Context: an optimization exercise on an open-source flow, tuned for small area, a short achievable clock period and few clock cycles. The choices shown serve that exercise and are no tape-out recipe.
The RTL was checked by simulation tests, not by an equivalence proof against the original design.
Not every run is shown, and edits may drop behaviour that the tests do not exercise.
Power figures rest on the tool's default switching activity, not on a simulated workload.

--- design.v ---
package cpu_types_pkg;
  parameter WORD_W    = 32;
  parameter WBYTES    = WORD_W/8;
  parameter OP_W      = 6;
  parameter REG_W     = 5;
  parameter SHAM_W    = REG_W;
  parameter FUNC_W    = OP_W;
  parameter IMM_W     = 16;
  parameter ADDR_W    = 26;
  parameter AOP_W     = 4;
  parameter ITAG_W    = 26;
  parameter IIDX_W    = 4;
  parameter IBLK_W    = 0;  
  parameter IBYT_W    = 2;
  parameter DTAG_W    = 26;
  parameter DIDX_W    = 3;
  parameter DBLK_W    = 1;
  parameter DBYT_W    = 2;
  parameter DWAY_ASS  = 2;
  typedef enum logic [OP_W-1:0] {
    RTYPE   = 6'b000000,
    J       = 6'b000010,
    JAL     = 6'b000011,
    BEQ     = 6'b000100,
    BNE     = 6'b000101,
    ADDI    = 6'b001000,
    ADDIU   = 6'b001001,
    SLTI    = 6'b001010,
    SLTIU   = 6'b001011,
    ANDI    = 6'b001100,
    ORI     = 6'b001101,
    XORI    = 6'b001110,
    LUI     = 6'b001111,
    LW      = 6'b100011,
    LBU     = 6'b100100,
    LHU     = 6'b100101,
    SB      = 6'b101000,
    SH      = 6'b101001,
    SW      = 6'b101011,
    LL      = 6'b110000,
    SC      = 6'b111000,
    HALT    = 6'b111111
  } opcode_t;
  typedef enum logic [FUNC_W-1:0] {
    SLLV    = 6'b000100,
    SRLV    = 6'b000110,
    JR      = 6'b001000,
    ADD     = 6'b100000,
    ADDU    = 6'b100001,
    SUB     = 6'b100010,
    SUBU    = 6'b100011,
    AND     = 6'b100100,
    OR      = 6'b100101,
    XOR     = 6'b100110,
    NOR     = 6'b100111,
    SLT     = 6'b101010,
    SLTU    = 6'b101011
  } funct_t;
  typedef enum logic [AOP_W-1:0] {
    ALU_SLL     = 4'b0000,
    ALU_SRL     = 4'b0001,
    ALU_ADD     = 4'b0010,
    ALU_SUB     = 4'b0011,
    ALU_AND     = 4'b0100,
    ALU_OR      = 4'b0101,
    ALU_XOR     = 4'b0110,
    ALU_NOR     = 4'b0111,
    ALU_SLT     = 4'b1010,
    ALU_SLTU    = 4'b1011
  } aluop_t;
  typedef logic [REG_W-1:0] regbits_t;
  typedef struct packed {
    opcode_t            opcode;
    logic [ADDR_W-1:0]  addr;
  } j_t;
  typedef struct packed {
    opcode_t            opcode;
    regbits_t           rs;
    regbits_t           rt;
    logic [IMM_W-1:0]   imm;
  } i_t;
  typedef struct packed {
    opcode_t            opcode;
    regbits_t           rs;
    regbits_t           rt;
    regbits_t           rd;
    logic [SHAM_W-1:0]  shamt;
    funct_t             funct;
  } r_t;
  typedef struct packed {
    logic [ITAG_W-1:0]  tag;
    logic [IIDX_W-1:0]  idx;
    logic [IBYT_W-1:0]  bytoff;
  } icachef_t;
  typedef struct packed {
    logic [DTAG_W-1:0]  tag;
    logic [DIDX_W-1:0]  idx;
    logic [DBLK_W-1:0]  blkoff;
    logic [DBYT_W-1:0]  bytoff;
  } dcachef_t;
  typedef logic [WORD_W-1:0] word_t;
  typedef enum logic [1:0] {
    FREE,
    BUSY,
    ACCESS,
    ERROR
  } ramstate_t;
  typedef struct packed {
	logic valid;
	logic dirty;
	logic [DTAG_W - 1:0] tag;
	word_t [1:0] data;
  } dcache_frame;
  typedef struct packed {
	logic valid;
	logic [ITAG_W - 1:0] tag;
	word_t data;
  } icache_frame;
endpackage
module alu (
  input logic [31:0] aluif_port_a,
  input logic [31:0] aluif_port_b,
  input logic [3:0] aluif_aluop,
  output logic [31:0] aluif_port_o,
  output logic aluif_zero,
  output logic aluif_ov,
  output logic aluif_neg
);
  always_comb begin
    aluif_zero = '0;
    aluif_ov = '0;
    aluif_neg = '0;
    aluif_port_o = '0;
    casez(aluif_aluop)
      cpu_types_pkg::ALU_SLL:begin
        aluif_port_o = aluif_port_b << aluif_port_a[4:0];
      end
      cpu_types_pkg::ALU_SRL:begin
        aluif_port_o = aluif_port_b >> aluif_port_a[4:0];
      end
      cpu_types_pkg::ALU_ADD:begin
        aluif_port_o = $signed(aluif_port_a) + $signed(aluif_port_b);
        if((aluif_port_o[31] ^ aluif_port_a[31]) && (aluif_port_a[31] ~^ aluif_port_b[31]))begin
          aluif_ov = 1'b1;
        end
      end
      cpu_types_pkg::ALU_SUB:begin
        aluif_port_o = $signed(aluif_port_a) - $signed(aluif_port_b);
        if(aluif_port_a[31] == 1'b1 && aluif_port_o[31] == 1'b0 || aluif_port_a[31] == 1'b0 && aluif_port_o[31] == 1'b1) begin
          aluif_ov = 1'b1;
        end
      end
      cpu_types_pkg::ALU_AND:begin
        aluif_port_o = aluif_port_a & aluif_port_b;
      end
      cpu_types_pkg::ALU_OR:begin
        aluif_port_o = aluif_port_a | aluif_port_b;
      end
      cpu_types_pkg::ALU_XOR:begin
        aluif_port_o = aluif_port_a ^ aluif_port_b;
      end
      cpu_types_pkg::ALU_NOR:begin
        aluif_port_o = ~(aluif_port_a | aluif_port_b);
      end
      cpu_types_pkg::ALU_SLT:begin
        aluif_port_o = $signed(aluif_port_a) < $signed(aluif_port_b);
      end
      cpu_types_pkg::ALU_SLTU:begin
        aluif_port_o = aluif_port_a < aluif_port_b;
      end
      default:begin
        aluif_port_o = '0;
      end
    endcase
    if(aluif_port_o == 0)begin
      aluif_zero = 1'b1;
    end
    if(aluif_port_o[31] == 1'b1)begin
      aluif_neg = 1'b1;
    end
  end
endmodule
module control_unit (
  input logic [31:0] cuif_instr,
  output logic cuif_brn,
  output logic cuif_bne,
  output logic cuif_jmp,
  output logic cuif_jr,
  output logic [25:0] cuif_jmpaddr,
  output logic [3:0] cuif_aluop,
  output logic cuif_WEN,
  output logic [4:0] cuif_wsel,
  output logic [4:0] cuif_rsel1,
  output logic [4:0] cuif_rsel2,
  output logic cuif_luipad,
  output logic cuif_extsel,
  output logic [1:0] cuif_memreg,
  output logic cuif_rdat2sel,
  output logic cuif_dWEN,
  output logic cuif_dREN,
  output logic cuif_halt,
  output logic [15:0] cuif_imm16,
  output logic [5:0] cuif_opcode
);
cpu_types_pkg::r_t rtype;
cpu_types_pkg::i_t itype;
cpu_types_pkg::j_t jtype;
assign rtype = cuif_instr;
assign itype = cuif_instr;
assign jtype = cuif_instr;
always_comb begin
  cuif_brn = '0;
  cuif_bne = '0;
  cuif_jmp = '0;
  cuif_jr = '0;
  cuif_jmpaddr = '0;
  cuif_aluop = cpu_types_pkg::ALU_ADD;
  cuif_WEN = '0;
  cuif_wsel = '0;
  cuif_rsel1 = '0;
  cuif_rsel2 = '0;
  cuif_luipad = '0;
  cuif_extsel = '0;
  cuif_memreg = '0;
  cuif_rdat2sel = '0;
  cuif_dWEN = '0;
  cuif_dREN = '0;
  cuif_halt = '0;
  cuif_imm16 = '0;
  cuif_opcode = itype.opcode;
  casez(itype.opcode)
    cpu_types_pkg::BEQ:begin
      cuif_aluop = cpu_types_pkg::ALU_SUB;
      cuif_brn = 1;
      cuif_rsel1 = itype.rs;
      cuif_rsel2 = itype.rt;
      cuif_imm16 = itype.imm;
      cuif_extsel = 1;
    end
    cpu_types_pkg::BNE:begin
      cuif_aluop = cpu_types_pkg::ALU_SUB;
      cuif_bne = 1;
      cuif_rsel1 = itype.rs;
      cuif_rsel2 = itype.rt;
      cuif_imm16 = itype.imm;
      cuif_extsel = 1;
    end
    cpu_types_pkg::ADDI:begin
      cuif_aluop = cpu_types_pkg::ALU_ADD;
      cuif_rsel1 = itype.rs;
      cuif_wsel = itype.rt;
      cuif_rdat2sel = 1;  
      cuif_imm16 = itype.imm;
      cuif_WEN = 1;
      cuif_extsel = 1;  
    end
    cpu_types_pkg::ADDIU:begin
      cuif_aluop = cpu_types_pkg::ALU_ADD;
      cuif_rsel1 = itype.rs;
      cuif_wsel = itype.rt;
      cuif_rdat2sel = 1;  
      cuif_imm16 = itype.imm;
      cuif_WEN = 1;
      cuif_extsel = 1;  
    end
    cpu_types_pkg::SLTI:begin
      cuif_aluop = cpu_types_pkg::ALU_SLT;
      cuif_rsel1 = itype.rs;
      cuif_wsel = itype.rt;
      cuif_rdat2sel = 1;  
      cuif_imm16 = itype.imm;
      cuif_WEN = 1;
      cuif_extsel = 1;  
    end
    cpu_types_pkg::SLTIU:begin
      cuif_aluop = cpu_types_pkg::ALU_SLTU;
      cuif_rsel1 = itype.rs;
      cuif_wsel = itype.rt;
      cuif_rdat2sel = 1;  
      cuif_imm16 = itype.imm;
      cuif_WEN = 1;
    end
    cpu_types_pkg::ANDI:begin
      cuif_aluop = cpu_types_pkg::ALU_AND;
      cuif_rsel1 = itype.rs;
      cuif_wsel = itype.rt;
      cuif_rdat2sel = 1;  
      cuif_imm16 = itype.imm;
      cuif_WEN = 1;
    end
    cpu_types_pkg::ORI:begin
      cuif_aluop = cpu_types_pkg::ALU_OR;
      cuif_rsel1 = itype.rs;
      cuif_wsel = itype.rt;
      cuif_rdat2sel = 1;  
      cuif_imm16 = itype.imm;
      cuif_WEN = 1;
    end
    cpu_types_pkg::XORI:begin
      cuif_aluop = cpu_types_pkg::ALU_XOR;
      cuif_rsel1 = itype.rs;
      cuif_wsel = itype.rt;
      cuif_rdat2sel = 1;  
      cuif_imm16 = itype.imm;
      cuif_WEN = 1;
    end
    cpu_types_pkg::LUI:begin
      cuif_aluop = cpu_types_pkg::ALU_OR;
      cuif_rsel1 = '0;  
      cuif_wsel = itype.rt;
      cuif_rdat2sel = 1;  
      cuif_imm16 = itype.imm;
      cuif_WEN = 1;
      cuif_luipad = 1;  
    end
    cpu_types_pkg::LW:begin
      cuif_aluop = cpu_types_pkg::ALU_ADD;
      cuif_rsel1 = itype.rs;
      cuif_wsel = itype.rt;
      cuif_memreg = 1;  
      cuif_rdat2sel = 1;  
      cuif_imm16 = itype.imm;
      cuif_WEN = 1;
      cuif_extsel = 1;  
      cuif_dREN = 1;  
    end
    cpu_types_pkg::SW:begin
      cuif_aluop = cpu_types_pkg::ALU_ADD;
      cuif_rsel1 = itype.rs;
      cuif_rsel2 = itype.rt;
      cuif_rdat2sel = 1;  
      cuif_imm16 = itype.imm;
      cuif_extsel = 1;  
      cuif_dWEN = 1;  
    end
    cpu_types_pkg::HALT:begin
      cuif_halt = 1;
    end
    cpu_types_pkg::J:begin
      cuif_jmp = 1;
      cuif_aluop = cpu_types_pkg::ALU_ADD;
      cuif_jmpaddr = jtype.addr;
    end
    cpu_types_pkg::JAL:begin
      cuif_jmp = 1;
      cuif_aluop = cpu_types_pkg::ALU_ADD;
      cuif_memreg = 2;  
      cuif_wsel = 31;  
      cuif_WEN = 1;  
      cuif_jmpaddr = jtype.addr;
    end
    cpu_types_pkg::RTYPE:begin
      cuif_brn = '0;
      cuif_bne = '0;
      cuif_jmp = '0;
      cuif_jr = '0;
      cuif_jmpaddr = '0;
      cuif_aluop = cpu_types_pkg::ALU_ADD;
      cuif_WEN = '0;
      cuif_wsel = '0;
      cuif_rsel1 = '0;
      cuif_rsel2 = '0;
      cuif_luipad = '0;
      cuif_extsel = '0;
      cuif_memreg = '0;
      cuif_rdat2sel = '0;
      cuif_dWEN = '0;
      cuif_dREN = '0;
      cuif_halt = '0;
      cuif_imm16 = '0;
      cuif_opcode = itype.opcode;
      casez(rtype.funct)
        cpu_types_pkg::SLLV:begin
          cuif_aluop = cpu_types_pkg::ALU_SLL;
          cuif_WEN = 1;
          cuif_rdat2sel = 0;  
          cuif_rsel1 = rtype.rs;
          cuif_rsel2 = rtype.rt;
          cuif_wsel = rtype.rd;
        end
        cpu_types_pkg::SRLV:begin
          cuif_aluop = cpu_types_pkg::ALU_SRL;
          cuif_WEN = 1;
          cuif_rdat2sel = 0;  
          cuif_rsel1 = rtype.rs;
          cuif_rsel2 = rtype.rt;
          cuif_wsel = rtype.rd;
        end
        cpu_types_pkg::JR:begin
          cuif_jr = 1;
          cuif_rsel1 = rtype.rs;
          cuif_rsel2 = 0;  
          cuif_wsel = rtype.rd;
          cuif_aluop = cpu_types_pkg::ALU_OR;
        end
        cpu_types_pkg::ADD:begin
          cuif_aluop = cpu_types_pkg::ALU_ADD;
          cuif_WEN = 1;
          cuif_rsel1 = rtype.rs;
          cuif_rsel2 = rtype.rt;
          cuif_wsel = rtype.rd;
        end
        cpu_types_pkg::ADDU:begin
          cuif_aluop = cpu_types_pkg::ALU_ADD;
          cuif_WEN = 1;
          cuif_rsel1 = rtype.rs;
          cuif_rsel2 = rtype.rt;
          cuif_wsel = rtype.rd;
        end
        cpu_types_pkg::SUB:begin
          cuif_aluop = cpu_types_pkg::ALU_SUB;
          cuif_WEN = 1;
          cuif_rsel1 = rtype.rs;
          cuif_rsel2 = rtype.rt;
          cuif_wsel = rtype.rd;
        end
        cpu_types_pkg::SUBU:begin
          cuif_aluop = cpu_types_pkg::ALU_SUB;
          cuif_WEN = 1;
          cuif_rsel1 = rtype.rs;
          cuif_rsel2 = rtype.rt;
          cuif_wsel = rtype.rd;
        end
        cpu_types_pkg::AND:begin
          cuif_aluop = cpu_types_pkg::ALU_AND;
          cuif_WEN = 1;
          cuif_rsel1 = rtype.rs;
          cuif_rsel2 = rtype.rt;
          cuif_wsel = rtype.rd;
        end
        cpu_types_pkg::OR:begin
          cuif_aluop = cpu_types_pkg::ALU_OR;
          cuif_WEN = 1;
          cuif_rsel1 = rtype.rs;
          cuif_rsel2 = rtype.rt;
          cuif_wsel = rtype.rd;
        end
        cpu_types_pkg::XOR:begin
          cuif_aluop = cpu_types_pkg::ALU_XOR;
          cuif_WEN = 1;
          cuif_rsel1 = rtype.rs;
          cuif_rsel2 = rtype.rt;
          cuif_wsel = rtype.rd;
        end
        cpu_types_pkg::NOR:begin
          cuif_aluop = cpu_types_pkg::ALU_NOR;
          cuif_WEN = 1;
          cuif_rsel1 = rtype.rs;
          cuif_rsel2 = rtype.rt;
          cuif_wsel = rtype.rd;
        end
        cpu_types_pkg::SLT:begin
          cuif_aluop = cpu_types_pkg::ALU_SLT;
          cuif_WEN = 1;
          cuif_rsel1 = rtype.rs;
          cuif_rsel2 = rtype.rt;
          cuif_wsel = rtype.rd;
        end
        cpu_types_pkg::SLTU:begin
          cuif_aluop = cpu_types_pkg::ALU_SLTU;
          cuif_WEN = 1;
          cuif_rsel1 = rtype.rs;
          cuif_rsel2 = rtype.rt;
          cuif_wsel = rtype.rd;
        end
      endcase
    end
  endcase
end
endmodule
module register_file (
  input logic CLK,
  input logic nRST,
  input logic rfif_WEN,
  input logic [4:0] rfif_wsel,
  input logic [4:0] rfif_rsel1,
  input logic [4:0] rfif_rsel2,
  input logic [31:0] rfif_wdat,
  output logic [31:0] rfif_rdat1,
  output logic [31:0] rfif_rdat2
);
    cpu_types_pkg::word_t [31:0] val;
    always_ff @ (negedge CLK, negedge nRST) begin
        if(nRST == 1'b0)begin
            val[31:0] <= '0;
        end
        else if(rfif_WEN == 1'b1 && rfif_wsel != '0)begin
            val[rfif_wsel] <= rfif_wdat;
        end
    end
    always_comb begin
        rfif_rdat1 = val[rfif_rsel1];
        rfif_rdat2 = val[rfif_rsel2];
    end
endmodule
module forward_unit (
  input logic [4:0] fuif_memwsel,
  input logic [4:0] fuif_wbwsel,
  input logic fuif_memWEN,
  input logic fuif_wbWEN,
  input logic [4:0] fuif_rs,
  input logic [4:0] fuif_rt,
  input logic [31:0] fuif_exinstr,
  output logic [1:0] fuif_forwardb,
  output logic [1:0] fuif_forwarda
);
	cpu_types_pkg::r_t rtype;
	cpu_types_pkg::i_t itype;
	assign rtype = fuif_exinstr;
	assign itype = fuif_exinstr;
	always_comb begin
		fuif_forwarda = 0;
		fuif_forwardb = 0;
		if(fuif_memWEN && (fuif_memwsel != 0) && (fuif_memwsel == fuif_rs))begin
			fuif_forwarda = 2'b10;
		end
		else if(fuif_wbWEN && (fuif_wbwsel != 0) && fuif_wbwsel == fuif_rs)begin
			fuif_forwarda = 2'b01;
		end
		if(fuif_memWEN && (fuif_memwsel != 0) && (fuif_memwsel == fuif_rt))begin
			if(fuif_memwsel == fuif_rt && (itype.opcode == cpu_types_pkg::SW || itype.opcode == cpu_types_pkg::BEQ || itype.opcode == cpu_types_pkg::BNE || rtype.opcode == cpu_types_pkg::RTYPE))begin
				fuif_forwardb = 2'b10;
			end
		end
		else if(fuif_wbWEN && (fuif_wbwsel != 0) && fuif_wbwsel == fuif_rt)begin
			if(fuif_wbwsel == fuif_rt && (itype.opcode == cpu_types_pkg::SW || itype.opcode == cpu_types_pkg::BEQ || itype.opcode == cpu_types_pkg::BNE || rtype.opcode == cpu_types_pkg::RTYPE))begin
				fuif_forwardb = 2'b01;
			end
		end
	end
endmodule  
module hazard_unit (
  input logic huif_exbrn,
  input logic huif_exbne,
  input logic huif_exzero,
  input logic huif_exjmp,
  input logic huif_exjr,
  input logic huif_dhit,
  input logic huif_exWEN,
  input logic huif_memWEN,
  input logic huif_wbWEN,
  input logic [4:0] huif_exwsel,
  input logic [4:0] huif_memwsel,
  input logic [4:0] huif_wbwsel,
  input logic [4:0] huif_rs,
  input logic [4:0] huif_rt,
  input logic [31:0] huif_exinstr,
  output logic huif_ifidfreeze,
  output logic huif_idexfreeze,
  output logic huif_exmemfreeze,
  output logic huif_memwbfreeze,
  output logic huif_ifidflush,
  output logic huif_idexflush,
  output logic huif_exmemflush,
  output logic huif_memwbflush,
  output logic huif_stall
);
	cpu_types_pkg::r_t rtype;
	assign rtype = huif_exinstr;
	always_comb begin
		huif_stall = 0;
		huif_ifidfreeze = 0;
		huif_idexfreeze = 0;
		huif_exmemfreeze = 0;
		huif_memwbfreeze = 0;
		huif_ifidflush = 0;
		huif_idexflush = 0;
		huif_exmemflush = 0;
		huif_memwbflush = 0;
		if(huif_exbrn && huif_exzero || huif_exbne && ~huif_exzero || huif_exjmp || huif_exjr)begin
			huif_ifidflush = 1;
			huif_idexflush = 1;
		end
		else if(rtype.opcode == cpu_types_pkg::LW && (huif_exwsel == huif_rs || huif_exwsel == huif_rt) && huif_exwsel != 0 && huif_exWEN == 1) begin
			huif_ifidfreeze = 1;
			huif_idexflush = 1;
			huif_stall = 1;
		end
	end
endmodule  
module if_id (
  input logic CLK,
  input logic nRST,
  input logic [31:0] iiif_imemload_in,
  input logic [31:0] iiif_npc_in,
  input logic iiif_ihit,
  input logic iiif_flush,
  input logic iiif_freeze,
  output logic [31:0] iiif_imemload_out,
  output logic [31:0] iiif_npc_out
);
	always_ff @(posedge CLK, negedge nRST)
	begin
		if(!nRST)
		begin
			iiif_imemload_out <= 0;
			iiif_npc_out <= 0;
		end
	    else if (iiif_ihit && ~iiif_freeze) begin
	    	if(iiif_flush)begin
				iiif_imemload_out <= 0;
				iiif_npc_out <= 0;
			end
    		else begin
				iiif_imemload_out <= iiif_imemload_in;
				iiif_npc_out <= iiif_npc_in;
    		end  
	    end  
	end
endmodule
module id_ex (
  input logic CLK,
  input logic nRST,
  input logic ieif_ihit,
  input logic ieif_dREN_in,
  input logic [1:0] ieif_memreg_in,
  input logic ieif_halt_in,
  input logic ieif_dWEN_in,
  input logic ieif_luipad_in,
  input logic ieif_jr_in,
  input logic ieif_jmp_in,
  input logic ieif_brn_in,
  input logic ieif_bne_in,
  input logic ieif_rdat2sel_in,
  input logic ieif_WEN_in,
  input logic ieif_extsel_in,
  input logic [25:0] ieif_jmpaddr_in,
  input logic [4:0] ieif_rs_in,
  input logic [4:0] ieif_rt_in,
  input logic [4:0] ieif_wsel_in,
  input logic [15:0] ieif_imm16_in,
  input logic [31:0] ieif_rdat1_in,
  input logic [31:0] ieif_rdat2_in,
  input logic [31:0] ieif_npc_in,
  input logic [3:0] ieif_aluop_in,
  input logic ieif_freeze,
  input logic ieif_flush,
  input logic [31:0] ieif_instr_in,
  output logic ieif_dREN_out,
  output logic [1:0] ieif_memreg_out,
  output logic ieif_halt_out,
  output logic ieif_dWEN_out,
  output logic ieif_luipad_out,
  output logic ieif_jr_out,
  output logic ieif_jmp_out,
  output logic ieif_brn_out,
  output logic ieif_bne_out,
  output logic ieif_rdat2sel_out,
  output logic ieif_WEN_out,
  output logic ieif_extsel_out,
  output logic [25:0] ieif_jmpaddr_out,
  output logic [4:0] ieif_rs_out,
  output logic [4:0] ieif_rt_out,
  output logic [4:0] ieif_wsel_out,
  output logic [15:0] ieif_imm16_out,
  output logic [31:0] ieif_rdat1_out,
  output logic [31:0] ieif_rdat2_out,
  output logic [31:0] ieif_npc_out,
  output logic [3:0] ieif_aluop_out,
  output logic [31:0] ieif_instr_out
);
always_ff @(posedge CLK, negedge nRST) 
begin
	if(!nRST) begin
		ieif_dREN_out <= 0;
		ieif_memreg_out<=0;
		ieif_halt_out<=0;
		ieif_dWEN_out<=0;
		ieif_luipad_out<=0; 
		ieif_jr_out<=0;
		ieif_jmp_out<=0;
		ieif_brn_out<=0;
		ieif_bne_out<=0;
		ieif_rdat2sel_out<=0;
		ieif_WEN_out<=0;
		ieif_extsel_out<=0;
		ieif_jmpaddr_out<=0;
		ieif_rs_out<=0;
		ieif_rt_out<=0;
		ieif_wsel_out<=0;
		ieif_imm16_out<=0;
		ieif_rdat1_out<=0;
		ieif_rdat2_out<=0;
		ieif_npc_out<=0;
		ieif_aluop_out<=0;
		ieif_instr_out<='0;
	end 
	else if(ieif_ihit && ~ieif_freeze)begin
		if(ieif_flush)begin
			ieif_dREN_out <= 0;
			ieif_memreg_out<=0;
			ieif_halt_out<=0;
			ieif_dWEN_out<=0;
			ieif_luipad_out<=0; 
			ieif_jr_out<=0;
			ieif_jmp_out<=0;
			ieif_brn_out<=0;
			ieif_bne_out<=0;
			ieif_rdat2sel_out<=0;
			ieif_WEN_out<=0;
			ieif_extsel_out<=0;
			ieif_jmpaddr_out<=0;
			ieif_rs_out<=0;
			ieif_rt_out<=0;
			ieif_wsel_out<=0;
			ieif_imm16_out<=0;
			ieif_rdat1_out<=0;
			ieif_rdat2_out<=0;
			ieif_npc_out<=0;
			ieif_aluop_out<=0;
			ieif_instr_out<=0;
		end
		else begin
			ieif_dREN_out <= ieif_dREN_in;
			ieif_memreg_out<= ieif_memreg_in;
			ieif_halt_out <= ieif_halt_in;
			ieif_dWEN_out<= ieif_dWEN_in;
			ieif_luipad_out<= ieif_luipad_in;
			ieif_jr_out<=ieif_jr_in;
			ieif_jmp_out<=ieif_jmp_in;
			ieif_brn_out<=ieif_brn_in;
			ieif_bne_out<=ieif_bne_in;
			ieif_rdat2sel_out<=ieif_rdat2sel_in;
			ieif_WEN_out<=ieif_WEN_in;
			ieif_extsel_out<=ieif_extsel_in;
			ieif_jmpaddr_out<=ieif_jmpaddr_in;
			ieif_rs_out<=ieif_rs_in;
			ieif_rt_out<=ieif_rt_in;
			ieif_wsel_out<=ieif_wsel_in;
			ieif_imm16_out<=ieif_imm16_in;
			ieif_rdat1_out<=ieif_rdat1_in;
			ieif_rdat2_out<=ieif_rdat2_in;
			ieif_npc_out<=ieif_npc_in;
			ieif_aluop_out<=ieif_aluop_in;
			ieif_instr_out<=ieif_instr_in;
		end  
	end
end
endmodule
module ex_mem (
  input logic CLK,
  input logic nRST,
  input logic emif_ihit,
  input logic emif_dhit,
  input logic emif_jmp_in,
  input logic emif_brn_in,
  input logic emif_bne_in,
  input logic emif_jr_in,
  input logic emif_halt_in,
  input logic [1:0] emif_memreg_in,
  input logic emif_WEN_in,
  input logic emif_dREN_in,
  input logic emif_dWEN_in,
  input logic [25:0] emif_jmpaddr_in,
  input logic [31:0] emif_jraddr_in,
  input logic [31:0] emif_brnaddr_in,
  input logic [31:0] emif_npc_in,
  input logic [31:0] emif_rdat2_in,
  input logic [4:0] emif_wsel_in,
  input logic [31:0] emif_port_o_in,
  input logic emif_zero_in,
  input logic emif_ov_in,
  input logic emif_neg_in,
  input logic emif_freeze,
  input logic emif_flush,
  input logic [31:0] emif_instr_in,
  input logic [31:0] emif_dmemload_in,
  output logic emif_jmp_out,
  output logic emif_brn_out,
  output logic emif_bne_out,
  output logic emif_jr_out,
  output logic emif_halt_out,
  output logic [1:0] emif_memreg_out,
  output logic emif_WEN_out,
  output logic emif_dREN_out,
  output logic emif_dWEN_out,
  output logic [25:0] emif_jmpaddr_out,
  output logic [31:0] emif_jraddr_out,
  output logic [31:0] emif_brnaddr_out,
  output logic [31:0] emif_npc_out,
  output logic [31:0] emif_rdat2_out,
  output logic [4:0] emif_wsel_out,
  output logic [31:0] emif_port_o_out,
  output logic emif_zero_out,
  output logic emif_ov_out,
  output logic emif_neg_out,
  output logic [31:0] emif_instr_out,
  output logic [31:0] emif_dmemload_out
);
	always_ff @(posedge CLK, negedge nRST)begin
		if(~nRST)begin
			emif_jmp_out <= '0;
			emif_brn_out <= '0;
			emif_bne_out <= '0;
			emif_jr_out <= '0;
			emif_memreg_out <= '0;
			emif_halt_out <= '0;
			emif_WEN_out <= '0;
			emif_dREN_out <= '0;
			emif_dWEN_out <= '0;
			emif_jmpaddr_out <= '0;
			emif_npc_out <= '0;
			emif_jraddr_out <= '0;
			emif_brnaddr_out <= '0;
			emif_wsel_out <= '0;
			emif_rdat2_out <= '0;
			emif_port_o_out <= '0;
			emif_zero_out <= '0;
			emif_ov_out <= '0;
			emif_neg_out <= '0;
			emif_instr_out <= '0;
		end
		else if((emif_ihit) && ~emif_freeze)begin
			if(emif_flush)begin
				emif_jmp_out <= '0;
				emif_brn_out <= '0;
				emif_bne_out <= '0;
				emif_jr_out <= '0;
				emif_memreg_out <= '0;
				emif_halt_out <= '0;
				emif_WEN_out <= '0;
				emif_dREN_out <= '0;
				emif_dWEN_out <= '0;
				emif_jmpaddr_out <= '0;
				emif_npc_out <= '0;
				emif_jraddr_out <= '0;
				emif_brnaddr_out <= '0;
				emif_wsel_out <= '0;
				emif_rdat2_out <= '0;
				emif_port_o_out <= '0;
				emif_zero_out <= '0;
				emif_ov_out <= '0;
				emif_neg_out <= '0;
				emif_instr_out <= '0;
				emif_dmemload_out <= 0;
			end
			else begin
				emif_jmp_out <= emif_jmp_in;
				emif_brn_out <= emif_brn_in;
				emif_bne_out <= emif_bne_in;
				emif_jr_out <= emif_jr_in;
				emif_memreg_out <= emif_memreg_in;
				emif_halt_out <= emif_halt_in;
				emif_WEN_out <= emif_WEN_in;
				emif_dREN_out <= emif_dREN_in;
				emif_dWEN_out <= emif_dWEN_in;
				emif_jmpaddr_out <= emif_jmp_in;
				emif_npc_out <= emif_npc_in;
				emif_jraddr_out <= emif_jraddr_in;
				emif_brnaddr_out <= emif_brnaddr_in;
				emif_wsel_out <= emif_wsel_in;
				emif_rdat2_out <= emif_rdat2_in;
				emif_port_o_out <= emif_port_o_in;
				emif_zero_out <= emif_zero_in;
				emif_ov_out <= emif_ov_in;
				emif_neg_out <= emif_neg_in;
				emif_instr_out <= emif_instr_in;
				emif_dmemload_out <= emif_dmemload_in;
			end  
		end
		else if(emif_dhit)begin  
			emif_dREN_out <= '0;
			emif_dWEN_out <= '0;
			emif_dmemload_out <= emif_dmemload_in;
		end
	end
endmodule
module mem_wb (
  input logic CLK,
  input logic nRST,
  input logic [31:0] mwif_dmemload_in,
  input logic [31:0] mwif_jraddr_in,
  input logic [31:0] mwif_brnaddr_in,
  input logic [31:0] mwif_npc_in,
  input logic [31:0] mwif_port_o_in,
  input logic mwif_ihit,
  input logic mwif_dhit,
  input logic mwif_halt_in,
  input logic [25:0] mwif_jmpaddr_in,
  input logic mwif_zero_in,
  input logic mwif_neg_in,
  input logic mwif_ov_in,
  input logic mwif_WEN_in,
  input logic [1:0] mwif_memreg_in,
  input logic mwif_brn_in,
  input logic mwif_bne_in,
  input logic mwif_jmp_in,
  input logic mwif_jr_in,
  input logic [4:0] mwif_wsel_in,
  input logic mwif_freeze,
  input logic mwif_flush,
  output logic [31:0] mwif_dmemload_out,
  output logic [31:0] mwif_jraddr_out,
  output logic [31:0] mwif_brnaddr_out,
  output logic [31:0] mwif_npc_out,
  output logic [31:0] mwif_port_o_out,
  output logic mwif_halt_out,
  output logic [25:0] mwif_jmpaddr_out,
  output logic mwif_zero_out,
  output logic mwif_neg_out,
  output logic mwif_ov_out,
  output logic mwif_WEN_out,
  output logic [1:0] mwif_memreg_out,
  output logic mwif_brn_out,
  output logic mwif_bne_out,
  output logic mwif_jmp_out,
  output logic mwif_jr_out,
  output logic [4:0] mwif_wsel_out
);
always_ff @(posedge CLK, negedge nRST) begin
	if(~nRST) begin
		mwif_dmemload_out <= '0;
		mwif_jraddr_out <= '0;
		mwif_brnaddr_out <= '0;
		mwif_npc_out <= '0;
		mwif_port_o_out <= '0;
		mwif_halt_out <= '0;
		mwif_jmpaddr_out <= '0;
		mwif_zero_out <= '0;
		mwif_neg_out <= '0;
		mwif_ov_out <= '0;
		mwif_WEN_out <= '0;
		mwif_memreg_out <= '0;
		mwif_brn_out <= '0;
		mwif_bne_out <= '0;
		mwif_jmp_out <= '0;
		mwif_jr_out <= '0;
		mwif_wsel_out <= '0;
	end 
	else if((mwif_ihit) && ~mwif_freeze)begin
		if(mwif_flush)begin
			mwif_dmemload_out <= '0;
			mwif_jraddr_out <= '0;
			mwif_brnaddr_out <= '0;
			mwif_npc_out <= '0;
			mwif_port_o_out <= '0;
			mwif_halt_out <= '0;
			mwif_jmpaddr_out <= '0;
			mwif_zero_out <= '0;
			mwif_neg_out <= '0;
			mwif_ov_out <= '0;
			mwif_WEN_out <= '0;
			mwif_memreg_out <= '0;
			mwif_brn_out <= '0;
			mwif_bne_out <= '0;
			mwif_jmp_out <= '0;
			mwif_jr_out <= '0;
			mwif_wsel_out <= '0;
		end  
		else begin
			mwif_dmemload_out <= mwif_dmemload_in;
			mwif_jraddr_out <= mwif_jraddr_in;
			mwif_brnaddr_out <= mwif_brnaddr_in;
			mwif_npc_out <= mwif_npc_in;
			mwif_port_o_out <= mwif_port_o_in;
			mwif_halt_out <= mwif_halt_in;
			mwif_jmpaddr_out <= mwif_jmpaddr_in;
			mwif_zero_out <= mwif_zero_in;
			mwif_neg_out <= mwif_neg_in;
			mwif_ov_out <= mwif_ov_in;
			mwif_WEN_out <= mwif_WEN_in;
			mwif_memreg_out <= mwif_memreg_in;
			mwif_brn_out <= mwif_brn_in;
			mwif_bne_out <= mwif_bne_in;
			mwif_jmp_out <= mwif_jmp_in;
			mwif_jr_out <= mwif_jr_in;
			mwif_wsel_out <= mwif_wsel_in;
		end
	end
end
endmodule
module datapath (
  input logic CLK,
  input logic nRST,
  input logic dpif_ihit,
  input logic [31:0] dpif_imemload,
  input logic dpif_dhit,
  input logic [31:0] dpif_dmemload,
  output logic dpif_halt,
  output logic dpif_imemREN,
  output logic [31:0] dpif_imemaddr,
  output logic dpif_dmemREN,
  output logic dpif_dmemWEN,
  output logic dpif_datomic,
  output logic [31:0] dpif_dmemstore,
  output logic [31:0] dpif_dmemaddr
);
  parameter PC_INIT = 0;
  logic rfif_WEN;
  logic [4:0] rfif_wsel;
  logic [4:0] rfif_rsel1;
  logic [4:0] rfif_rsel2;
  logic [31:0] rfif_wdat;
  logic [31:0] rfif_rdat1;
  logic [31:0] rfif_rdat2;
  logic [31:0] aluif_port_a;
  logic [31:0] aluif_port_b;
  logic [31:0] aluif_port_o;
  logic aluif_zero;
  logic aluif_ov;
  logic aluif_neg;
  logic [3:0] aluif_aluop;
  logic cuif_brn;
  logic cuif_bne;
  logic cuif_jmp;
  logic cuif_jr;
  logic [25:0] cuif_jmpaddr;
  logic [3:0] cuif_aluop;
  logic [5:0] cuif_opcode;
  logic cuif_WEN;
  logic [4:0] cuif_wsel;
  logic [4:0] cuif_rsel1;
  logic [4:0] cuif_rsel2;
  logic cuif_extsel;
  logic cuif_luipad;
  logic [1:0] cuif_memreg;
  logic cuif_rdat2sel;
  logic [15:0] cuif_imm16;
  logic cuif_dWEN;
  logic cuif_dREN;
  logic cuif_halt;
  logic [31:0] cuif_instr;
  logic [31:0] iiif_imemload_in;
  logic [31:0] iiif_npc_in;
  logic [31:0] iiif_imemload_out;
  logic [31:0] iiif_npc_out;
  logic iiif_ihit;
  logic iiif_flush;
  logic iiif_freeze;
  logic ieif_ihit;
  logic ieif_dREN_in;
  logic ieif_halt_in;
  logic ieif_dWEN_in;
  logic ieif_luipad_in;
  logic ieif_jr_in;
  logic ieif_jmp_in;
  logic ieif_brn_in;
  logic ieif_bne_in;
  logic ieif_rdat2sel_in;
  logic ieif_WEN_in;
  logic ieif_extsel_in;
  logic [1:0] ieif_memreg_in;
  logic [25:0] ieif_jmpaddr_in;
  logic [31:0] ieif_rdat1_in;
  logic [31:0] ieif_rdat2_in;
  logic [31:0] ieif_npc_in;
  logic [3:0] ieif_aluop_in;
  logic [4:0] ieif_rs_in;
  logic [4:0] ieif_rt_in;
  logic [4:0] ieif_wsel_in;
  logic [15:0] ieif_imm16_in;
  logic ieif_flush;
  logic ieif_freeze;
  logic [31:0] ieif_instr_in;
  logic ieif_dREN_out;
  logic ieif_halt_out;
  logic ieif_dWEN_out;
  logic ieif_luipad_out;
  logic ieif_jr_out;
  logic ieif_jmp_out;
  logic ieif_brn_out;
  logic ieif_bne_out;
  logic ieif_rdat2sel_out;
  logic ieif_WEN_out;
  logic ieif_extsel_out;
  logic [1:0] ieif_memreg_out;
  logic [25:0] ieif_jmpaddr_out;
  logic [31:0] ieif_rdat1_out;
  logic [31:0] ieif_rdat2_out;
  logic [31:0] ieif_npc_out;
  logic [3:0] ieif_aluop_out;
  logic [4:0] ieif_rs_out;
  logic [4:0] ieif_rt_out;
  logic [4:0] ieif_wsel_out;
  logic [15:0] ieif_imm16_out;
  logic [31:0] ieif_instr_out;
  logic emif_ihit;
  logic emif_dhit;
  logic [1:0] emif_memreg_in;
  logic emif_jmp_in;
  logic emif_brn_in;
  logic emif_bne_in;
  logic emif_jr_in;
  logic emif_halt_in;
  logic emif_WEN_in;
  logic emif_dREN_in;
  logic emif_dWEN_in;
  logic [25:0] emif_jmpaddr_in;
  logic [31:0] emif_npc_in;
  logic [31:0] emif_jraddr_in;
  logic [31:0] emif_brnaddr_in;
  logic [4:0] emif_wsel_in;
  logic [31:0] emif_rdat2_in;
  logic [31:0] emif_port_o_in;
  logic emif_zero_in;
  logic emif_ov_in;
  logic emif_neg_in;
  logic emif_freeze;
  logic emif_flush;
  logic [31:0] emif_instr_in;
  logic [31:0] emif_dmemload_in;
  logic emif_jmp_out;
  logic emif_brn_out;
  logic emif_bne_out;
  logic emif_jr_out;
  logic [1:0] emif_memreg_out;
  logic emif_halt_out;
  logic emif_WEN_out;
  logic emif_dREN_out;
  logic emif_dWEN_out;
  logic [25:0] emif_jmpaddr_out;
  logic [31:0] emif_npc_out;
  logic [31:0] emif_jraddr_out;
  logic [31:0] emif_brnaddr_out;
  logic [4:0] emif_wsel_out;
  logic [31:0] emif_rdat2_out;
  logic [31:0] emif_port_o_out;
  logic emif_zero_out;
  logic emif_ov_out;
  logic emif_neg_out;
  logic [31:0] emif_instr_out;
  logic [31:0] emif_dmemload_out;
  logic [31:0] mwif_dmemload_in;
  logic [31:0] mwif_jraddr_in;
  logic [31:0] mwif_brnaddr_in;
  logic [31:0] mwif_npc_in;
  logic [31:0] mwif_port_o_in;
  logic mwif_ihit;
  logic mwif_dhit;
  logic mwif_halt_in;
  logic [25:0] mwif_jmpaddr_in;
  logic mwif_zero_in;
  logic mwif_neg_in;
  logic mwif_ov_in;
  logic mwif_WEN_in;
  logic [1:0] mwif_memreg_in;
  logic mwif_brn_in;
  logic mwif_bne_in;
  logic mwif_jmp_in;
  logic mwif_jr_in;
  logic [4:0] mwif_wsel_in;
  logic mwif_freeze;
  logic mwif_flush;
  logic [31:0] mwif_dmemload_out;
  logic [31:0] mwif_jraddr_out;
  logic [31:0] mwif_brnaddr_out;
  logic [31:0] mwif_npc_out;
  logic [31:0] mwif_port_o_out;
  logic mwif_halt_out;
  logic [25:0] mwif_jmpaddr_out;
  logic mwif_zero_out;
  logic mwif_neg_out;
  logic mwif_ov_out;
  logic mwif_WEN_out;
  logic [1:0] mwif_memreg_out;
  logic mwif_brn_out;
  logic mwif_bne_out;
  logic mwif_jmp_out;
  logic mwif_jr_out;
  logic [4:0] mwif_wsel_out;
  logic huif_exWEN;
  logic huif_memWEN;
  logic huif_wbWEN;
  logic huif_exbrn;
  logic huif_exbne;
  logic huif_exzero;
  logic huif_exjmp;
  logic huif_exjr;
  logic huif_dhit;
  logic [4:0] huif_exwsel;
  logic [4:0] huif_memwsel;
  logic [4:0] huif_wbwsel;
  logic [4:0] huif_rs;
  logic [4:0] huif_rt;
  logic [31:0] huif_exinstr;
  logic huif_stall;
  logic huif_ifidfreeze;
  logic huif_idexfreeze;
  logic huif_exmemfreeze;
  logic huif_memwbfreeze;
  logic huif_ifidflush;
  logic huif_idexflush;
  logic huif_exmemflush;
  logic huif_memwbflush;
  logic [4:0] fuif_rs;
  logic [4:0] fuif_rt;
  logic [4:0] fuif_memwsel;
  logic [4:0] fuif_wbwsel;
  logic fuif_memWEN;
  logic fuif_wbWEN;
  logic [31:0] fuif_exinstr;
  logic [1:0] fuif_forwarda;
  logic [1:0] fuif_forwardb;
  register_file RF (
    .CLK(CLK),
    .nRST(nRST),
    .rfif_WEN(rfif_WEN),
    .rfif_wsel(rfif_wsel),
    .rfif_rsel1(rfif_rsel1),
    .rfif_rsel2(rfif_rsel2),
    .rfif_wdat(rfif_wdat),
    .rfif_rdat1(rfif_rdat1),
    .rfif_rdat2(rfif_rdat2)
  );
  alu ALU (
    .aluif_port_a(aluif_port_a),
    .aluif_port_b(aluif_port_b),
    .aluif_aluop(aluif_aluop),
    .aluif_port_o(aluif_port_o),
    .aluif_zero(aluif_zero),
    .aluif_ov(aluif_ov),
    .aluif_neg(aluif_neg)
  );
  control_unit CU (
    .cuif_instr(cuif_instr),
    .cuif_brn(cuif_brn),
    .cuif_bne(cuif_bne),
    .cuif_jmp(cuif_jmp),
    .cuif_jr(cuif_jr),
    .cuif_jmpaddr(cuif_jmpaddr),
    .cuif_aluop(cuif_aluop),
    .cuif_WEN(cuif_WEN),
    .cuif_wsel(cuif_wsel),
    .cuif_rsel1(cuif_rsel1),
    .cuif_rsel2(cuif_rsel2),
    .cuif_luipad(cuif_luipad),
    .cuif_extsel(cuif_extsel),
    .cuif_memreg(cuif_memreg),
    .cuif_rdat2sel(cuif_rdat2sel),
    .cuif_dWEN(cuif_dWEN),
    .cuif_dREN(cuif_dREN),
    .cuif_halt(cuif_halt),
    .cuif_imm16(cuif_imm16),
    .cuif_opcode(cuif_opcode)
  );
  if_id IFID (
    .CLK(CLK),
    .nRST(nRST),
    .iiif_imemload_in(iiif_imemload_in),
    .iiif_npc_in(iiif_npc_in),
    .iiif_ihit(iiif_ihit),
    .iiif_flush(iiif_flush),
    .iiif_freeze(iiif_freeze),
    .iiif_imemload_out(iiif_imemload_out),
    .iiif_npc_out(iiif_npc_out)
  );
  id_ex IDEX (
    .CLK(CLK),
    .nRST(nRST),
    .ieif_ihit(ieif_ihit),
    .ieif_dREN_in(ieif_dREN_in),
    .ieif_memreg_in(ieif_memreg_in),
    .ieif_halt_in(ieif_halt_in),
    .ieif_dWEN_in(ieif_dWEN_in),
    .ieif_luipad_in(ieif_luipad_in),
    .ieif_jr_in(ieif_jr_in),
    .ieif_jmp_in(ieif_jmp_in),
    .ieif_brn_in(ieif_brn_in),
    .ieif_bne_in(ieif_bne_in),
    .ieif_rdat2sel_in(ieif_rdat2sel_in),
    .ieif_WEN_in(ieif_WEN_in),
    .ieif_extsel_in(ieif_extsel_in),
    .ieif_jmpaddr_in(ieif_jmpaddr_in),
    .ieif_rs_in(ieif_rs_in),
    .ieif_rt_in(ieif_rt_in),
    .ieif_wsel_in(ieif_wsel_in),
    .ieif_imm16_in(ieif_imm16_in),
    .ieif_rdat1_in(ieif_rdat1_in),
    .ieif_rdat2_in(ieif_rdat2_in),
    .ieif_npc_in(ieif_npc_in),
    .ieif_aluop_in(ieif_aluop_in),
    .ieif_freeze(ieif_freeze),
    .ieif_flush(ieif_flush),
    .ieif_instr_in(ieif_instr_in),
    .ieif_dREN_out(ieif_dREN_out),
    .ieif_memreg_out(ieif_memreg_out),
    .ieif_halt_out(ieif_halt_out),
    .ieif_dWEN_out(ieif_dWEN_out),
    .ieif_luipad_out(ieif_luipad_out),
    .ieif_jr_out(ieif_jr_out),
    .ieif_jmp_out(ieif_jmp_out),
    .ieif_brn_out(ieif_brn_out),
    .ieif_bne_out(ieif_bne_out),
    .ieif_rdat2sel_out(ieif_rdat2sel_out),
    .ieif_WEN_out(ieif_WEN_out),
    .ieif_extsel_out(ieif_extsel_out),
    .ieif_jmpaddr_out(ieif_jmpaddr_out),
    .ieif_rs_out(ieif_rs_out),
    .ieif_rt_out(ieif_rt_out),
    .ieif_wsel_out(ieif_wsel_out),
    .ieif_imm16_out(ieif_imm16_out),
    .ieif_rdat1_out(ieif_rdat1_out),
    .ieif_rdat2_out(ieif_rdat2_out),
    .ieif_npc_out(ieif_npc_out),
    .ieif_aluop_out(ieif_aluop_out),
    .ieif_instr_out(ieif_instr_out)
  );
  ex_mem EXMEM (
    .CLK(CLK),
    .nRST(nRST),
    .emif_ihit(emif_ihit),
    .emif_dhit(emif_dhit),
    .emif_jmp_in(emif_jmp_in),
    .emif_brn_in(emif_brn_in),
    .emif_bne_in(emif_bne_in),
    .emif_jr_in(emif_jr_in),
    .emif_halt_in(emif_halt_in),
    .emif_memreg_in(emif_memreg_in),
    .emif_WEN_in(emif_WEN_in),
    .emif_dREN_in(emif_dREN_in),
    .emif_dWEN_in(emif_dWEN_in),
    .emif_jmpaddr_in(emif_jmpaddr_in),
    .emif_jraddr_in(emif_jraddr_in),
    .emif_brnaddr_in(emif_brnaddr_in),
    .emif_npc_in(emif_npc_in),
    .emif_rdat2_in(emif_rdat2_in),
    .emif_wsel_in(emif_wsel_in),
    .emif_port_o_in(emif_port_o_in),
    .emif_zero_in(emif_zero_in),
    .emif_ov_in(emif_ov_in),
    .emif_neg_in(emif_neg_in),
    .emif_freeze(emif_freeze),
    .emif_flush(emif_flush),
    .emif_instr_in(emif_instr_in),
    .emif_dmemload_in(emif_dmemload_in),
    .emif_jmp_out(emif_jmp_out),
    .emif_brn_out(emif_brn_out),
    .emif_bne_out(emif_bne_out),
    .emif_jr_out(emif_jr_out),
    .emif_halt_out(emif_halt_out),
    .emif_memreg_out(emif_memreg_out),
    .emif_WEN_out(emif_WEN_out),
    .emif_dREN_out(emif_dREN_out),
    .emif_dWEN_out(emif_dWEN_out),
    .emif_jmpaddr_out(emif_jmpaddr_out),
    .emif_jraddr_out(emif_jraddr_out),
    .emif_brnaddr_out(emif_brnaddr_out),
    .emif_npc_out(emif_npc_out),
    .emif_rdat2_out(emif_rdat2_out),
    .emif_wsel_out(emif_wsel_out),
    .emif_port_o_out(emif_port_o_out),
    .emif_zero_out(emif_zero_out),
    .emif_ov_out(emif_ov_out),
    .emif_neg_out(emif_neg_out),
    .emif_instr_out(emif_instr_out),
    .emif_dmemload_out(emif_dmemload_out)
  );
  mem_wb MEMWB (
    .CLK(CLK),
    .nRST(nRST),
    .mwif_dmemload_in(mwif_dmemload_in),
    .mwif_jraddr_in(mwif_jraddr_in),
    .mwif_brnaddr_in(mwif_brnaddr_in),
    .mwif_npc_in(mwif_npc_in),
    .mwif_port_o_in(mwif_port_o_in),
    .mwif_ihit(mwif_ihit),
    .mwif_dhit(mwif_dhit),
    .mwif_halt_in(mwif_halt_in),
    .mwif_jmpaddr_in(mwif_jmpaddr_in),
    .mwif_zero_in(mwif_zero_in),
    .mwif_neg_in(mwif_neg_in),
    .mwif_ov_in(mwif_ov_in),
    .mwif_WEN_in(mwif_WEN_in),
    .mwif_memreg_in(mwif_memreg_in),
    .mwif_brn_in(mwif_brn_in),
    .mwif_bne_in(mwif_bne_in),
    .mwif_jmp_in(mwif_jmp_in),
    .mwif_jr_in(mwif_jr_in),
    .mwif_wsel_in(mwif_wsel_in),
    .mwif_freeze(mwif_freeze),
    .mwif_flush(mwif_flush),
    .mwif_dmemload_out(mwif_dmemload_out),
    .mwif_jraddr_out(mwif_jraddr_out),
    .mwif_brnaddr_out(mwif_brnaddr_out),
    .mwif_npc_out(mwif_npc_out),
    .mwif_port_o_out(mwif_port_o_out),
    .mwif_halt_out(mwif_halt_out),
    .mwif_jmpaddr_out(mwif_jmpaddr_out),
    .mwif_zero_out(mwif_zero_out),
    .mwif_neg_out(mwif_neg_out),
    .mwif_ov_out(mwif_ov_out),
    .mwif_WEN_out(mwif_WEN_out),
    .mwif_memreg_out(mwif_memreg_out),
    .mwif_brn_out(mwif_brn_out),
    .mwif_bne_out(mwif_bne_out),
    .mwif_jmp_out(mwif_jmp_out),
    .mwif_jr_out(mwif_jr_out),
    .mwif_wsel_out(mwif_wsel_out)
  );
  hazard_unit HU (
    .huif_exbrn(huif_exbrn),
    .huif_exbne(huif_exbne),
    .huif_exzero(huif_exzero),
    .huif_exjmp(huif_exjmp),
    .huif_exjr(huif_exjr),
    .huif_dhit(huif_dhit),
    .huif_exWEN(huif_exWEN),
    .huif_memWEN(huif_memWEN),
    .huif_wbWEN(huif_wbWEN),
    .huif_exwsel(huif_exwsel),
    .huif_memwsel(huif_memwsel),
    .huif_wbwsel(huif_wbwsel),
    .huif_rs(huif_rs),
    .huif_rt(huif_rt),
    .huif_exinstr(huif_exinstr),
    .huif_ifidfreeze(huif_ifidfreeze),
    .huif_idexfreeze(huif_idexfreeze),
    .huif_exmemfreeze(huif_exmemfreeze),
    .huif_memwbfreeze(huif_memwbfreeze),
    .huif_ifidflush(huif_ifidflush),
    .huif_idexflush(huif_idexflush),
    .huif_exmemflush(huif_exmemflush),
    .huif_memwbflush(huif_memwbflush),
    .huif_stall(huif_stall)
  );
  forward_unit FU (
    .fuif_memwsel(fuif_memwsel),
    .fuif_wbwsel(fuif_wbwsel),
    .fuif_memWEN(fuif_memWEN),
    .fuif_wbWEN(fuif_wbWEN),
    .fuif_rs(fuif_rs),
    .fuif_rt(fuif_rt),
    .fuif_exinstr(fuif_exinstr),
    .fuif_forwardb(fuif_forwardb),
    .fuif_forwarda(fuif_forwarda)
  );
  cpu_types_pkg::word_t imm32, lui32, brnaddr, wdat;
  cpu_types_pkg::word_t cpcr, npcr, pcradd;
  always_ff @ (posedge CLK, negedge nRST) begin
    if(!nRST)
      cpcr <= '0;
    else
      if(dpif_ihit && ~huif_stall)
        cpcr <= npcr;
      else
        cpcr <= cpcr;
  end
  assign pcradd = cpcr + 4;
  always_comb begin
    if(ieif_brn_out && aluif_zero || ieif_bne_out && ~aluif_zero)begin
      npcr = brnaddr;
    end  
    else if(ieif_jmp_out)begin
      npcr = {pcradd[31:28], ieif_jmpaddr_out, 2'b0};
    end  
    else if(ieif_jr_out)begin
      npcr = aluif_port_o;  
    end  
    else begin
      npcr = pcradd;
    end
  end  
  assign iiif_freeze = huif_ifidfreeze;
  assign ieif_freeze = huif_idexfreeze;
  assign iiif_flush = huif_ifidflush;
  assign ieif_flush = huif_idexflush;
  assign emif_freeze = huif_exmemfreeze;
  assign emif_flush = huif_exmemflush;
  assign mwif_freeze = huif_memwbfreeze;
  assign mwif_flush = huif_memwbflush;
  assign huif_rs = cuif_rsel1;
  assign huif_rt = cuif_rsel2;
  assign huif_dhit = dpif_dhit;
  assign huif_exinstr = ieif_instr_out;
  assign huif_exwsel = ieif_wsel_out;
  assign huif_exWEN = ieif_WEN_out;
  assign huif_memwsel = emif_wsel_out;
  assign huif_memWEN = emif_WEN_out;
  assign huif_wbwsel = mwif_wsel_out;
  assign huif_wbWEN = mwif_WEN_out;
  assign huif_exbrn = ieif_brn_out;
  assign huif_exbne = ieif_bne_out;
  assign huif_exjmp = ieif_jmp_out;
  assign huif_exjr = ieif_jr_out;
  assign huif_exzero = aluif_zero;
  assign fuif_rs = ieif_rs_out;
  assign fuif_rt = ieif_rt_out;
  assign fuif_exinstr = ieif_instr_out;
  assign fuif_memwsel = emif_wsel_out;
  assign fuif_wbwsel = mwif_wsel_out;
  assign fuif_memWEN = emif_WEN_out;
  assign fuif_wbWEN = mwif_WEN_out;
  assign iiif_ihit = dpif_ihit;
  assign iiif_npc_in = npcr;
  assign iiif_imemload_in = dpif_imemload;
  assign cuif_instr = iiif_imemload_out;
  assign rfif_rsel1 = cuif_rsel1;
  assign rfif_rsel2 = cuif_rsel2;
  assign ieif_ihit = dpif_ihit;
  assign ieif_npc_in = iiif_npc_out;
  assign ieif_brn_in = cuif_brn;
  assign ieif_bne_in = cuif_bne;
  assign ieif_jmpaddr_in = cuif_jmpaddr;
  assign ieif_jmp_in = cuif_jmp;
  assign ieif_jr_in = cuif_jr;
  assign ieif_dREN_in = cuif_dREN;
  assign ieif_dWEN_in = cuif_dWEN;
  assign ieif_WEN_in = cuif_WEN;
  assign ieif_memreg_in = cuif_memreg;
  assign ieif_halt_in = cuif_halt;
  assign ieif_wsel_in = cuif_wsel;
  assign ieif_aluop_in = cuif_aluop;
  assign ieif_rdat2sel_in = cuif_rdat2sel;
  assign ieif_luipad_in = cuif_luipad;
  assign ieif_extsel_in = cuif_extsel;
  assign ieif_rdat1_in = rfif_rdat1;
  assign ieif_rdat2_in = rfif_rdat2;
  assign ieif_imm16_in = cuif_imm16;
  assign ieif_rs_in = cuif_rsel1;
  assign ieif_rt_in = cuif_rsel2;
  assign ieif_instr_in = cuif_instr;
  always_comb begin 
    lui32 = '0;
    imm32 = {16'h0, ieif_imm16_out};
    if(ieif_luipad_out)begin
      lui32 = {ieif_imm16_out, 16'h0};
    end  
    else if(ieif_extsel_out)begin
      imm32 = (ieif_imm16_out[15] == 0) ? {16'h0, ieif_imm16_out} : {16'hffff, ieif_imm16_out};
    end  
    else begin
      imm32 = {16'h0, ieif_imm16_out};
    end  
  end  
  always_comb begin
    if(ieif_luipad_out)begin
      aluif_port_b = lui32;
    end  
    else if(ieif_rdat2sel_out)begin
      aluif_port_b = imm32;
    end  
    else begin
      if(fuif_forwardb == 2'b00)begin
        aluif_port_b = ieif_rdat2_out;
      end
      else if(fuif_forwardb == 2'b01)begin
        aluif_port_b = wdat;
      end
      else begin
        aluif_port_b = emif_port_o_out;
      end  
    end  
  end  
  always_comb begin
    if(fuif_forwarda == 2'b00)begin
      aluif_port_a = ieif_rdat1_out;
    end
    else if(fuif_forwarda == 2'b01)begin
      aluif_port_a = wdat;
    end
    else begin
      aluif_port_a = emif_port_o_out;
    end  
  end  
  assign brnaddr = ieif_npc_out + {imm32[29:0], 2'b00};
  assign emif_ihit = dpif_ihit;
  assign emif_dhit = dpif_dhit;
  assign emif_npc_in = ieif_npc_out;
  assign emif_brnaddr_in = brnaddr;
  assign emif_brn_in = ieif_brn_out;
  assign emif_bne_in = ieif_bne_out;
  assign emif_jmpaddr_in = ieif_jmpaddr_out;
  assign emif_jmp_in = ieif_jmp_out;
  assign emif_jraddr_in = aluif_port_o;
  assign emif_jr_in = ieif_jr_out;
  assign emif_dREN_in = ieif_dREN_out;
  assign emif_dWEN_in = ieif_dWEN_out;
  assign emif_WEN_in = ieif_WEN_out;
  assign emif_memreg_in = ieif_memreg_out;
  assign emif_halt_in = ieif_halt_out;
  assign emif_wsel_in = ieif_wsel_out;
  always_comb begin
      if(fuif_forwardb == 2'b00)begin
        emif_rdat2_in = ieif_rdat2_out;
      end
      else if(fuif_forwardb == 2'b01)begin
        emif_rdat2_in = wdat;
      end
      else begin
        emif_rdat2_in = emif_port_o_out;
      end  
  end
  assign emif_port_o_in = aluif_port_o;
  assign emif_zero_in = aluif_zero;
  assign emif_ov_in = aluif_ov;
  assign emif_neg_in = aluif_neg;
  assign aluif_aluop = ieif_aluop_out;
  assign dpif_dmemstore = emif_rdat2_out;
  assign emif_instr_in = ieif_instr_out;
  assign emif_dmemload_in = dpif_dmemload;
  assign dpif_imemREN = 1'b1;
  assign dpif_dmemREN = emif_dREN_out;
  assign dpif_dmemWEN = emif_dWEN_out;
  assign dpif_dmemaddr = emif_port_o_out;
  assign dpif_imemaddr = cpcr;
  assign mwif_ihit = dpif_ihit;
  assign mwif_dhit = dpif_dhit;
  assign mwif_npc_in = emif_npc_out;
  assign mwif_brnaddr_in = emif_brnaddr_out;
  assign mwif_brn_in = emif_brn_out;
  assign mwif_bne_in = emif_bne_out;
  assign mwif_jmpaddr_in = emif_jmpaddr_out;
  assign mwif_jmp_in = emif_jmp_out;
  assign mwif_jraddr_in = emif_jraddr_out;
  assign mwif_jr_in = emif_jr_out;
  assign mwif_WEN_in = emif_WEN_out;
  assign mwif_memreg_in = emif_memreg_out;
  assign mwif_halt_in = emif_halt_out;
  assign mwif_wsel_in = emif_wsel_out;
  assign mwif_port_o_in = emif_port_o_out;
  assign mwif_dmemload_in = emif_dmemload_out;
  assign mwif_zero_in = emif_zero_out;
  assign mwif_ov_in = emif_ov_out;
  assign mwif_neg_in = emif_neg_out;
  assign rfif_WEN = mwif_WEN_out;
  assign rfif_wsel = mwif_wsel_out;
  assign rfif_wdat = wdat;
  always_comb begin
    if(mwif_memreg_out == 2)begin
      wdat = mwif_npc_out;
    end  
    else if(mwif_memreg_out == 1)begin
      wdat = mwif_dmemload_out;
    end
    else begin
      wdat = mwif_port_o_out;
    end
  end
  always_ff @(posedge CLK ,negedge nRST) begin
    if(!nRST) begin
       dpif_halt <= 0;
    end else if(mwif_halt_out)begin
      dpif_halt <= 1;
    end
    else begin
      dpif_halt <= dpif_halt;
    end
  end
endmodule
module caches (
  input logic CLK, nRST,
  input  logic        dcif_halt, dcif_imemREN, dcif_dmemREN, dcif_dmemWEN,
  input  logic [31:0] dcif_dmemstore, dcif_dmemaddr, dcif_imemaddr,
  output logic        dcif_ihit, dcif_dhit, dcif_flushed,
  output logic [31:0] dcif_imemload, dcif_dmemload,
  input  logic        cif_iwait, cif_dwait,
  input  logic [31:0] cif_iload, cif_dload,
  output logic        cif_iREN, cif_dREN, cif_dWEN,
  output logic [31:0] cif_dstore, cif_iaddr, cif_daddr
);
  assign dcif_flushed = dcif_halt;
  assign dcif_ihit = (dcif_imemREN) ? ~cif_iwait : 0;
  assign dcif_dhit = (dcif_dmemREN|dcif_dmemWEN) ? ~cif_dwait : 0;
  assign dcif_imemload = cif_iload;
  assign dcif_dmemload = cif_dload;
  assign cif_iREN = dcif_imemREN;
  assign cif_dREN = dcif_dmemREN;
  assign cif_dWEN = dcif_dmemWEN;
  assign cif_dstore = dcif_dmemstore;
  assign cif_iaddr = dcif_imemaddr;
  assign cif_daddr = dcif_dmemaddr;
endmodule
module memory_control (
  input logic CLK, nRST,
  input  logic        ccif_iREN, ccif_dREN, ccif_dWEN,
  input  logic [31:0] ccif_dstore, ccif_iaddr, ccif_daddr,
  output logic        ccif_iwait, ccif_dwait,
  output logic [31:0] ccif_iload, ccif_dload,
  input  logic [31:0] ccif_ramload,
  input  logic [1:0]  ccif_ramstate,
  output logic        ccif_ramREN, ccif_ramWEN,
  output logic [31:0] ccif_ramaddr, ccif_ramstore
);
  parameter CPUS = 1;
  assign ccif_iload = ccif_ramload;
  assign ccif_dload = ccif_ramload;
  assign ccif_ramstore = ccif_dstore;
  assign ccif_ramWEN = ccif_dWEN;
  assign ccif_ramREN = ccif_dREN != 1'b0 ? ccif_dREN : ccif_iREN;
  assign ccif_ramaddr = (ccif_dREN || ccif_dWEN) ? ccif_daddr : ccif_iaddr;
  always_comb begin
    ccif_iwait = 1'b1;
    ccif_dwait = 1'b1;
    casez(ccif_ramstate)
      cpu_types_pkg::FREE,
      cpu_types_pkg::BUSY,
      cpu_types_pkg::ERROR:begin
        ccif_iwait = 1'b1;
        ccif_dwait = 1'b1;
      end
      cpu_types_pkg::ACCESS:begin
        if(ccif_dREN || ccif_dWEN)begin
          ccif_dwait = 1'b0;
          ccif_iwait = 1'b1;
        end
        else if(ccif_iREN)begin
          ccif_dwait = 1'b1;
          ccif_iwait = 1'b0;
        end
      end
    endcase
  end
endmodule
module pipeline (
  input  logic        CLK, nRST,
  output logic        halt,
  input  logic [1:0]  ramstate,
  input  logic [31:0] ramload,
  output logic [31:0] memaddr,
  output logic        memREN,
  output logic        memWEN,
  output logic [31:0] memstore
);
parameter PC0 = 0;
  logic        dcif_halt, dcif_ihit, dcif_imemREN, dcif_dhit, dcif_datomic;
  logic        dcif_dmemREN, dcif_dmemWEN, dcif_flushed;
  logic [31:0] dcif_imemload, dcif_imemaddr, dcif_dmemload, dcif_dmemstore, dcif_dmemaddr;
  logic        cif0_iwait, cif0_dwait, cif0_iREN, cif0_dREN, cif0_dWEN;
  logic [31:0] cif0_iload, cif0_dload, cif0_dstore, cif0_iaddr, cif0_daddr;
  datapath #(.PC_INIT(PC0)) DP (
    .CLK(CLK), .nRST(nRST),
    .dpif_ihit(dcif_ihit), .dpif_imemload(dcif_imemload),
    .dpif_dhit(dcif_dhit), .dpif_dmemload(dcif_dmemload),
    .dpif_halt(dcif_halt), .dpif_imemREN(dcif_imemREN), .dpif_imemaddr(dcif_imemaddr),
    .dpif_dmemREN(dcif_dmemREN), .dpif_dmemWEN(dcif_dmemWEN), .dpif_datomic(dcif_datomic),
    .dpif_dmemstore(dcif_dmemstore), .dpif_dmemaddr(dcif_dmemaddr)
  );
  caches CM (
    .CLK(CLK), .nRST(nRST),
    .dcif_halt(dcif_halt), .dcif_imemREN(dcif_imemREN), .dcif_dmemREN(dcif_dmemREN),
    .dcif_dmemWEN(dcif_dmemWEN), .dcif_dmemstore(dcif_dmemstore), .dcif_dmemaddr(dcif_dmemaddr),
    .dcif_imemaddr(dcif_imemaddr), .dcif_ihit(dcif_ihit), .dcif_dhit(dcif_dhit),
    .dcif_flushed(dcif_flushed), .dcif_imemload(dcif_imemload), .dcif_dmemload(dcif_dmemload),
    .cif_iwait(cif0_iwait), .cif_dwait(cif0_dwait), .cif_iload(cif0_iload), .cif_dload(cif0_dload),
    .cif_iREN(cif0_iREN), .cif_dREN(cif0_dREN), .cif_dWEN(cif0_dWEN),
    .cif_dstore(cif0_dstore), .cif_iaddr(cif0_iaddr), .cif_daddr(cif0_daddr)
  );
  memory_control CC (
    .CLK(CLK), .nRST(nRST),
    .ccif_iREN(cif0_iREN), .ccif_dREN(cif0_dREN), .ccif_dWEN(cif0_dWEN),
    .ccif_dstore(cif0_dstore), .ccif_iaddr(cif0_iaddr), .ccif_daddr(cif0_daddr),
    .ccif_iwait(cif0_iwait), .ccif_dwait(cif0_dwait), .ccif_iload(cif0_iload), .ccif_dload(cif0_dload),
    .ccif_ramload(ramload), .ccif_ramstate(ramstate),
    .ccif_ramREN(memREN), .ccif_ramWEN(memWEN), .ccif_ramaddr(memaddr), .ccif_ramstore(memstore)
  );
  assign halt = dcif_flushed;
endmodule
--- run.sh ---
#!/bin/bash
# synth_recipe.tcl (not shown) runs the flow's synth.tcl, then flattens the netlist and writes it again
# the make line also repeats each setting of config.mk as NAME=value (left out here)
make -C /OpenROAD-flow-scripts/flow DESIGN_CONFIG=/design/flow/config.mk WORK_HOME=/design/flow/orfs CLKGATE_MAP_FILE= SYNTH_SCRIPT=/design/flow/synth_recipe.tcl finish
--- config.mk ---
export PLATFORM = sky130hd
export DESIGN_NAME = pipeline
export DESIGN_NICKNAME = pipeline
export VERILOG_FILES = /design/flow/design.v
export SDC_FILE = /design/flow/constraint.sdc
export NUM_CORES = 4
export LEC_CHECK = 0
export CAP_MARGIN = 20
export CORE_MARGIN = 2
export CORE_UTILIZATION = 40
export PLACE_DENSITY = 0.6
export SLEW_MARGIN = 20
--- constraint.sdc ---
create_clock -name core_clock -period 12.0 [get_ports {CLK}]
set_input_delay 2.4000 -clock core_clock [delete_from_list [all_inputs] [get_ports {CLK}]]
set_output_delay 2.4000 -clock core_clock [all_outputs]
set_load 0.01 [all_outputs]
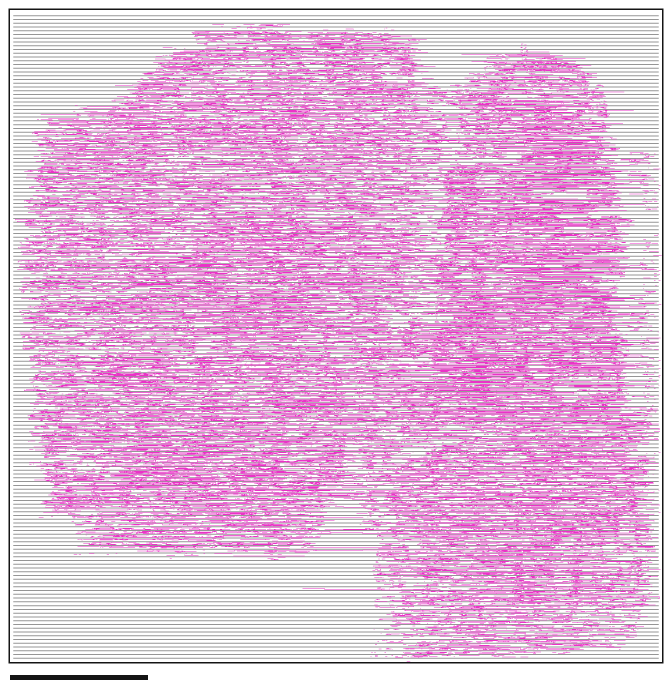
run_1/met1.png
Bar = 100 µm. Supply wires on this layer in grey.
The layer holds 38% of the routed length. The wires run mostly horizontal.
met1 Resource Use GR: 45.6%
DR vias: 80322

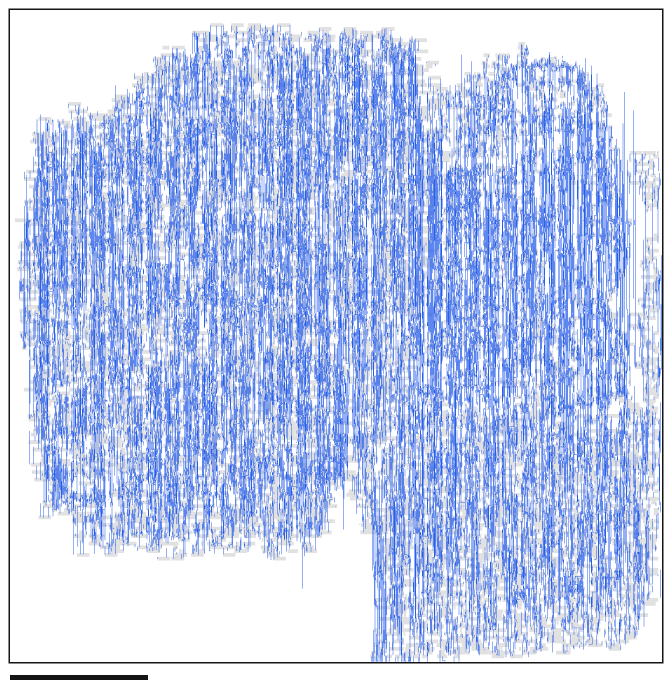
run_1/met2.png
Bar = 100 µm.
The longest straight run is 151 µm. The layer carries 170 mm of wire. 7153 nets have wire on it.
met2 global-route usage: 51.1%
total wire length: 401 mm

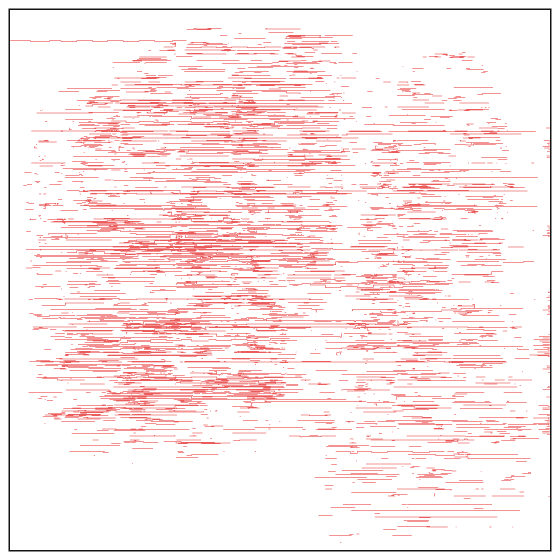
run_1/met3.png
The longest straight run is 231 µm. The layer holds 12% of the routed length. 1213 nets have wire on it. The layer carries 47.3 mm of wire. The wires run mostly horizontal.

==> impl_metrics.yaml, run 1 <==
run_status:
  status: "complete, no violations"
cells_and_area:
  post-route-util_pct: 45.3
  design_area_um2: 98400
  layout.nets: 8753
  fillCellCount: 20273
  largest-register: "DP.RF.val"
setup_path:
  path_buf_inv: 2
  worst_setup_path_start_kind: "flip-flop"
  path_cells: "inv_1, ha_1, nor3b_1, ha_1, nor2b_1, nand2_1, nor2_1, nand3_2, buf_4, a22o_1"
  r2r_slack_ps: 1470
  reg2regPathDepth: 10
  cp_max_fo: 18
  worst_setup_path_end_kind: "flip-flop"
  crit_family: "simple AND/OR/NAND/NOR gates"
  crit_slowest_cell: "nor2_1"
timing:
  fin_ws_ps: 1470
  relSlewSlack_pct: 10.8
  slew_violations: 0
  timing.hold.ws_ps: 339
  hold_violations: 0
clocking:
  post_cts_buffers: 0
  ctsResizeCount: 0
  cts_tree: "yes"
  insertion_delay_ps: 860
  path_clk_slew_ps: 60
  max-clock-path-buffers: 3
  h-tree-depth: 4
synthesis:
  async_flop_share_pct: 97.9
  synth_seq_area_share_pct: 44.2
  yosys_warnings: 11
  avgSynthCellArea_um2: 9.85
  synth_cell_types: 102
  synthFlopType: "dfrtn_1"
  yosys.area.top_type: "dfrtn_1"
  synth_edf_count: 32
route:
  antenna_left: 0
  met1Wirelength_mm: 153
  first_pass_iters: 10
  route.met3.wl_mm: 47.3
  wl_met2_mm: 170
  drcViolationCount: 0
die:
  rows: 171
  die_area_um2: 223000
  die_y_um: 472
  coreArea_um2: 217000
pwr:
  vdd_ir_drop_max_mv: 0.151
  p_per_area_nw_per_um2: 191
  p_leak_nw: 41.9
placement:
  dp.cells: 11250
  port_buffers: 101
  placed_area_um2: 92000
  place_congestion: 1.04
  place_worst_setup_slack_ps: 1760
global_route:
  grt_overflow: 0
  grt_pass1_wl_mm: 574
  grt_max_degree: 238
  grt_pass1_vias: 77255
run:
  cap_violations: 0
worst_hold_path:
  min_path_cells: 0
Testbench counts for the RTL of run 1, summed over its fixed seeds: cycles 122,512.
[run 1: cells in the final DEF (no fill, tap or decap), types with 29 or more instances in the layout]
cell	n
nand2_1	1488
dfrtn_1	1024
a22o_1	843
o21ai_0	626
dfrtp_1	477
nor2_1	322
buf_4	286
a21oi_1	282
a221oi_1	282
mux4_2	260
inv_1	203
clkbuf_16	177
nor3_1	171
mux2_2	149
ha_1	141
mux2i_1	133
a211oi_1	133
o211ai_1	131
a222oi_1	131
clkdlybuf4s50_1	100
nand3_1	82
a31oi_1	82
xnor2_1	74
o311ai_0	73
o22ai_1	57
o221ai_1	47
o21ai_1	44
clkbuf_8	40
a21o_1	38
clkinv_2	36
edfxtp_1	32
o2bb2ai_1	32
nand2b_1	29
xor2_1	29
[run 1: cell type report]
class,count,area [µm²],area share (%)
antenna,19,47.5,0.0483
clock buffer,242,5070,5.16
clock inverter,83,1180,1.20
inverter,209,785,0.797
multi-input combinational,6231,45200,45.9
sequential,1541,38700,39.4
tap,2854,3570,3.63
timing repair buffer,417,3800,3.87
[run 1: how the worst max path moves through the flow]
stage | slack [ps] | from | endpoint | cells past startpoint
finish | 1470 | DP.MEMWB.mwif_wsel_out[0] | DP.RF.val[52] | 10
global route | 1270 | DP.MEMWB.mwif_wsel_out[0] | DP.RF.val[649] | 10
CTS | 1640 | DP.MEMWB.mwif_wsel_out[0] | DP.RF.val[474] | 10
detailed placement | 1760 | DP.MEMWB.mwif_wsel_out[0] | DP.RF.val[462] | 10
global placement | 1890 | DP.MEMWB.mwif_wsel_out[0] | DP.RF.val[667] | 10
floorplan | 3220 | DP.MEMWB.mwif_wsel_out[0] | DP.RF.val[773] | 10
[run 1: report_power, final]
part,total [mW],internal (mW),leakage (nW),switching (mW)
combinational,6.82,1.91,17.8,4.91
clock,5.85,3.45,3.07,2.40
sequential,6.09,5.60,21.1,0.492
[run 1: cells by family after synthesis]
| logic type | share of synthesized area (%) |
|---|---|
| AO/OA/AOI/OAI | 25.8 |
| AND/OR/NAND/NOR | 11.3 |
| flip-flops | 44.2 |
| buffers and inverters | 4.97 |
| multiplexers | 10.7 |
| adder cells (fa/ha/maj) | 2.08 |
| XOR/XNOR | 1.04 |
| other | 0.00428 |
[run 1: per-layer routing]
layer | up-vias | global-route usage, %
li1 | 32899 | -
met1 | 40353 | 45.6
met2 | 5673 | 51.1
met3 | 1389 | 10.4
met4 | 8 | 22.9
met5 | - | 0
==> run 2: a larger rewrite; changed files in full <==
==> design.v <==
module pipeline (
  input  logic        CLK, nRST,
  output logic        halt,
  input  logic [1:0]  ramstate,
  input  logic [31:0] ramload,
  output logic [31:0] memaddr,
  output logic        memREN,
  output logic        memWEN,
  output logic [31:0] memstore
);
  logic [31:2] npc;        
  logic [31:0] ir;
  logic        dv;         
  logic        dph;        
  logic        dm;         
  logic        dwr;        
  logic [15:2] daddr;
  logic [31:0] a, b;
  logic        ev;         
  logic [3:0]  eop;
  logic [4:0]  ewsel;
  logic        halt_r;
  logic [31:0] rf [1:31];
  logic [31:1] rvalid;
  logic [5:0]  op, fn;
  logic [4:0]  rs, rt, rd;
  logic [15:0] imm;
  assign op  = ir[31:26];
  assign fn  = ir[5:0];
  assign rs  = ir[25:21];
  assign rt  = ir[20:16];
  assign rd  = ir[15:11];
  assign imm = ir[15:0];
  localparam logic [3:0] A_ADD = 4'd0, A_SUB = 4'd1, A_SLT = 4'd2, A_SLTU = 4'd3,
                         A_AND = 4'd4, A_OR = 4'd5, A_XOR = 4'd6, A_NOR = 4'd7,
                         A_SLL = 4'd8, A_SRL = 4'd9, A_PASSB = 4'd10;
  logic is_r, is_jr, is_j, is_jal, is_beq, is_bne, is_br, is_immop, is_lui,
        is_lw, is_sw, is_halt, r_alu;
  logic [3:0] r_op;
  always_comb begin
    is_r     = (op == 6'b000000);
    is_jr    = is_r && (fn == 6'b001000);
    is_j     = (op == 6'b000010);
    is_jal   = (op == 6'b000011);
    is_beq   = (op == 6'b000100);
    is_bne   = (op == 6'b000101);
    is_br    = is_beq || is_bne;
    is_immop = (op[5:3] == 3'b001) && (op[2:0] != 3'b111);
    is_lui   = (op == 6'b001111);
    is_lw    = (op == 6'b100011);
    is_sw    = (op == 6'b101011);
    is_halt  = (op == 6'b111111);
    r_alu    = 1'b1;
    case (fn)
      6'b100000, 6'b100001: r_op = A_ADD;
      6'b100010, 6'b100011: r_op = A_SUB;
      6'b100100:            r_op = A_AND;
      6'b100101:            r_op = A_OR;
      6'b100110:            r_op = A_XOR;
      6'b100111:            r_op = A_NOR;
      6'b101010:            r_op = A_SLT;
      6'b101011:            r_op = A_SLTU;
      6'b000100:            r_op = A_SLL;
      6'b000110:            r_op = A_SRL;
      default: begin        r_op = A_ADD; r_alu = 1'b0; end
    endcase
    r_alu = r_alu && is_r;
  end
  logic [3:0] i_op;
  always_comb
    case (op[2:0])
      3'b010:  i_op = A_SLT;
      3'b011:  i_op = A_SLTU;
      3'b100:  i_op = A_AND;
      3'b101:  i_op = A_OR;
      3'b110:  i_op = A_XOR;
      default: i_op = A_ADD;
    endcase
  logic        sext;
  logic [31:0] immx;
  assign sext = ~op[2] & ~(op[1] & op[0]);
  assign immx = {{16{sext & imm[15]}}, imm};
  logic two;
  assign two = r_alu || is_br || is_sw;
  logic rd_now;
  assign rd_now = dph ? 1'b1 : (is_r || is_br || is_immop || is_lw || is_sw);
  logic [4:0]  raddr;
  logic [31:0] rdata;
  assign raddr = dph ? rt : rs;
  logic [31:0] rfa [0:31];
  logic [31:0] rva;
  always_comb begin
    rfa[0] = '0;
    for (int i = 1; i < 32; i++) rfa[i] = rf[i];
  end
  assign rva   = {rvalid, 1'b0};
  assign rdata = rva[raddr] ? rfa[raddr] : 32'd0;
  logic stall_rd;
  assign stall_rd = rd_now && ev && (ewsel != 5'd0) && (ewsel == raddr);
  logic dstep;     
  assign dstep = dv && !dm && !halt_r && !stall_rd;
  logic last;      
  assign last = dph || !two;
  logic taken;
  assign taken = is_br && ((a == rdata) ^ is_bne);
  logic redirect;
  assign redirect = dstep && ((!dph && (is_j || is_jal || is_jr)) || (dph && taken));
  logic [31:2] target;
  always_comb begin
    if (dph)           target = npc + {{14{imm[15]}}, imm};
    else if (is_jr)    target = rdata[31:2];
    else               target = {npc[31:28], ir[25:0]};
  end
  logic fetch_en, acc, fdone, daccept;
  assign fetch_en = !halt_r && !(dv && is_halt);
  assign acc      = ramstate[1];                  
  assign fdone    = acc && !dm && fetch_en;
  assign daccept  = !dv || (dstep && last);
  assign memaddr  = {16'h0, dm ? daddr : npc[15:2], 2'b00};
  assign memREN   = dm ? !dwr : fetch_en;
  assign memWEN   = dm && dwr;
  assign memstore = b;
  assign halt     = halt_r;
  logic        sub;
  logic [31:0] bx, res;
  logic [32:0] sum;
  logic        slt, sltu;
  logic        left;
  logic [31:0] shin, shr, sh;
  assign sub  = (eop == A_SUB) || (eop == A_SLT) || (eop == A_SLTU);
  assign bx   = sub ? ~b : b;
  assign sum  = {1'b0, a} + {1'b0, bx} + {32'd0, sub};
  assign sltu = ~sum[32];
  assign slt  = (a[31] ^ b[31]) ? a[31] : sum[31];
  assign left = (eop == A_SLL);
  always_comb
    for (int i = 0; i < 32; i++) shin[i] = left ? b[31-i] : b[i];
  assign shr = shin >> a[4:0];
  always_comb
    for (int i = 0; i < 32; i++) sh[i] = left ? shr[31-i] : shr[i];
  always_comb
    case (eop)
      A_ADD, A_SUB: res = sum[31:0];
      A_SLT:        res = {31'd0, slt};
      A_SLTU:       res = {31'd0, sltu};
      A_AND:        res = a & b;
      A_OR:         res = a | b;
      A_XOR:        res = a ^ b;
      A_NOR:        res = ~(a | b);
      A_SLL, A_SRL: res = sh;
      default:      res = b;
    endcase
  always_ff @(posedge CLK)
    for (int i = 1; i < 32; i++)
      if (ev && ewsel == 5'(i)) rf[i] <= res;
  always_ff @(posedge CLK, negedge nRST)
    if (!nRST) rvalid <= '0;
    else
      for (int i = 1; i < 32; i++)
        if (ev && ewsel == 5'(i)) rvalid[i] <= 1'b1;
  always_ff @(posedge CLK, negedge nRST) begin
    if (!nRST) begin
      npc    <= '0;
      dv     <= 1'b0;
      dph    <= 1'b0;
      dm     <= 1'b0;
      ev     <= 1'b0;
      halt_r <= 1'b0;
    end else begin
      if (redirect)
        npc <= target;
      else if (fdone && daccept)
        npc <= npc + 30'd1;
      if (daccept)
        dv <= fdone && !redirect;
      if (dstep)
        dph <= two && !dph;
      if (dm) begin
        if (acc) dm <= 1'b0;
      end else if (dstep && ((is_lw && !dph) || (is_sw && dph)))
        dm <= 1'b1;
      ev <= (dm && !dwr && acc) ||
            (dstep && last && ((r_alu && dph) || (!dph && (is_immop || is_lui || is_jal))));
      if (dstep && is_halt)
        halt_r <= 1'b1;
    end
  end
  always_ff @(posedge CLK) begin
    if (fdone && daccept)
      ir <= ramload;
    if (dstep && !dph) begin
      daddr <= rdata[15:2] + imm[15:2];
      dwr   <= is_sw;
    end
    if (dstep && !dph)
      a <= rdata;
    if (dm && !dwr)
      b <= ramload;
    else if (dstep) begin
      if (dph)          b <= rdata;
      else if (is_lui)  b <= {imm, 16'h0};
      else if (is_jal)  b <= {npc, 2'b00};
      else              b <= immx;
    end
    if (dstep && last) begin
      if (dph)          begin eop <= r_op;    ewsel <= rd;     end
      else if (is_jal)  begin eop <= A_PASSB; ewsel <= 5'd31;  end
      else if (is_lui)  begin eop <= A_PASSB; ewsel <= rt;     end
      else if (is_lw)   begin eop <= A_PASSB; ewsel <= rt;     end
      else              begin eop <= i_op;    ewsel <= rt;     end
    end
  end
endmodule
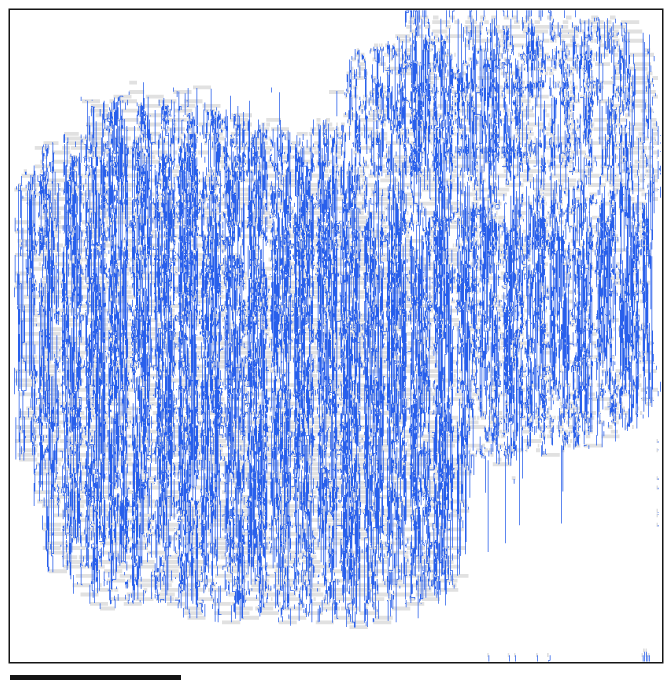
run_2/met2.png
Bar = 100 µm.
total wire length: 241 mm
DR vias: 44929
met2 global-route usage: 47.2%

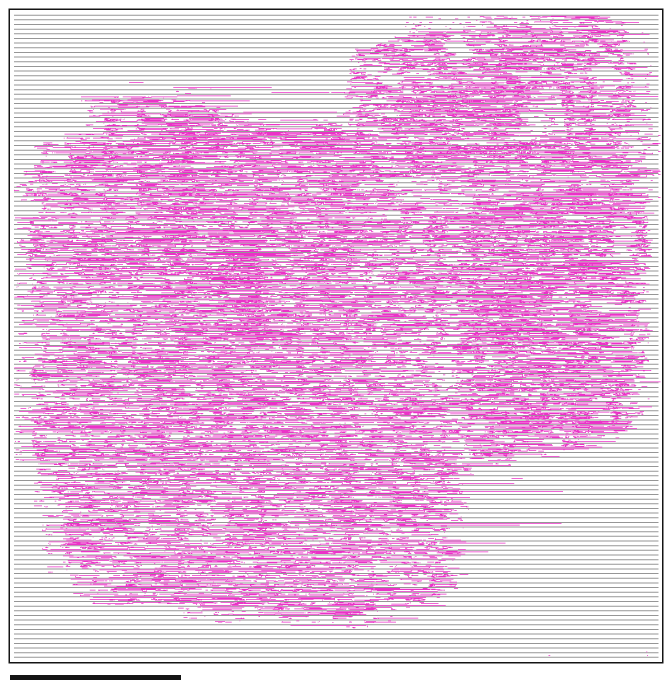
run_2/met1.png
Bar = 100 µm. Supply wires on this layer in grey.
The layer holds 37% of the routed length. The layer carries 89.3 mm of wire. The longest straight run is 125 µm. 4558 nets have wire on it. The wires run mostly horizontal.

==> impl_metrics.yaml, run 2 <==
run_status:
  status: "complete, no violations"
setup_path:
  cpPeakStageDelay_ps: 910
  cp_max_fo: 78
  worst_setup_path_start_kind: "flip-flop"
  critPathKind: "flip-flop to flip-flop"
  arrival_ps: 8640
  path_cells: "buf_4, and3_2, buf_4, o22a_1, buf_4, a22oi_1, and4_1, nand4_1, and2_1, ha_1, a21oi_1, o21bai_1, a21oi_1, o21bai_1, a21oi_1, nor2b_1, o21a_1, o21ai_0, nand2b_1, a21oi_1, o21ai_0, xnor2_1"
  crit_slowest_cell: "o22a_1"
  worst_setup_path_end_kind: "flip-flop"
  path_common_cell: "a21oi_1"
  cp.required_ps: 12490
global_route:
  grt_pass1_vias: 41195
  grt_usage_pct: 32.1
  grt_overflow: 0
  grt_pass1_wl_mm: 329
  antenna_found_initial: 12
  grt_max_degree: 91
clocking:
  cts_sinks: 1178
  post_cts_buffers: 0
  path_clk_slew_ps: 60
  clock-root-buffer: "clkbuf_16"
  max-clock-path-buffers: 3
  ctsResizeCount: 0
  h-tree-depth: 3
  insertion_delay_ps: 790
  cts-hold-fix-buffers: 0
  cts_tree: "yes"
  numCtsBuffers: 118
synthesis:
  yosys_warnings: 3
  synth_cell_types: 105
  yosys-top-cells-count: "edfxtp_1 (1112), a21oi_1 (367), nand2_1 (260), nor2_1 (260), a22oi_1 (254)"
  synth_seq_area_share_pct: 61.6
  syn_inst: 4526
  synth_edf_count: 1112
  ys_seq_elements: 1178
  synth.most_common_cell: "edfxtp_1"
  synth_area_um2: 56900
  avgSynthCellArea_um2: 12.6
  synth_top_area_share_pct: 58.7
  synthFlopType: "edfxtp_1"
  yosys.area.top_type: "edfxtp_1"
  async_flop_share_pct: 5.60
  synth_area_leaders: "edfxtp_1 (59%), a22oi_1 (3.4%), a21oi_1 (3.2%)"
route:
  first_pass_iters: 6
  drcViolationCount: 0
  vias_per_cell: 6.77
  drtIter0Drc: 7309
  antenna_left: 0
  wl_per_cell_um: 36.2
timing:
  period_share_pct: 67.9
  tightest_slew_ps: 1360
  report.final.setup_viol: 0
  period_minus_slack_ps: 8150
  clock.fmax_mhz: 123
  rsz0062_at_grt: "no"
  hold_violations: 0
  fin_ws_ps: 3850
  timing.hold.ws_ps: 460
  tns_ps: 0
  skew_ps: 90.2
  relSlewSlack_pct: 8.78
  slew_violations: 0
cells_and_area:
  largest-register: "rf"
  largest_reg_flops: 992
  post-route-util_pct: 46.1
  drive_gt1_share_pct: 13.5
  ff_latch_area_um2: 35000
  stdcell_count: 6640
  mostFrequentLayoutCell: "edfxtp_1"
  multiInputGateArea_um2: 20600
  syn_to_final_growth_pct: 14.5
  fillCellCount: 12574
  design_area_um2: 65200
  layout.nets: 4818
  layout_common_cells: "edfxtp_1 (1112), a21oi_1 (343), nand2_1 (254), a22oi_1 (246), nor2_1 (225)"
die:
  initial_core_util_pct: 40.2
  fp.dieW_um: 381
  die_area_um2: 145000
  coreArea_um2: 141000
  rows: 138
  die_y_um: 381
  ioPinCount: 103
placement:
  dp_hpwl_mm: 147
  placed_area_um2: 61000
  place_worst_setup_slack_ps: 4220
  port_buffers: 83
  dp.cells: 6411
  place_congestion: 0.938
pwr:
  p_per_area_nw_per_um2: 322
  p_leak_nw: 22.2
  vdd_ir_drop_max_mv: 0.192
  p_total_mw: 21.0
worst_hold_path:
  min_path_type: "flip-flop to flip-flop"
run:
  cap_violations: 0
Testbench counts for the RTL of run 2, summed over its fixed seeds: cycles 110,112.
==> run 2: changes by cell type after synthesis, sizes merged, moves of 93 or more <==
cell / previous run / this run
nand2: 1505 / 261
edfxtp: 32 / 1112
dfrtn: 1024 / 0
a22o: 843 / 50
clkbuf: 756 / 204
o21ai: 672 / 224
dfrtp: 485 / 66
mux4: 260 / 6
a221oi: 284 / 45
a22oi: 16 / 255
mux2: 181 / 36
nor3: 177 / 68
inv: 207 / 113
a211oi: 136 / 43
==> run 2: critical path: cells and delay by family (launching register included) <==
kind	cells	cell delay, ps
buffers and inverters	3	1820
DFF	1	790
adders and majority gates	1	340
and+or+nand+nor	6	2030
xor gates and xnor gates	1	160
AOI/OAI and AO/OA	11	2690
==> run 2: kinds of logic after synthesis <==
family                   share of synthesized area, %
flip-flops                                       61.6
AND/OR/NAND/NOR                                  9.10
XOR/XNOR                                         2.43
AO/OA/AOI/OAI                                    18.0
other                                         0.00659
adder cells (fa/ha/maj)                          3.14
buffers and inverters                            3.30
multiplexers                                     2.43
==> run 2: worst paths after layout <==
check	start	to	slack [ps]	cells past startpoint
max reg2reg	dph	daddr[15]	3850	22
min	rvalid[16]	rvalid[16]	460	1
min in group asynchronous	nRST	npc[24]	1610	1
min reg2reg	rvalid[16]	rvalid[16]	460	1
max in group asynchronous	nRST	dph	9080	2
max	dph	daddr[15]	3850	22
==> run 2: final cells by class <==
cell class                      instances  share of cell area (%)
Timing Repair Buffer                  307                    3.85
Clock buffer                          156                    4.98
Multi-Input combinational cell       2922                    31.7
Antenna cell                            8                  0.0307
Tap cell                             1890                    3.63
Sequential cell                      1178                    53.8
Inverter                              114                   0.657
Clock inverter                         65                    1.40
==> run 2: where the power goes <==
group / leakage, nW / internal, mW / switching [mW] / total [mW]
clock network: 2.00 / 2.30 / 1.67 / 3.97
logic: 9.18 / 2.90 / 7.09 / 10.0
registers: 11.0 / 6.42 / 0.566 / 6.99
total: 22.2 / 11.6 / 9.33 / 21.0
==> run 2: routing by layer <==
metal / wire length [µm] / GRT usage, % / share of wire, %
met5: 83 / 0 / 0.035
met4: 17400 / 19.4 / 7.2
met3: 31500 / 8.70 / 13
met2: 102000 / 47.2 / 43
met1: 89300 / 42.4 / 37
==> run 3: a larger rewrite; changed files in full <==
==> design.v <==
module pipeline (
  input  logic        CLK, nRST,
  output logic        halt,
  input  logic [1:0]  ramstate,
  input  logic [31:0] ramload,
  output logic [31:0] memaddr,
  output logic        memREN,
  output logic        memWEN,
  output logic [31:0] memstore
);
  logic [31:2] npc;        
  logic [31:0] ir;
  logic        dv;         
  logic        dph;        
  logic [4:0]  raddr;      
  logic [31:1] rse;        
  logic [15:2] daddr;      
  logic        dm;         
  logic [4:0]  lrt;        
  logic        halt_r;
  logic        ev;
  logic [4:0]  ewsel;
  logic [31:0] a, b;       
  logic [4:0]  sa;         
  logic        e_sub, e_left;
  logic        e_sum, e_slt, e_sltu, e_and, e_or, e_xor, e_nor, e_sh, e_b;
  logic [31:0] rf [1:31];
  logic [31:1] rvalid;
  logic [5:0]  op, fn;
  logic [4:0]  rs, rt, rd;
  logic [15:0] imm;
  assign op  = ir[31:26];
  assign fn  = ir[5:0];
  assign rs  = ir[25:21];
  assign rt  = ir[20:16];
  assign rd  = ir[15:11];
  assign imm = ir[15:0];
  logic is_r, is_jr, is_jal, is_beq, is_bne, is_br, is_immop, is_lui,
        is_lw, is_sw, is_halt, r_alu;
  logic f_add, f_sub, f_and, f_or, f_xor, f_nor, f_slt, f_sltu, f_sll, f_srl;
  always_comb begin
    is_r     = (op == 6'b000000);
    is_jr    = is_r && (fn == 6'b001000);
    is_jal   = (op == 6'b000011);
    is_beq   = (op == 6'b000100);
    is_bne   = (op == 6'b000101);
    is_br    = is_beq || is_bne;
    is_immop = (op[5:3] == 3'b001);           
    is_lui   = (op == 6'b001111);
    is_lw    = (op == 6'b100011);
    is_sw    = (op == 6'b101011);
    is_halt  = (op == 6'b111111);
    if (is_r) begin
      f_add  = (fn[5:1] == 5'b10000);
      f_sub  = (fn[5:1] == 5'b10001);
      f_and  = (fn == 6'b100100);
      f_or   = (fn == 6'b100101);
      f_xor  = (fn == 6'b100110);
      f_nor  = (fn == 6'b100111);
      f_slt  = (fn == 6'b101010);
      f_sltu = (fn == 6'b101011);
      f_sll  = (fn == 6'b000100);
      f_srl  = (fn == 6'b000110);
    end else begin
      f_add  = is_immop && (op[2:1] == 2'b00);
      f_sub  = 1'b0;
      f_and  = is_immop && (op[2:0] == 3'b100);
      f_or   = is_immop && (op[2:0] == 3'b101);
      f_xor  = is_immop && (op[2:0] == 3'b110);
      f_nor  = 1'b0;
      f_slt  = is_immop && (op[2:0] == 3'b010);
      f_sltu = is_immop && (op[2:0] == 3'b011);
      f_sll  = 1'b0;
      f_srl  = 1'b0;
    end
    r_alu = is_r && (f_add || f_sub || f_and || f_or || f_xor || f_nor ||
                     f_slt || f_sltu || f_sll || f_srl);
  end
  logic        sext;
  logic [31:0] immy;
  assign sext = ~op[2] & ~(op[1] & op[0]);
  assign immy = is_lui ? {imm, 16'h0} : {{16{sext & imm[15]}}, imm};
  logic two;
  assign two = r_alu || (is_br && rt != 5'd0) || is_sw;
  logic [31:0] rdata;
  always_comb begin
    rdata = '0;
    for (int i = 1; i < 32; i++)
      rdata = rdata | ({32{rse[i]}} & rf[i]);
  end
  logic acc, st, fetch_en, fdone;
  logic rq_d, rq_w, rq_f;
  assign acc      = ramstate[1];                  
  assign st       = rq_w;                         
  assign fetch_en = rq_f;                         
  assign fdone    = acc && !rq_d && fetch_en;
  assign memaddr  = {16'h0, rq_d ? daddr : npc[15:2], 2'b00};
  assign memREN   = rq_d ? !rq_w : rq_f;
  assign memWEN   = rq_w;
  assign memstore = rdata;
  assign halt     = halt_r;
  logic rd_now, stall, dstep, last, leave, taken, redirect;
  assign rd_now = dph || is_r || is_br || is_immop || is_lw || is_sw;
  assign stall  = rd_now && ev && (ewsel == raddr);
  assign dstep  = dv && !dm && !halt_r && !stall;
  assign last   = dph || !two;
  assign leave  = dstep && last && !(st && !acc);
  assign taken  = is_br && (((dph ? b : 32'd0) == rdata) ^ is_bne);
  assign redirect = dstep && last && (is_jal || is_jr || taken);
  logic [31:2] target;
  always_comb begin
    if (is_br)      target = npc + {{14{imm[15]}}, imm};
    else if (is_jr) target = rdata[31:2];
    else            target = {npc[31:28], ir[25:0]};
  end
  logic daccept;
  assign daccept = !dv || leave;
  logic [31:2] npc1;
  logic        fj;
  assign npc1 = npc + 30'd1;
  assign fj   = (ramload[31:26] == 6'b000010);
  logic [4:0] fra;
  logic       f_rt;
  assign f_rt = (ramload[31:26] == 6'b000000 && ramload[5:0] != 6'b001000) ||
                (ramload[31:27] == 5'b00010 && ramload[20:16] != 5'd0);
  assign fra  = f_rt ? ramload[20:16] : ramload[25:21];
  logic [4:0] sra;
  assign sra = is_sw ? rt : rs;
  logic [4:0] raddr_n;
  logic       raddr_ld;
  always_comb begin
    raddr_ld = 1'b1;
    raddr_n  = fra;
    if (fdone && daccept) raddr_n = fra;
    else if (dstep && !dph && two) raddr_n = sra;
    else raddr_ld = 1'b0;
  end
  logic [31:0] brev;
  always_comb
    for (int i = 0; i < 32; i++) brev[i] = b[31-i];
  logic [32:0] sum;
  logic        slt, sltu;
  logic [31:0] shr, sh, res;
  assign sum  = {1'b0, a} + {1'b0, b} + {32'd0, e_sub};
  assign sltu = ~sum[32];
  assign slt  = (a[31] ^ b[31] ^ e_sub) ? a[31] : sum[31];
  assign shr  = b >> sa;
  always_comb
    for (int i = 0; i < 32; i++) sh[i] = e_left ? shr[31-i] : shr[i];
  assign res = ({32{e_sum}}  & sum[31:0]) |
               ({32{e_slt}}  & {31'd0, slt}) |
               ({32{e_sltu}} & {31'd0, sltu}) |
               ({32{e_and}}  & (a & b)) |
               ({32{e_or}}   & (a | b)) |
               ({32{e_xor}}  & (a ^ b)) |
               ({32{e_nor}}  & ~(a | b)) |
               ({32{e_sh}}   & sh) |
               ({32{e_b}}    & b);
  logic        wen;
  logic [4:0]  wsel;
  logic [31:0] wdata;
  assign wen   = dm ? acc : ev;
  assign wsel  = dm ? lrt : ewsel;
  assign wdata = dm ? ramload : res;
  always_ff @(posedge CLK)
    for (int i = 1; i < 32; i++)
      if (wen && wsel == 5'(i)) rf[i] <= wdata;
  logic [31:1] rvalid_n;
  always_comb
    for (int i = 1; i < 32; i++)
      rvalid_n[i] = rvalid[i] || (wen && wsel == 5'(i));
  always_ff @(posedge CLK, negedge nRST)
    if (!nRST) rvalid <= '0;
    else       rvalid <= rvalid_n;
  logic [4:0] raddr_nx;
  assign raddr_nx = raddr_ld ? raddr_n : raddr;
  always_ff @(posedge CLK) begin
    raddr <= raddr_nx;
    for (int i = 1; i < 32; i++) rse[i] <= (raddr_nx == 5'(i)) && rvalid_n[i];
  end
  logic dm_nx, st_nx, halt_nx, dv_nx, halt_ir_nx;
  assign dm_nx      = dm ? !acc : (dstep && !dph && is_lw);
  assign st_nx      = (dstep && !dph && is_sw) || (st && !acc);
  assign halt_nx    = halt_r || (dstep && is_halt);
  assign dv_nx      = daccept ? (fdone && !redirect && !fj) : dv;
  assign halt_ir_nx = (fdone && daccept) ? (ramload[31:26] == 6'b111111) : is_halt;
  logic e_go;    
  assign e_go = dstep && ((dph && r_alu) || (!dph && (is_immop || is_jal)));
  always_ff @(posedge CLK, negedge nRST) begin
    if (!nRST) begin
      npc    <= '0;
      dv     <= 1'b0;
      dph    <= 1'b0;
      dm     <= 1'b0;
      ev     <= 1'b0;
      halt_r <= 1'b0;
      rq_d   <= 1'b0;
      rq_w   <= 1'b0;
      rq_f   <= 1'b1;
    end else begin
      if (redirect)
        npc <= target;
      else if (fdone && daccept)
        npc <= fj ? {npc1[31:28], ramload[25:0]} : npc1;
      if (daccept)
        dv <= fdone && !redirect && !fj;
      if (leave)
        dph <= 1'b0;
      else if (dstep && !dph && two)
        dph <= 1'b1;
      if (dm) begin
        if (acc) dm <= 1'b0;
      end else if (dstep && !dph && is_lw)
        dm <= 1'b1;
      ev <= e_go;
      rq_d <= dm_nx || st_nx;
      rq_w <= st_nx;
      rq_f <= !halt_nx && !(dv_nx && halt_ir_nx);
      if (dstep && is_halt)
        halt_r <= 1'b1;
    end
  end
  always_ff @(posedge CLK) begin
    if (fdone && daccept)
      ir <= ramload;
    if (dstep && !dph) begin
      daddr <= rdata[15:2] + imm[15:2];
      lrt   <= rt;
    end
    if (dstep) begin
      a  <= rdata;
      sa <= rdata[4:0];
      if (dph)
        b <= {32{f_sub | f_slt | f_sltu}} ^ (f_sll ? brev : b);
      else if (two)
        b <= rdata;                        
      else if (is_jal)
        b <= {npc, 2'b00};
      else
        b <= {32{f_slt | f_sltu}} ^ immy;
    end
    if (e_go) begin
      ewsel  <= dph ? rd : (is_jal ? 5'd31 : rt);
      e_sub  <= f_sub | f_slt | f_sltu;
      e_left <= f_sll;
      e_sum  <= f_add | f_sub;
      e_slt  <= f_slt;
      e_sltu <= f_sltu;
      e_and  <= f_and;
      e_or   <= f_or;
      e_xor  <= f_xor;
      e_nor  <= f_nor;
      e_sh   <= f_sll | f_srl;
      e_b    <= is_jal || is_lui;
    end
  end
endmodule
==> config.mk <==
export PLATFORM = sky130hd
export DESIGN_NAME = pipeline
export DESIGN_NICKNAME = pipeline
export VERILOG_FILES = /design/flow/design.v
export SDC_FILE = /design/flow/constraint.sdc
export NUM_CORES = 4
export LEC_CHECK = 0
export CAP_MARGIN = 50
export CORE_MARGIN = 2
export CORE_UTILIZATION = 40
export PLACE_DENSITY = 0.6
export SETUP_SLACK_MARGIN = 5
export SLEW_MARGIN = 70
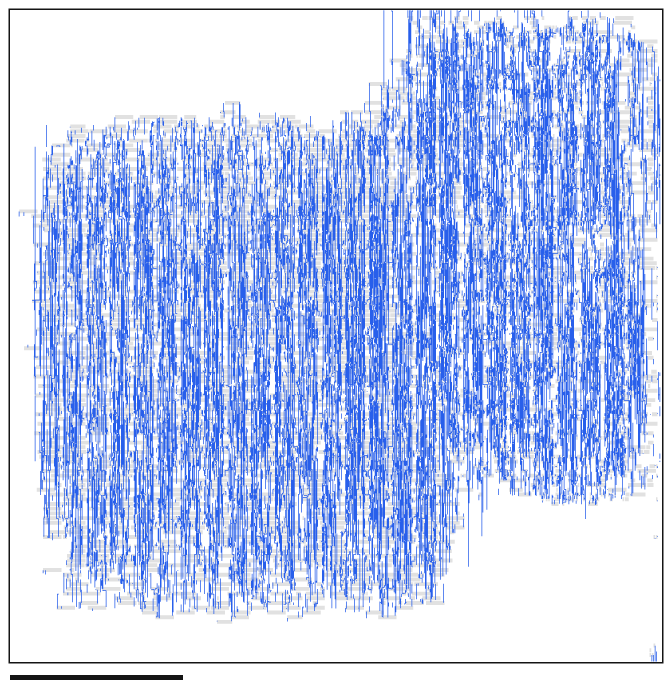
run_3/met2.png
Bar = 100 µm.
DR vias: 41884
total wire length: 218 mm
met2 global-route usage: 47.2%

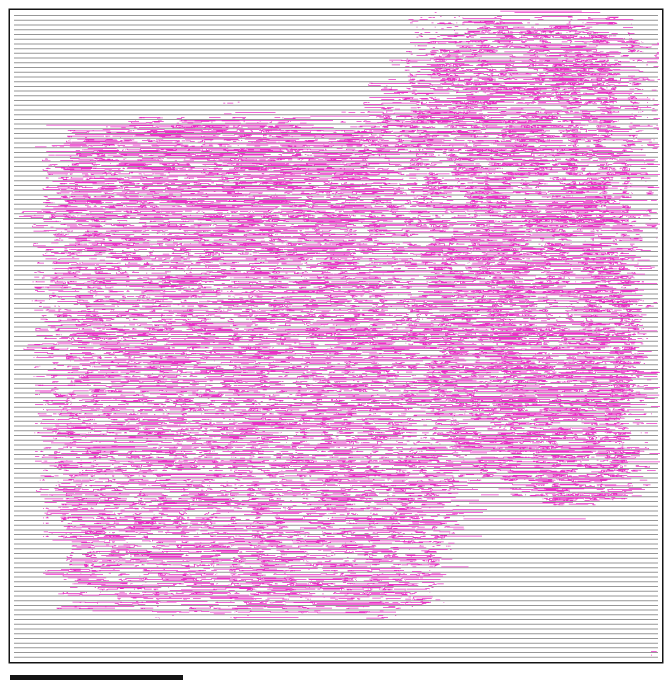
run_3/met1.png
Bar = 100 µm. Supply wires on this layer in grey.
The layer carries 81.2 mm of wire. The layer holds 37% of the routed length.

==> impl_metrics.yaml, run 3 <==
global_route:
  grt_usage_pct: 30.1
  grt_max_degree: 61
  grt_overflow: 0
  grt_pass1_vias: 38604
  antenna_found_initial: 9
  grt_pass1_wl_mm: 300
route:
  drcViolationCount: 0
  vias_per_cell: 6.59
  first_pass_iters: 6
  drtIter0Drc: 6666
  wl_per_cell_um: 34.2
  antenna_left: 0
timing:
  rsz0062_at_grt: "no"
  tightest_slew_ps: 533
  period_minus_slack_ps: 6190
  clock.fmax_mhz: 161
  report.final.setup_viol: 0
  hold_violations: 0
  slew_violations: 0
  skew_ps: 46.6
  period_share_pct: 51.6
  relSlewSlack_pct: 64.0
  tns_ps: 0
die:
  initial_core_util_pct: 40.3
  ioPinCount: 103
  die_y_um: 376
  rows: 136
  fp.dieW_um: 376
  coreArea_um2: 137000
  die_area_um2: 141000
pwr:
  p_per_area_nw_per_um2: 262
  p_leak_nw: 22.5
  vdd_ir_drop_max_mv: 0.148
run:
  cap_violations: 0
clocking:
  h-tree-depth: 4
  numCtsBuffers: 131
  max-clock-path-buffers: 3
  path_clk_slew_ps: 60
  cts-hold-fix-buffers: 0
  cts_sinks: 1228
  clock-root-buffer: "clkbuf_16"
  post_cts_buffers: 0
  insertion_delay_ps: 790
  ctsResizeCount: 0
  cts_tree: "yes"
cells_and_area:
  largest_reg_flops: 992
  stdcell_count: 6355
  syn_to_final_growth_pct: 19.4
  largest-register: "rf"
  mostFrequentLayoutCell: "edfxtp_1"
  drive_gt1_share_pct: 16.6
  layout_common_cells: "edfxtp_1 (1123), a22oi_1 (358), nand2_1 (271), a21oi_1 (235), nor2_1 (193)"
  layout.nets: 4600
  fillCellCount: 11821
synthesis:
  synthFlopType: "edfxtp_1"
  async_flop_share_pct: 5.62
  ys_seq_elements: 1228
  synth_cell_types: 91
  syn_inst: 4218
  synth_area_um2: 55300
  avgSynthCellArea_um2: 13.1
  synth_area_leaders: "edfxtp_1 (61%), a22oi_1 (4.9%), dfrtp_1 (3.1%)"
  yosys-top-cells-count: "edfxtp_1 (1123), a22oi_1 (358), nand2_1 (282)"
  synth_edf_count: 1123
  synth.most_common_cell: "edfxtp_1"
  yosys_warnings: 2
  synth_seq_area_share_pct: 65.4
  yosys.area.top_type: "edfxtp_1"
  synth_top_area_share_pct: 61.0
setup_path:
  worst_setup_path_start_kind: "flip-flop"
  path_cells: "buf_6, buf_12, a222oi_1, nand3_1, or4_2, clkdlybuf4s50_1"
  arrival_ps: 3790
  crit_slowest_cell: "or4_2"
  cp.required_ps: 9600
  critPathKind: "flip-flop to primary output"
  worst_setup_path_end_kind: "primary output"
  cpPeakStageDelay_ps: 950
  cp_max_fo: 16
run_status:
  status: "complete, no violations"
placement:
  place_congestion: 0.990
  dp.cells: 6104
  dp_hpwl_mm: 140
  port_buffers: 83
worst_hold_path:
  min_path_type: "flip-flop to flip-flop"
Testbench counts for the RTL of run 3, summed over its fixed seeds: cycles 106,576.
run 3: cell count changes after synthesis, sizes merged, moves of 37 or more:
| cell | previous run | this run |
|---|---|---|
| a21oi | 367 | 256 |
| a221oi | 45 | 88 |
| a22oi | 255 | 358 |
| nand3 | 70 | 107 |
| o21ai | 224 | 161 |
| o221ai | 91 | 10 |
run 3: worst max-delay path, delay by kind of cell (launching register included):
kind / cells / cell delay [ps]
buffers and inverters: 3 / 1100
and+or+nand+nor: 2 / 1060
DFF: 1 / 420
AOI/OAI and AO/OA: 1 / 380
run 3: report_power, final:
group	switching (mW)	internal [mW]	total, mW
Combinational	4.59	2.31	6.91
Sequential	0.395	5.93	6.32
Clock	1.77	2.28	4.06
Total	6.76	10.5	17.3
run 3: through the flow:
stage               cell area [µm²]  worst slack [ps]  utilization, %  power (mW)  hold slack (ps)
global route                  66100              5750            48.1        17.9              452
detailed placement            61500              6380            44.8        13.0              434
floorplan                     55400              5020               -        10.1              422
finish                        66100              5810            48.1        17.3              450
CTS                           65800              5810            47.9        17.0              448
global placement              58800              5820            42.9        12.6              433
run 3: metal layers:
metal / share of wire (%) / up-vias / global-route usage (%)
met1: 37 / 21231 / 40.2
met2: 45 / 3059 / 47.2
met5: 0.0032 / - / 0
met3: 12 / 529 / 6.09
met4: 5.5 / 2 / 14.3
li1: - / 17063 / -
run 3: area by class of cell:
type	instances	area [µm²]	area share, %
Sequential cell	1228	36200	54.9
Multi-Input combinational cell	2599	18500	28.0
Timing Repair Buffer	361	4260	6.44
Clock buffer	167	3510	5.31
Tap cell	1794	2240	3.40
Clock inverter	71	792	1.20
Inverter	132	499	0.756
Antenna cell	3	7.51	0.0114
run 3: final timing paths:
| kind | startpoint | to | slack [ps] | cells past startpoint |
|---|---|---|---|---|
| hold reg to reg | rvalid[20] | rvalid[20] | 450 | 1 |
| hold / removal | rvalid[20] | rvalid[20] | 450 | 1 |
| setup reg to reg | b[0] | rf[7][28] | 6970 | 17 |
| max in group asynchronous | nRST | dm | 9760 | 3 |
| min in group asynchronous | nRST | npc[5] | 1510 | 1 |
| setup / recovery | rse[11] | memstore[19] | 5810 | 6 |
run 3: cells by family after synthesis:
kind of cell,share of synthesized area (%)
mux,2.43
buf+inv,3.02
fa+ha+maj,2.57
compound gates,15.9
xor+xnor,1.87
other cells,0.00678
simple gates,8.82
flops,65.4
==> run 4: changes to the inputs <==
--- a/design.v
+++ b/design.v
@@ -98,5 +98,5 @@
   assign memREN   = rq_d ? !rq_w : rq_f;
   assign memWEN   = rq_w;
-  assign memstore = rdata;
+  assign memstore = b;
   assign halt     = halt_r;
   logic rd_now, stall, dstep, last, leave, taken, redirect;
@@ -105,5 +105,5 @@
   assign dstep  = dv && !dm && !halt_r && !stall;
   assign last   = dph || !two;
-  assign leave  = dstep && last && !(st && !acc);
+  assign leave  = dstep && last && !(is_sw && !(st && acc));
   assign taken  = is_br && (((dph ? b : 32'd0) == rdata) ^ is_bne);
   assign redirect = dstep && last && (is_jal || is_jr || taken);
@@ -181,5 +181,5 @@
   logic dm_nx, st_nx, halt_nx, dv_nx, halt_ir_nx;
   assign dm_nx      = dm ? !acc : (dstep && !dph && is_lw);
-  assign st_nx      = (dstep && !dph && is_sw) || (st && !acc);
+  assign st_nx      = (dstep && dph && is_sw && !st) || (st && !acc);
   assign halt_nx    = halt_r || (dstep && is_halt);
   assign dv_nx      = daccept ? (fdone && !redirect && !fj) : dv;
@@ -231,5 +231,7 @@
       a  <= rdata;
       sa <= rdata[4:0];
-      if (dph)
+      if (dph && is_sw) begin
+        if (!st) b <= rdata;               
+      end else if (dph)
         b <= {32{f_sub | f_slt | f_sltu}} ^ (f_sll ? brev : b);
       else if (two)
--- a/config.mk
+++ b/config.mk
@@ -8,6 +8,6 @@
 export CAP_MARGIN = 50
 export CORE_MARGIN = 2
-export CORE_UTILIZATION = 40
-export PLACE_DENSITY = 0.6
+export CORE_UTILIZATION = 55
+export PLACE_DENSITY = 0.7
 export SETUP_SLACK_MARGIN = 5
 export SLEW_MARGIN = 70
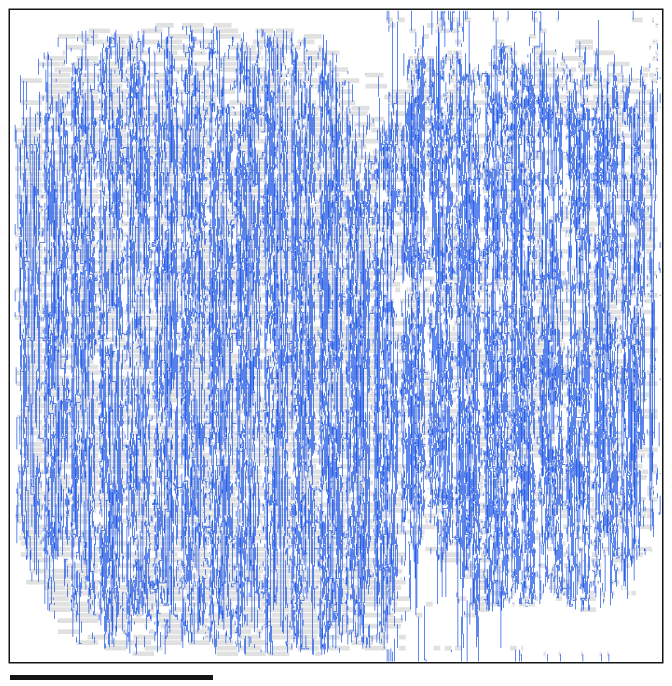
run_4/met2.png
Bar = 100 µm.
DR vias: 42041
total wire length: 207 mm
met2 global-route usage: 59.9%

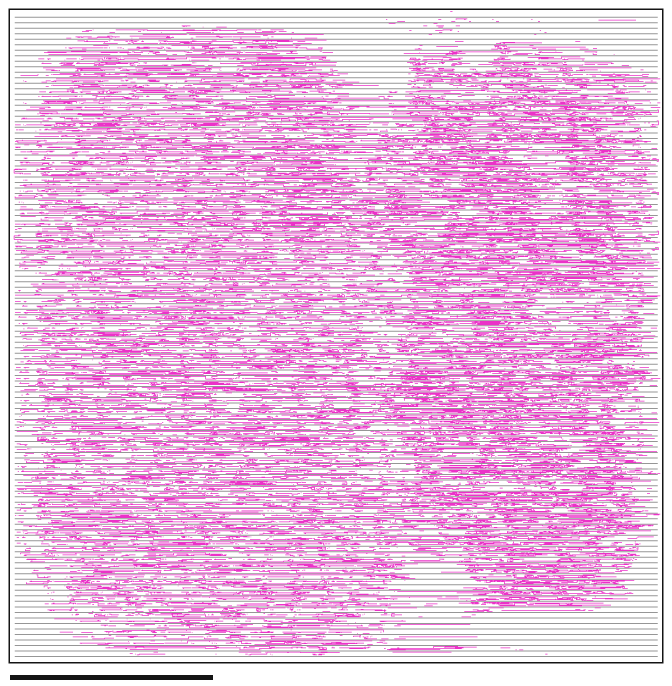
run_4/met1.png
Bar = 100 µm. Supply wires on this layer in grey.
met1 Resource Use GR: 51.8%

==> impl_metrics.yaml, run 4 <==
synthesis:
  yosys_warnings: 2
  syn_inst: 4250
  synth_area_um2: 55500
  ys_seq_elements: 1228
  synth.most_common_cell: "edfxtp_1"
  synth_top_area_share_pct: 60.7
  avgSynthCellArea_um2: 13.1
  synth_seq_area_share_pct: 65.1
  synthFlopType: "edfxtp_1"
  async_flop_share_pct: 5.62
  yosys.area.top_type: "edfxtp_1"
  synth_edf_count: 1123
  yosys-top-cells-count: "edfxtp_1 (1123), a22oi_1 (359), a21oi_1 (256)"
  synth_area_leaders: "edfxtp_1 (61%), a22oi_1 (4.9%), dfrtp_1 (3.1%)"
  synth_cell_types: 84
clocking:
  post_cts_buffers: 0
  path_clk_slew_ps: 60
  clock-root-buffer: "clkbuf_16"
  cts_sinks: 1228
  cts_tree: "yes"
  insertion_delay_ps: 750
  numCtsBuffers: 119
  ctsResizeCount: 0
  cts-hold-fix-buffers: 0
  max-clock-path-buffers: 3
  h-tree-depth: 3
cells_and_area:
  layout_common_cells: "edfxtp_1 (1123), a22oi_1 (359), nand2_1 (245), a21oi_1 (229), nor2_1 (210)"
  largest_reg_flops: 992
  layout.nets: 4593
  syn_to_final_growth_pct: 16.4
  drive_gt1_share_pct: 16.3
  mostFrequentLayoutCell: "edfxtp_1"
  largest-register: "rf"
  multiInputGateArea_um2: 18700
  fillCellCount: 7216
  ff_latch_area_um2: 36300
timing:
  fin_ws_ps: 6590
  report.final.setup_viol: 0
  period_minus_slack_ps: 5410
  hold_violations: 0
  clock.fmax_mhz: 185
  skew_ps: 70.2
  relSlewSlack_pct: 66.4
  tns_ps: 0
  slew_violations: 0
  rsz0062_at_grt: "no"
  period_share_pct: 45.1
  tightest_slew_ps: 501
setup_path:
  crit_slowest_cell: "or4_2"
  cp_max_fo: 19
  cpPeakStageDelay_ps: 950
  arrival_ps: 5870
  r2r_slack_ps: 6590
  critPathKind: "flip-flop to flip-flop"
  cp.required_ps: 12450
  worst_setup_path_start_kind: "flip-flop"
  path_common_cell: "a21oi_1"
  worst_setup_path_end_kind: "flip-flop"
  path_cells: "buf_4, buf_4, a222oi_1, nand3_1, or4_2, ha_1, a21o_1, a21oi_1, o21ai_0, a21oi_1, o21ai_0, a21oi_1, nand2b_1, a21boi_0, or4_1, a31o_2, a21oi_1, xnor2_1"
pwr:
  p_leak_nw: 22.2
  power_frac_seq_pct: 36.5
  switching_share_pct: 39.4
  pg_comb_mw: 7.32
  p_per_area_nw_per_um2: 273
  vdd_ir_drop_max_mv: 0.195
  p_comb_share_pct: 41.4
  pwr-share-clk_pct: 22.1
  power.internal_mw: 10.7
  p_clk_mw: 3.90
  maxPowerGroup: "combinational cells"
  net-switching-power_mw: 6.96
  powerSeq_mw: 6.45
run:
  cap_violations: 0
placement:
  place_congestion: 0.997
  port_buffers: 83
  place_worst_setup_slack_ps: 6410
  dp_hpwl_mm: 130
global_route:
  grt_pass1_vias: 39152
  grt_pass1_wl_mm: 289
  grt_usage_pct: 39.6
  grt_max_degree: 65
  grt_overflow: 0
  antenna_found_initial: 4
die:
  die_y_um: 322
  ioPinCount: 103
  fp.dieW_um: 322
  rows: 116
  coreArea_um2: 100000
  initial_core_util_pct: 55.5
  die_area_um2: 104000
route:
  wl_per_cell_um: 35.4
  first_pass_iters: 7
  vias_per_cell: 7.19
  drcViolationCount: 0
  antenna_left: 0
  drtIter0Drc: 6971
run_status:
  status: "complete, no violations"
worst_hold_path:
  min_path_type: "flip-flop to flip-flop"
Testbench counts for the RTL of run 4, summed over its fixed seeds: cycles 110,240.
-- run 4: cell types whose count changed after synthesis, sizes merged, moves of 11 or more --
cell	before	now
o211ai	34	16
xnor2	87	106
a221oi	88	110
nand2	282	252
or3	26	15
o22ai	31	43
a211oi	19	50
or4	10	23
a221o	14	1
o21a	15	31
buf	97	110
nand3	107	120
mux2i	76	60
-- run 4: per-layer routing --
layer | track usage, % | wire (µm)
met5 | 0 | 26
met4 | 24.5 | 16000
met3 | 9.57 | 28600
met2 | 59.9 | 90900
met1 | 51.8 | 71500
-- run 4: area by class of cell --
type	count	share of cell area [%]
repair buffers	356	5.41
clock buffers	144	4.80
clock inverters	81	1.48
inverters	129	0.751
multi-input cells	2612	28.9
well taps	1298	2.51
diodes	2	0.00774
flip-flops and latches	1228	56.1
-- run 4: cells by family (layout without fill, tap and decap cells) --
| kind of cell | after synthesis | after routing | share of synthesized area, % |
|---|---|---|---|
| other cells | 1 | 20 | 0.00675 |
| xor+xnor | 133 | 133 | 2.10 |
| simple gates | 962 | 962 | 8.54 |
| buf+inv | 427 | 710 | 3.16 |
| fa+ha+maj | 111 | 111 | 2.55 |
| compound gates | 1295 | 1295 | 16.3 |
| flops | 1228 | 1228 | 65.1 |
| mux | 93 | 93 | 2.16 |
-- run 4: critical path: cells and delay by family, from the launching register on --
family | cells | cell delay (ps)
and+or+nand+nor | 4 | 1660
AOI/OAI and AO/OA | 10 | 2120
buffers and inverters | 2 | 570
xor gates and xnor gates | 1 | 80
DFF | 1 | 310
adders and majority gates | 1 | 330
-- run 4: path summary, 6_finish.rpt --
check	start	end	cells past startpoint
setup / recovery	rse[19]	daddr[15]	18
hold / removal	rvalid[18]	rvalid[18]	1
setup reg to reg	rse[19]	daddr[15]	18
hold reg to reg	rvalid[18]	rvalid[18]	1
max in group asynchronous	nRST	rvalid[15]	3
min in group asynchronous	nRST	npc[2]	1
-- run 4: stage by stage --
step           util, %  hold WS [ps]  instance area [µm²]  power, mW  cells
2_1_floorplan        -           422                55600       10.5   4267
3_3_place_gp      58.2           432                58300       13.0   5488
3_5_place_dp      60.3           433                60300       13.5   5612
4_1_cts           64.3           448                64400       17.4   5837
5_1_grt           64.5           456                64600       18.3   5848
6_report          64.6           448                64600       17.7   5850
==> run 5: changes to the inputs <==
--- a/design.v
+++ b/design.v
@@ -1,2 +1,29 @@
+module ksadd #(parameter int W = 32, parameter int L = 5) (   
+  input  logic [W-1:0] x, y,
+  input  logic         cin,
+  output logic [W-1:0] s,
+  output logic         cout
+);
+  logic [W-1:0] p;
+  logic [W-1:0] g [0:L];
+  logic [W-1:0] q [0:L];
+  assign p = x ^ y;
+  always_comb begin
+    g[0] = x & y;
+    g[0][0] = g[0][0] | (p[0] & cin);
+    q[0] = p;
+    for (int k = 0; k < L; k++)
+      for (int i = 0; i < W; i++)
+        if (i >= (1 << k)) begin
+          g[k+1][i] = g[k][i] | (q[k][i] & g[k][i - (1 << k)]);
+          q[k+1][i] = q[k][i] & q[k][i - (1 << k)];
+        end else begin
+          g[k+1][i] = g[k][i];
+          q[k+1][i] = q[k][i];
+        end
+  end
+  assign s    = p ^ {g[L][W-2:0], cin};
+  assign cout = g[L][W-1];
+endmodule
 module pipeline (
   input  logic        CLK, nRST,
@@ -105,5 +132,5 @@
   assign dstep  = dv && !dm && !halt_r && !stall;
   assign last   = dph || !two;
-  assign leave  = dstep && last && !(is_sw && !(st && acc));
+  assign leave  = dstep && last;
   assign taken  = is_br && (((dph ? b : 32'd0) == rdata) ^ is_bne);
   assign redirect = dstep && last && (is_jal || is_jr || taken);
@@ -114,4 +141,7 @@
     else            target = {npc[31:28], ir[25:0]};
   end
+  logic [15:2] dsum;
+  logic        dsum_co;
+  ksadd #(.W(14), .L(4)) u_dadd (.x(rdata[15:2]), .y(imm[15:2]), .cin(1'b0), .s(dsum), .cout(dsum_co));
   logic daccept;
   assign daccept = !dv || leave;
@@ -142,5 +172,5 @@
   logic        slt, sltu;
   logic [31:0] shr, sh, res;
-  assign sum  = {1'b0, a} + {1'b0, b} + {32'd0, e_sub};
+  ksadd #(.W(32), .L(5)) u_add (.x(a), .y(b), .cin(e_sub), .s(sum[31:0]), .cout(sum[32]));
   assign sltu = ~sum[32];
   assign slt  = (a[31] ^ b[31] ^ e_sub) ? a[31] : sum[31];
@@ -160,5 +190,5 @@
   logic [4:0]  wsel;
   logic [31:0] wdata;
-  assign wen   = dm ? acc : ev;
+  assign wen   = dm ? (acc && !st) : ev;
   assign wsel  = dm ? lrt : ewsel;
   assign wdata = dm ? ramload : res;
@@ -175,11 +205,20 @@
   logic [4:0] raddr_nx;
   assign raddr_nx = raddr_ld ? raddr_n : raddr;
+  logic [31:1] rsel_nx;
+  always_comb
+    for (int i = 1; i < 32; i++)
+      if (fdone && daccept)
+        rsel_nx[i] = f_rt ? (ramload[20:16] == 5'(i)) : (ramload[25:21] == 5'(i));
+      else if (dstep && !dph && two)
+        rsel_nx[i] = (sra == 5'(i));
+      else
+        rsel_nx[i] = (raddr == 5'(i));
   always_ff @(posedge CLK) begin
     raddr <= raddr_nx;
-    for (int i = 1; i < 32; i++) rse[i] <= (raddr_nx == 5'(i)) && rvalid_n[i];
+    for (int i = 1; i < 32; i++) rse[i] <= rsel_nx[i] && rvalid_n[i];
   end
   logic dm_nx, st_nx, halt_nx, dv_nx, halt_ir_nx;
-  assign dm_nx      = dm ? !acc : (dstep && !dph && is_lw);
-  assign st_nx      = (dstep && dph && is_sw && !st) || (st && !acc);
+  assign dm_nx      = dm ? !acc : (dstep && ((!dph && is_lw) || (dph && is_sw)));
+  assign st_nx      = dm ? (st && !acc) : (dstep && dph && is_sw);
   assign halt_nx    = halt_r || (dstep && is_halt);
   assign dv_nx      = daccept ? (fdone && !redirect && !fj) : dv;
@@ -209,8 +248,5 @@
       else if (dstep && !dph && two)
         dph <= 1'b1;
-      if (dm) begin
-        if (acc) dm <= 1'b0;
-      end else if (dstep && !dph && is_lw)
-        dm <= 1'b1;
+      dm <= dm_nx;
       ev <= e_go;
       rq_d <= dm_nx || st_nx;
@@ -225,5 +261,5 @@
       ir <= ramload;
     if (dstep && !dph) begin
-      daddr <= rdata[15:2] + imm[15:2];
+      daddr <= dsum;
       lrt   <= rt;
     end
@@ -231,7 +267,7 @@
       a  <= rdata;
       sa <= rdata[4:0];
-      if (dph && is_sw) begin
-        if (!st) b <= rdata;               
-      end else if (dph)
+      if (dph && is_sw)
+        b <= rdata;                        
+      else if (dph)
         b <= {32{f_sub | f_slt | f_sltu}} ^ (f_sll ? brev : b);
       else if (two)
--- a/config.mk
+++ b/config.mk
@@ -9,4 +9,6 @@
 export CORE_MARGIN = 2
 export CORE_UTILIZATION = 55
+export CTS_CLUSTER_DIAMETER = 80
+export CTS_CLUSTER_SIZE = 20
 export PLACE_DENSITY = 0.7
 export SETUP_SLACK_MARGIN = 5
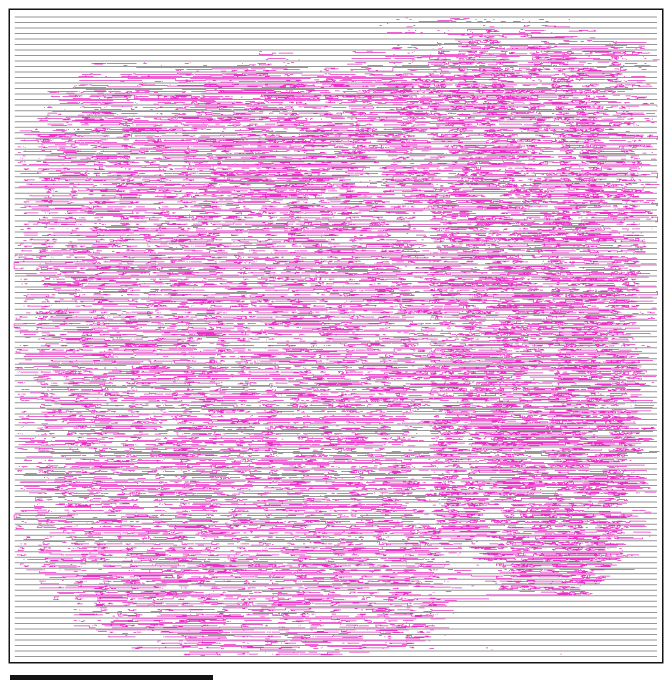
run_5/met1.png
Bar = 100 µm. Supply wires on this layer in grey.
4267 nets have wire on it. The layer holds 34% of the routed length. The wires run mostly horizontal.
met1 Resource Use GR: 49.4%
total wire length: 205 mm
DR vias: 41555

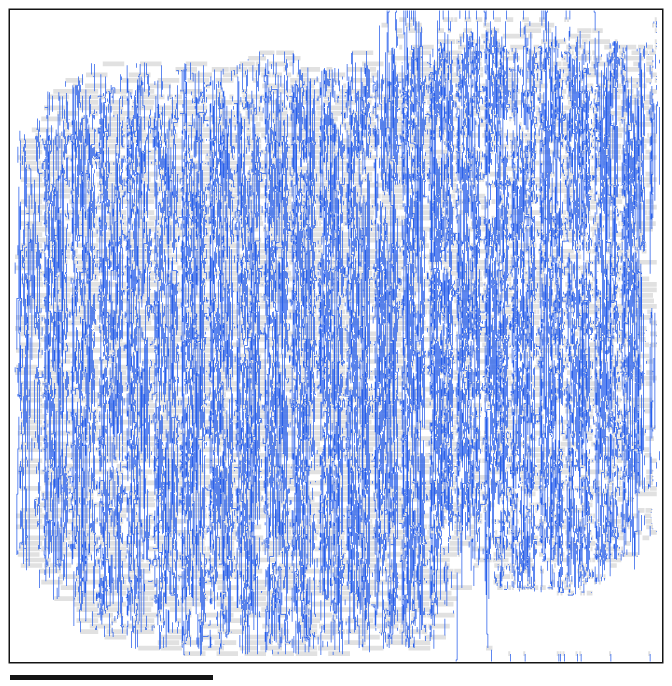
run_5/met2.png
Bar = 100 µm.
The layer carries 91.4 mm of wire. The wires run mostly vertical. 3757 nets have wire on it.

==> impl_metrics.yaml, run 5 <==
cells_and_area:
  design_area_um2: 63100
  largest_reg_flops: 992
  fillCellCount: 7388
  layout.nets: 4540
  drive_gt1_share_pct: 14.5
  largest-register: "rf"
  layout_common_cells: "edfxtp_1 (1128), a22oi_1 (354), nand2_1 (248), a21oi_1 (231), nor2_1 (199)"
  syn_to_final_growth_pct: 13.8
  mostFrequentLayoutCell: "edfxtp_1"
pwr:
  pwr-share-clk_pct: 17.3
  power_frac_seq_pct: 40.7
  power.internal_mw: 9.28
  net-switching-power_mw: 6.07
  p_per_area_nw_per_um2: 243
  switching_share_pct: 39.6
  vdd_ir_drop_max_mv: 0.160
  p_comb_share_pct: 42.0
  p_leak_nw: 21.5
route:
  vias_per_cell: 7.26
  first_pass_iters: 6
  drtIter0Drc: 6878
  wl_per_cell_um: 35.9
  antenna_left: 0
  drcViolationCount: 0
clocking:
  max-clock-path-buffers: 3
  clock-root-buffer: "clkbuf_16"
  cts_sinks: 1228
  path_clk_slew_ps: 80
  ctsResizeCount: 0
  post_cts_buffers: 0
  cts_tree: "yes"
  insertion_delay_ps: 690
  numCtsBuffers: 76
  cts-hold-fix-buffers: 0
  h-tree-depth: 3
synthesis:
  synth_cell_types: 84
  synth.most_common_cell: "edfxtp_1"
  avgSynthCellArea_um2: 13.1
  synth_area_leaders: "edfxtp_1 (61%), a22oi_1 (4.8%), dfrtp_1 (3.1%)"
  yosys_warnings: 8
  ys_seq_elements: 1228
  syn_inst: 4240
  synth_edf_count: 1128
  async_flop_share_pct: 5.62
  synthFlopType: "edfxtp_1"
  synth_seq_area_share_pct: 65.3
  synth_top_area_share_pct: 61.0
  yosys.area.top_type: "edfxtp_1"
  yosys-top-cells-count: "edfxtp_1 (1128), a22oi_1 (354), nand2_1 (258)"
  synth_area_um2: 55500
die:
  die_y_um: 322
  fp.dieW_um: 322
  coreArea_um2: 100000
  rows: 116
  die_area_um2: 103000
  initial_core_util_pct: 55.5
  ioPinCount: 103
timing:
  rsz0062_at_grt: "no"
  period_share_pct: 44.5
  fin_ws_ps: 6660
  report.final.setup_viol: 0
  period_minus_slack_ps: 5340
  clock.fmax_mhz: 187
  slew_violations: 0
  hold_violations: 0
  timing.hold.ws_ps: 455
  tns_ps: 0
  skew_ps: 30.3
setup_path:
  worst_setup_path_end_kind: "flip-flop"
  cp_max_fo: 48
  cp-startpoint: "rse[3]"
  crit_slowest_cell: "or4_1"
  cp-endpoint: "npc[31]"
  cp.depth: 16
  reg2regPathDepth: 16
  path_common_cell: "buf_4"
  arrival_ps: 5900
  r2r_slack_ps: 6660
  path_cells: "buf_4, buf_4, a22o_1, a221oi_2, nand3_1, or4_1, buf_4, or4_1, o31a_1, a2111oi_4, nand4_1, mux2i_2, nand2_2, buf_8, mux2i_1, a211o_1"
  path_buf_inv: 4
  cpPeakStageDelay_ps: 700
  reg2reg_to: "npc[31]"
  crit_family: "simple AND/OR/NAND/NOR gates"
  worst_setup_path_start_kind: "flip-flop"
  critPathKind: "flip-flop to flip-flop"
  cp.required_ps: 12560
  r2r_start: "rse[3]"
worst_hold_path:
  min_path_cells: 1
  min_path_type: "flip-flop to flip-flop"
global_route:
  grt_overflow: 0
  grt_pass1_vias: 38419
  grt_pass1_wl_mm: 284
  grt_max_degree: 66
  grt_usage_pct: 39.0
  antenna_found_initial: 5
placement:
  place_worst_setup_slack_ps: 6250
  placed_area_um2: 60600
  port_buffers: 83
  dp_hpwl_mm: 131
  place_congestion: 0.994
run_status:
  status: "complete, no violations"
run:
  cap_violations: 0
Testbench counts for the RTL of run 5, summed over its fixed seeds: cycles 104,983.
run 5: metrics by stage:
stage	util (%)	instances	power, mW
2_1_floorplan	-	4257	9.85
3_3_place_gp	58.3	5481	12.0
3_5_place_dp	60.6	5604	12.4
4_1_cts	62.9	5709	15.0
5_1_grt	63.1	5719	15.9
6_report	63.1	5721	15.4
run 5: power by group through the flow:
stage	Combinational, mW	Sequential, mW	Clock, mW
after floorplan	3.59	6.27	0
after global placement	5.49	6.48	0
after detailed placement	6.11	6.34	0
after CTS	6.15	6.24	2.66
after global routing	6.80	6.28	2.80
final	6.44	6.26	2.65
run 5: final cells by class:
class | instances | area, µm² | area share (%)
Multi-Input combinational cell | 2607 | 18700 | 29.6
Tap cell | 1298 | 1620 | 2.57
Sequential cell | 1228 | 36300 | 57.5
Inverter | 129 | 488 | 0.773
Clock buffer | 89 | 1990 | 3.16
Clock inverter | 16 | 239 | 0.378
Antenna cell | 3 | 7.51 | 0.0119
Timing Repair Buffer | 351 | 3770 | 5.97
run 5: worst reg2reg max path, stage by stage, from the launching register on:
cell	delay (ps)
dfxtp_2	470
buf_4	330
buf_4	270
a22o_1	250
a221oi_2	200
nand3_1	110
or4_1	540
buf_4	260
or4_1	710
o31a_1	220
a2111oi_4	420
nand4_1	310
mux2i_2	260
nand2_2	100
buf_8	340
mux2i_1	140
a211o_1	280
run 5: worst min path at each step:
stage,to,startpoint,slack (ps)
4_1_cts,rvalid[24],rvalid[24],450
5_1_grt,rvalid[16],rvalid[16],470
3_5_place_dp,rvalid[24],rvalid[24],430
2_1_floorplan,rvalid[10],rvalid[10],420
3_3_place_gp,rvalid[23],rvalid[23],430
6_report,rvalid[15],rvalid[15],460
run 5: kinds of logic after synthesis:
kind of cell	share of synthesized area (%)
buffers and inverters	3.06
AND/OR/NAND/NOR	8.33
XOR/XNOR	2.07
other	0.00676
adder cells (fa/ha/maj)	2.56
multiplexers	2.54
flip-flops	65.3
AO/OA/AOI/OAI	16.2
run 5: per-layer routing:
layer	vias up	share of wire [%]	wire, µm	GRT usage [%]
met5	-	0.0058	12	0
met4	2	8.1	16700	26.1
met3	835	13	27600	9.61
met2	3445	45	91400	59.7
met1	20343	34	69700	49.4
li1	16930	-	-	-
==> run 6: changes to the inputs <==
--- a/design.v
+++ b/design.v
@@ -264,7 +264,7 @@
       lrt   <= rt;
     end
+    a  <= rdata;
+    sa <= rdata[4:0];
     if (dstep) begin
-      a  <= rdata;
-      sa <= rdata[4:0];
       if (dph && is_sw)
         b <= rdata;                        
@@ -278,5 +278,5 @@
         b <= {32{f_slt | f_sltu}} ^ immy;
     end
-    if (e_go) begin
+    begin
       ewsel  <= dph ? rd : (is_jal ? 5'd31 : rt);
       e_sub  <= f_sub | f_slt | f_sltu;
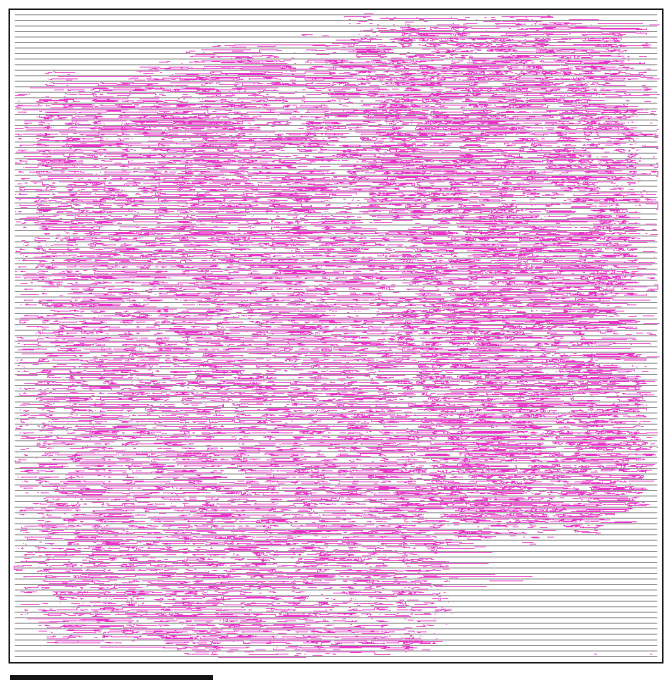
run_6/met1.png
Bar = 100 µm. Supply wires on this layer in grey.
The layer carries 70.3 mm of wire. The wires run mostly horizontal. The layer holds 35% of the routed length. The longest straight run is 173 µm. 4245 nets have wire on it.
met1 Resource Use GR: 49.9%
total wire length: 202 mm
DR vias: 41053

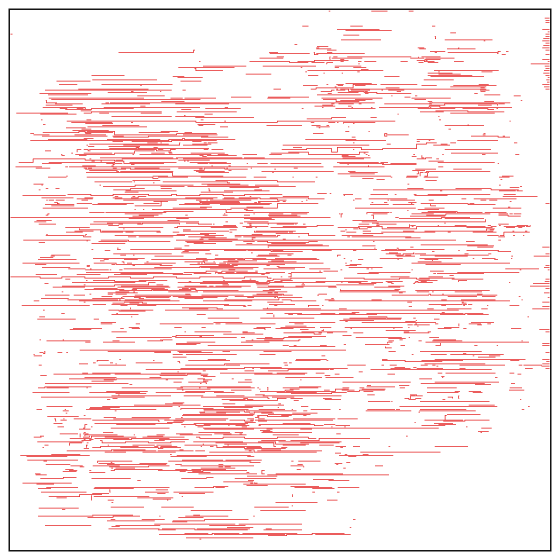
run_6/met3.png
The layer holds 13% of the routed length. 689 nets have wire on it.

==> impl_metrics.yaml, run 6 <==
global_route:
  grt_pass1_vias: 38160
  grt_pass1_wl_mm: 281
  grt_overflow: 0
  grt_max_degree: 82
  antenna_found_initial: 3
  grt_usage_pct: 38.7
cells_and_area:
  fillCellCount: 7391
  design_area_um2: 63000
  drive_gt1_share_pct: 15.0
  multiInputGateArea_um2: 18700
  layout.nets: 4516
  largest-register: "rf"
  ff_latch_area_um2: 35800
  largest_reg_flops: 992
  mostFrequentLayoutCell: "edfxtp_1"
  layout_common_cells: "edfxtp_1 (1080), a22oi_1 (319), nand2_1 (260), a21oi_1 (227), nor2_1 (173)"
  largestRegisters: "rf (992), b (32), ir (32)"
  syn_to_final_growth_pct: 14.2
synthesis:
  synthFlopType: "edfxtp_1"
  yosys.area.top_type: "edfxtp_1"
  yosys-top-cells-count: "edfxtp_1 (1080), a22oi_1 (319), nand2_1 (263)"
  synth_area_leaders: "edfxtp_1 (59%), a22oi_1 (4.3%), dfrtp_1 (3.1%)"
  synth.most_common_cell: "edfxtp_1"
  yosys_warnings: 8
  synth_seq_area_share_pct: 64.8
  synth_top_area_share_pct: 58.8
  synth_cell_types: 91
  ys_seq_elements: 1228
  syn_inst: 4218
  avgSynthCellArea_um2: 13.1
  synth_area_um2: 55100
  synth_edf_count: 1080
  async_flop_share_pct: 5.62
timing:
  period_minus_slack_ps: 5130
  fin_ws_ps: 6870
  tns_ps: 0
  hold_violations: 0
  timing.hold.ws_ps: 454
  rsz0062_at_grt: "no"
  slew_violations: 0
  tightest_slew_ps: 505
  clock.fmax_mhz: 195
  period_share_pct: 42.7
  skew_ps: 50.1
  report.final.setup_viol: 0
  relSlewSlack_pct: 66.2
clocking:
  ctsResizeCount: 0
  cts_tree: "yes"
  cts-hold-fix-buffers: 0
  max-clock-path-buffers: 3
  h-tree-depth: 3
  insertion_delay_ps: 710
  cts_sinks: 1228
  post_cts_buffers: 0
  numCtsBuffers: 77
  clock-root-buffer: "clkbuf_16"
  path_clk_slew_ps: 80
die:
  ioPinCount: 103
  coreArea_um2: 99700
  die_y_um: 321
  rows: 116
  die_area_um2: 103000
  fp.dieW_um: 321
  initial_core_util_pct: 55.3
pwr:
  p_per_area_nw_per_um2: 217
  vdd_ir_drop_max_mv: 0.180
  pwr-share-clk_pct: 19.9
  power_frac_seq_pct: 41.1
  p_comb_share_pct: 39.0
  switching_share_pct: 38.4
  p_leak_nw: 22.1
  p_total_mw: 13.7
  power.internal_mw: 8.41
  net-switching-power_mw: 5.24
run:
  cap_violations: 0
setup_path:
  cpPeakStageDelay_ps: 950
  worst_setup_path_start_kind: "flip-flop"
  path_cells: "buf_6, a222oi_1, clkdlybuf4s50_1, nand3_1, or4_2, nor4_2, a32oi_1, a2111oi_4, nor3b_2, mux2i_1, a31oi_4, mux2_4"
  worst_setup_path_end_kind: "flip-flop"
  r2r_slack_ps: 6870
  cp_max_fo: 24
  critPathKind: "flip-flop to flip-flop"
  arrival_ps: 5690
  crit_slowest_cell: "or4_2"
  cp.required_ps: 12560
route:
  antenna_left: 0
  vias_per_cell: 7.18
  drtIter0Drc: 6713
  drcViolationCount: 0
  first_pass_iters: 8
  wl_per_cell_um: 35.4
run_status:
  status: "complete, no violations"
placement:
  placed_area_um2: 60400
  dp_hpwl_mm: 128
  place_congestion: 1.01
  port_buffers: 83
  place_worst_setup_slack_ps: 6470
worst_hold_path:
  min_path_type: "flip-flop to flip-flop"
Testbench counts for the RTL of run 6, summed over its fixed seeds: cycles 104,983.
## run 6: cell count changes after synthesis, moves of 13 or more
cell	previous run	this run
dfxtp_1	31	79
edfxtp_1	1128	1080
a22oi_1	354	319
nor2_1	243	211
a22o_1	74	98
xor2_1	43	64
buf_2	14	34
a311oi_1	18	2
clkbuf_1	211	198
## run 6: cells by family after synthesis
group	synth area share [%]
compound gates	16.3
simple gates	8.06
mux	2.70
fa+ha+maj	2.57
flops	64.8
buf+inv	3.28
xor+xnor	2.26
other cells	0.00680
## run 6: worst max-delay path, delay by kind of cell, from the launching register on
| family | cells | cell delay, ps |
|---|---|---|
| compound gates | 4 | 1330 |
| flops | 1 | 470 |
| simple gates | 4 | 1740 |
| mux | 2 | 540 |
| buf+inv | 2 | 900 |
## run 6: through the flow
step           utilization [%]  std cells
2_1_floorplan                -       4235
3_3_place_gp              58.0       5453
3_5_place_dp              60.5       5578
4_1_cts                   62.9       5704
5_1_grt                   63.1       5714
6_report                  63.1       5716
## run 6: area by class of cell
type	count	share of cell area (%)
tap	1298	2.58
inverter	134	0.815
antenna	2	0.00795
clock inverter	19	0.397
timing repair buffer	356	6.33
multi-input combinational	2572	29.7
sequential	1228	56.9
clock buffer	107	3.31
## run 6: worst paths after layout
path                             from         end  depth (start not counted)
setup / recovery              rse[29]     npc[16]                         12
hold / removal             rvalid[13]  rvalid[13]                          1
setup reg to reg              rse[29]     npc[16]                         12
hold reg to reg            rvalid[13]  rvalid[13]                          1
max in group asynchronous        nRST        rq_f                          3
min in group asynchronous        nRST     npc[13]                          1
## run 6: power by group through the flow
stage	Sequential (mW)	Combinational [mW]	Clock, mW
CTS	5.60	5.13	2.71
finish	5.61	5.33	2.72
floorplan	5.60	3.09	0
detailed placement	5.69	5.10	0
global placement	5.81	4.66	0
global route	5.63	5.64	2.85
## run 6: per-layer routing
layer | global-route usage [%] | vias up | wire length, µm
li1 | - | 16789 | -
met1 | 49.9 | 20207 | 70300
met2 | 59.5 | 3298 | 89500
met3 | 8.66 | 759 | 26100
met4 | 25.0 | 0 | 16400
met5 | 0 | - | 0
==> run 7: changes to the inputs <==
--- a/config.mk
+++ b/config.mk
@@ -8,8 +8,8 @@
 export CAP_MARGIN = 50
 export CORE_MARGIN = 2
-export CORE_UTILIZATION = 55
-export CTS_CLUSTER_DIAMETER = 80
-export CTS_CLUSTER_SIZE = 20
-export PLACE_DENSITY = 0.7
+export CORE_UTILIZATION = 65
+export CTS_CLUSTER_DIAMETER = 90
+export CTS_CLUSTER_SIZE = 25
+export PLACE_DENSITY = 0.8
 export SETUP_SLACK_MARGIN = 5
 export SLEW_MARGIN = 70
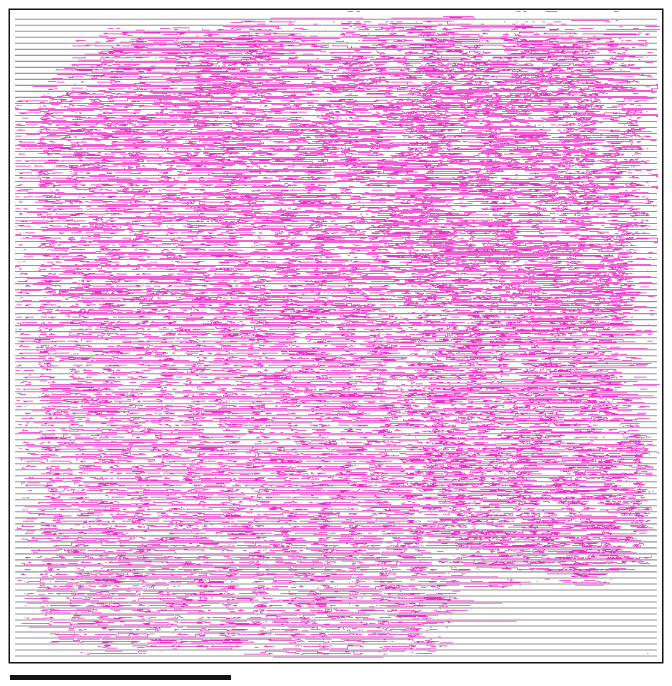
run_7/met1.png
Bar = 100 µm. Supply wires on this layer in grey.
The wires run mostly horizontal. The layer carries 62.8 mm of wire. 4227 nets have wire on it. The layer holds 32% of the routed length.

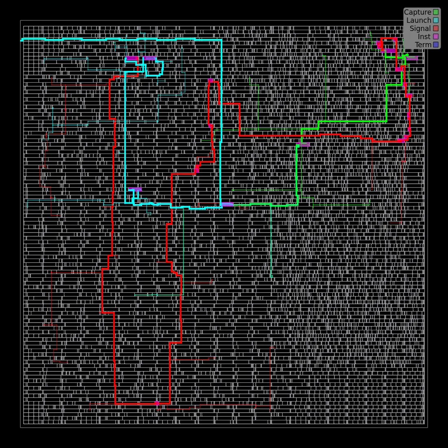
run_7/final_worst_path.png
post-route insts no fill: 5509
Post-Route Utilization: 73.9%

==> impl_metrics.yaml, run 7 <==
setup_path:
  path_cells: "buf_4, a221oi_1, clkbuf_1, nand3_1, or4_2, ha_1, a21o_1, a21oi_1, o21ai_0, a21oi_1, o21ai_0, a21oi_1, o21bai_1, a2111oi_2, o31ai_1, a21oi_1, xnor2_1"
  critPathKind: "flip-flop to flip-flop"
  worst_setup_path_end_kind: "flip-flop"
  arrival_ps: 5570
  crit_family: "compound AO/OA/AOI/OAI gates"
  cp.required_ps: 12430
  cp_max_fo: 18
  worst_setup_path_start_kind: "flip-flop"
  cpPeakStageDelay_ps: 880
clocking:
  ctsResizeCount: 0
  path_clk_slew_ps: 90
  clock-root-buffer: "clkbuf_16"
  insertion_delay_ps: 720
  max-clock-path-buffers: 3
  h-tree-depth: 2
  numCtsBuffers: 58
  post_cts_buffers: 0
  cts-hold-fix-buffers: 0
  cts_sinks: 1228
pwr:
  p_per_area_nw_per_um2: 214
  vdd_ir_drop_max_mv: 0.163
  net-switching-power_mw: 5.16
  power.internal_mw: 8.13
  switching_share_pct: 38.8
  power_frac_seq_pct: 42.4
  p_comb_share_pct: 40.2
  p_leak_nw: 21.8
  pwr-share-clk_pct: 17.4
  p_total_mw: 13.3
synthesis:
  yosys-top-cells-count: "edfxtp_1 (1080), a22oi_1 (319), nand2_1 (263)"
  synth_area_leaders: "edfxtp_1 (59%), a22oi_1 (4.3%), dfrtp_1 (3.1%)"
  synth_edf_count: 1080
  avgSynthCellArea_um2: 13.1
  yosys.area_share.simple_pct: 8.06
  post_synth_fa_ha_maj_area_fraction_pct: 2.57
  synth_mux_area_share_pct: 2.70
  synth_area_um2: 55100
  synth_xor_area_share_pct: 2.26
  synth.most_common_cell: "edfxtp_1"
  synthFlopType: "edfxtp_1"
  async_flop_share_pct: 5.62
  synth_compound_gate_area_share_pct: 16.3
  ys_seq_elements: 1228
  synth_top_family_by_area: "compound AO/OA/AOI/OAI gates"
  yosys_warnings: 8
  syn_inst: 4218
  yosys.area.top_type: "edfxtp_1"
  synth_seq_area_share_pct: 64.8
cells_and_area:
  layout.nets: 4485
  layout_common_cells: "edfxtp_1 (1080), a22oi_1 (319), nand2_1 (258), a21oi_1 (228), nor2_1 (176)"
  fillCellCount: 5229
  largestRegisters: "rf (992), b (32), ir (32)"
  design_area_um2: 62000
  largest-register: "rf"
  drive_gt1_share_pct: 14.3
  syn_to_final_growth_pct: 12.4
  largest_reg_flops: 992
die:
  fp.dieW_um: 295
  rows: 106
  coreArea_um2: 83800
  die_y_um: 295
  ioPinCount: 103
  die_area_um2: 87200
  initial_core_util_pct: 65.8
placement:
  place_worst_setup_slack_ps: 6410
  placed_area_um2: 59900
  port_buffers: 83
  place_congestion: 1.03
  dp_hpwl_mm: 121
global_route:
  grt_overflow: 0
  grt_use_met2_pct: 67.3
  grt_max_degree: 66
  grt_usage_pct: 45.2
  met3_usage_pct: 12.9
  use_met1_pct: 56.3
  grt_pass1_wl_mm: 279
  grt_pass1_vias: 39440
  antenna_found_initial: 2
route:
  drcViolationCount: 0
  antenna_left: 0
  wl_per_cell_um: 35.9
  vias_per_cell: 7.60
  drtIter0Drc: 7521
  wl_mm: 198
  vias: 41878
  first_pass_iters: 6
timing:
  tns_ps: 0
  fin_ws_ps: 6870
  tightest_slew_ps: 510
  period_minus_slack_ps: 5130
  slew_violations: 0
  period_share_pct: 42.8
  report.final.setup_viol: 0
  clock.fmax_mhz: 195
  relSlewSlack_pct: 65.9
run:
  cap_violations: 0
worst_hold_path:
  min_path_type: "flip-flop to flip-flop"
run_status:
  status: "complete, no violations"
==> run 7: cell count changes in the layout (fill, tap and decap cells not counted), moves of 4 or more <==
cell       delta
buf_2        +13
buf_4        -13
o21ai_1       +4
buf_12        -9
buf_6         +5
dfxtp_4       -4
o21ai_0       -4
clkbuf_16    -21
==> run 7: worst paths after layout <==
path	slack (ps)	cells past startpoint	startpoint	end
min in group asynchronous	1500	1	nRST	npc[8]
setup / recovery	6870	17	rse[5]	daddr[15]
hold / removal	460	1	rvalid[6]	rvalid[6]
hold reg to reg	460	1	rvalid[6]	rvalid[6]
max in group asynchronous	9780	3	nRST	rq_f
setup reg to reg	6870	17	rse[5]	daddr[15]
==> run 7: layer usage <==
metal,part of all wire (%),wire length (µm),vias to the layer above
li1,-,-,16717
met1,32,62800,20061
met2,44,86300,4113
met3,15,30200,987
met4,9.4,18600,0
met5,0,0,-
==> run 7: through the flow <==
| step | instances | hold slack [ps] | utilization [%] |
|---|---|---|---|
| 3_3_place_gp | 5283 | 431 | 68.7 |
| 4_1_cts | 5495 | 456 | 73.6 |
| 6_report | 5509 | 457 | 73.9 |
| 2_1_floorplan | 4235 | 422 | - |
| 3_5_place_dp | 5401 | 434 | 71.5 |
| 5_1_grt | 5506 | 468 | 73.9 |
==> run 7: power groups by stage <==
stage / Sequential [mW] / Clock (mW) / Combinational, mW
4_1_cts: 5.61 / 2.29 / 5.09
2_1_floorplan: 5.60 / 0 / 3.09
3_3_place_gp: 5.82 / 0 / 4.56
3_5_place_dp: 5.70 / 0 / 5.05
5_1_grt: 5.65 / 2.42 / 5.64
6_report: 5.64 / 2.31 / 5.35
==> run 7: layout make-up <==
cell class	instances	area [µm²]	share of cell area [%]
timing repair buffer	344	3730	6.01
inverter	134	517	0.834
tap	1134	1420	2.29
antenna	3	7.51	0.0121
sequential	1228	35800	57.8
clock buffer	82	1540	2.49
clock inverter	12	243	0.392
multi-input combinational	2572	18700	30.2
==> run 7: kinds of logic after synthesis <==
logic type | after synthesis
XOR/XNOR | 142
AO/OA/AOI/OAI | 1268
AND/OR/NAND/NOR | 907
flip-flops | 1228
other | 1
buffers and inverters | 435
adder cells (fa/ha/maj) | 111
multiplexers | 126
==> run 8: changes to the inputs <==
--- a/design.v
+++ b/design.v
@@ -53,5 +53,4 @@
   logic        e_sum, e_slt, e_sltu, e_and, e_or, e_xor, e_nor, e_sh, e_b;
   logic [31:0] rf [1:31];
-  logic [31:1] rvalid;
   logic [5:0]  op, fn;
   logic [4:0]  rs, rt, rd;
@@ -193,14 +192,12 @@
   assign wsel  = dm ? lrt : ewsel;
   assign wdata = dm ? ramload : res;
+  logic        clr;
+  logic [31:0] wdata_c;
+  assign clr     = !nRST;
+  assign wdata_c = wdata & {32{nRST}};
   always_ff @(posedge CLK)
     for (int i = 1; i < 32; i++)
-      if (wen && wsel == 5'(i)) rf[i] <= wdata;
-  logic [31:1] rvalid_n;
-  always_comb
-    for (int i = 1; i < 32; i++)
-      rvalid_n[i] = rvalid[i] || (wen && wsel == 5'(i));
-  always_ff @(posedge CLK, negedge nRST)
-    if (!nRST) rvalid <= '0;
-    else       rvalid <= rvalid_n;
+      if (clr || (wen && wsel == 5'(i)))
+        rf[i] <= wdata_c;
   logic [4:0] raddr_nx;
   assign raddr_nx = raddr_ld ? raddr_n : raddr;
@@ -216,5 +213,5 @@
   always_ff @(posedge CLK) begin
     raddr <= raddr_nx;
-    for (int i = 1; i < 32; i++) rse[i] <= rsel_nx[i] && rvalid_n[i];
+    rse <= rsel_nx;
   end
   logic dm_nx, st_nx, halt_nx, dv_nx, halt_ir_nx;
--- a/config.mk
+++ b/config.mk
@@ -8,8 +8,8 @@
 export CAP_MARGIN = 50
 export CORE_MARGIN = 2
-export CORE_UTILIZATION = 65
-export CTS_CLUSTER_DIAMETER = 90
-export CTS_CLUSTER_SIZE = 25
-export PLACE_DENSITY = 0.8
+export CORE_UTILIZATION = 55
+export CTS_CLUSTER_DIAMETER = 80
+export CTS_CLUSTER_SIZE = 20
+export PLACE_DENSITY = 0.7
 export SETUP_SLACK_MARGIN = 5
 export SLEW_MARGIN = 70
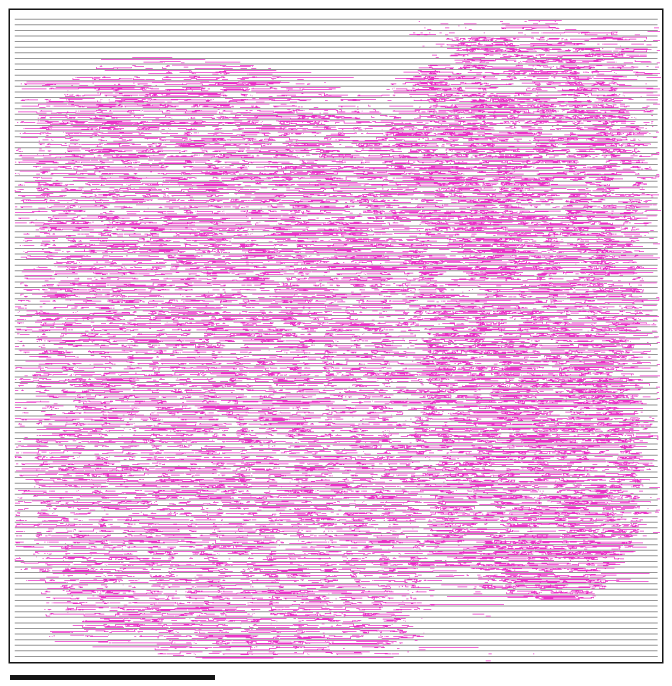
run_8/met1.png
Bar = 100 µm. Supply wires on this layer in grey.
The layer holds 34% of the routed length. The layer carries 68.4 mm of wire.
DR vias: 40656
met1 Resource Use GR: 50.7%

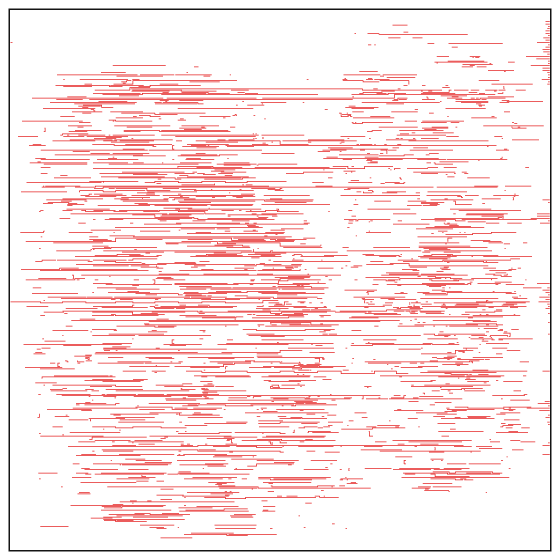
run_8/met3.png
The longest straight run is 194 µm. 714 nets have wire on it. The layer carries 26.7 mm of wire. The layer holds 13% of the routed length.

==> impl_metrics.yaml, run 8 <==
pwr:
  p_per_area_nw_per_um2: 249
  pwr-share-clk_pct: 16.9
  net-switching-power_mw: 6.39
  power_frac_seq_pct: 39.0
  power.internal_mw: 8.95
  p_comb_share_pct: 44.1
  p_leak_nw: 22.3
  vdd_ir_drop_max_mv: 0.160
  switching_share_pct: 41.6
route:
  vias_per_cell: 7.22
  first_pass_iters: 7
  wl_mm: 198
  route.met3.wl_mm: 26.7
  wl_per_cell_um: 35.2
  drcViolationCount: 0
  met1Wirelength_mm: 68.4
  top_layer: "met4"
  antenna_left: 0
  drtIter0Drc: 7112
  wl_met2_mm: 87.9
synthesis:
  synth_compound_gate_area_share_pct: 16.6
  yosys.area_share.simple_pct: 7.50
  yosys_warnings: 8
  synth_top_family_by_area: "compound AO/OA/AOI/OAI gates"
  post_synth_fa_ha_maj_area_fraction_pct: 2.63
  syn_inst: 4167
  async_flop_share_pct: 3.17
  synth_xor_area_share_pct: 2.21
  ys_seq_elements: 1197
  synth_mux_area_share_pct: 3.13
  synth.most_common_cell: "edfxtp_1"
  avgSynthCellArea_um2: 13.0
  synth_area_leaders: "edfxtp_1 (60%), a22oi_1 (5.1%), dfxtp_1 (2.9%)"
  yosys.area.top_type: "edfxtp_1"
  synth_edf_count: 1080
  yosys-top-cells-count: "edfxtp_1 (1080), a22oi_1 (364), clkbuf_1 (248)"
  synth_area_um2: 54000
  synth_seq_area_share_pct: 64.8
  synthFlopType: "edfxtp_1"
cells_and_area:
  stdcell_count: 5628
  drive_gt1_share_pct: 14.5
  largestRegisters: "rf (992), b (32), ir (32)"
  largest-register: "rf"
  syn_to_final_growth_pct: 14.1
  post-route-util_pct: 63.5
  layout_common_cells: "edfxtp_1 (1080), a22oi_1 (364), nand2_1 (240), a21oi_1 (219), nor2_1 (210)"
  largest_reg_flops: 992
  layout.nets: 4458
clocking:
  h-tree-depth: 3
  path_clk_slew_ps: 90
  clock-root-buffer: "clkbuf_16"
  cts-hold-fix-buffers: 0
  insertion_delay_ps: 690
  ctsResizeCount: 0
  cts_sinks: 1197
  numCtsBuffers: 75
  post_cts_buffers: 0
  max-clock-path-buffers: 3
global_route:
  grt_pass1_wl_mm: 276
  antenna_found_initial: 6
  grt_max_degree: 69
  grt_pass1_vias: 37388
  grt_overflow: 0
  grt_usage_pct: 39.0
setup_path:
  worst_setup_path_start_kind: "flip-flop"
  cp.required_ps: 12570
  path_common_cell: "buf_4"
  critPathKind: "flip-flop to flip-flop"
  worst_setup_path_end_kind: "flip-flop"
  path_cells: "buf_4, buf_4, a222oi_1, nand3_1, or4_1, buf_4, or4_1, or4_1, a211oi_2, nand4_1, mux2i_2, or2_2, buf_4, mux2i_1, a31o_2"
  crit_family: "simple AND/OR/NAND/NOR gates"
  crit_slowest_cell: "or4_1"
  arrival_ps: 5910
  cp_max_fo: 20
  cpPeakStageDelay_ps: 510
timing:
  period_share_pct: 44.5
  slew_violations: 0
  clock.fmax_mhz: 187
  tns_ps: 0
  report.final.setup_viol: 0
  period_minus_slack_ps: 5340
die:
  die_y_um: 317
  rows: 114
  initial_core_util_pct: 55.7
  fp.dieW_um: 317
  coreArea_um2: 97000
  die_area_um2: 101000
  ioPinCount: 103
placement:
  dp.cells: 5496
  port_buffers: 83
  dp_hpwl_mm: 123
  place_congestion: 0.983
run_status:
  status: "complete, no violations"
worst_hold_path:
  min_path_type: "flip-flop to flip-flop"
run:
  cap_violations: 0
Testbench counts for the RTL of run 8, summed over its fixed seeds: cycles 104,983.
run 8: layout make-up:
cell class                 instances  area (µm²)
multi-input combinational       2556       18500
antenna                            4        10.0
clock inverter                    14         161
timing repair buffer             366        3870
inverter                         115         434
sequential                      1197       35000
fill                            7150       35400
clock buffer                     100        2010
tap                             1276        1600
run 8: stage by stage:
stage          power (mW)  hold slack, ps  worst slack [ps]  cell area, µm²
4_1_cts              15.0             578              6740           61300
3_5_place_dp         12.5             551              6710           59100
2_1_floorplan        9.60             482              6160           54100
6_report             15.3             589              6660           61600
3_3_place_gp         12.0             553              6280           56800
5_1_grt              15.8             595              6510           61600
run 8: kinds of logic after synthesis:
| logic type | count (synthesis) |
|---|---|
| compound gates | 1293 |
| flops | 1197 |
| simple gates | 854 |
| buf+inv | 431 |
| mux | 144 |
| xor+xnor | 136 |
| fa+ha+maj | 111 |
| other cells | 1 |
run 8: metal layers:
| metal | GRT usage (%) | vias to the layer above |
|---|---|---|
| met4 | 24.1 | 0 |
| li1 | - | 16623 |
| met2 | 59.2 | 3262 |
| met5 | 0 | - |
| met3 | 10.0 | 762 |
| met1 | 50.7 | 20009 |
run 8: worst register-to-register path: cells and delay by family (launching register included):
kind,cells,cell delay [ps]
AOI/OAI and AO/OA,3,1020
buffers and inverters,4,1260
DFF,1,320
muxes,2,460
and+or+nand+nor,6,2160
run 8: final timing paths:
path                       startpoint       to  slack (ps)  depth (start not counted)
max                           rse[24]  npc[20]        6660                         15
min                            ir[18]   lrt[2]         590                          0
max reg2reg                   rse[24]  npc[20]        6660                         15
min reg2reg                    ir[18]   lrt[2]         590                          0
max in group asynchronous        nRST     rq_f        9470                          4
min in group asynchronous        nRST  npc[26]        1580                          1
run 8: power groups by stage:
| stage | registers (mW) | logic [mW] | clock network [mW] |
|---|---|---|---|
| 6_report | 5.98 | 6.76 | 2.60 |
| 5_1_grt | 6.02 | 7.07 | 2.73 |
| 4_1_cts | 5.96 | 6.45 | 2.60 |
| 3_5_place_dp | 6.05 | 6.43 | 0 |
| 3_3_place_gp | 6.19 | 5.86 | 0 |
| 2_1_floorplan | 5.87 | 3.73 | 0 |
==> run 9: changes to the inputs <==
--- a/design.v
+++ b/design.v
@@ -215,10 +215,8 @@
     rse <= rsel_nx;
   end
-  logic dm_nx, st_nx, halt_nx, dv_nx, halt_ir_nx;
+  logic dm_nx, st_nx, halt_nx;
   assign dm_nx      = dm ? !acc : (dstep && ((!dph && is_lw) || (dph && is_sw)));
   assign st_nx      = dm ? (st && !acc) : (dstep && dph && is_sw);
   assign halt_nx    = halt_r || (dstep && is_halt);
-  assign dv_nx      = daccept ? (fdone && !redirect && !fj) : dv;
-  assign halt_ir_nx = (fdone && daccept) ? (ramload[31:26] == 6'b111111) : is_halt;
   logic e_go;    
   assign e_go = dstep && ((dph && r_alu) || (!dph && (is_immop || is_jal)));
@@ -249,5 +247,5 @@
       rq_d <= dm_nx || st_nx;
       rq_w <= st_nx;
-      rq_f <= !halt_nx && !(dv_nx && halt_ir_nx);
+      rq_f <= !halt_nx;            
       if (dstep && is_halt)
         halt_r <= 1'b1;
--- a/config.mk
+++ b/config.mk
@@ -8,8 +8,8 @@
 export CAP_MARGIN = 50
 export CORE_MARGIN = 2
-export CORE_UTILIZATION = 55
+export CORE_UTILIZATION = 65
 export CTS_CLUSTER_DIAMETER = 80
 export CTS_CLUSTER_SIZE = 20
-export PLACE_DENSITY = 0.7
+export PLACE_DENSITY = 0.8
 export SETUP_SLACK_MARGIN = 5
 export SLEW_MARGIN = 70
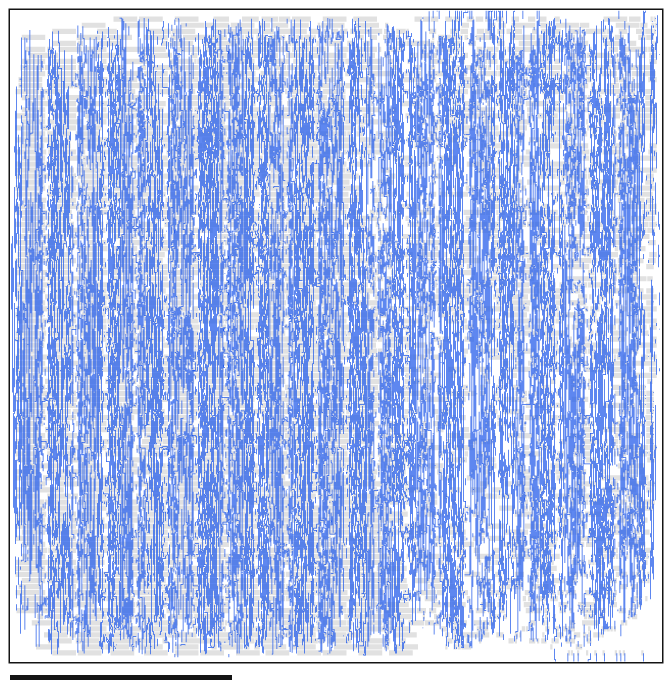
run_9/met2.png
Bar = 100 µm.
met2 global-route usage: 72.3%
DR vias: 43078
total wire length: 209 mm

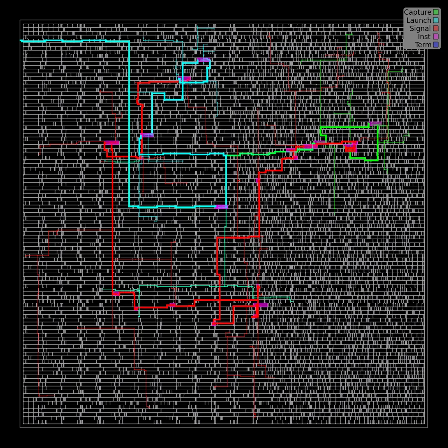
run_9/final_worst_path.png
crit path time final: 5210 ps
setup TNS: 0 ps
min setup slack post-route: 6790 ps
Post-Route Utilization: 74.3%
post-route insts no fill: 5576

==> impl_metrics.yaml, run 9 <==
global_route:
  grt_pass1_vias: 40665
  antenna_found_initial: 2
  grt_pass1_wl_mm: 290
  grt_usage_pct: 47.9
  grt_max_degree: 71
  grt_overflow: 0
die:
  fp.dieW_um: 294
  rows: 106
  ioPinCount: 103
  coreArea_um2: 83400
  die_y_um: 294
  die_area_um2: 86300
  initial_core_util_pct: 65.5
clocking:
  max-clock-path-buffers: 3
  ctsResizeCount: 0
  cts_sinks: 1197
  cts-hold-fix-buffers: 0
  numCtsBuffers: 76
  clock-root-buffer: "clkbuf_16"
  insertion_delay_ps: 710
  path_clk_slew_ps: 80
  h-tree-depth: 3
  post_cts_buffers: 0
  cts_tree: "yes"
timing:
  hold_violations: 0
  skew_ps: 87.5
  period_share_pct: 43.4
  tightest_slew_ps: 520
  slew_violations: 0
  rsz0062_at_grt: "no"
  report.final.setup_viol: 0
  relSlewSlack_pct: 65.3
  clock.fmax_mhz: 192
setup_path:
  worst_setup_path_start_kind: "flip-flop"
  r2r_start: "rse[25]"
  cp.required_ps: 12540
  r2r_slack_ps: 6790
  cp_max_fo: 20
  arrival_ps: 5750
  reg2regPathDepth: 15
  worst_setup_path_end_kind: "flip-flop"
  cp-endpoint: "npc[2]"
  critPathKind: "flip-flop to flip-flop"
  cp-startpoint: "rse[25]"
  reg2reg_to: "npc[2]"
cells_and_area:
  mostFrequentLayoutCell: "edfxtp_1"
  drive_gt1_share_pct: 14.5
  largest-register: "rf"
  syn_to_final_growth_pct: 13.5
  largest_reg_flops: 992
  layout.nets: 4606
  fillCellCount: 5227
  layout_common_cells: "edfxtp_1 (1080), a22oi_1 (400), nand2_1 (324), a21oi_1 (204), o21ai_0 (193)"
  largestRegisters: "rf (992), b (32), ir (32)"
synthesis:
  ys_seq_elements: 1197
  yosys_warnings: 8
  synthFlopType: "edfxtp_1"
  synth_edf_count: 1080
  synth.most_common_cell: "edfxtp_1"
  synth_area_leaders: "edfxtp_1 (59%), a22oi_1 (5.5%), dfxtp_1 (2.9%)"
  synth_seq_area_share_pct: 64.0
  synth_area_um2: 54600
  syn_inst: 4307
  synth_cell_types: 88
  yosys-top-cells-count: "edfxtp_1 (1080), a22oi_1 (401), nand2_1 (339)"
  synth_top_area_share_pct: 59.4
  avgSynthCellArea_um2: 12.7
  async_flop_share_pct: 3.17
  yosys.area.top_type: "edfxtp_1"
route:
  wl_per_cell_um: 37.4
  drcViolationCount: 0
  antenna_left: 0
  first_pass_iters: 10
  drtIter0Drc: 8297
  vias_per_cell: 7.73
run:
  cap_violations: 0
pwr:
  p_total_mw: 15.8
  p_leak_nw: 22.5
  vdd_ir_drop_max_mv: 0.156
  pwr-share-clk_pct: 16.8
  p_per_area_nw_per_um2: 255
  net-switching-power_mw: 6.81
  p_comb_share_pct: 45.7
  power_frac_seq_pct: 37.5
  switching_share_pct: 43.0
  power.internal_mw: 9.02
run_status:
  status: "complete, no violations"
placement:
  place_congestion: 1.02
  dp_hpwl_mm: 129
  port_buffers: 83
worst_hold_path:
  min_path_type: "flip-flop to flip-flop"
Testbench counts for the RTL of run 9, summed over its fixed seeds: cycles 104,625.
## run 9: metrics by stage
step	instances	hold slack, ps	cell area, µm²	worst slack, ps
4_1_cts	5561	534	61600	6950
3_3_place_gp	5329	499	57100	6120
5_1_grt	5574	573	62000	6840
2_1_floorplan	4324	463	54700	6040
3_5_place_dp	5448	510	59300	6280
6_report	5576	537	62000	6790
## run 9: cell type report
| class | count | area (µm²) | share of cell area, % |
|---|---|---|---|
| tap | 1080 | 1350 | 2.18 |
| multi-input combinational | 2723 | 19200 | 30.9 |
| timing repair buffer | 357 | 3750 | 6.05 |
| sequential | 1197 | 35000 | 56.5 |
| clock buffer | 92 | 1980 | 3.20 |
| inverter | 104 | 398 | 0.642 |
| clock inverter | 21 | 299 | 0.482 |
| antenna | 2 | 5.00 | 0.00808 |
## run 9: cells by family (layout without fill, tap and decap cells)
logic type	after synthesis	after routing	synth area share (%)
AOI/OAI and AO/OA	1370	1370	17.1
xor gates and xnor gates	114	114	1.83
muxes	132	132	2.78
buffers and inverters	404	574	3.07
other	1	20	0.00687
DFF	1197	1197	64.0
and+or+nand+nor	978	978	8.56
adders and majority gates	111	111	2.60
## run 9: routing by layer
layer	wire, µm	vias to the layer above	track usage [%]
met5	9	-	0
met4	18300	2	34.7
met3	33400	1054	15.0
met2	91800	4398	72.3
met1	65100	20480	58.5
li1	-	17144	-
## run 9: how the worst min path moves through the flow
stage / start / to / cells past startpoint
3_5_place_dp: dv / dv / 2
4_1_cts: dv / dv / 2
6_report: dv / dv / 2
3_3_place_gp: dv / dv / 2
2_1_floorplan: dv / dv / 2
5_1_grt: dv / dv / 2
## run 9: power groups by stage
| stage | clock [mW] | sequential, mW | combinational [mW] |
|---|---|---|---|
| after floorplan | 0 | 5.86 | 3.82 |
| after global placement | 0 | 6.10 | 6.16 |
| after detailed placement | 0 | 5.97 | 6.74 |
| after CTS | 2.63 | 5.90 | 6.78 |
| after global routing | 2.75 | 5.97 | 7.47 |
| final | 2.65 | 5.94 | 7.23 |
## run 9: worst max-delay path, stage by stage (launching register included)
cell and delay [ps]:
dfxtp_4 490, buf_4 260, buf_16 190, a222oi_1 400, nand3_1 230, nor3_2 330
nand2_1 400, o22ai_1 380, o32ai_4 150, clkbuf_4 210, or4_1 630, o21ai_2 270
nand3_4 280, buf_16 260, a2111oi_1 460, a21oi_1 90
==> run 10: changes to the inputs <==
--- a/design.v
+++ b/design.v
@@ -193,11 +193,9 @@
   assign wdata = dm ? ramload : res;
   logic        clr;
-  logic [31:0] wdata_c;
   assign clr     = !nRST;
-  assign wdata_c = wdata & {32{nRST}};
   always_ff @(posedge CLK)
     for (int i = 1; i < 32; i++)
       if (clr || (wen && wsel == 5'(i)))
-        rf[i] <= wdata_c;
+        rf[i] <= wdata;
   logic [4:0] raddr_nx;
   assign raddr_nx = raddr_ld ? raddr_n : raddr;
@@ -229,4 +227,5 @@
       ev     <= 1'b0;
       halt_r <= 1'b0;
+      {e_sum, e_slt, e_sltu, e_and, e_or, e_xor, e_nor, e_sh, e_b} <= '0;
       rq_d   <= 1'b0;
       rq_w   <= 1'b0;
@@ -245,4 +244,13 @@
       dm <= dm_nx;
       ev <= e_go;
+      e_sum  <= f_add | f_sub;
+      e_slt  <= f_slt;
+      e_sltu <= f_sltu;
+      e_and  <= f_and;
+      e_or   <= f_or;
+      e_xor  <= f_xor;
+      e_nor  <= f_nor;
+      e_sh   <= f_sll | f_srl;
+      e_b    <= is_jal || is_lui;
       rq_d <= dm_nx || st_nx;
       rq_w <= st_nx;
@@ -277,13 +285,4 @@
       e_sub  <= f_sub | f_slt | f_sltu;
       e_left <= f_sll;
-      e_sum  <= f_add | f_sub;
-      e_slt  <= f_slt;
-      e_sltu <= f_sltu;
-      e_and  <= f_and;
-      e_or   <= f_or;
-      e_xor  <= f_xor;
-      e_nor  <= f_nor;
-      e_sh   <= f_sll | f_srl;
-      e_b    <= is_jal || is_lui;
     end
   end
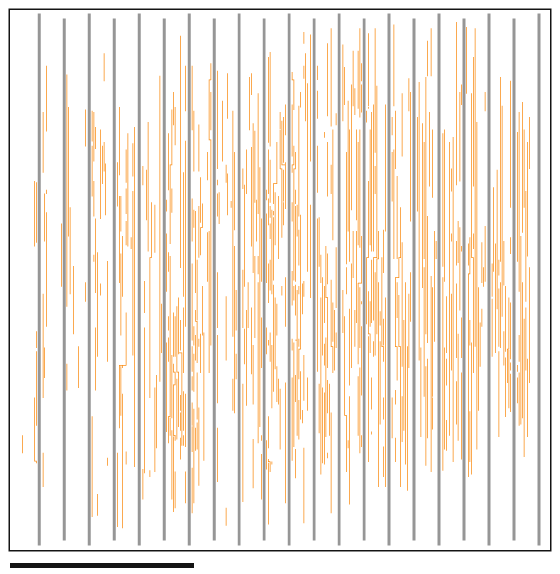
run_10/met4.png
Bar = 100 µm. Supply wires on this layer in grey.
The layer holds 9.4% of the routed length. 285 nets have wire on it. The longest straight run is 184 µm. The wires run mostly vertical. The layer carries 18500 µm of wire.
DR vias: 42012
total wire length: 198 mm

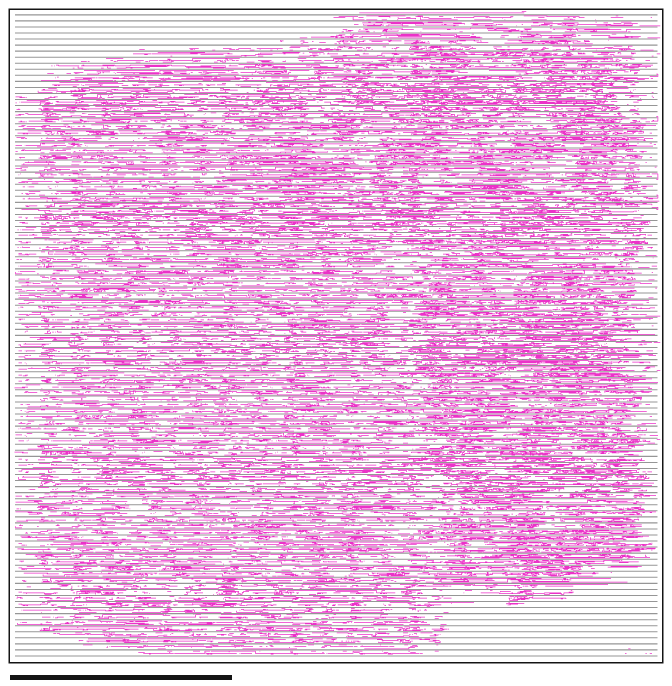
run_10/met1.png
Bar = 100 µm. Supply wires on this layer in grey.
The wires run mostly horizontal. The longest straight run is 114 µm. 4226 nets have wire on it. The layer holds 31% of the routed length.

==> impl_metrics.yaml, run 10 <==
timing:
  tightest_slew_ps: 511
  hold_violations: 0
  report.final.setup_viol: 0
  skew_ps: 38.4
  fin_ws_ps: 7090
  period_share_pct: 40.9
  rsz0062_at_grt: "no"
  timing.hold.ws_ps: 542
  period_minus_slack_ps: 4910
  tns_ps: 0
  slew_violations: 0
  clock.fmax_mhz: 204
  relSlewSlack_pct: 65.9
die:
  fp.dieW_um: 293
  die_y_um: 293
  die_area_um2: 86000
  rows: 106
  coreArea_um2: 83300
  ioPinCount: 103
  initial_core_util_pct: 65.3
route:
  drcViolationCount: 0
  wl_per_cell_um: 36.3
  vias_per_cell: 7.69
  drtIter0Drc: 8366
  antenna_left: 0
  first_pass_iters: 8
synthesis:
  yosys_warnings: 8
  synthFlopType: "edfxtp_1"
  synth_edf_count: 1080
  synth_area_leaders: "edfxtp_1 (60%), a22oi_1 (5.4%), dfxtp_1 (2.6%)"
  yosys-top-cells-count: "edfxtp_1 (1080), a22oi_1 (390), nand2_1 (303)"
  synth_top_area_share_pct: 59.6
  synth_seq_area_share_pct: 64.4
  yosys.area.top_type: "edfxtp_1"
  async_flop_share_pct: 3.93
  ys_seq_elements: 1197
  synth.most_common_cell: "edfxtp_1"
  avgSynthCellArea_um2: 13.0
  synth_area_um2: 54400
  syn_inst: 4181
  synth_cell_types: 97
cells_and_area:
  stdcell_count: 5462
  largest-register: "rf"
  mostFrequentLayoutCell: "edfxtp_1"
  drive_gt1_share_pct: 15.4
  design_area_um2: 61800
  fillCellCount: 5136
  largest_reg_flops: 992
  largestRegisters: "rf (992), b (32), ir (32)"
  layout_common_cells: "edfxtp_1 (1080), a22oi_1 (390), nand2_1 (294), a21oi_1 (208), nor2_1 (187)"
  syn_to_final_growth_pct: 13.7
  layout.nets: 4486
clocking:
  insertion_delay_ps: 690
  h-tree-depth: 3
  path_clk_slew_ps: 100
  post_cts_buffers: 0
  max-clock-path-buffers: 3
  cts_sinks: 1197
  cts-hold-fix-buffers: 0
  clock-root-buffer: "clkbuf_16"
  cts_tree: "yes"
  ctsResizeCount: 0
  numCtsBuffers: 73
setup_path:
  cp_max_fo: 21
  cp.required_ps: 12410
  critPathKind: "flip-flop to flip-flop"
  worst_setup_path_start_kind: "flip-flop"
  worst_setup_path_end_kind: "flip-flop"
  arrival_ps: 5320
global_route:
  grt_pass1_vias: 39399
  grt_usage_pct: 45.6
  grt_overflow: 0
  grt_pass1_wl_mm: 278
  use_met1_pct: 55.6
  grt_use_met2_pct: 67.2
  met3_usage_pct: 15.4
  grt_max_degree: 73
  antenna_found_initial: 8
  grt_busiest_layer: "met2"
placement:
  dp_hpwl_mm: 120
  dp.cells: 5321
  place_worst_setup_slack_ps: 6850
  port_buffers: 83
  place_congestion: 1.02
  placed_area_um2: 59100
pwr:
  p_leak_nw: 22.4
  p_per_area_nw_per_um2: 266
  vdd_ir_drop_max_mv: 0.183
worst_hold_path:
  min_path_type: "flip-flop to flip-flop"
run:
  cap_violations: 0
run_status:
  status: "complete, no violations"
Testbench counts for the RTL of run 10, summed over its fixed seeds: cycles 104,625.
run 10: power breakdown:
group | internal, mW | total (mW) | switching, mW | leakage (nW)
logic | 2.43 | 7.37 | 4.94 | 9.15
registers | 5.83 | 6.44 | 0.609 | 12.2
clock network | 1.19 | 2.63 | 1.43 | 1.07
run 10: logic make-up after synthesis:
kind of cell	after synthesis	synth area share [%]
adder cells (fa/ha/maj)	111	2.61
AND/OR/NAND/NOR	884	7.84
multiplexers	106	2.43
other	1	0.00690
AO/OA/AOI/OAI	1316	17.0
XOR/XNOR	133	2.16
flip-flops	1197	64.4
buffers and inverters	433	3.54
run 10: final cells by class:
type	count	area (µm²)	share of cell area (%)
sequential	1197	35100	56.7
clock buffer	96	1980	3.19
multi-input combinational	2568	18800	30.4
tap	1080	1350	2.19
inverter	139	529	0.856
clock inverter	15	260	0.421
timing repair buffer	360	3850	6.23
antenna	7	17.5	0.0283
run 10: metrics by stage:
step / util (%) / power (mW)
final: 74.3 / 16.4
after global routing: 74.2 / 16.8
after CTS: 73.6 / 15.9
after detailed placement: 71.0 / 13.3
after global placement: 68.2 / 12.8
after floorplan: - / 10.3
run 10: worst paths after layout:
check                         from         to  slack (ps)  cells past startpoint
setup / recovery           rse[10]  daddr[15]        7090                     17
hold / removal                  dv         dv         540                      2
setup reg to reg           rse[10]  daddr[15]        7090                     17
hold reg to reg                 dv         dv         540                      2
max in group asynchronous     nRST         ev        9780                      2
min in group asynchronous     nRST       rq_d        1630                      1
run 10: worst max-delay path, cell delays in order (launching register included):
cell      delay (ps)
dfxtp_4          460
buf_6            280
a222oi_1         420
nand3_1          180
or4_4            740
ha_1             300
a21o_1           190
a21oi_1          240
o21bai_1         130
a21oi_1          250
o21bai_1         100
a21oi_1          240
o21bai_1          90
a21oi_1          270
o21ai_0          210
a21o_1           210
a21oi_1          200
xnor2_1           90
run 10: metal layers:
layer / share of wire, % / vias to the layer above
li1: - / 16659
met1: 31 / 19915
met2: 43 / 4321
met3: 16 / 1111
met4: 9.4 / 6
met5: 0.020 / -

==> screenshots <==
M2 wires.
Bar = 100 µm.
(a)
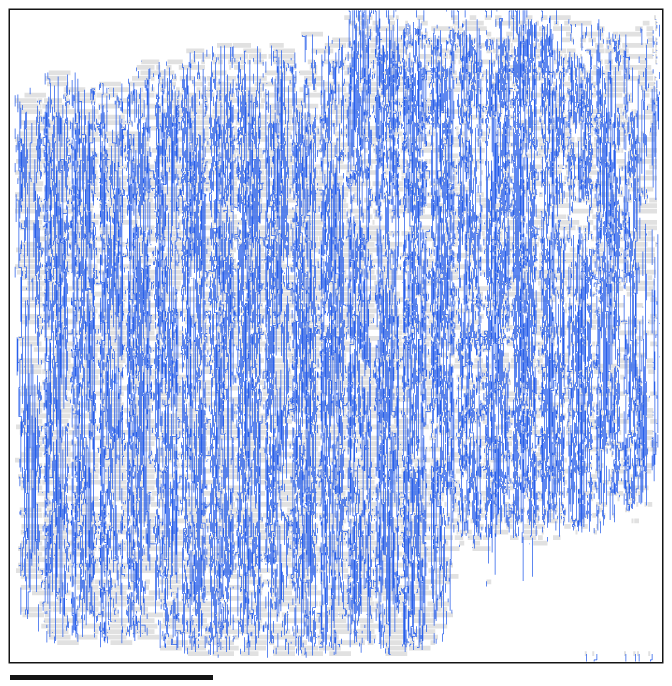
(b)
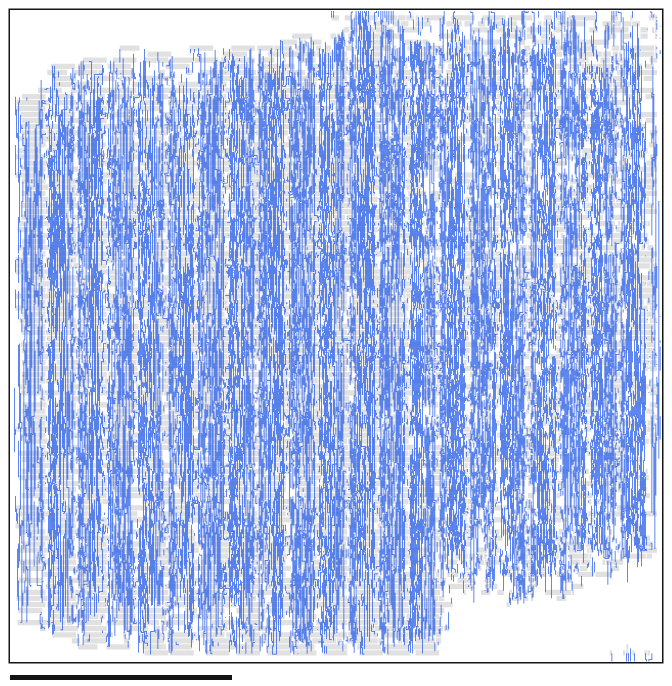
(c)
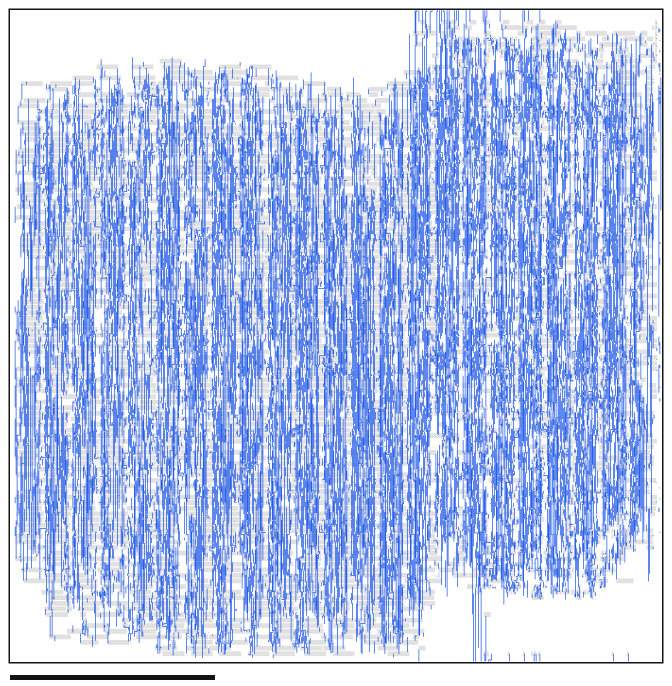
Of these, smallest die: (b)
(a): run 6
(b): run 10
(c): run 8


==> notes/layouts.md <==
Pictures saved along the way, in no particular order.

The metal 4 layer.
Bar = 100 µm. Supply wires on this layer in grey.
image #1
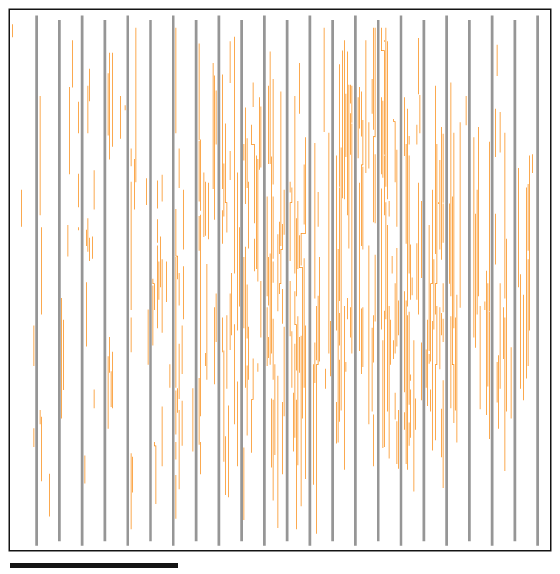
image #2
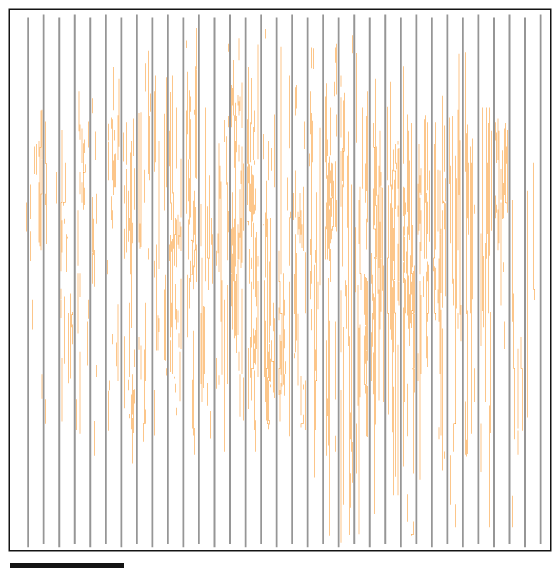
image #3
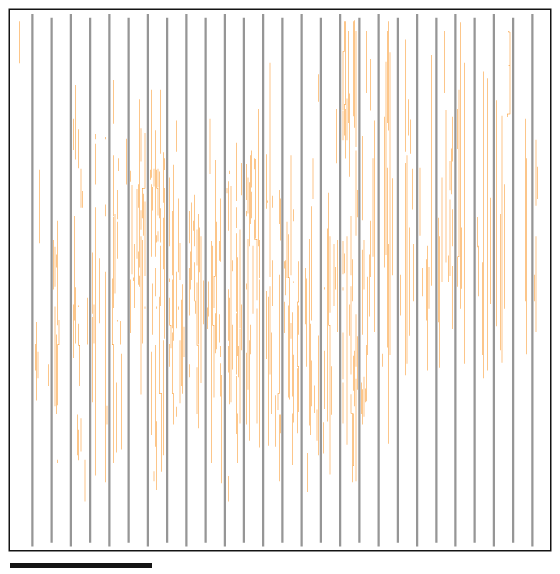
Of these, smallest die: image #1
Of these, largest die: image #2
run 1 -> image #2
run 4 -> image #1
run 2 -> image #3

Key to image #1:
The longest straight run is 156 µm. The layer holds 7.7% of the routed length. 211 nets have wire on it.

what the ideal ports hide:
How much do the figures lean on ideal ports? The routed layouts below were timed once more, with nothing changed but the port constraints.
Step 1: set_driving_cell puts a clkbuf_16 on CLK and a buf_2 on each other input, an assumption about the parent block.
Step 2 moves the port delays by t, midway between the first and last clock arrival at a register: inputs arrive t later, outputs are due t later. That takes back most of the time a late clock gives input paths.
Three values: ideal ports, drivers, drivers and shift; two values: the first two.
run	t (ns)	setup slack, ns	worst setup path after step 2	worst data-port slew with drivers (ns)	cell pins on the clock port's net
run 2	0.823	3.853 / 3.853 / 3.853	register to register	0.06	1
run 3	0.839	5.806 / 5.734 / 6.351	input to register	0.11	1
run 4	0.793	6.587 / 6.587 / 6.327	input to register	0.05	1
run 5	0.745	6.656 / 6.656 / 6.340	input to register	0.05	1
run 6	0.757	6.872 / 6.872 / 6.512	input to register	0.04	1
run 7	0.765	6.868 / 6.868 / 6.398	input to register	0.05	1
run 8	0.740	6.661 / 6.661 / 6.661	register to register	0.05	1
run 9	0.736	6.793 / 6.793 / 6.155	input to register	0.05	1
run 10	0.738	7.090 / 7.090 / 6.623	input to register	0.05	1
After both steps setup and hold are still met in every run listed. For run 9, which loses most, drivers alone change the setup slack by 0.000 ns; drivers and shift together by -0.638 ns.
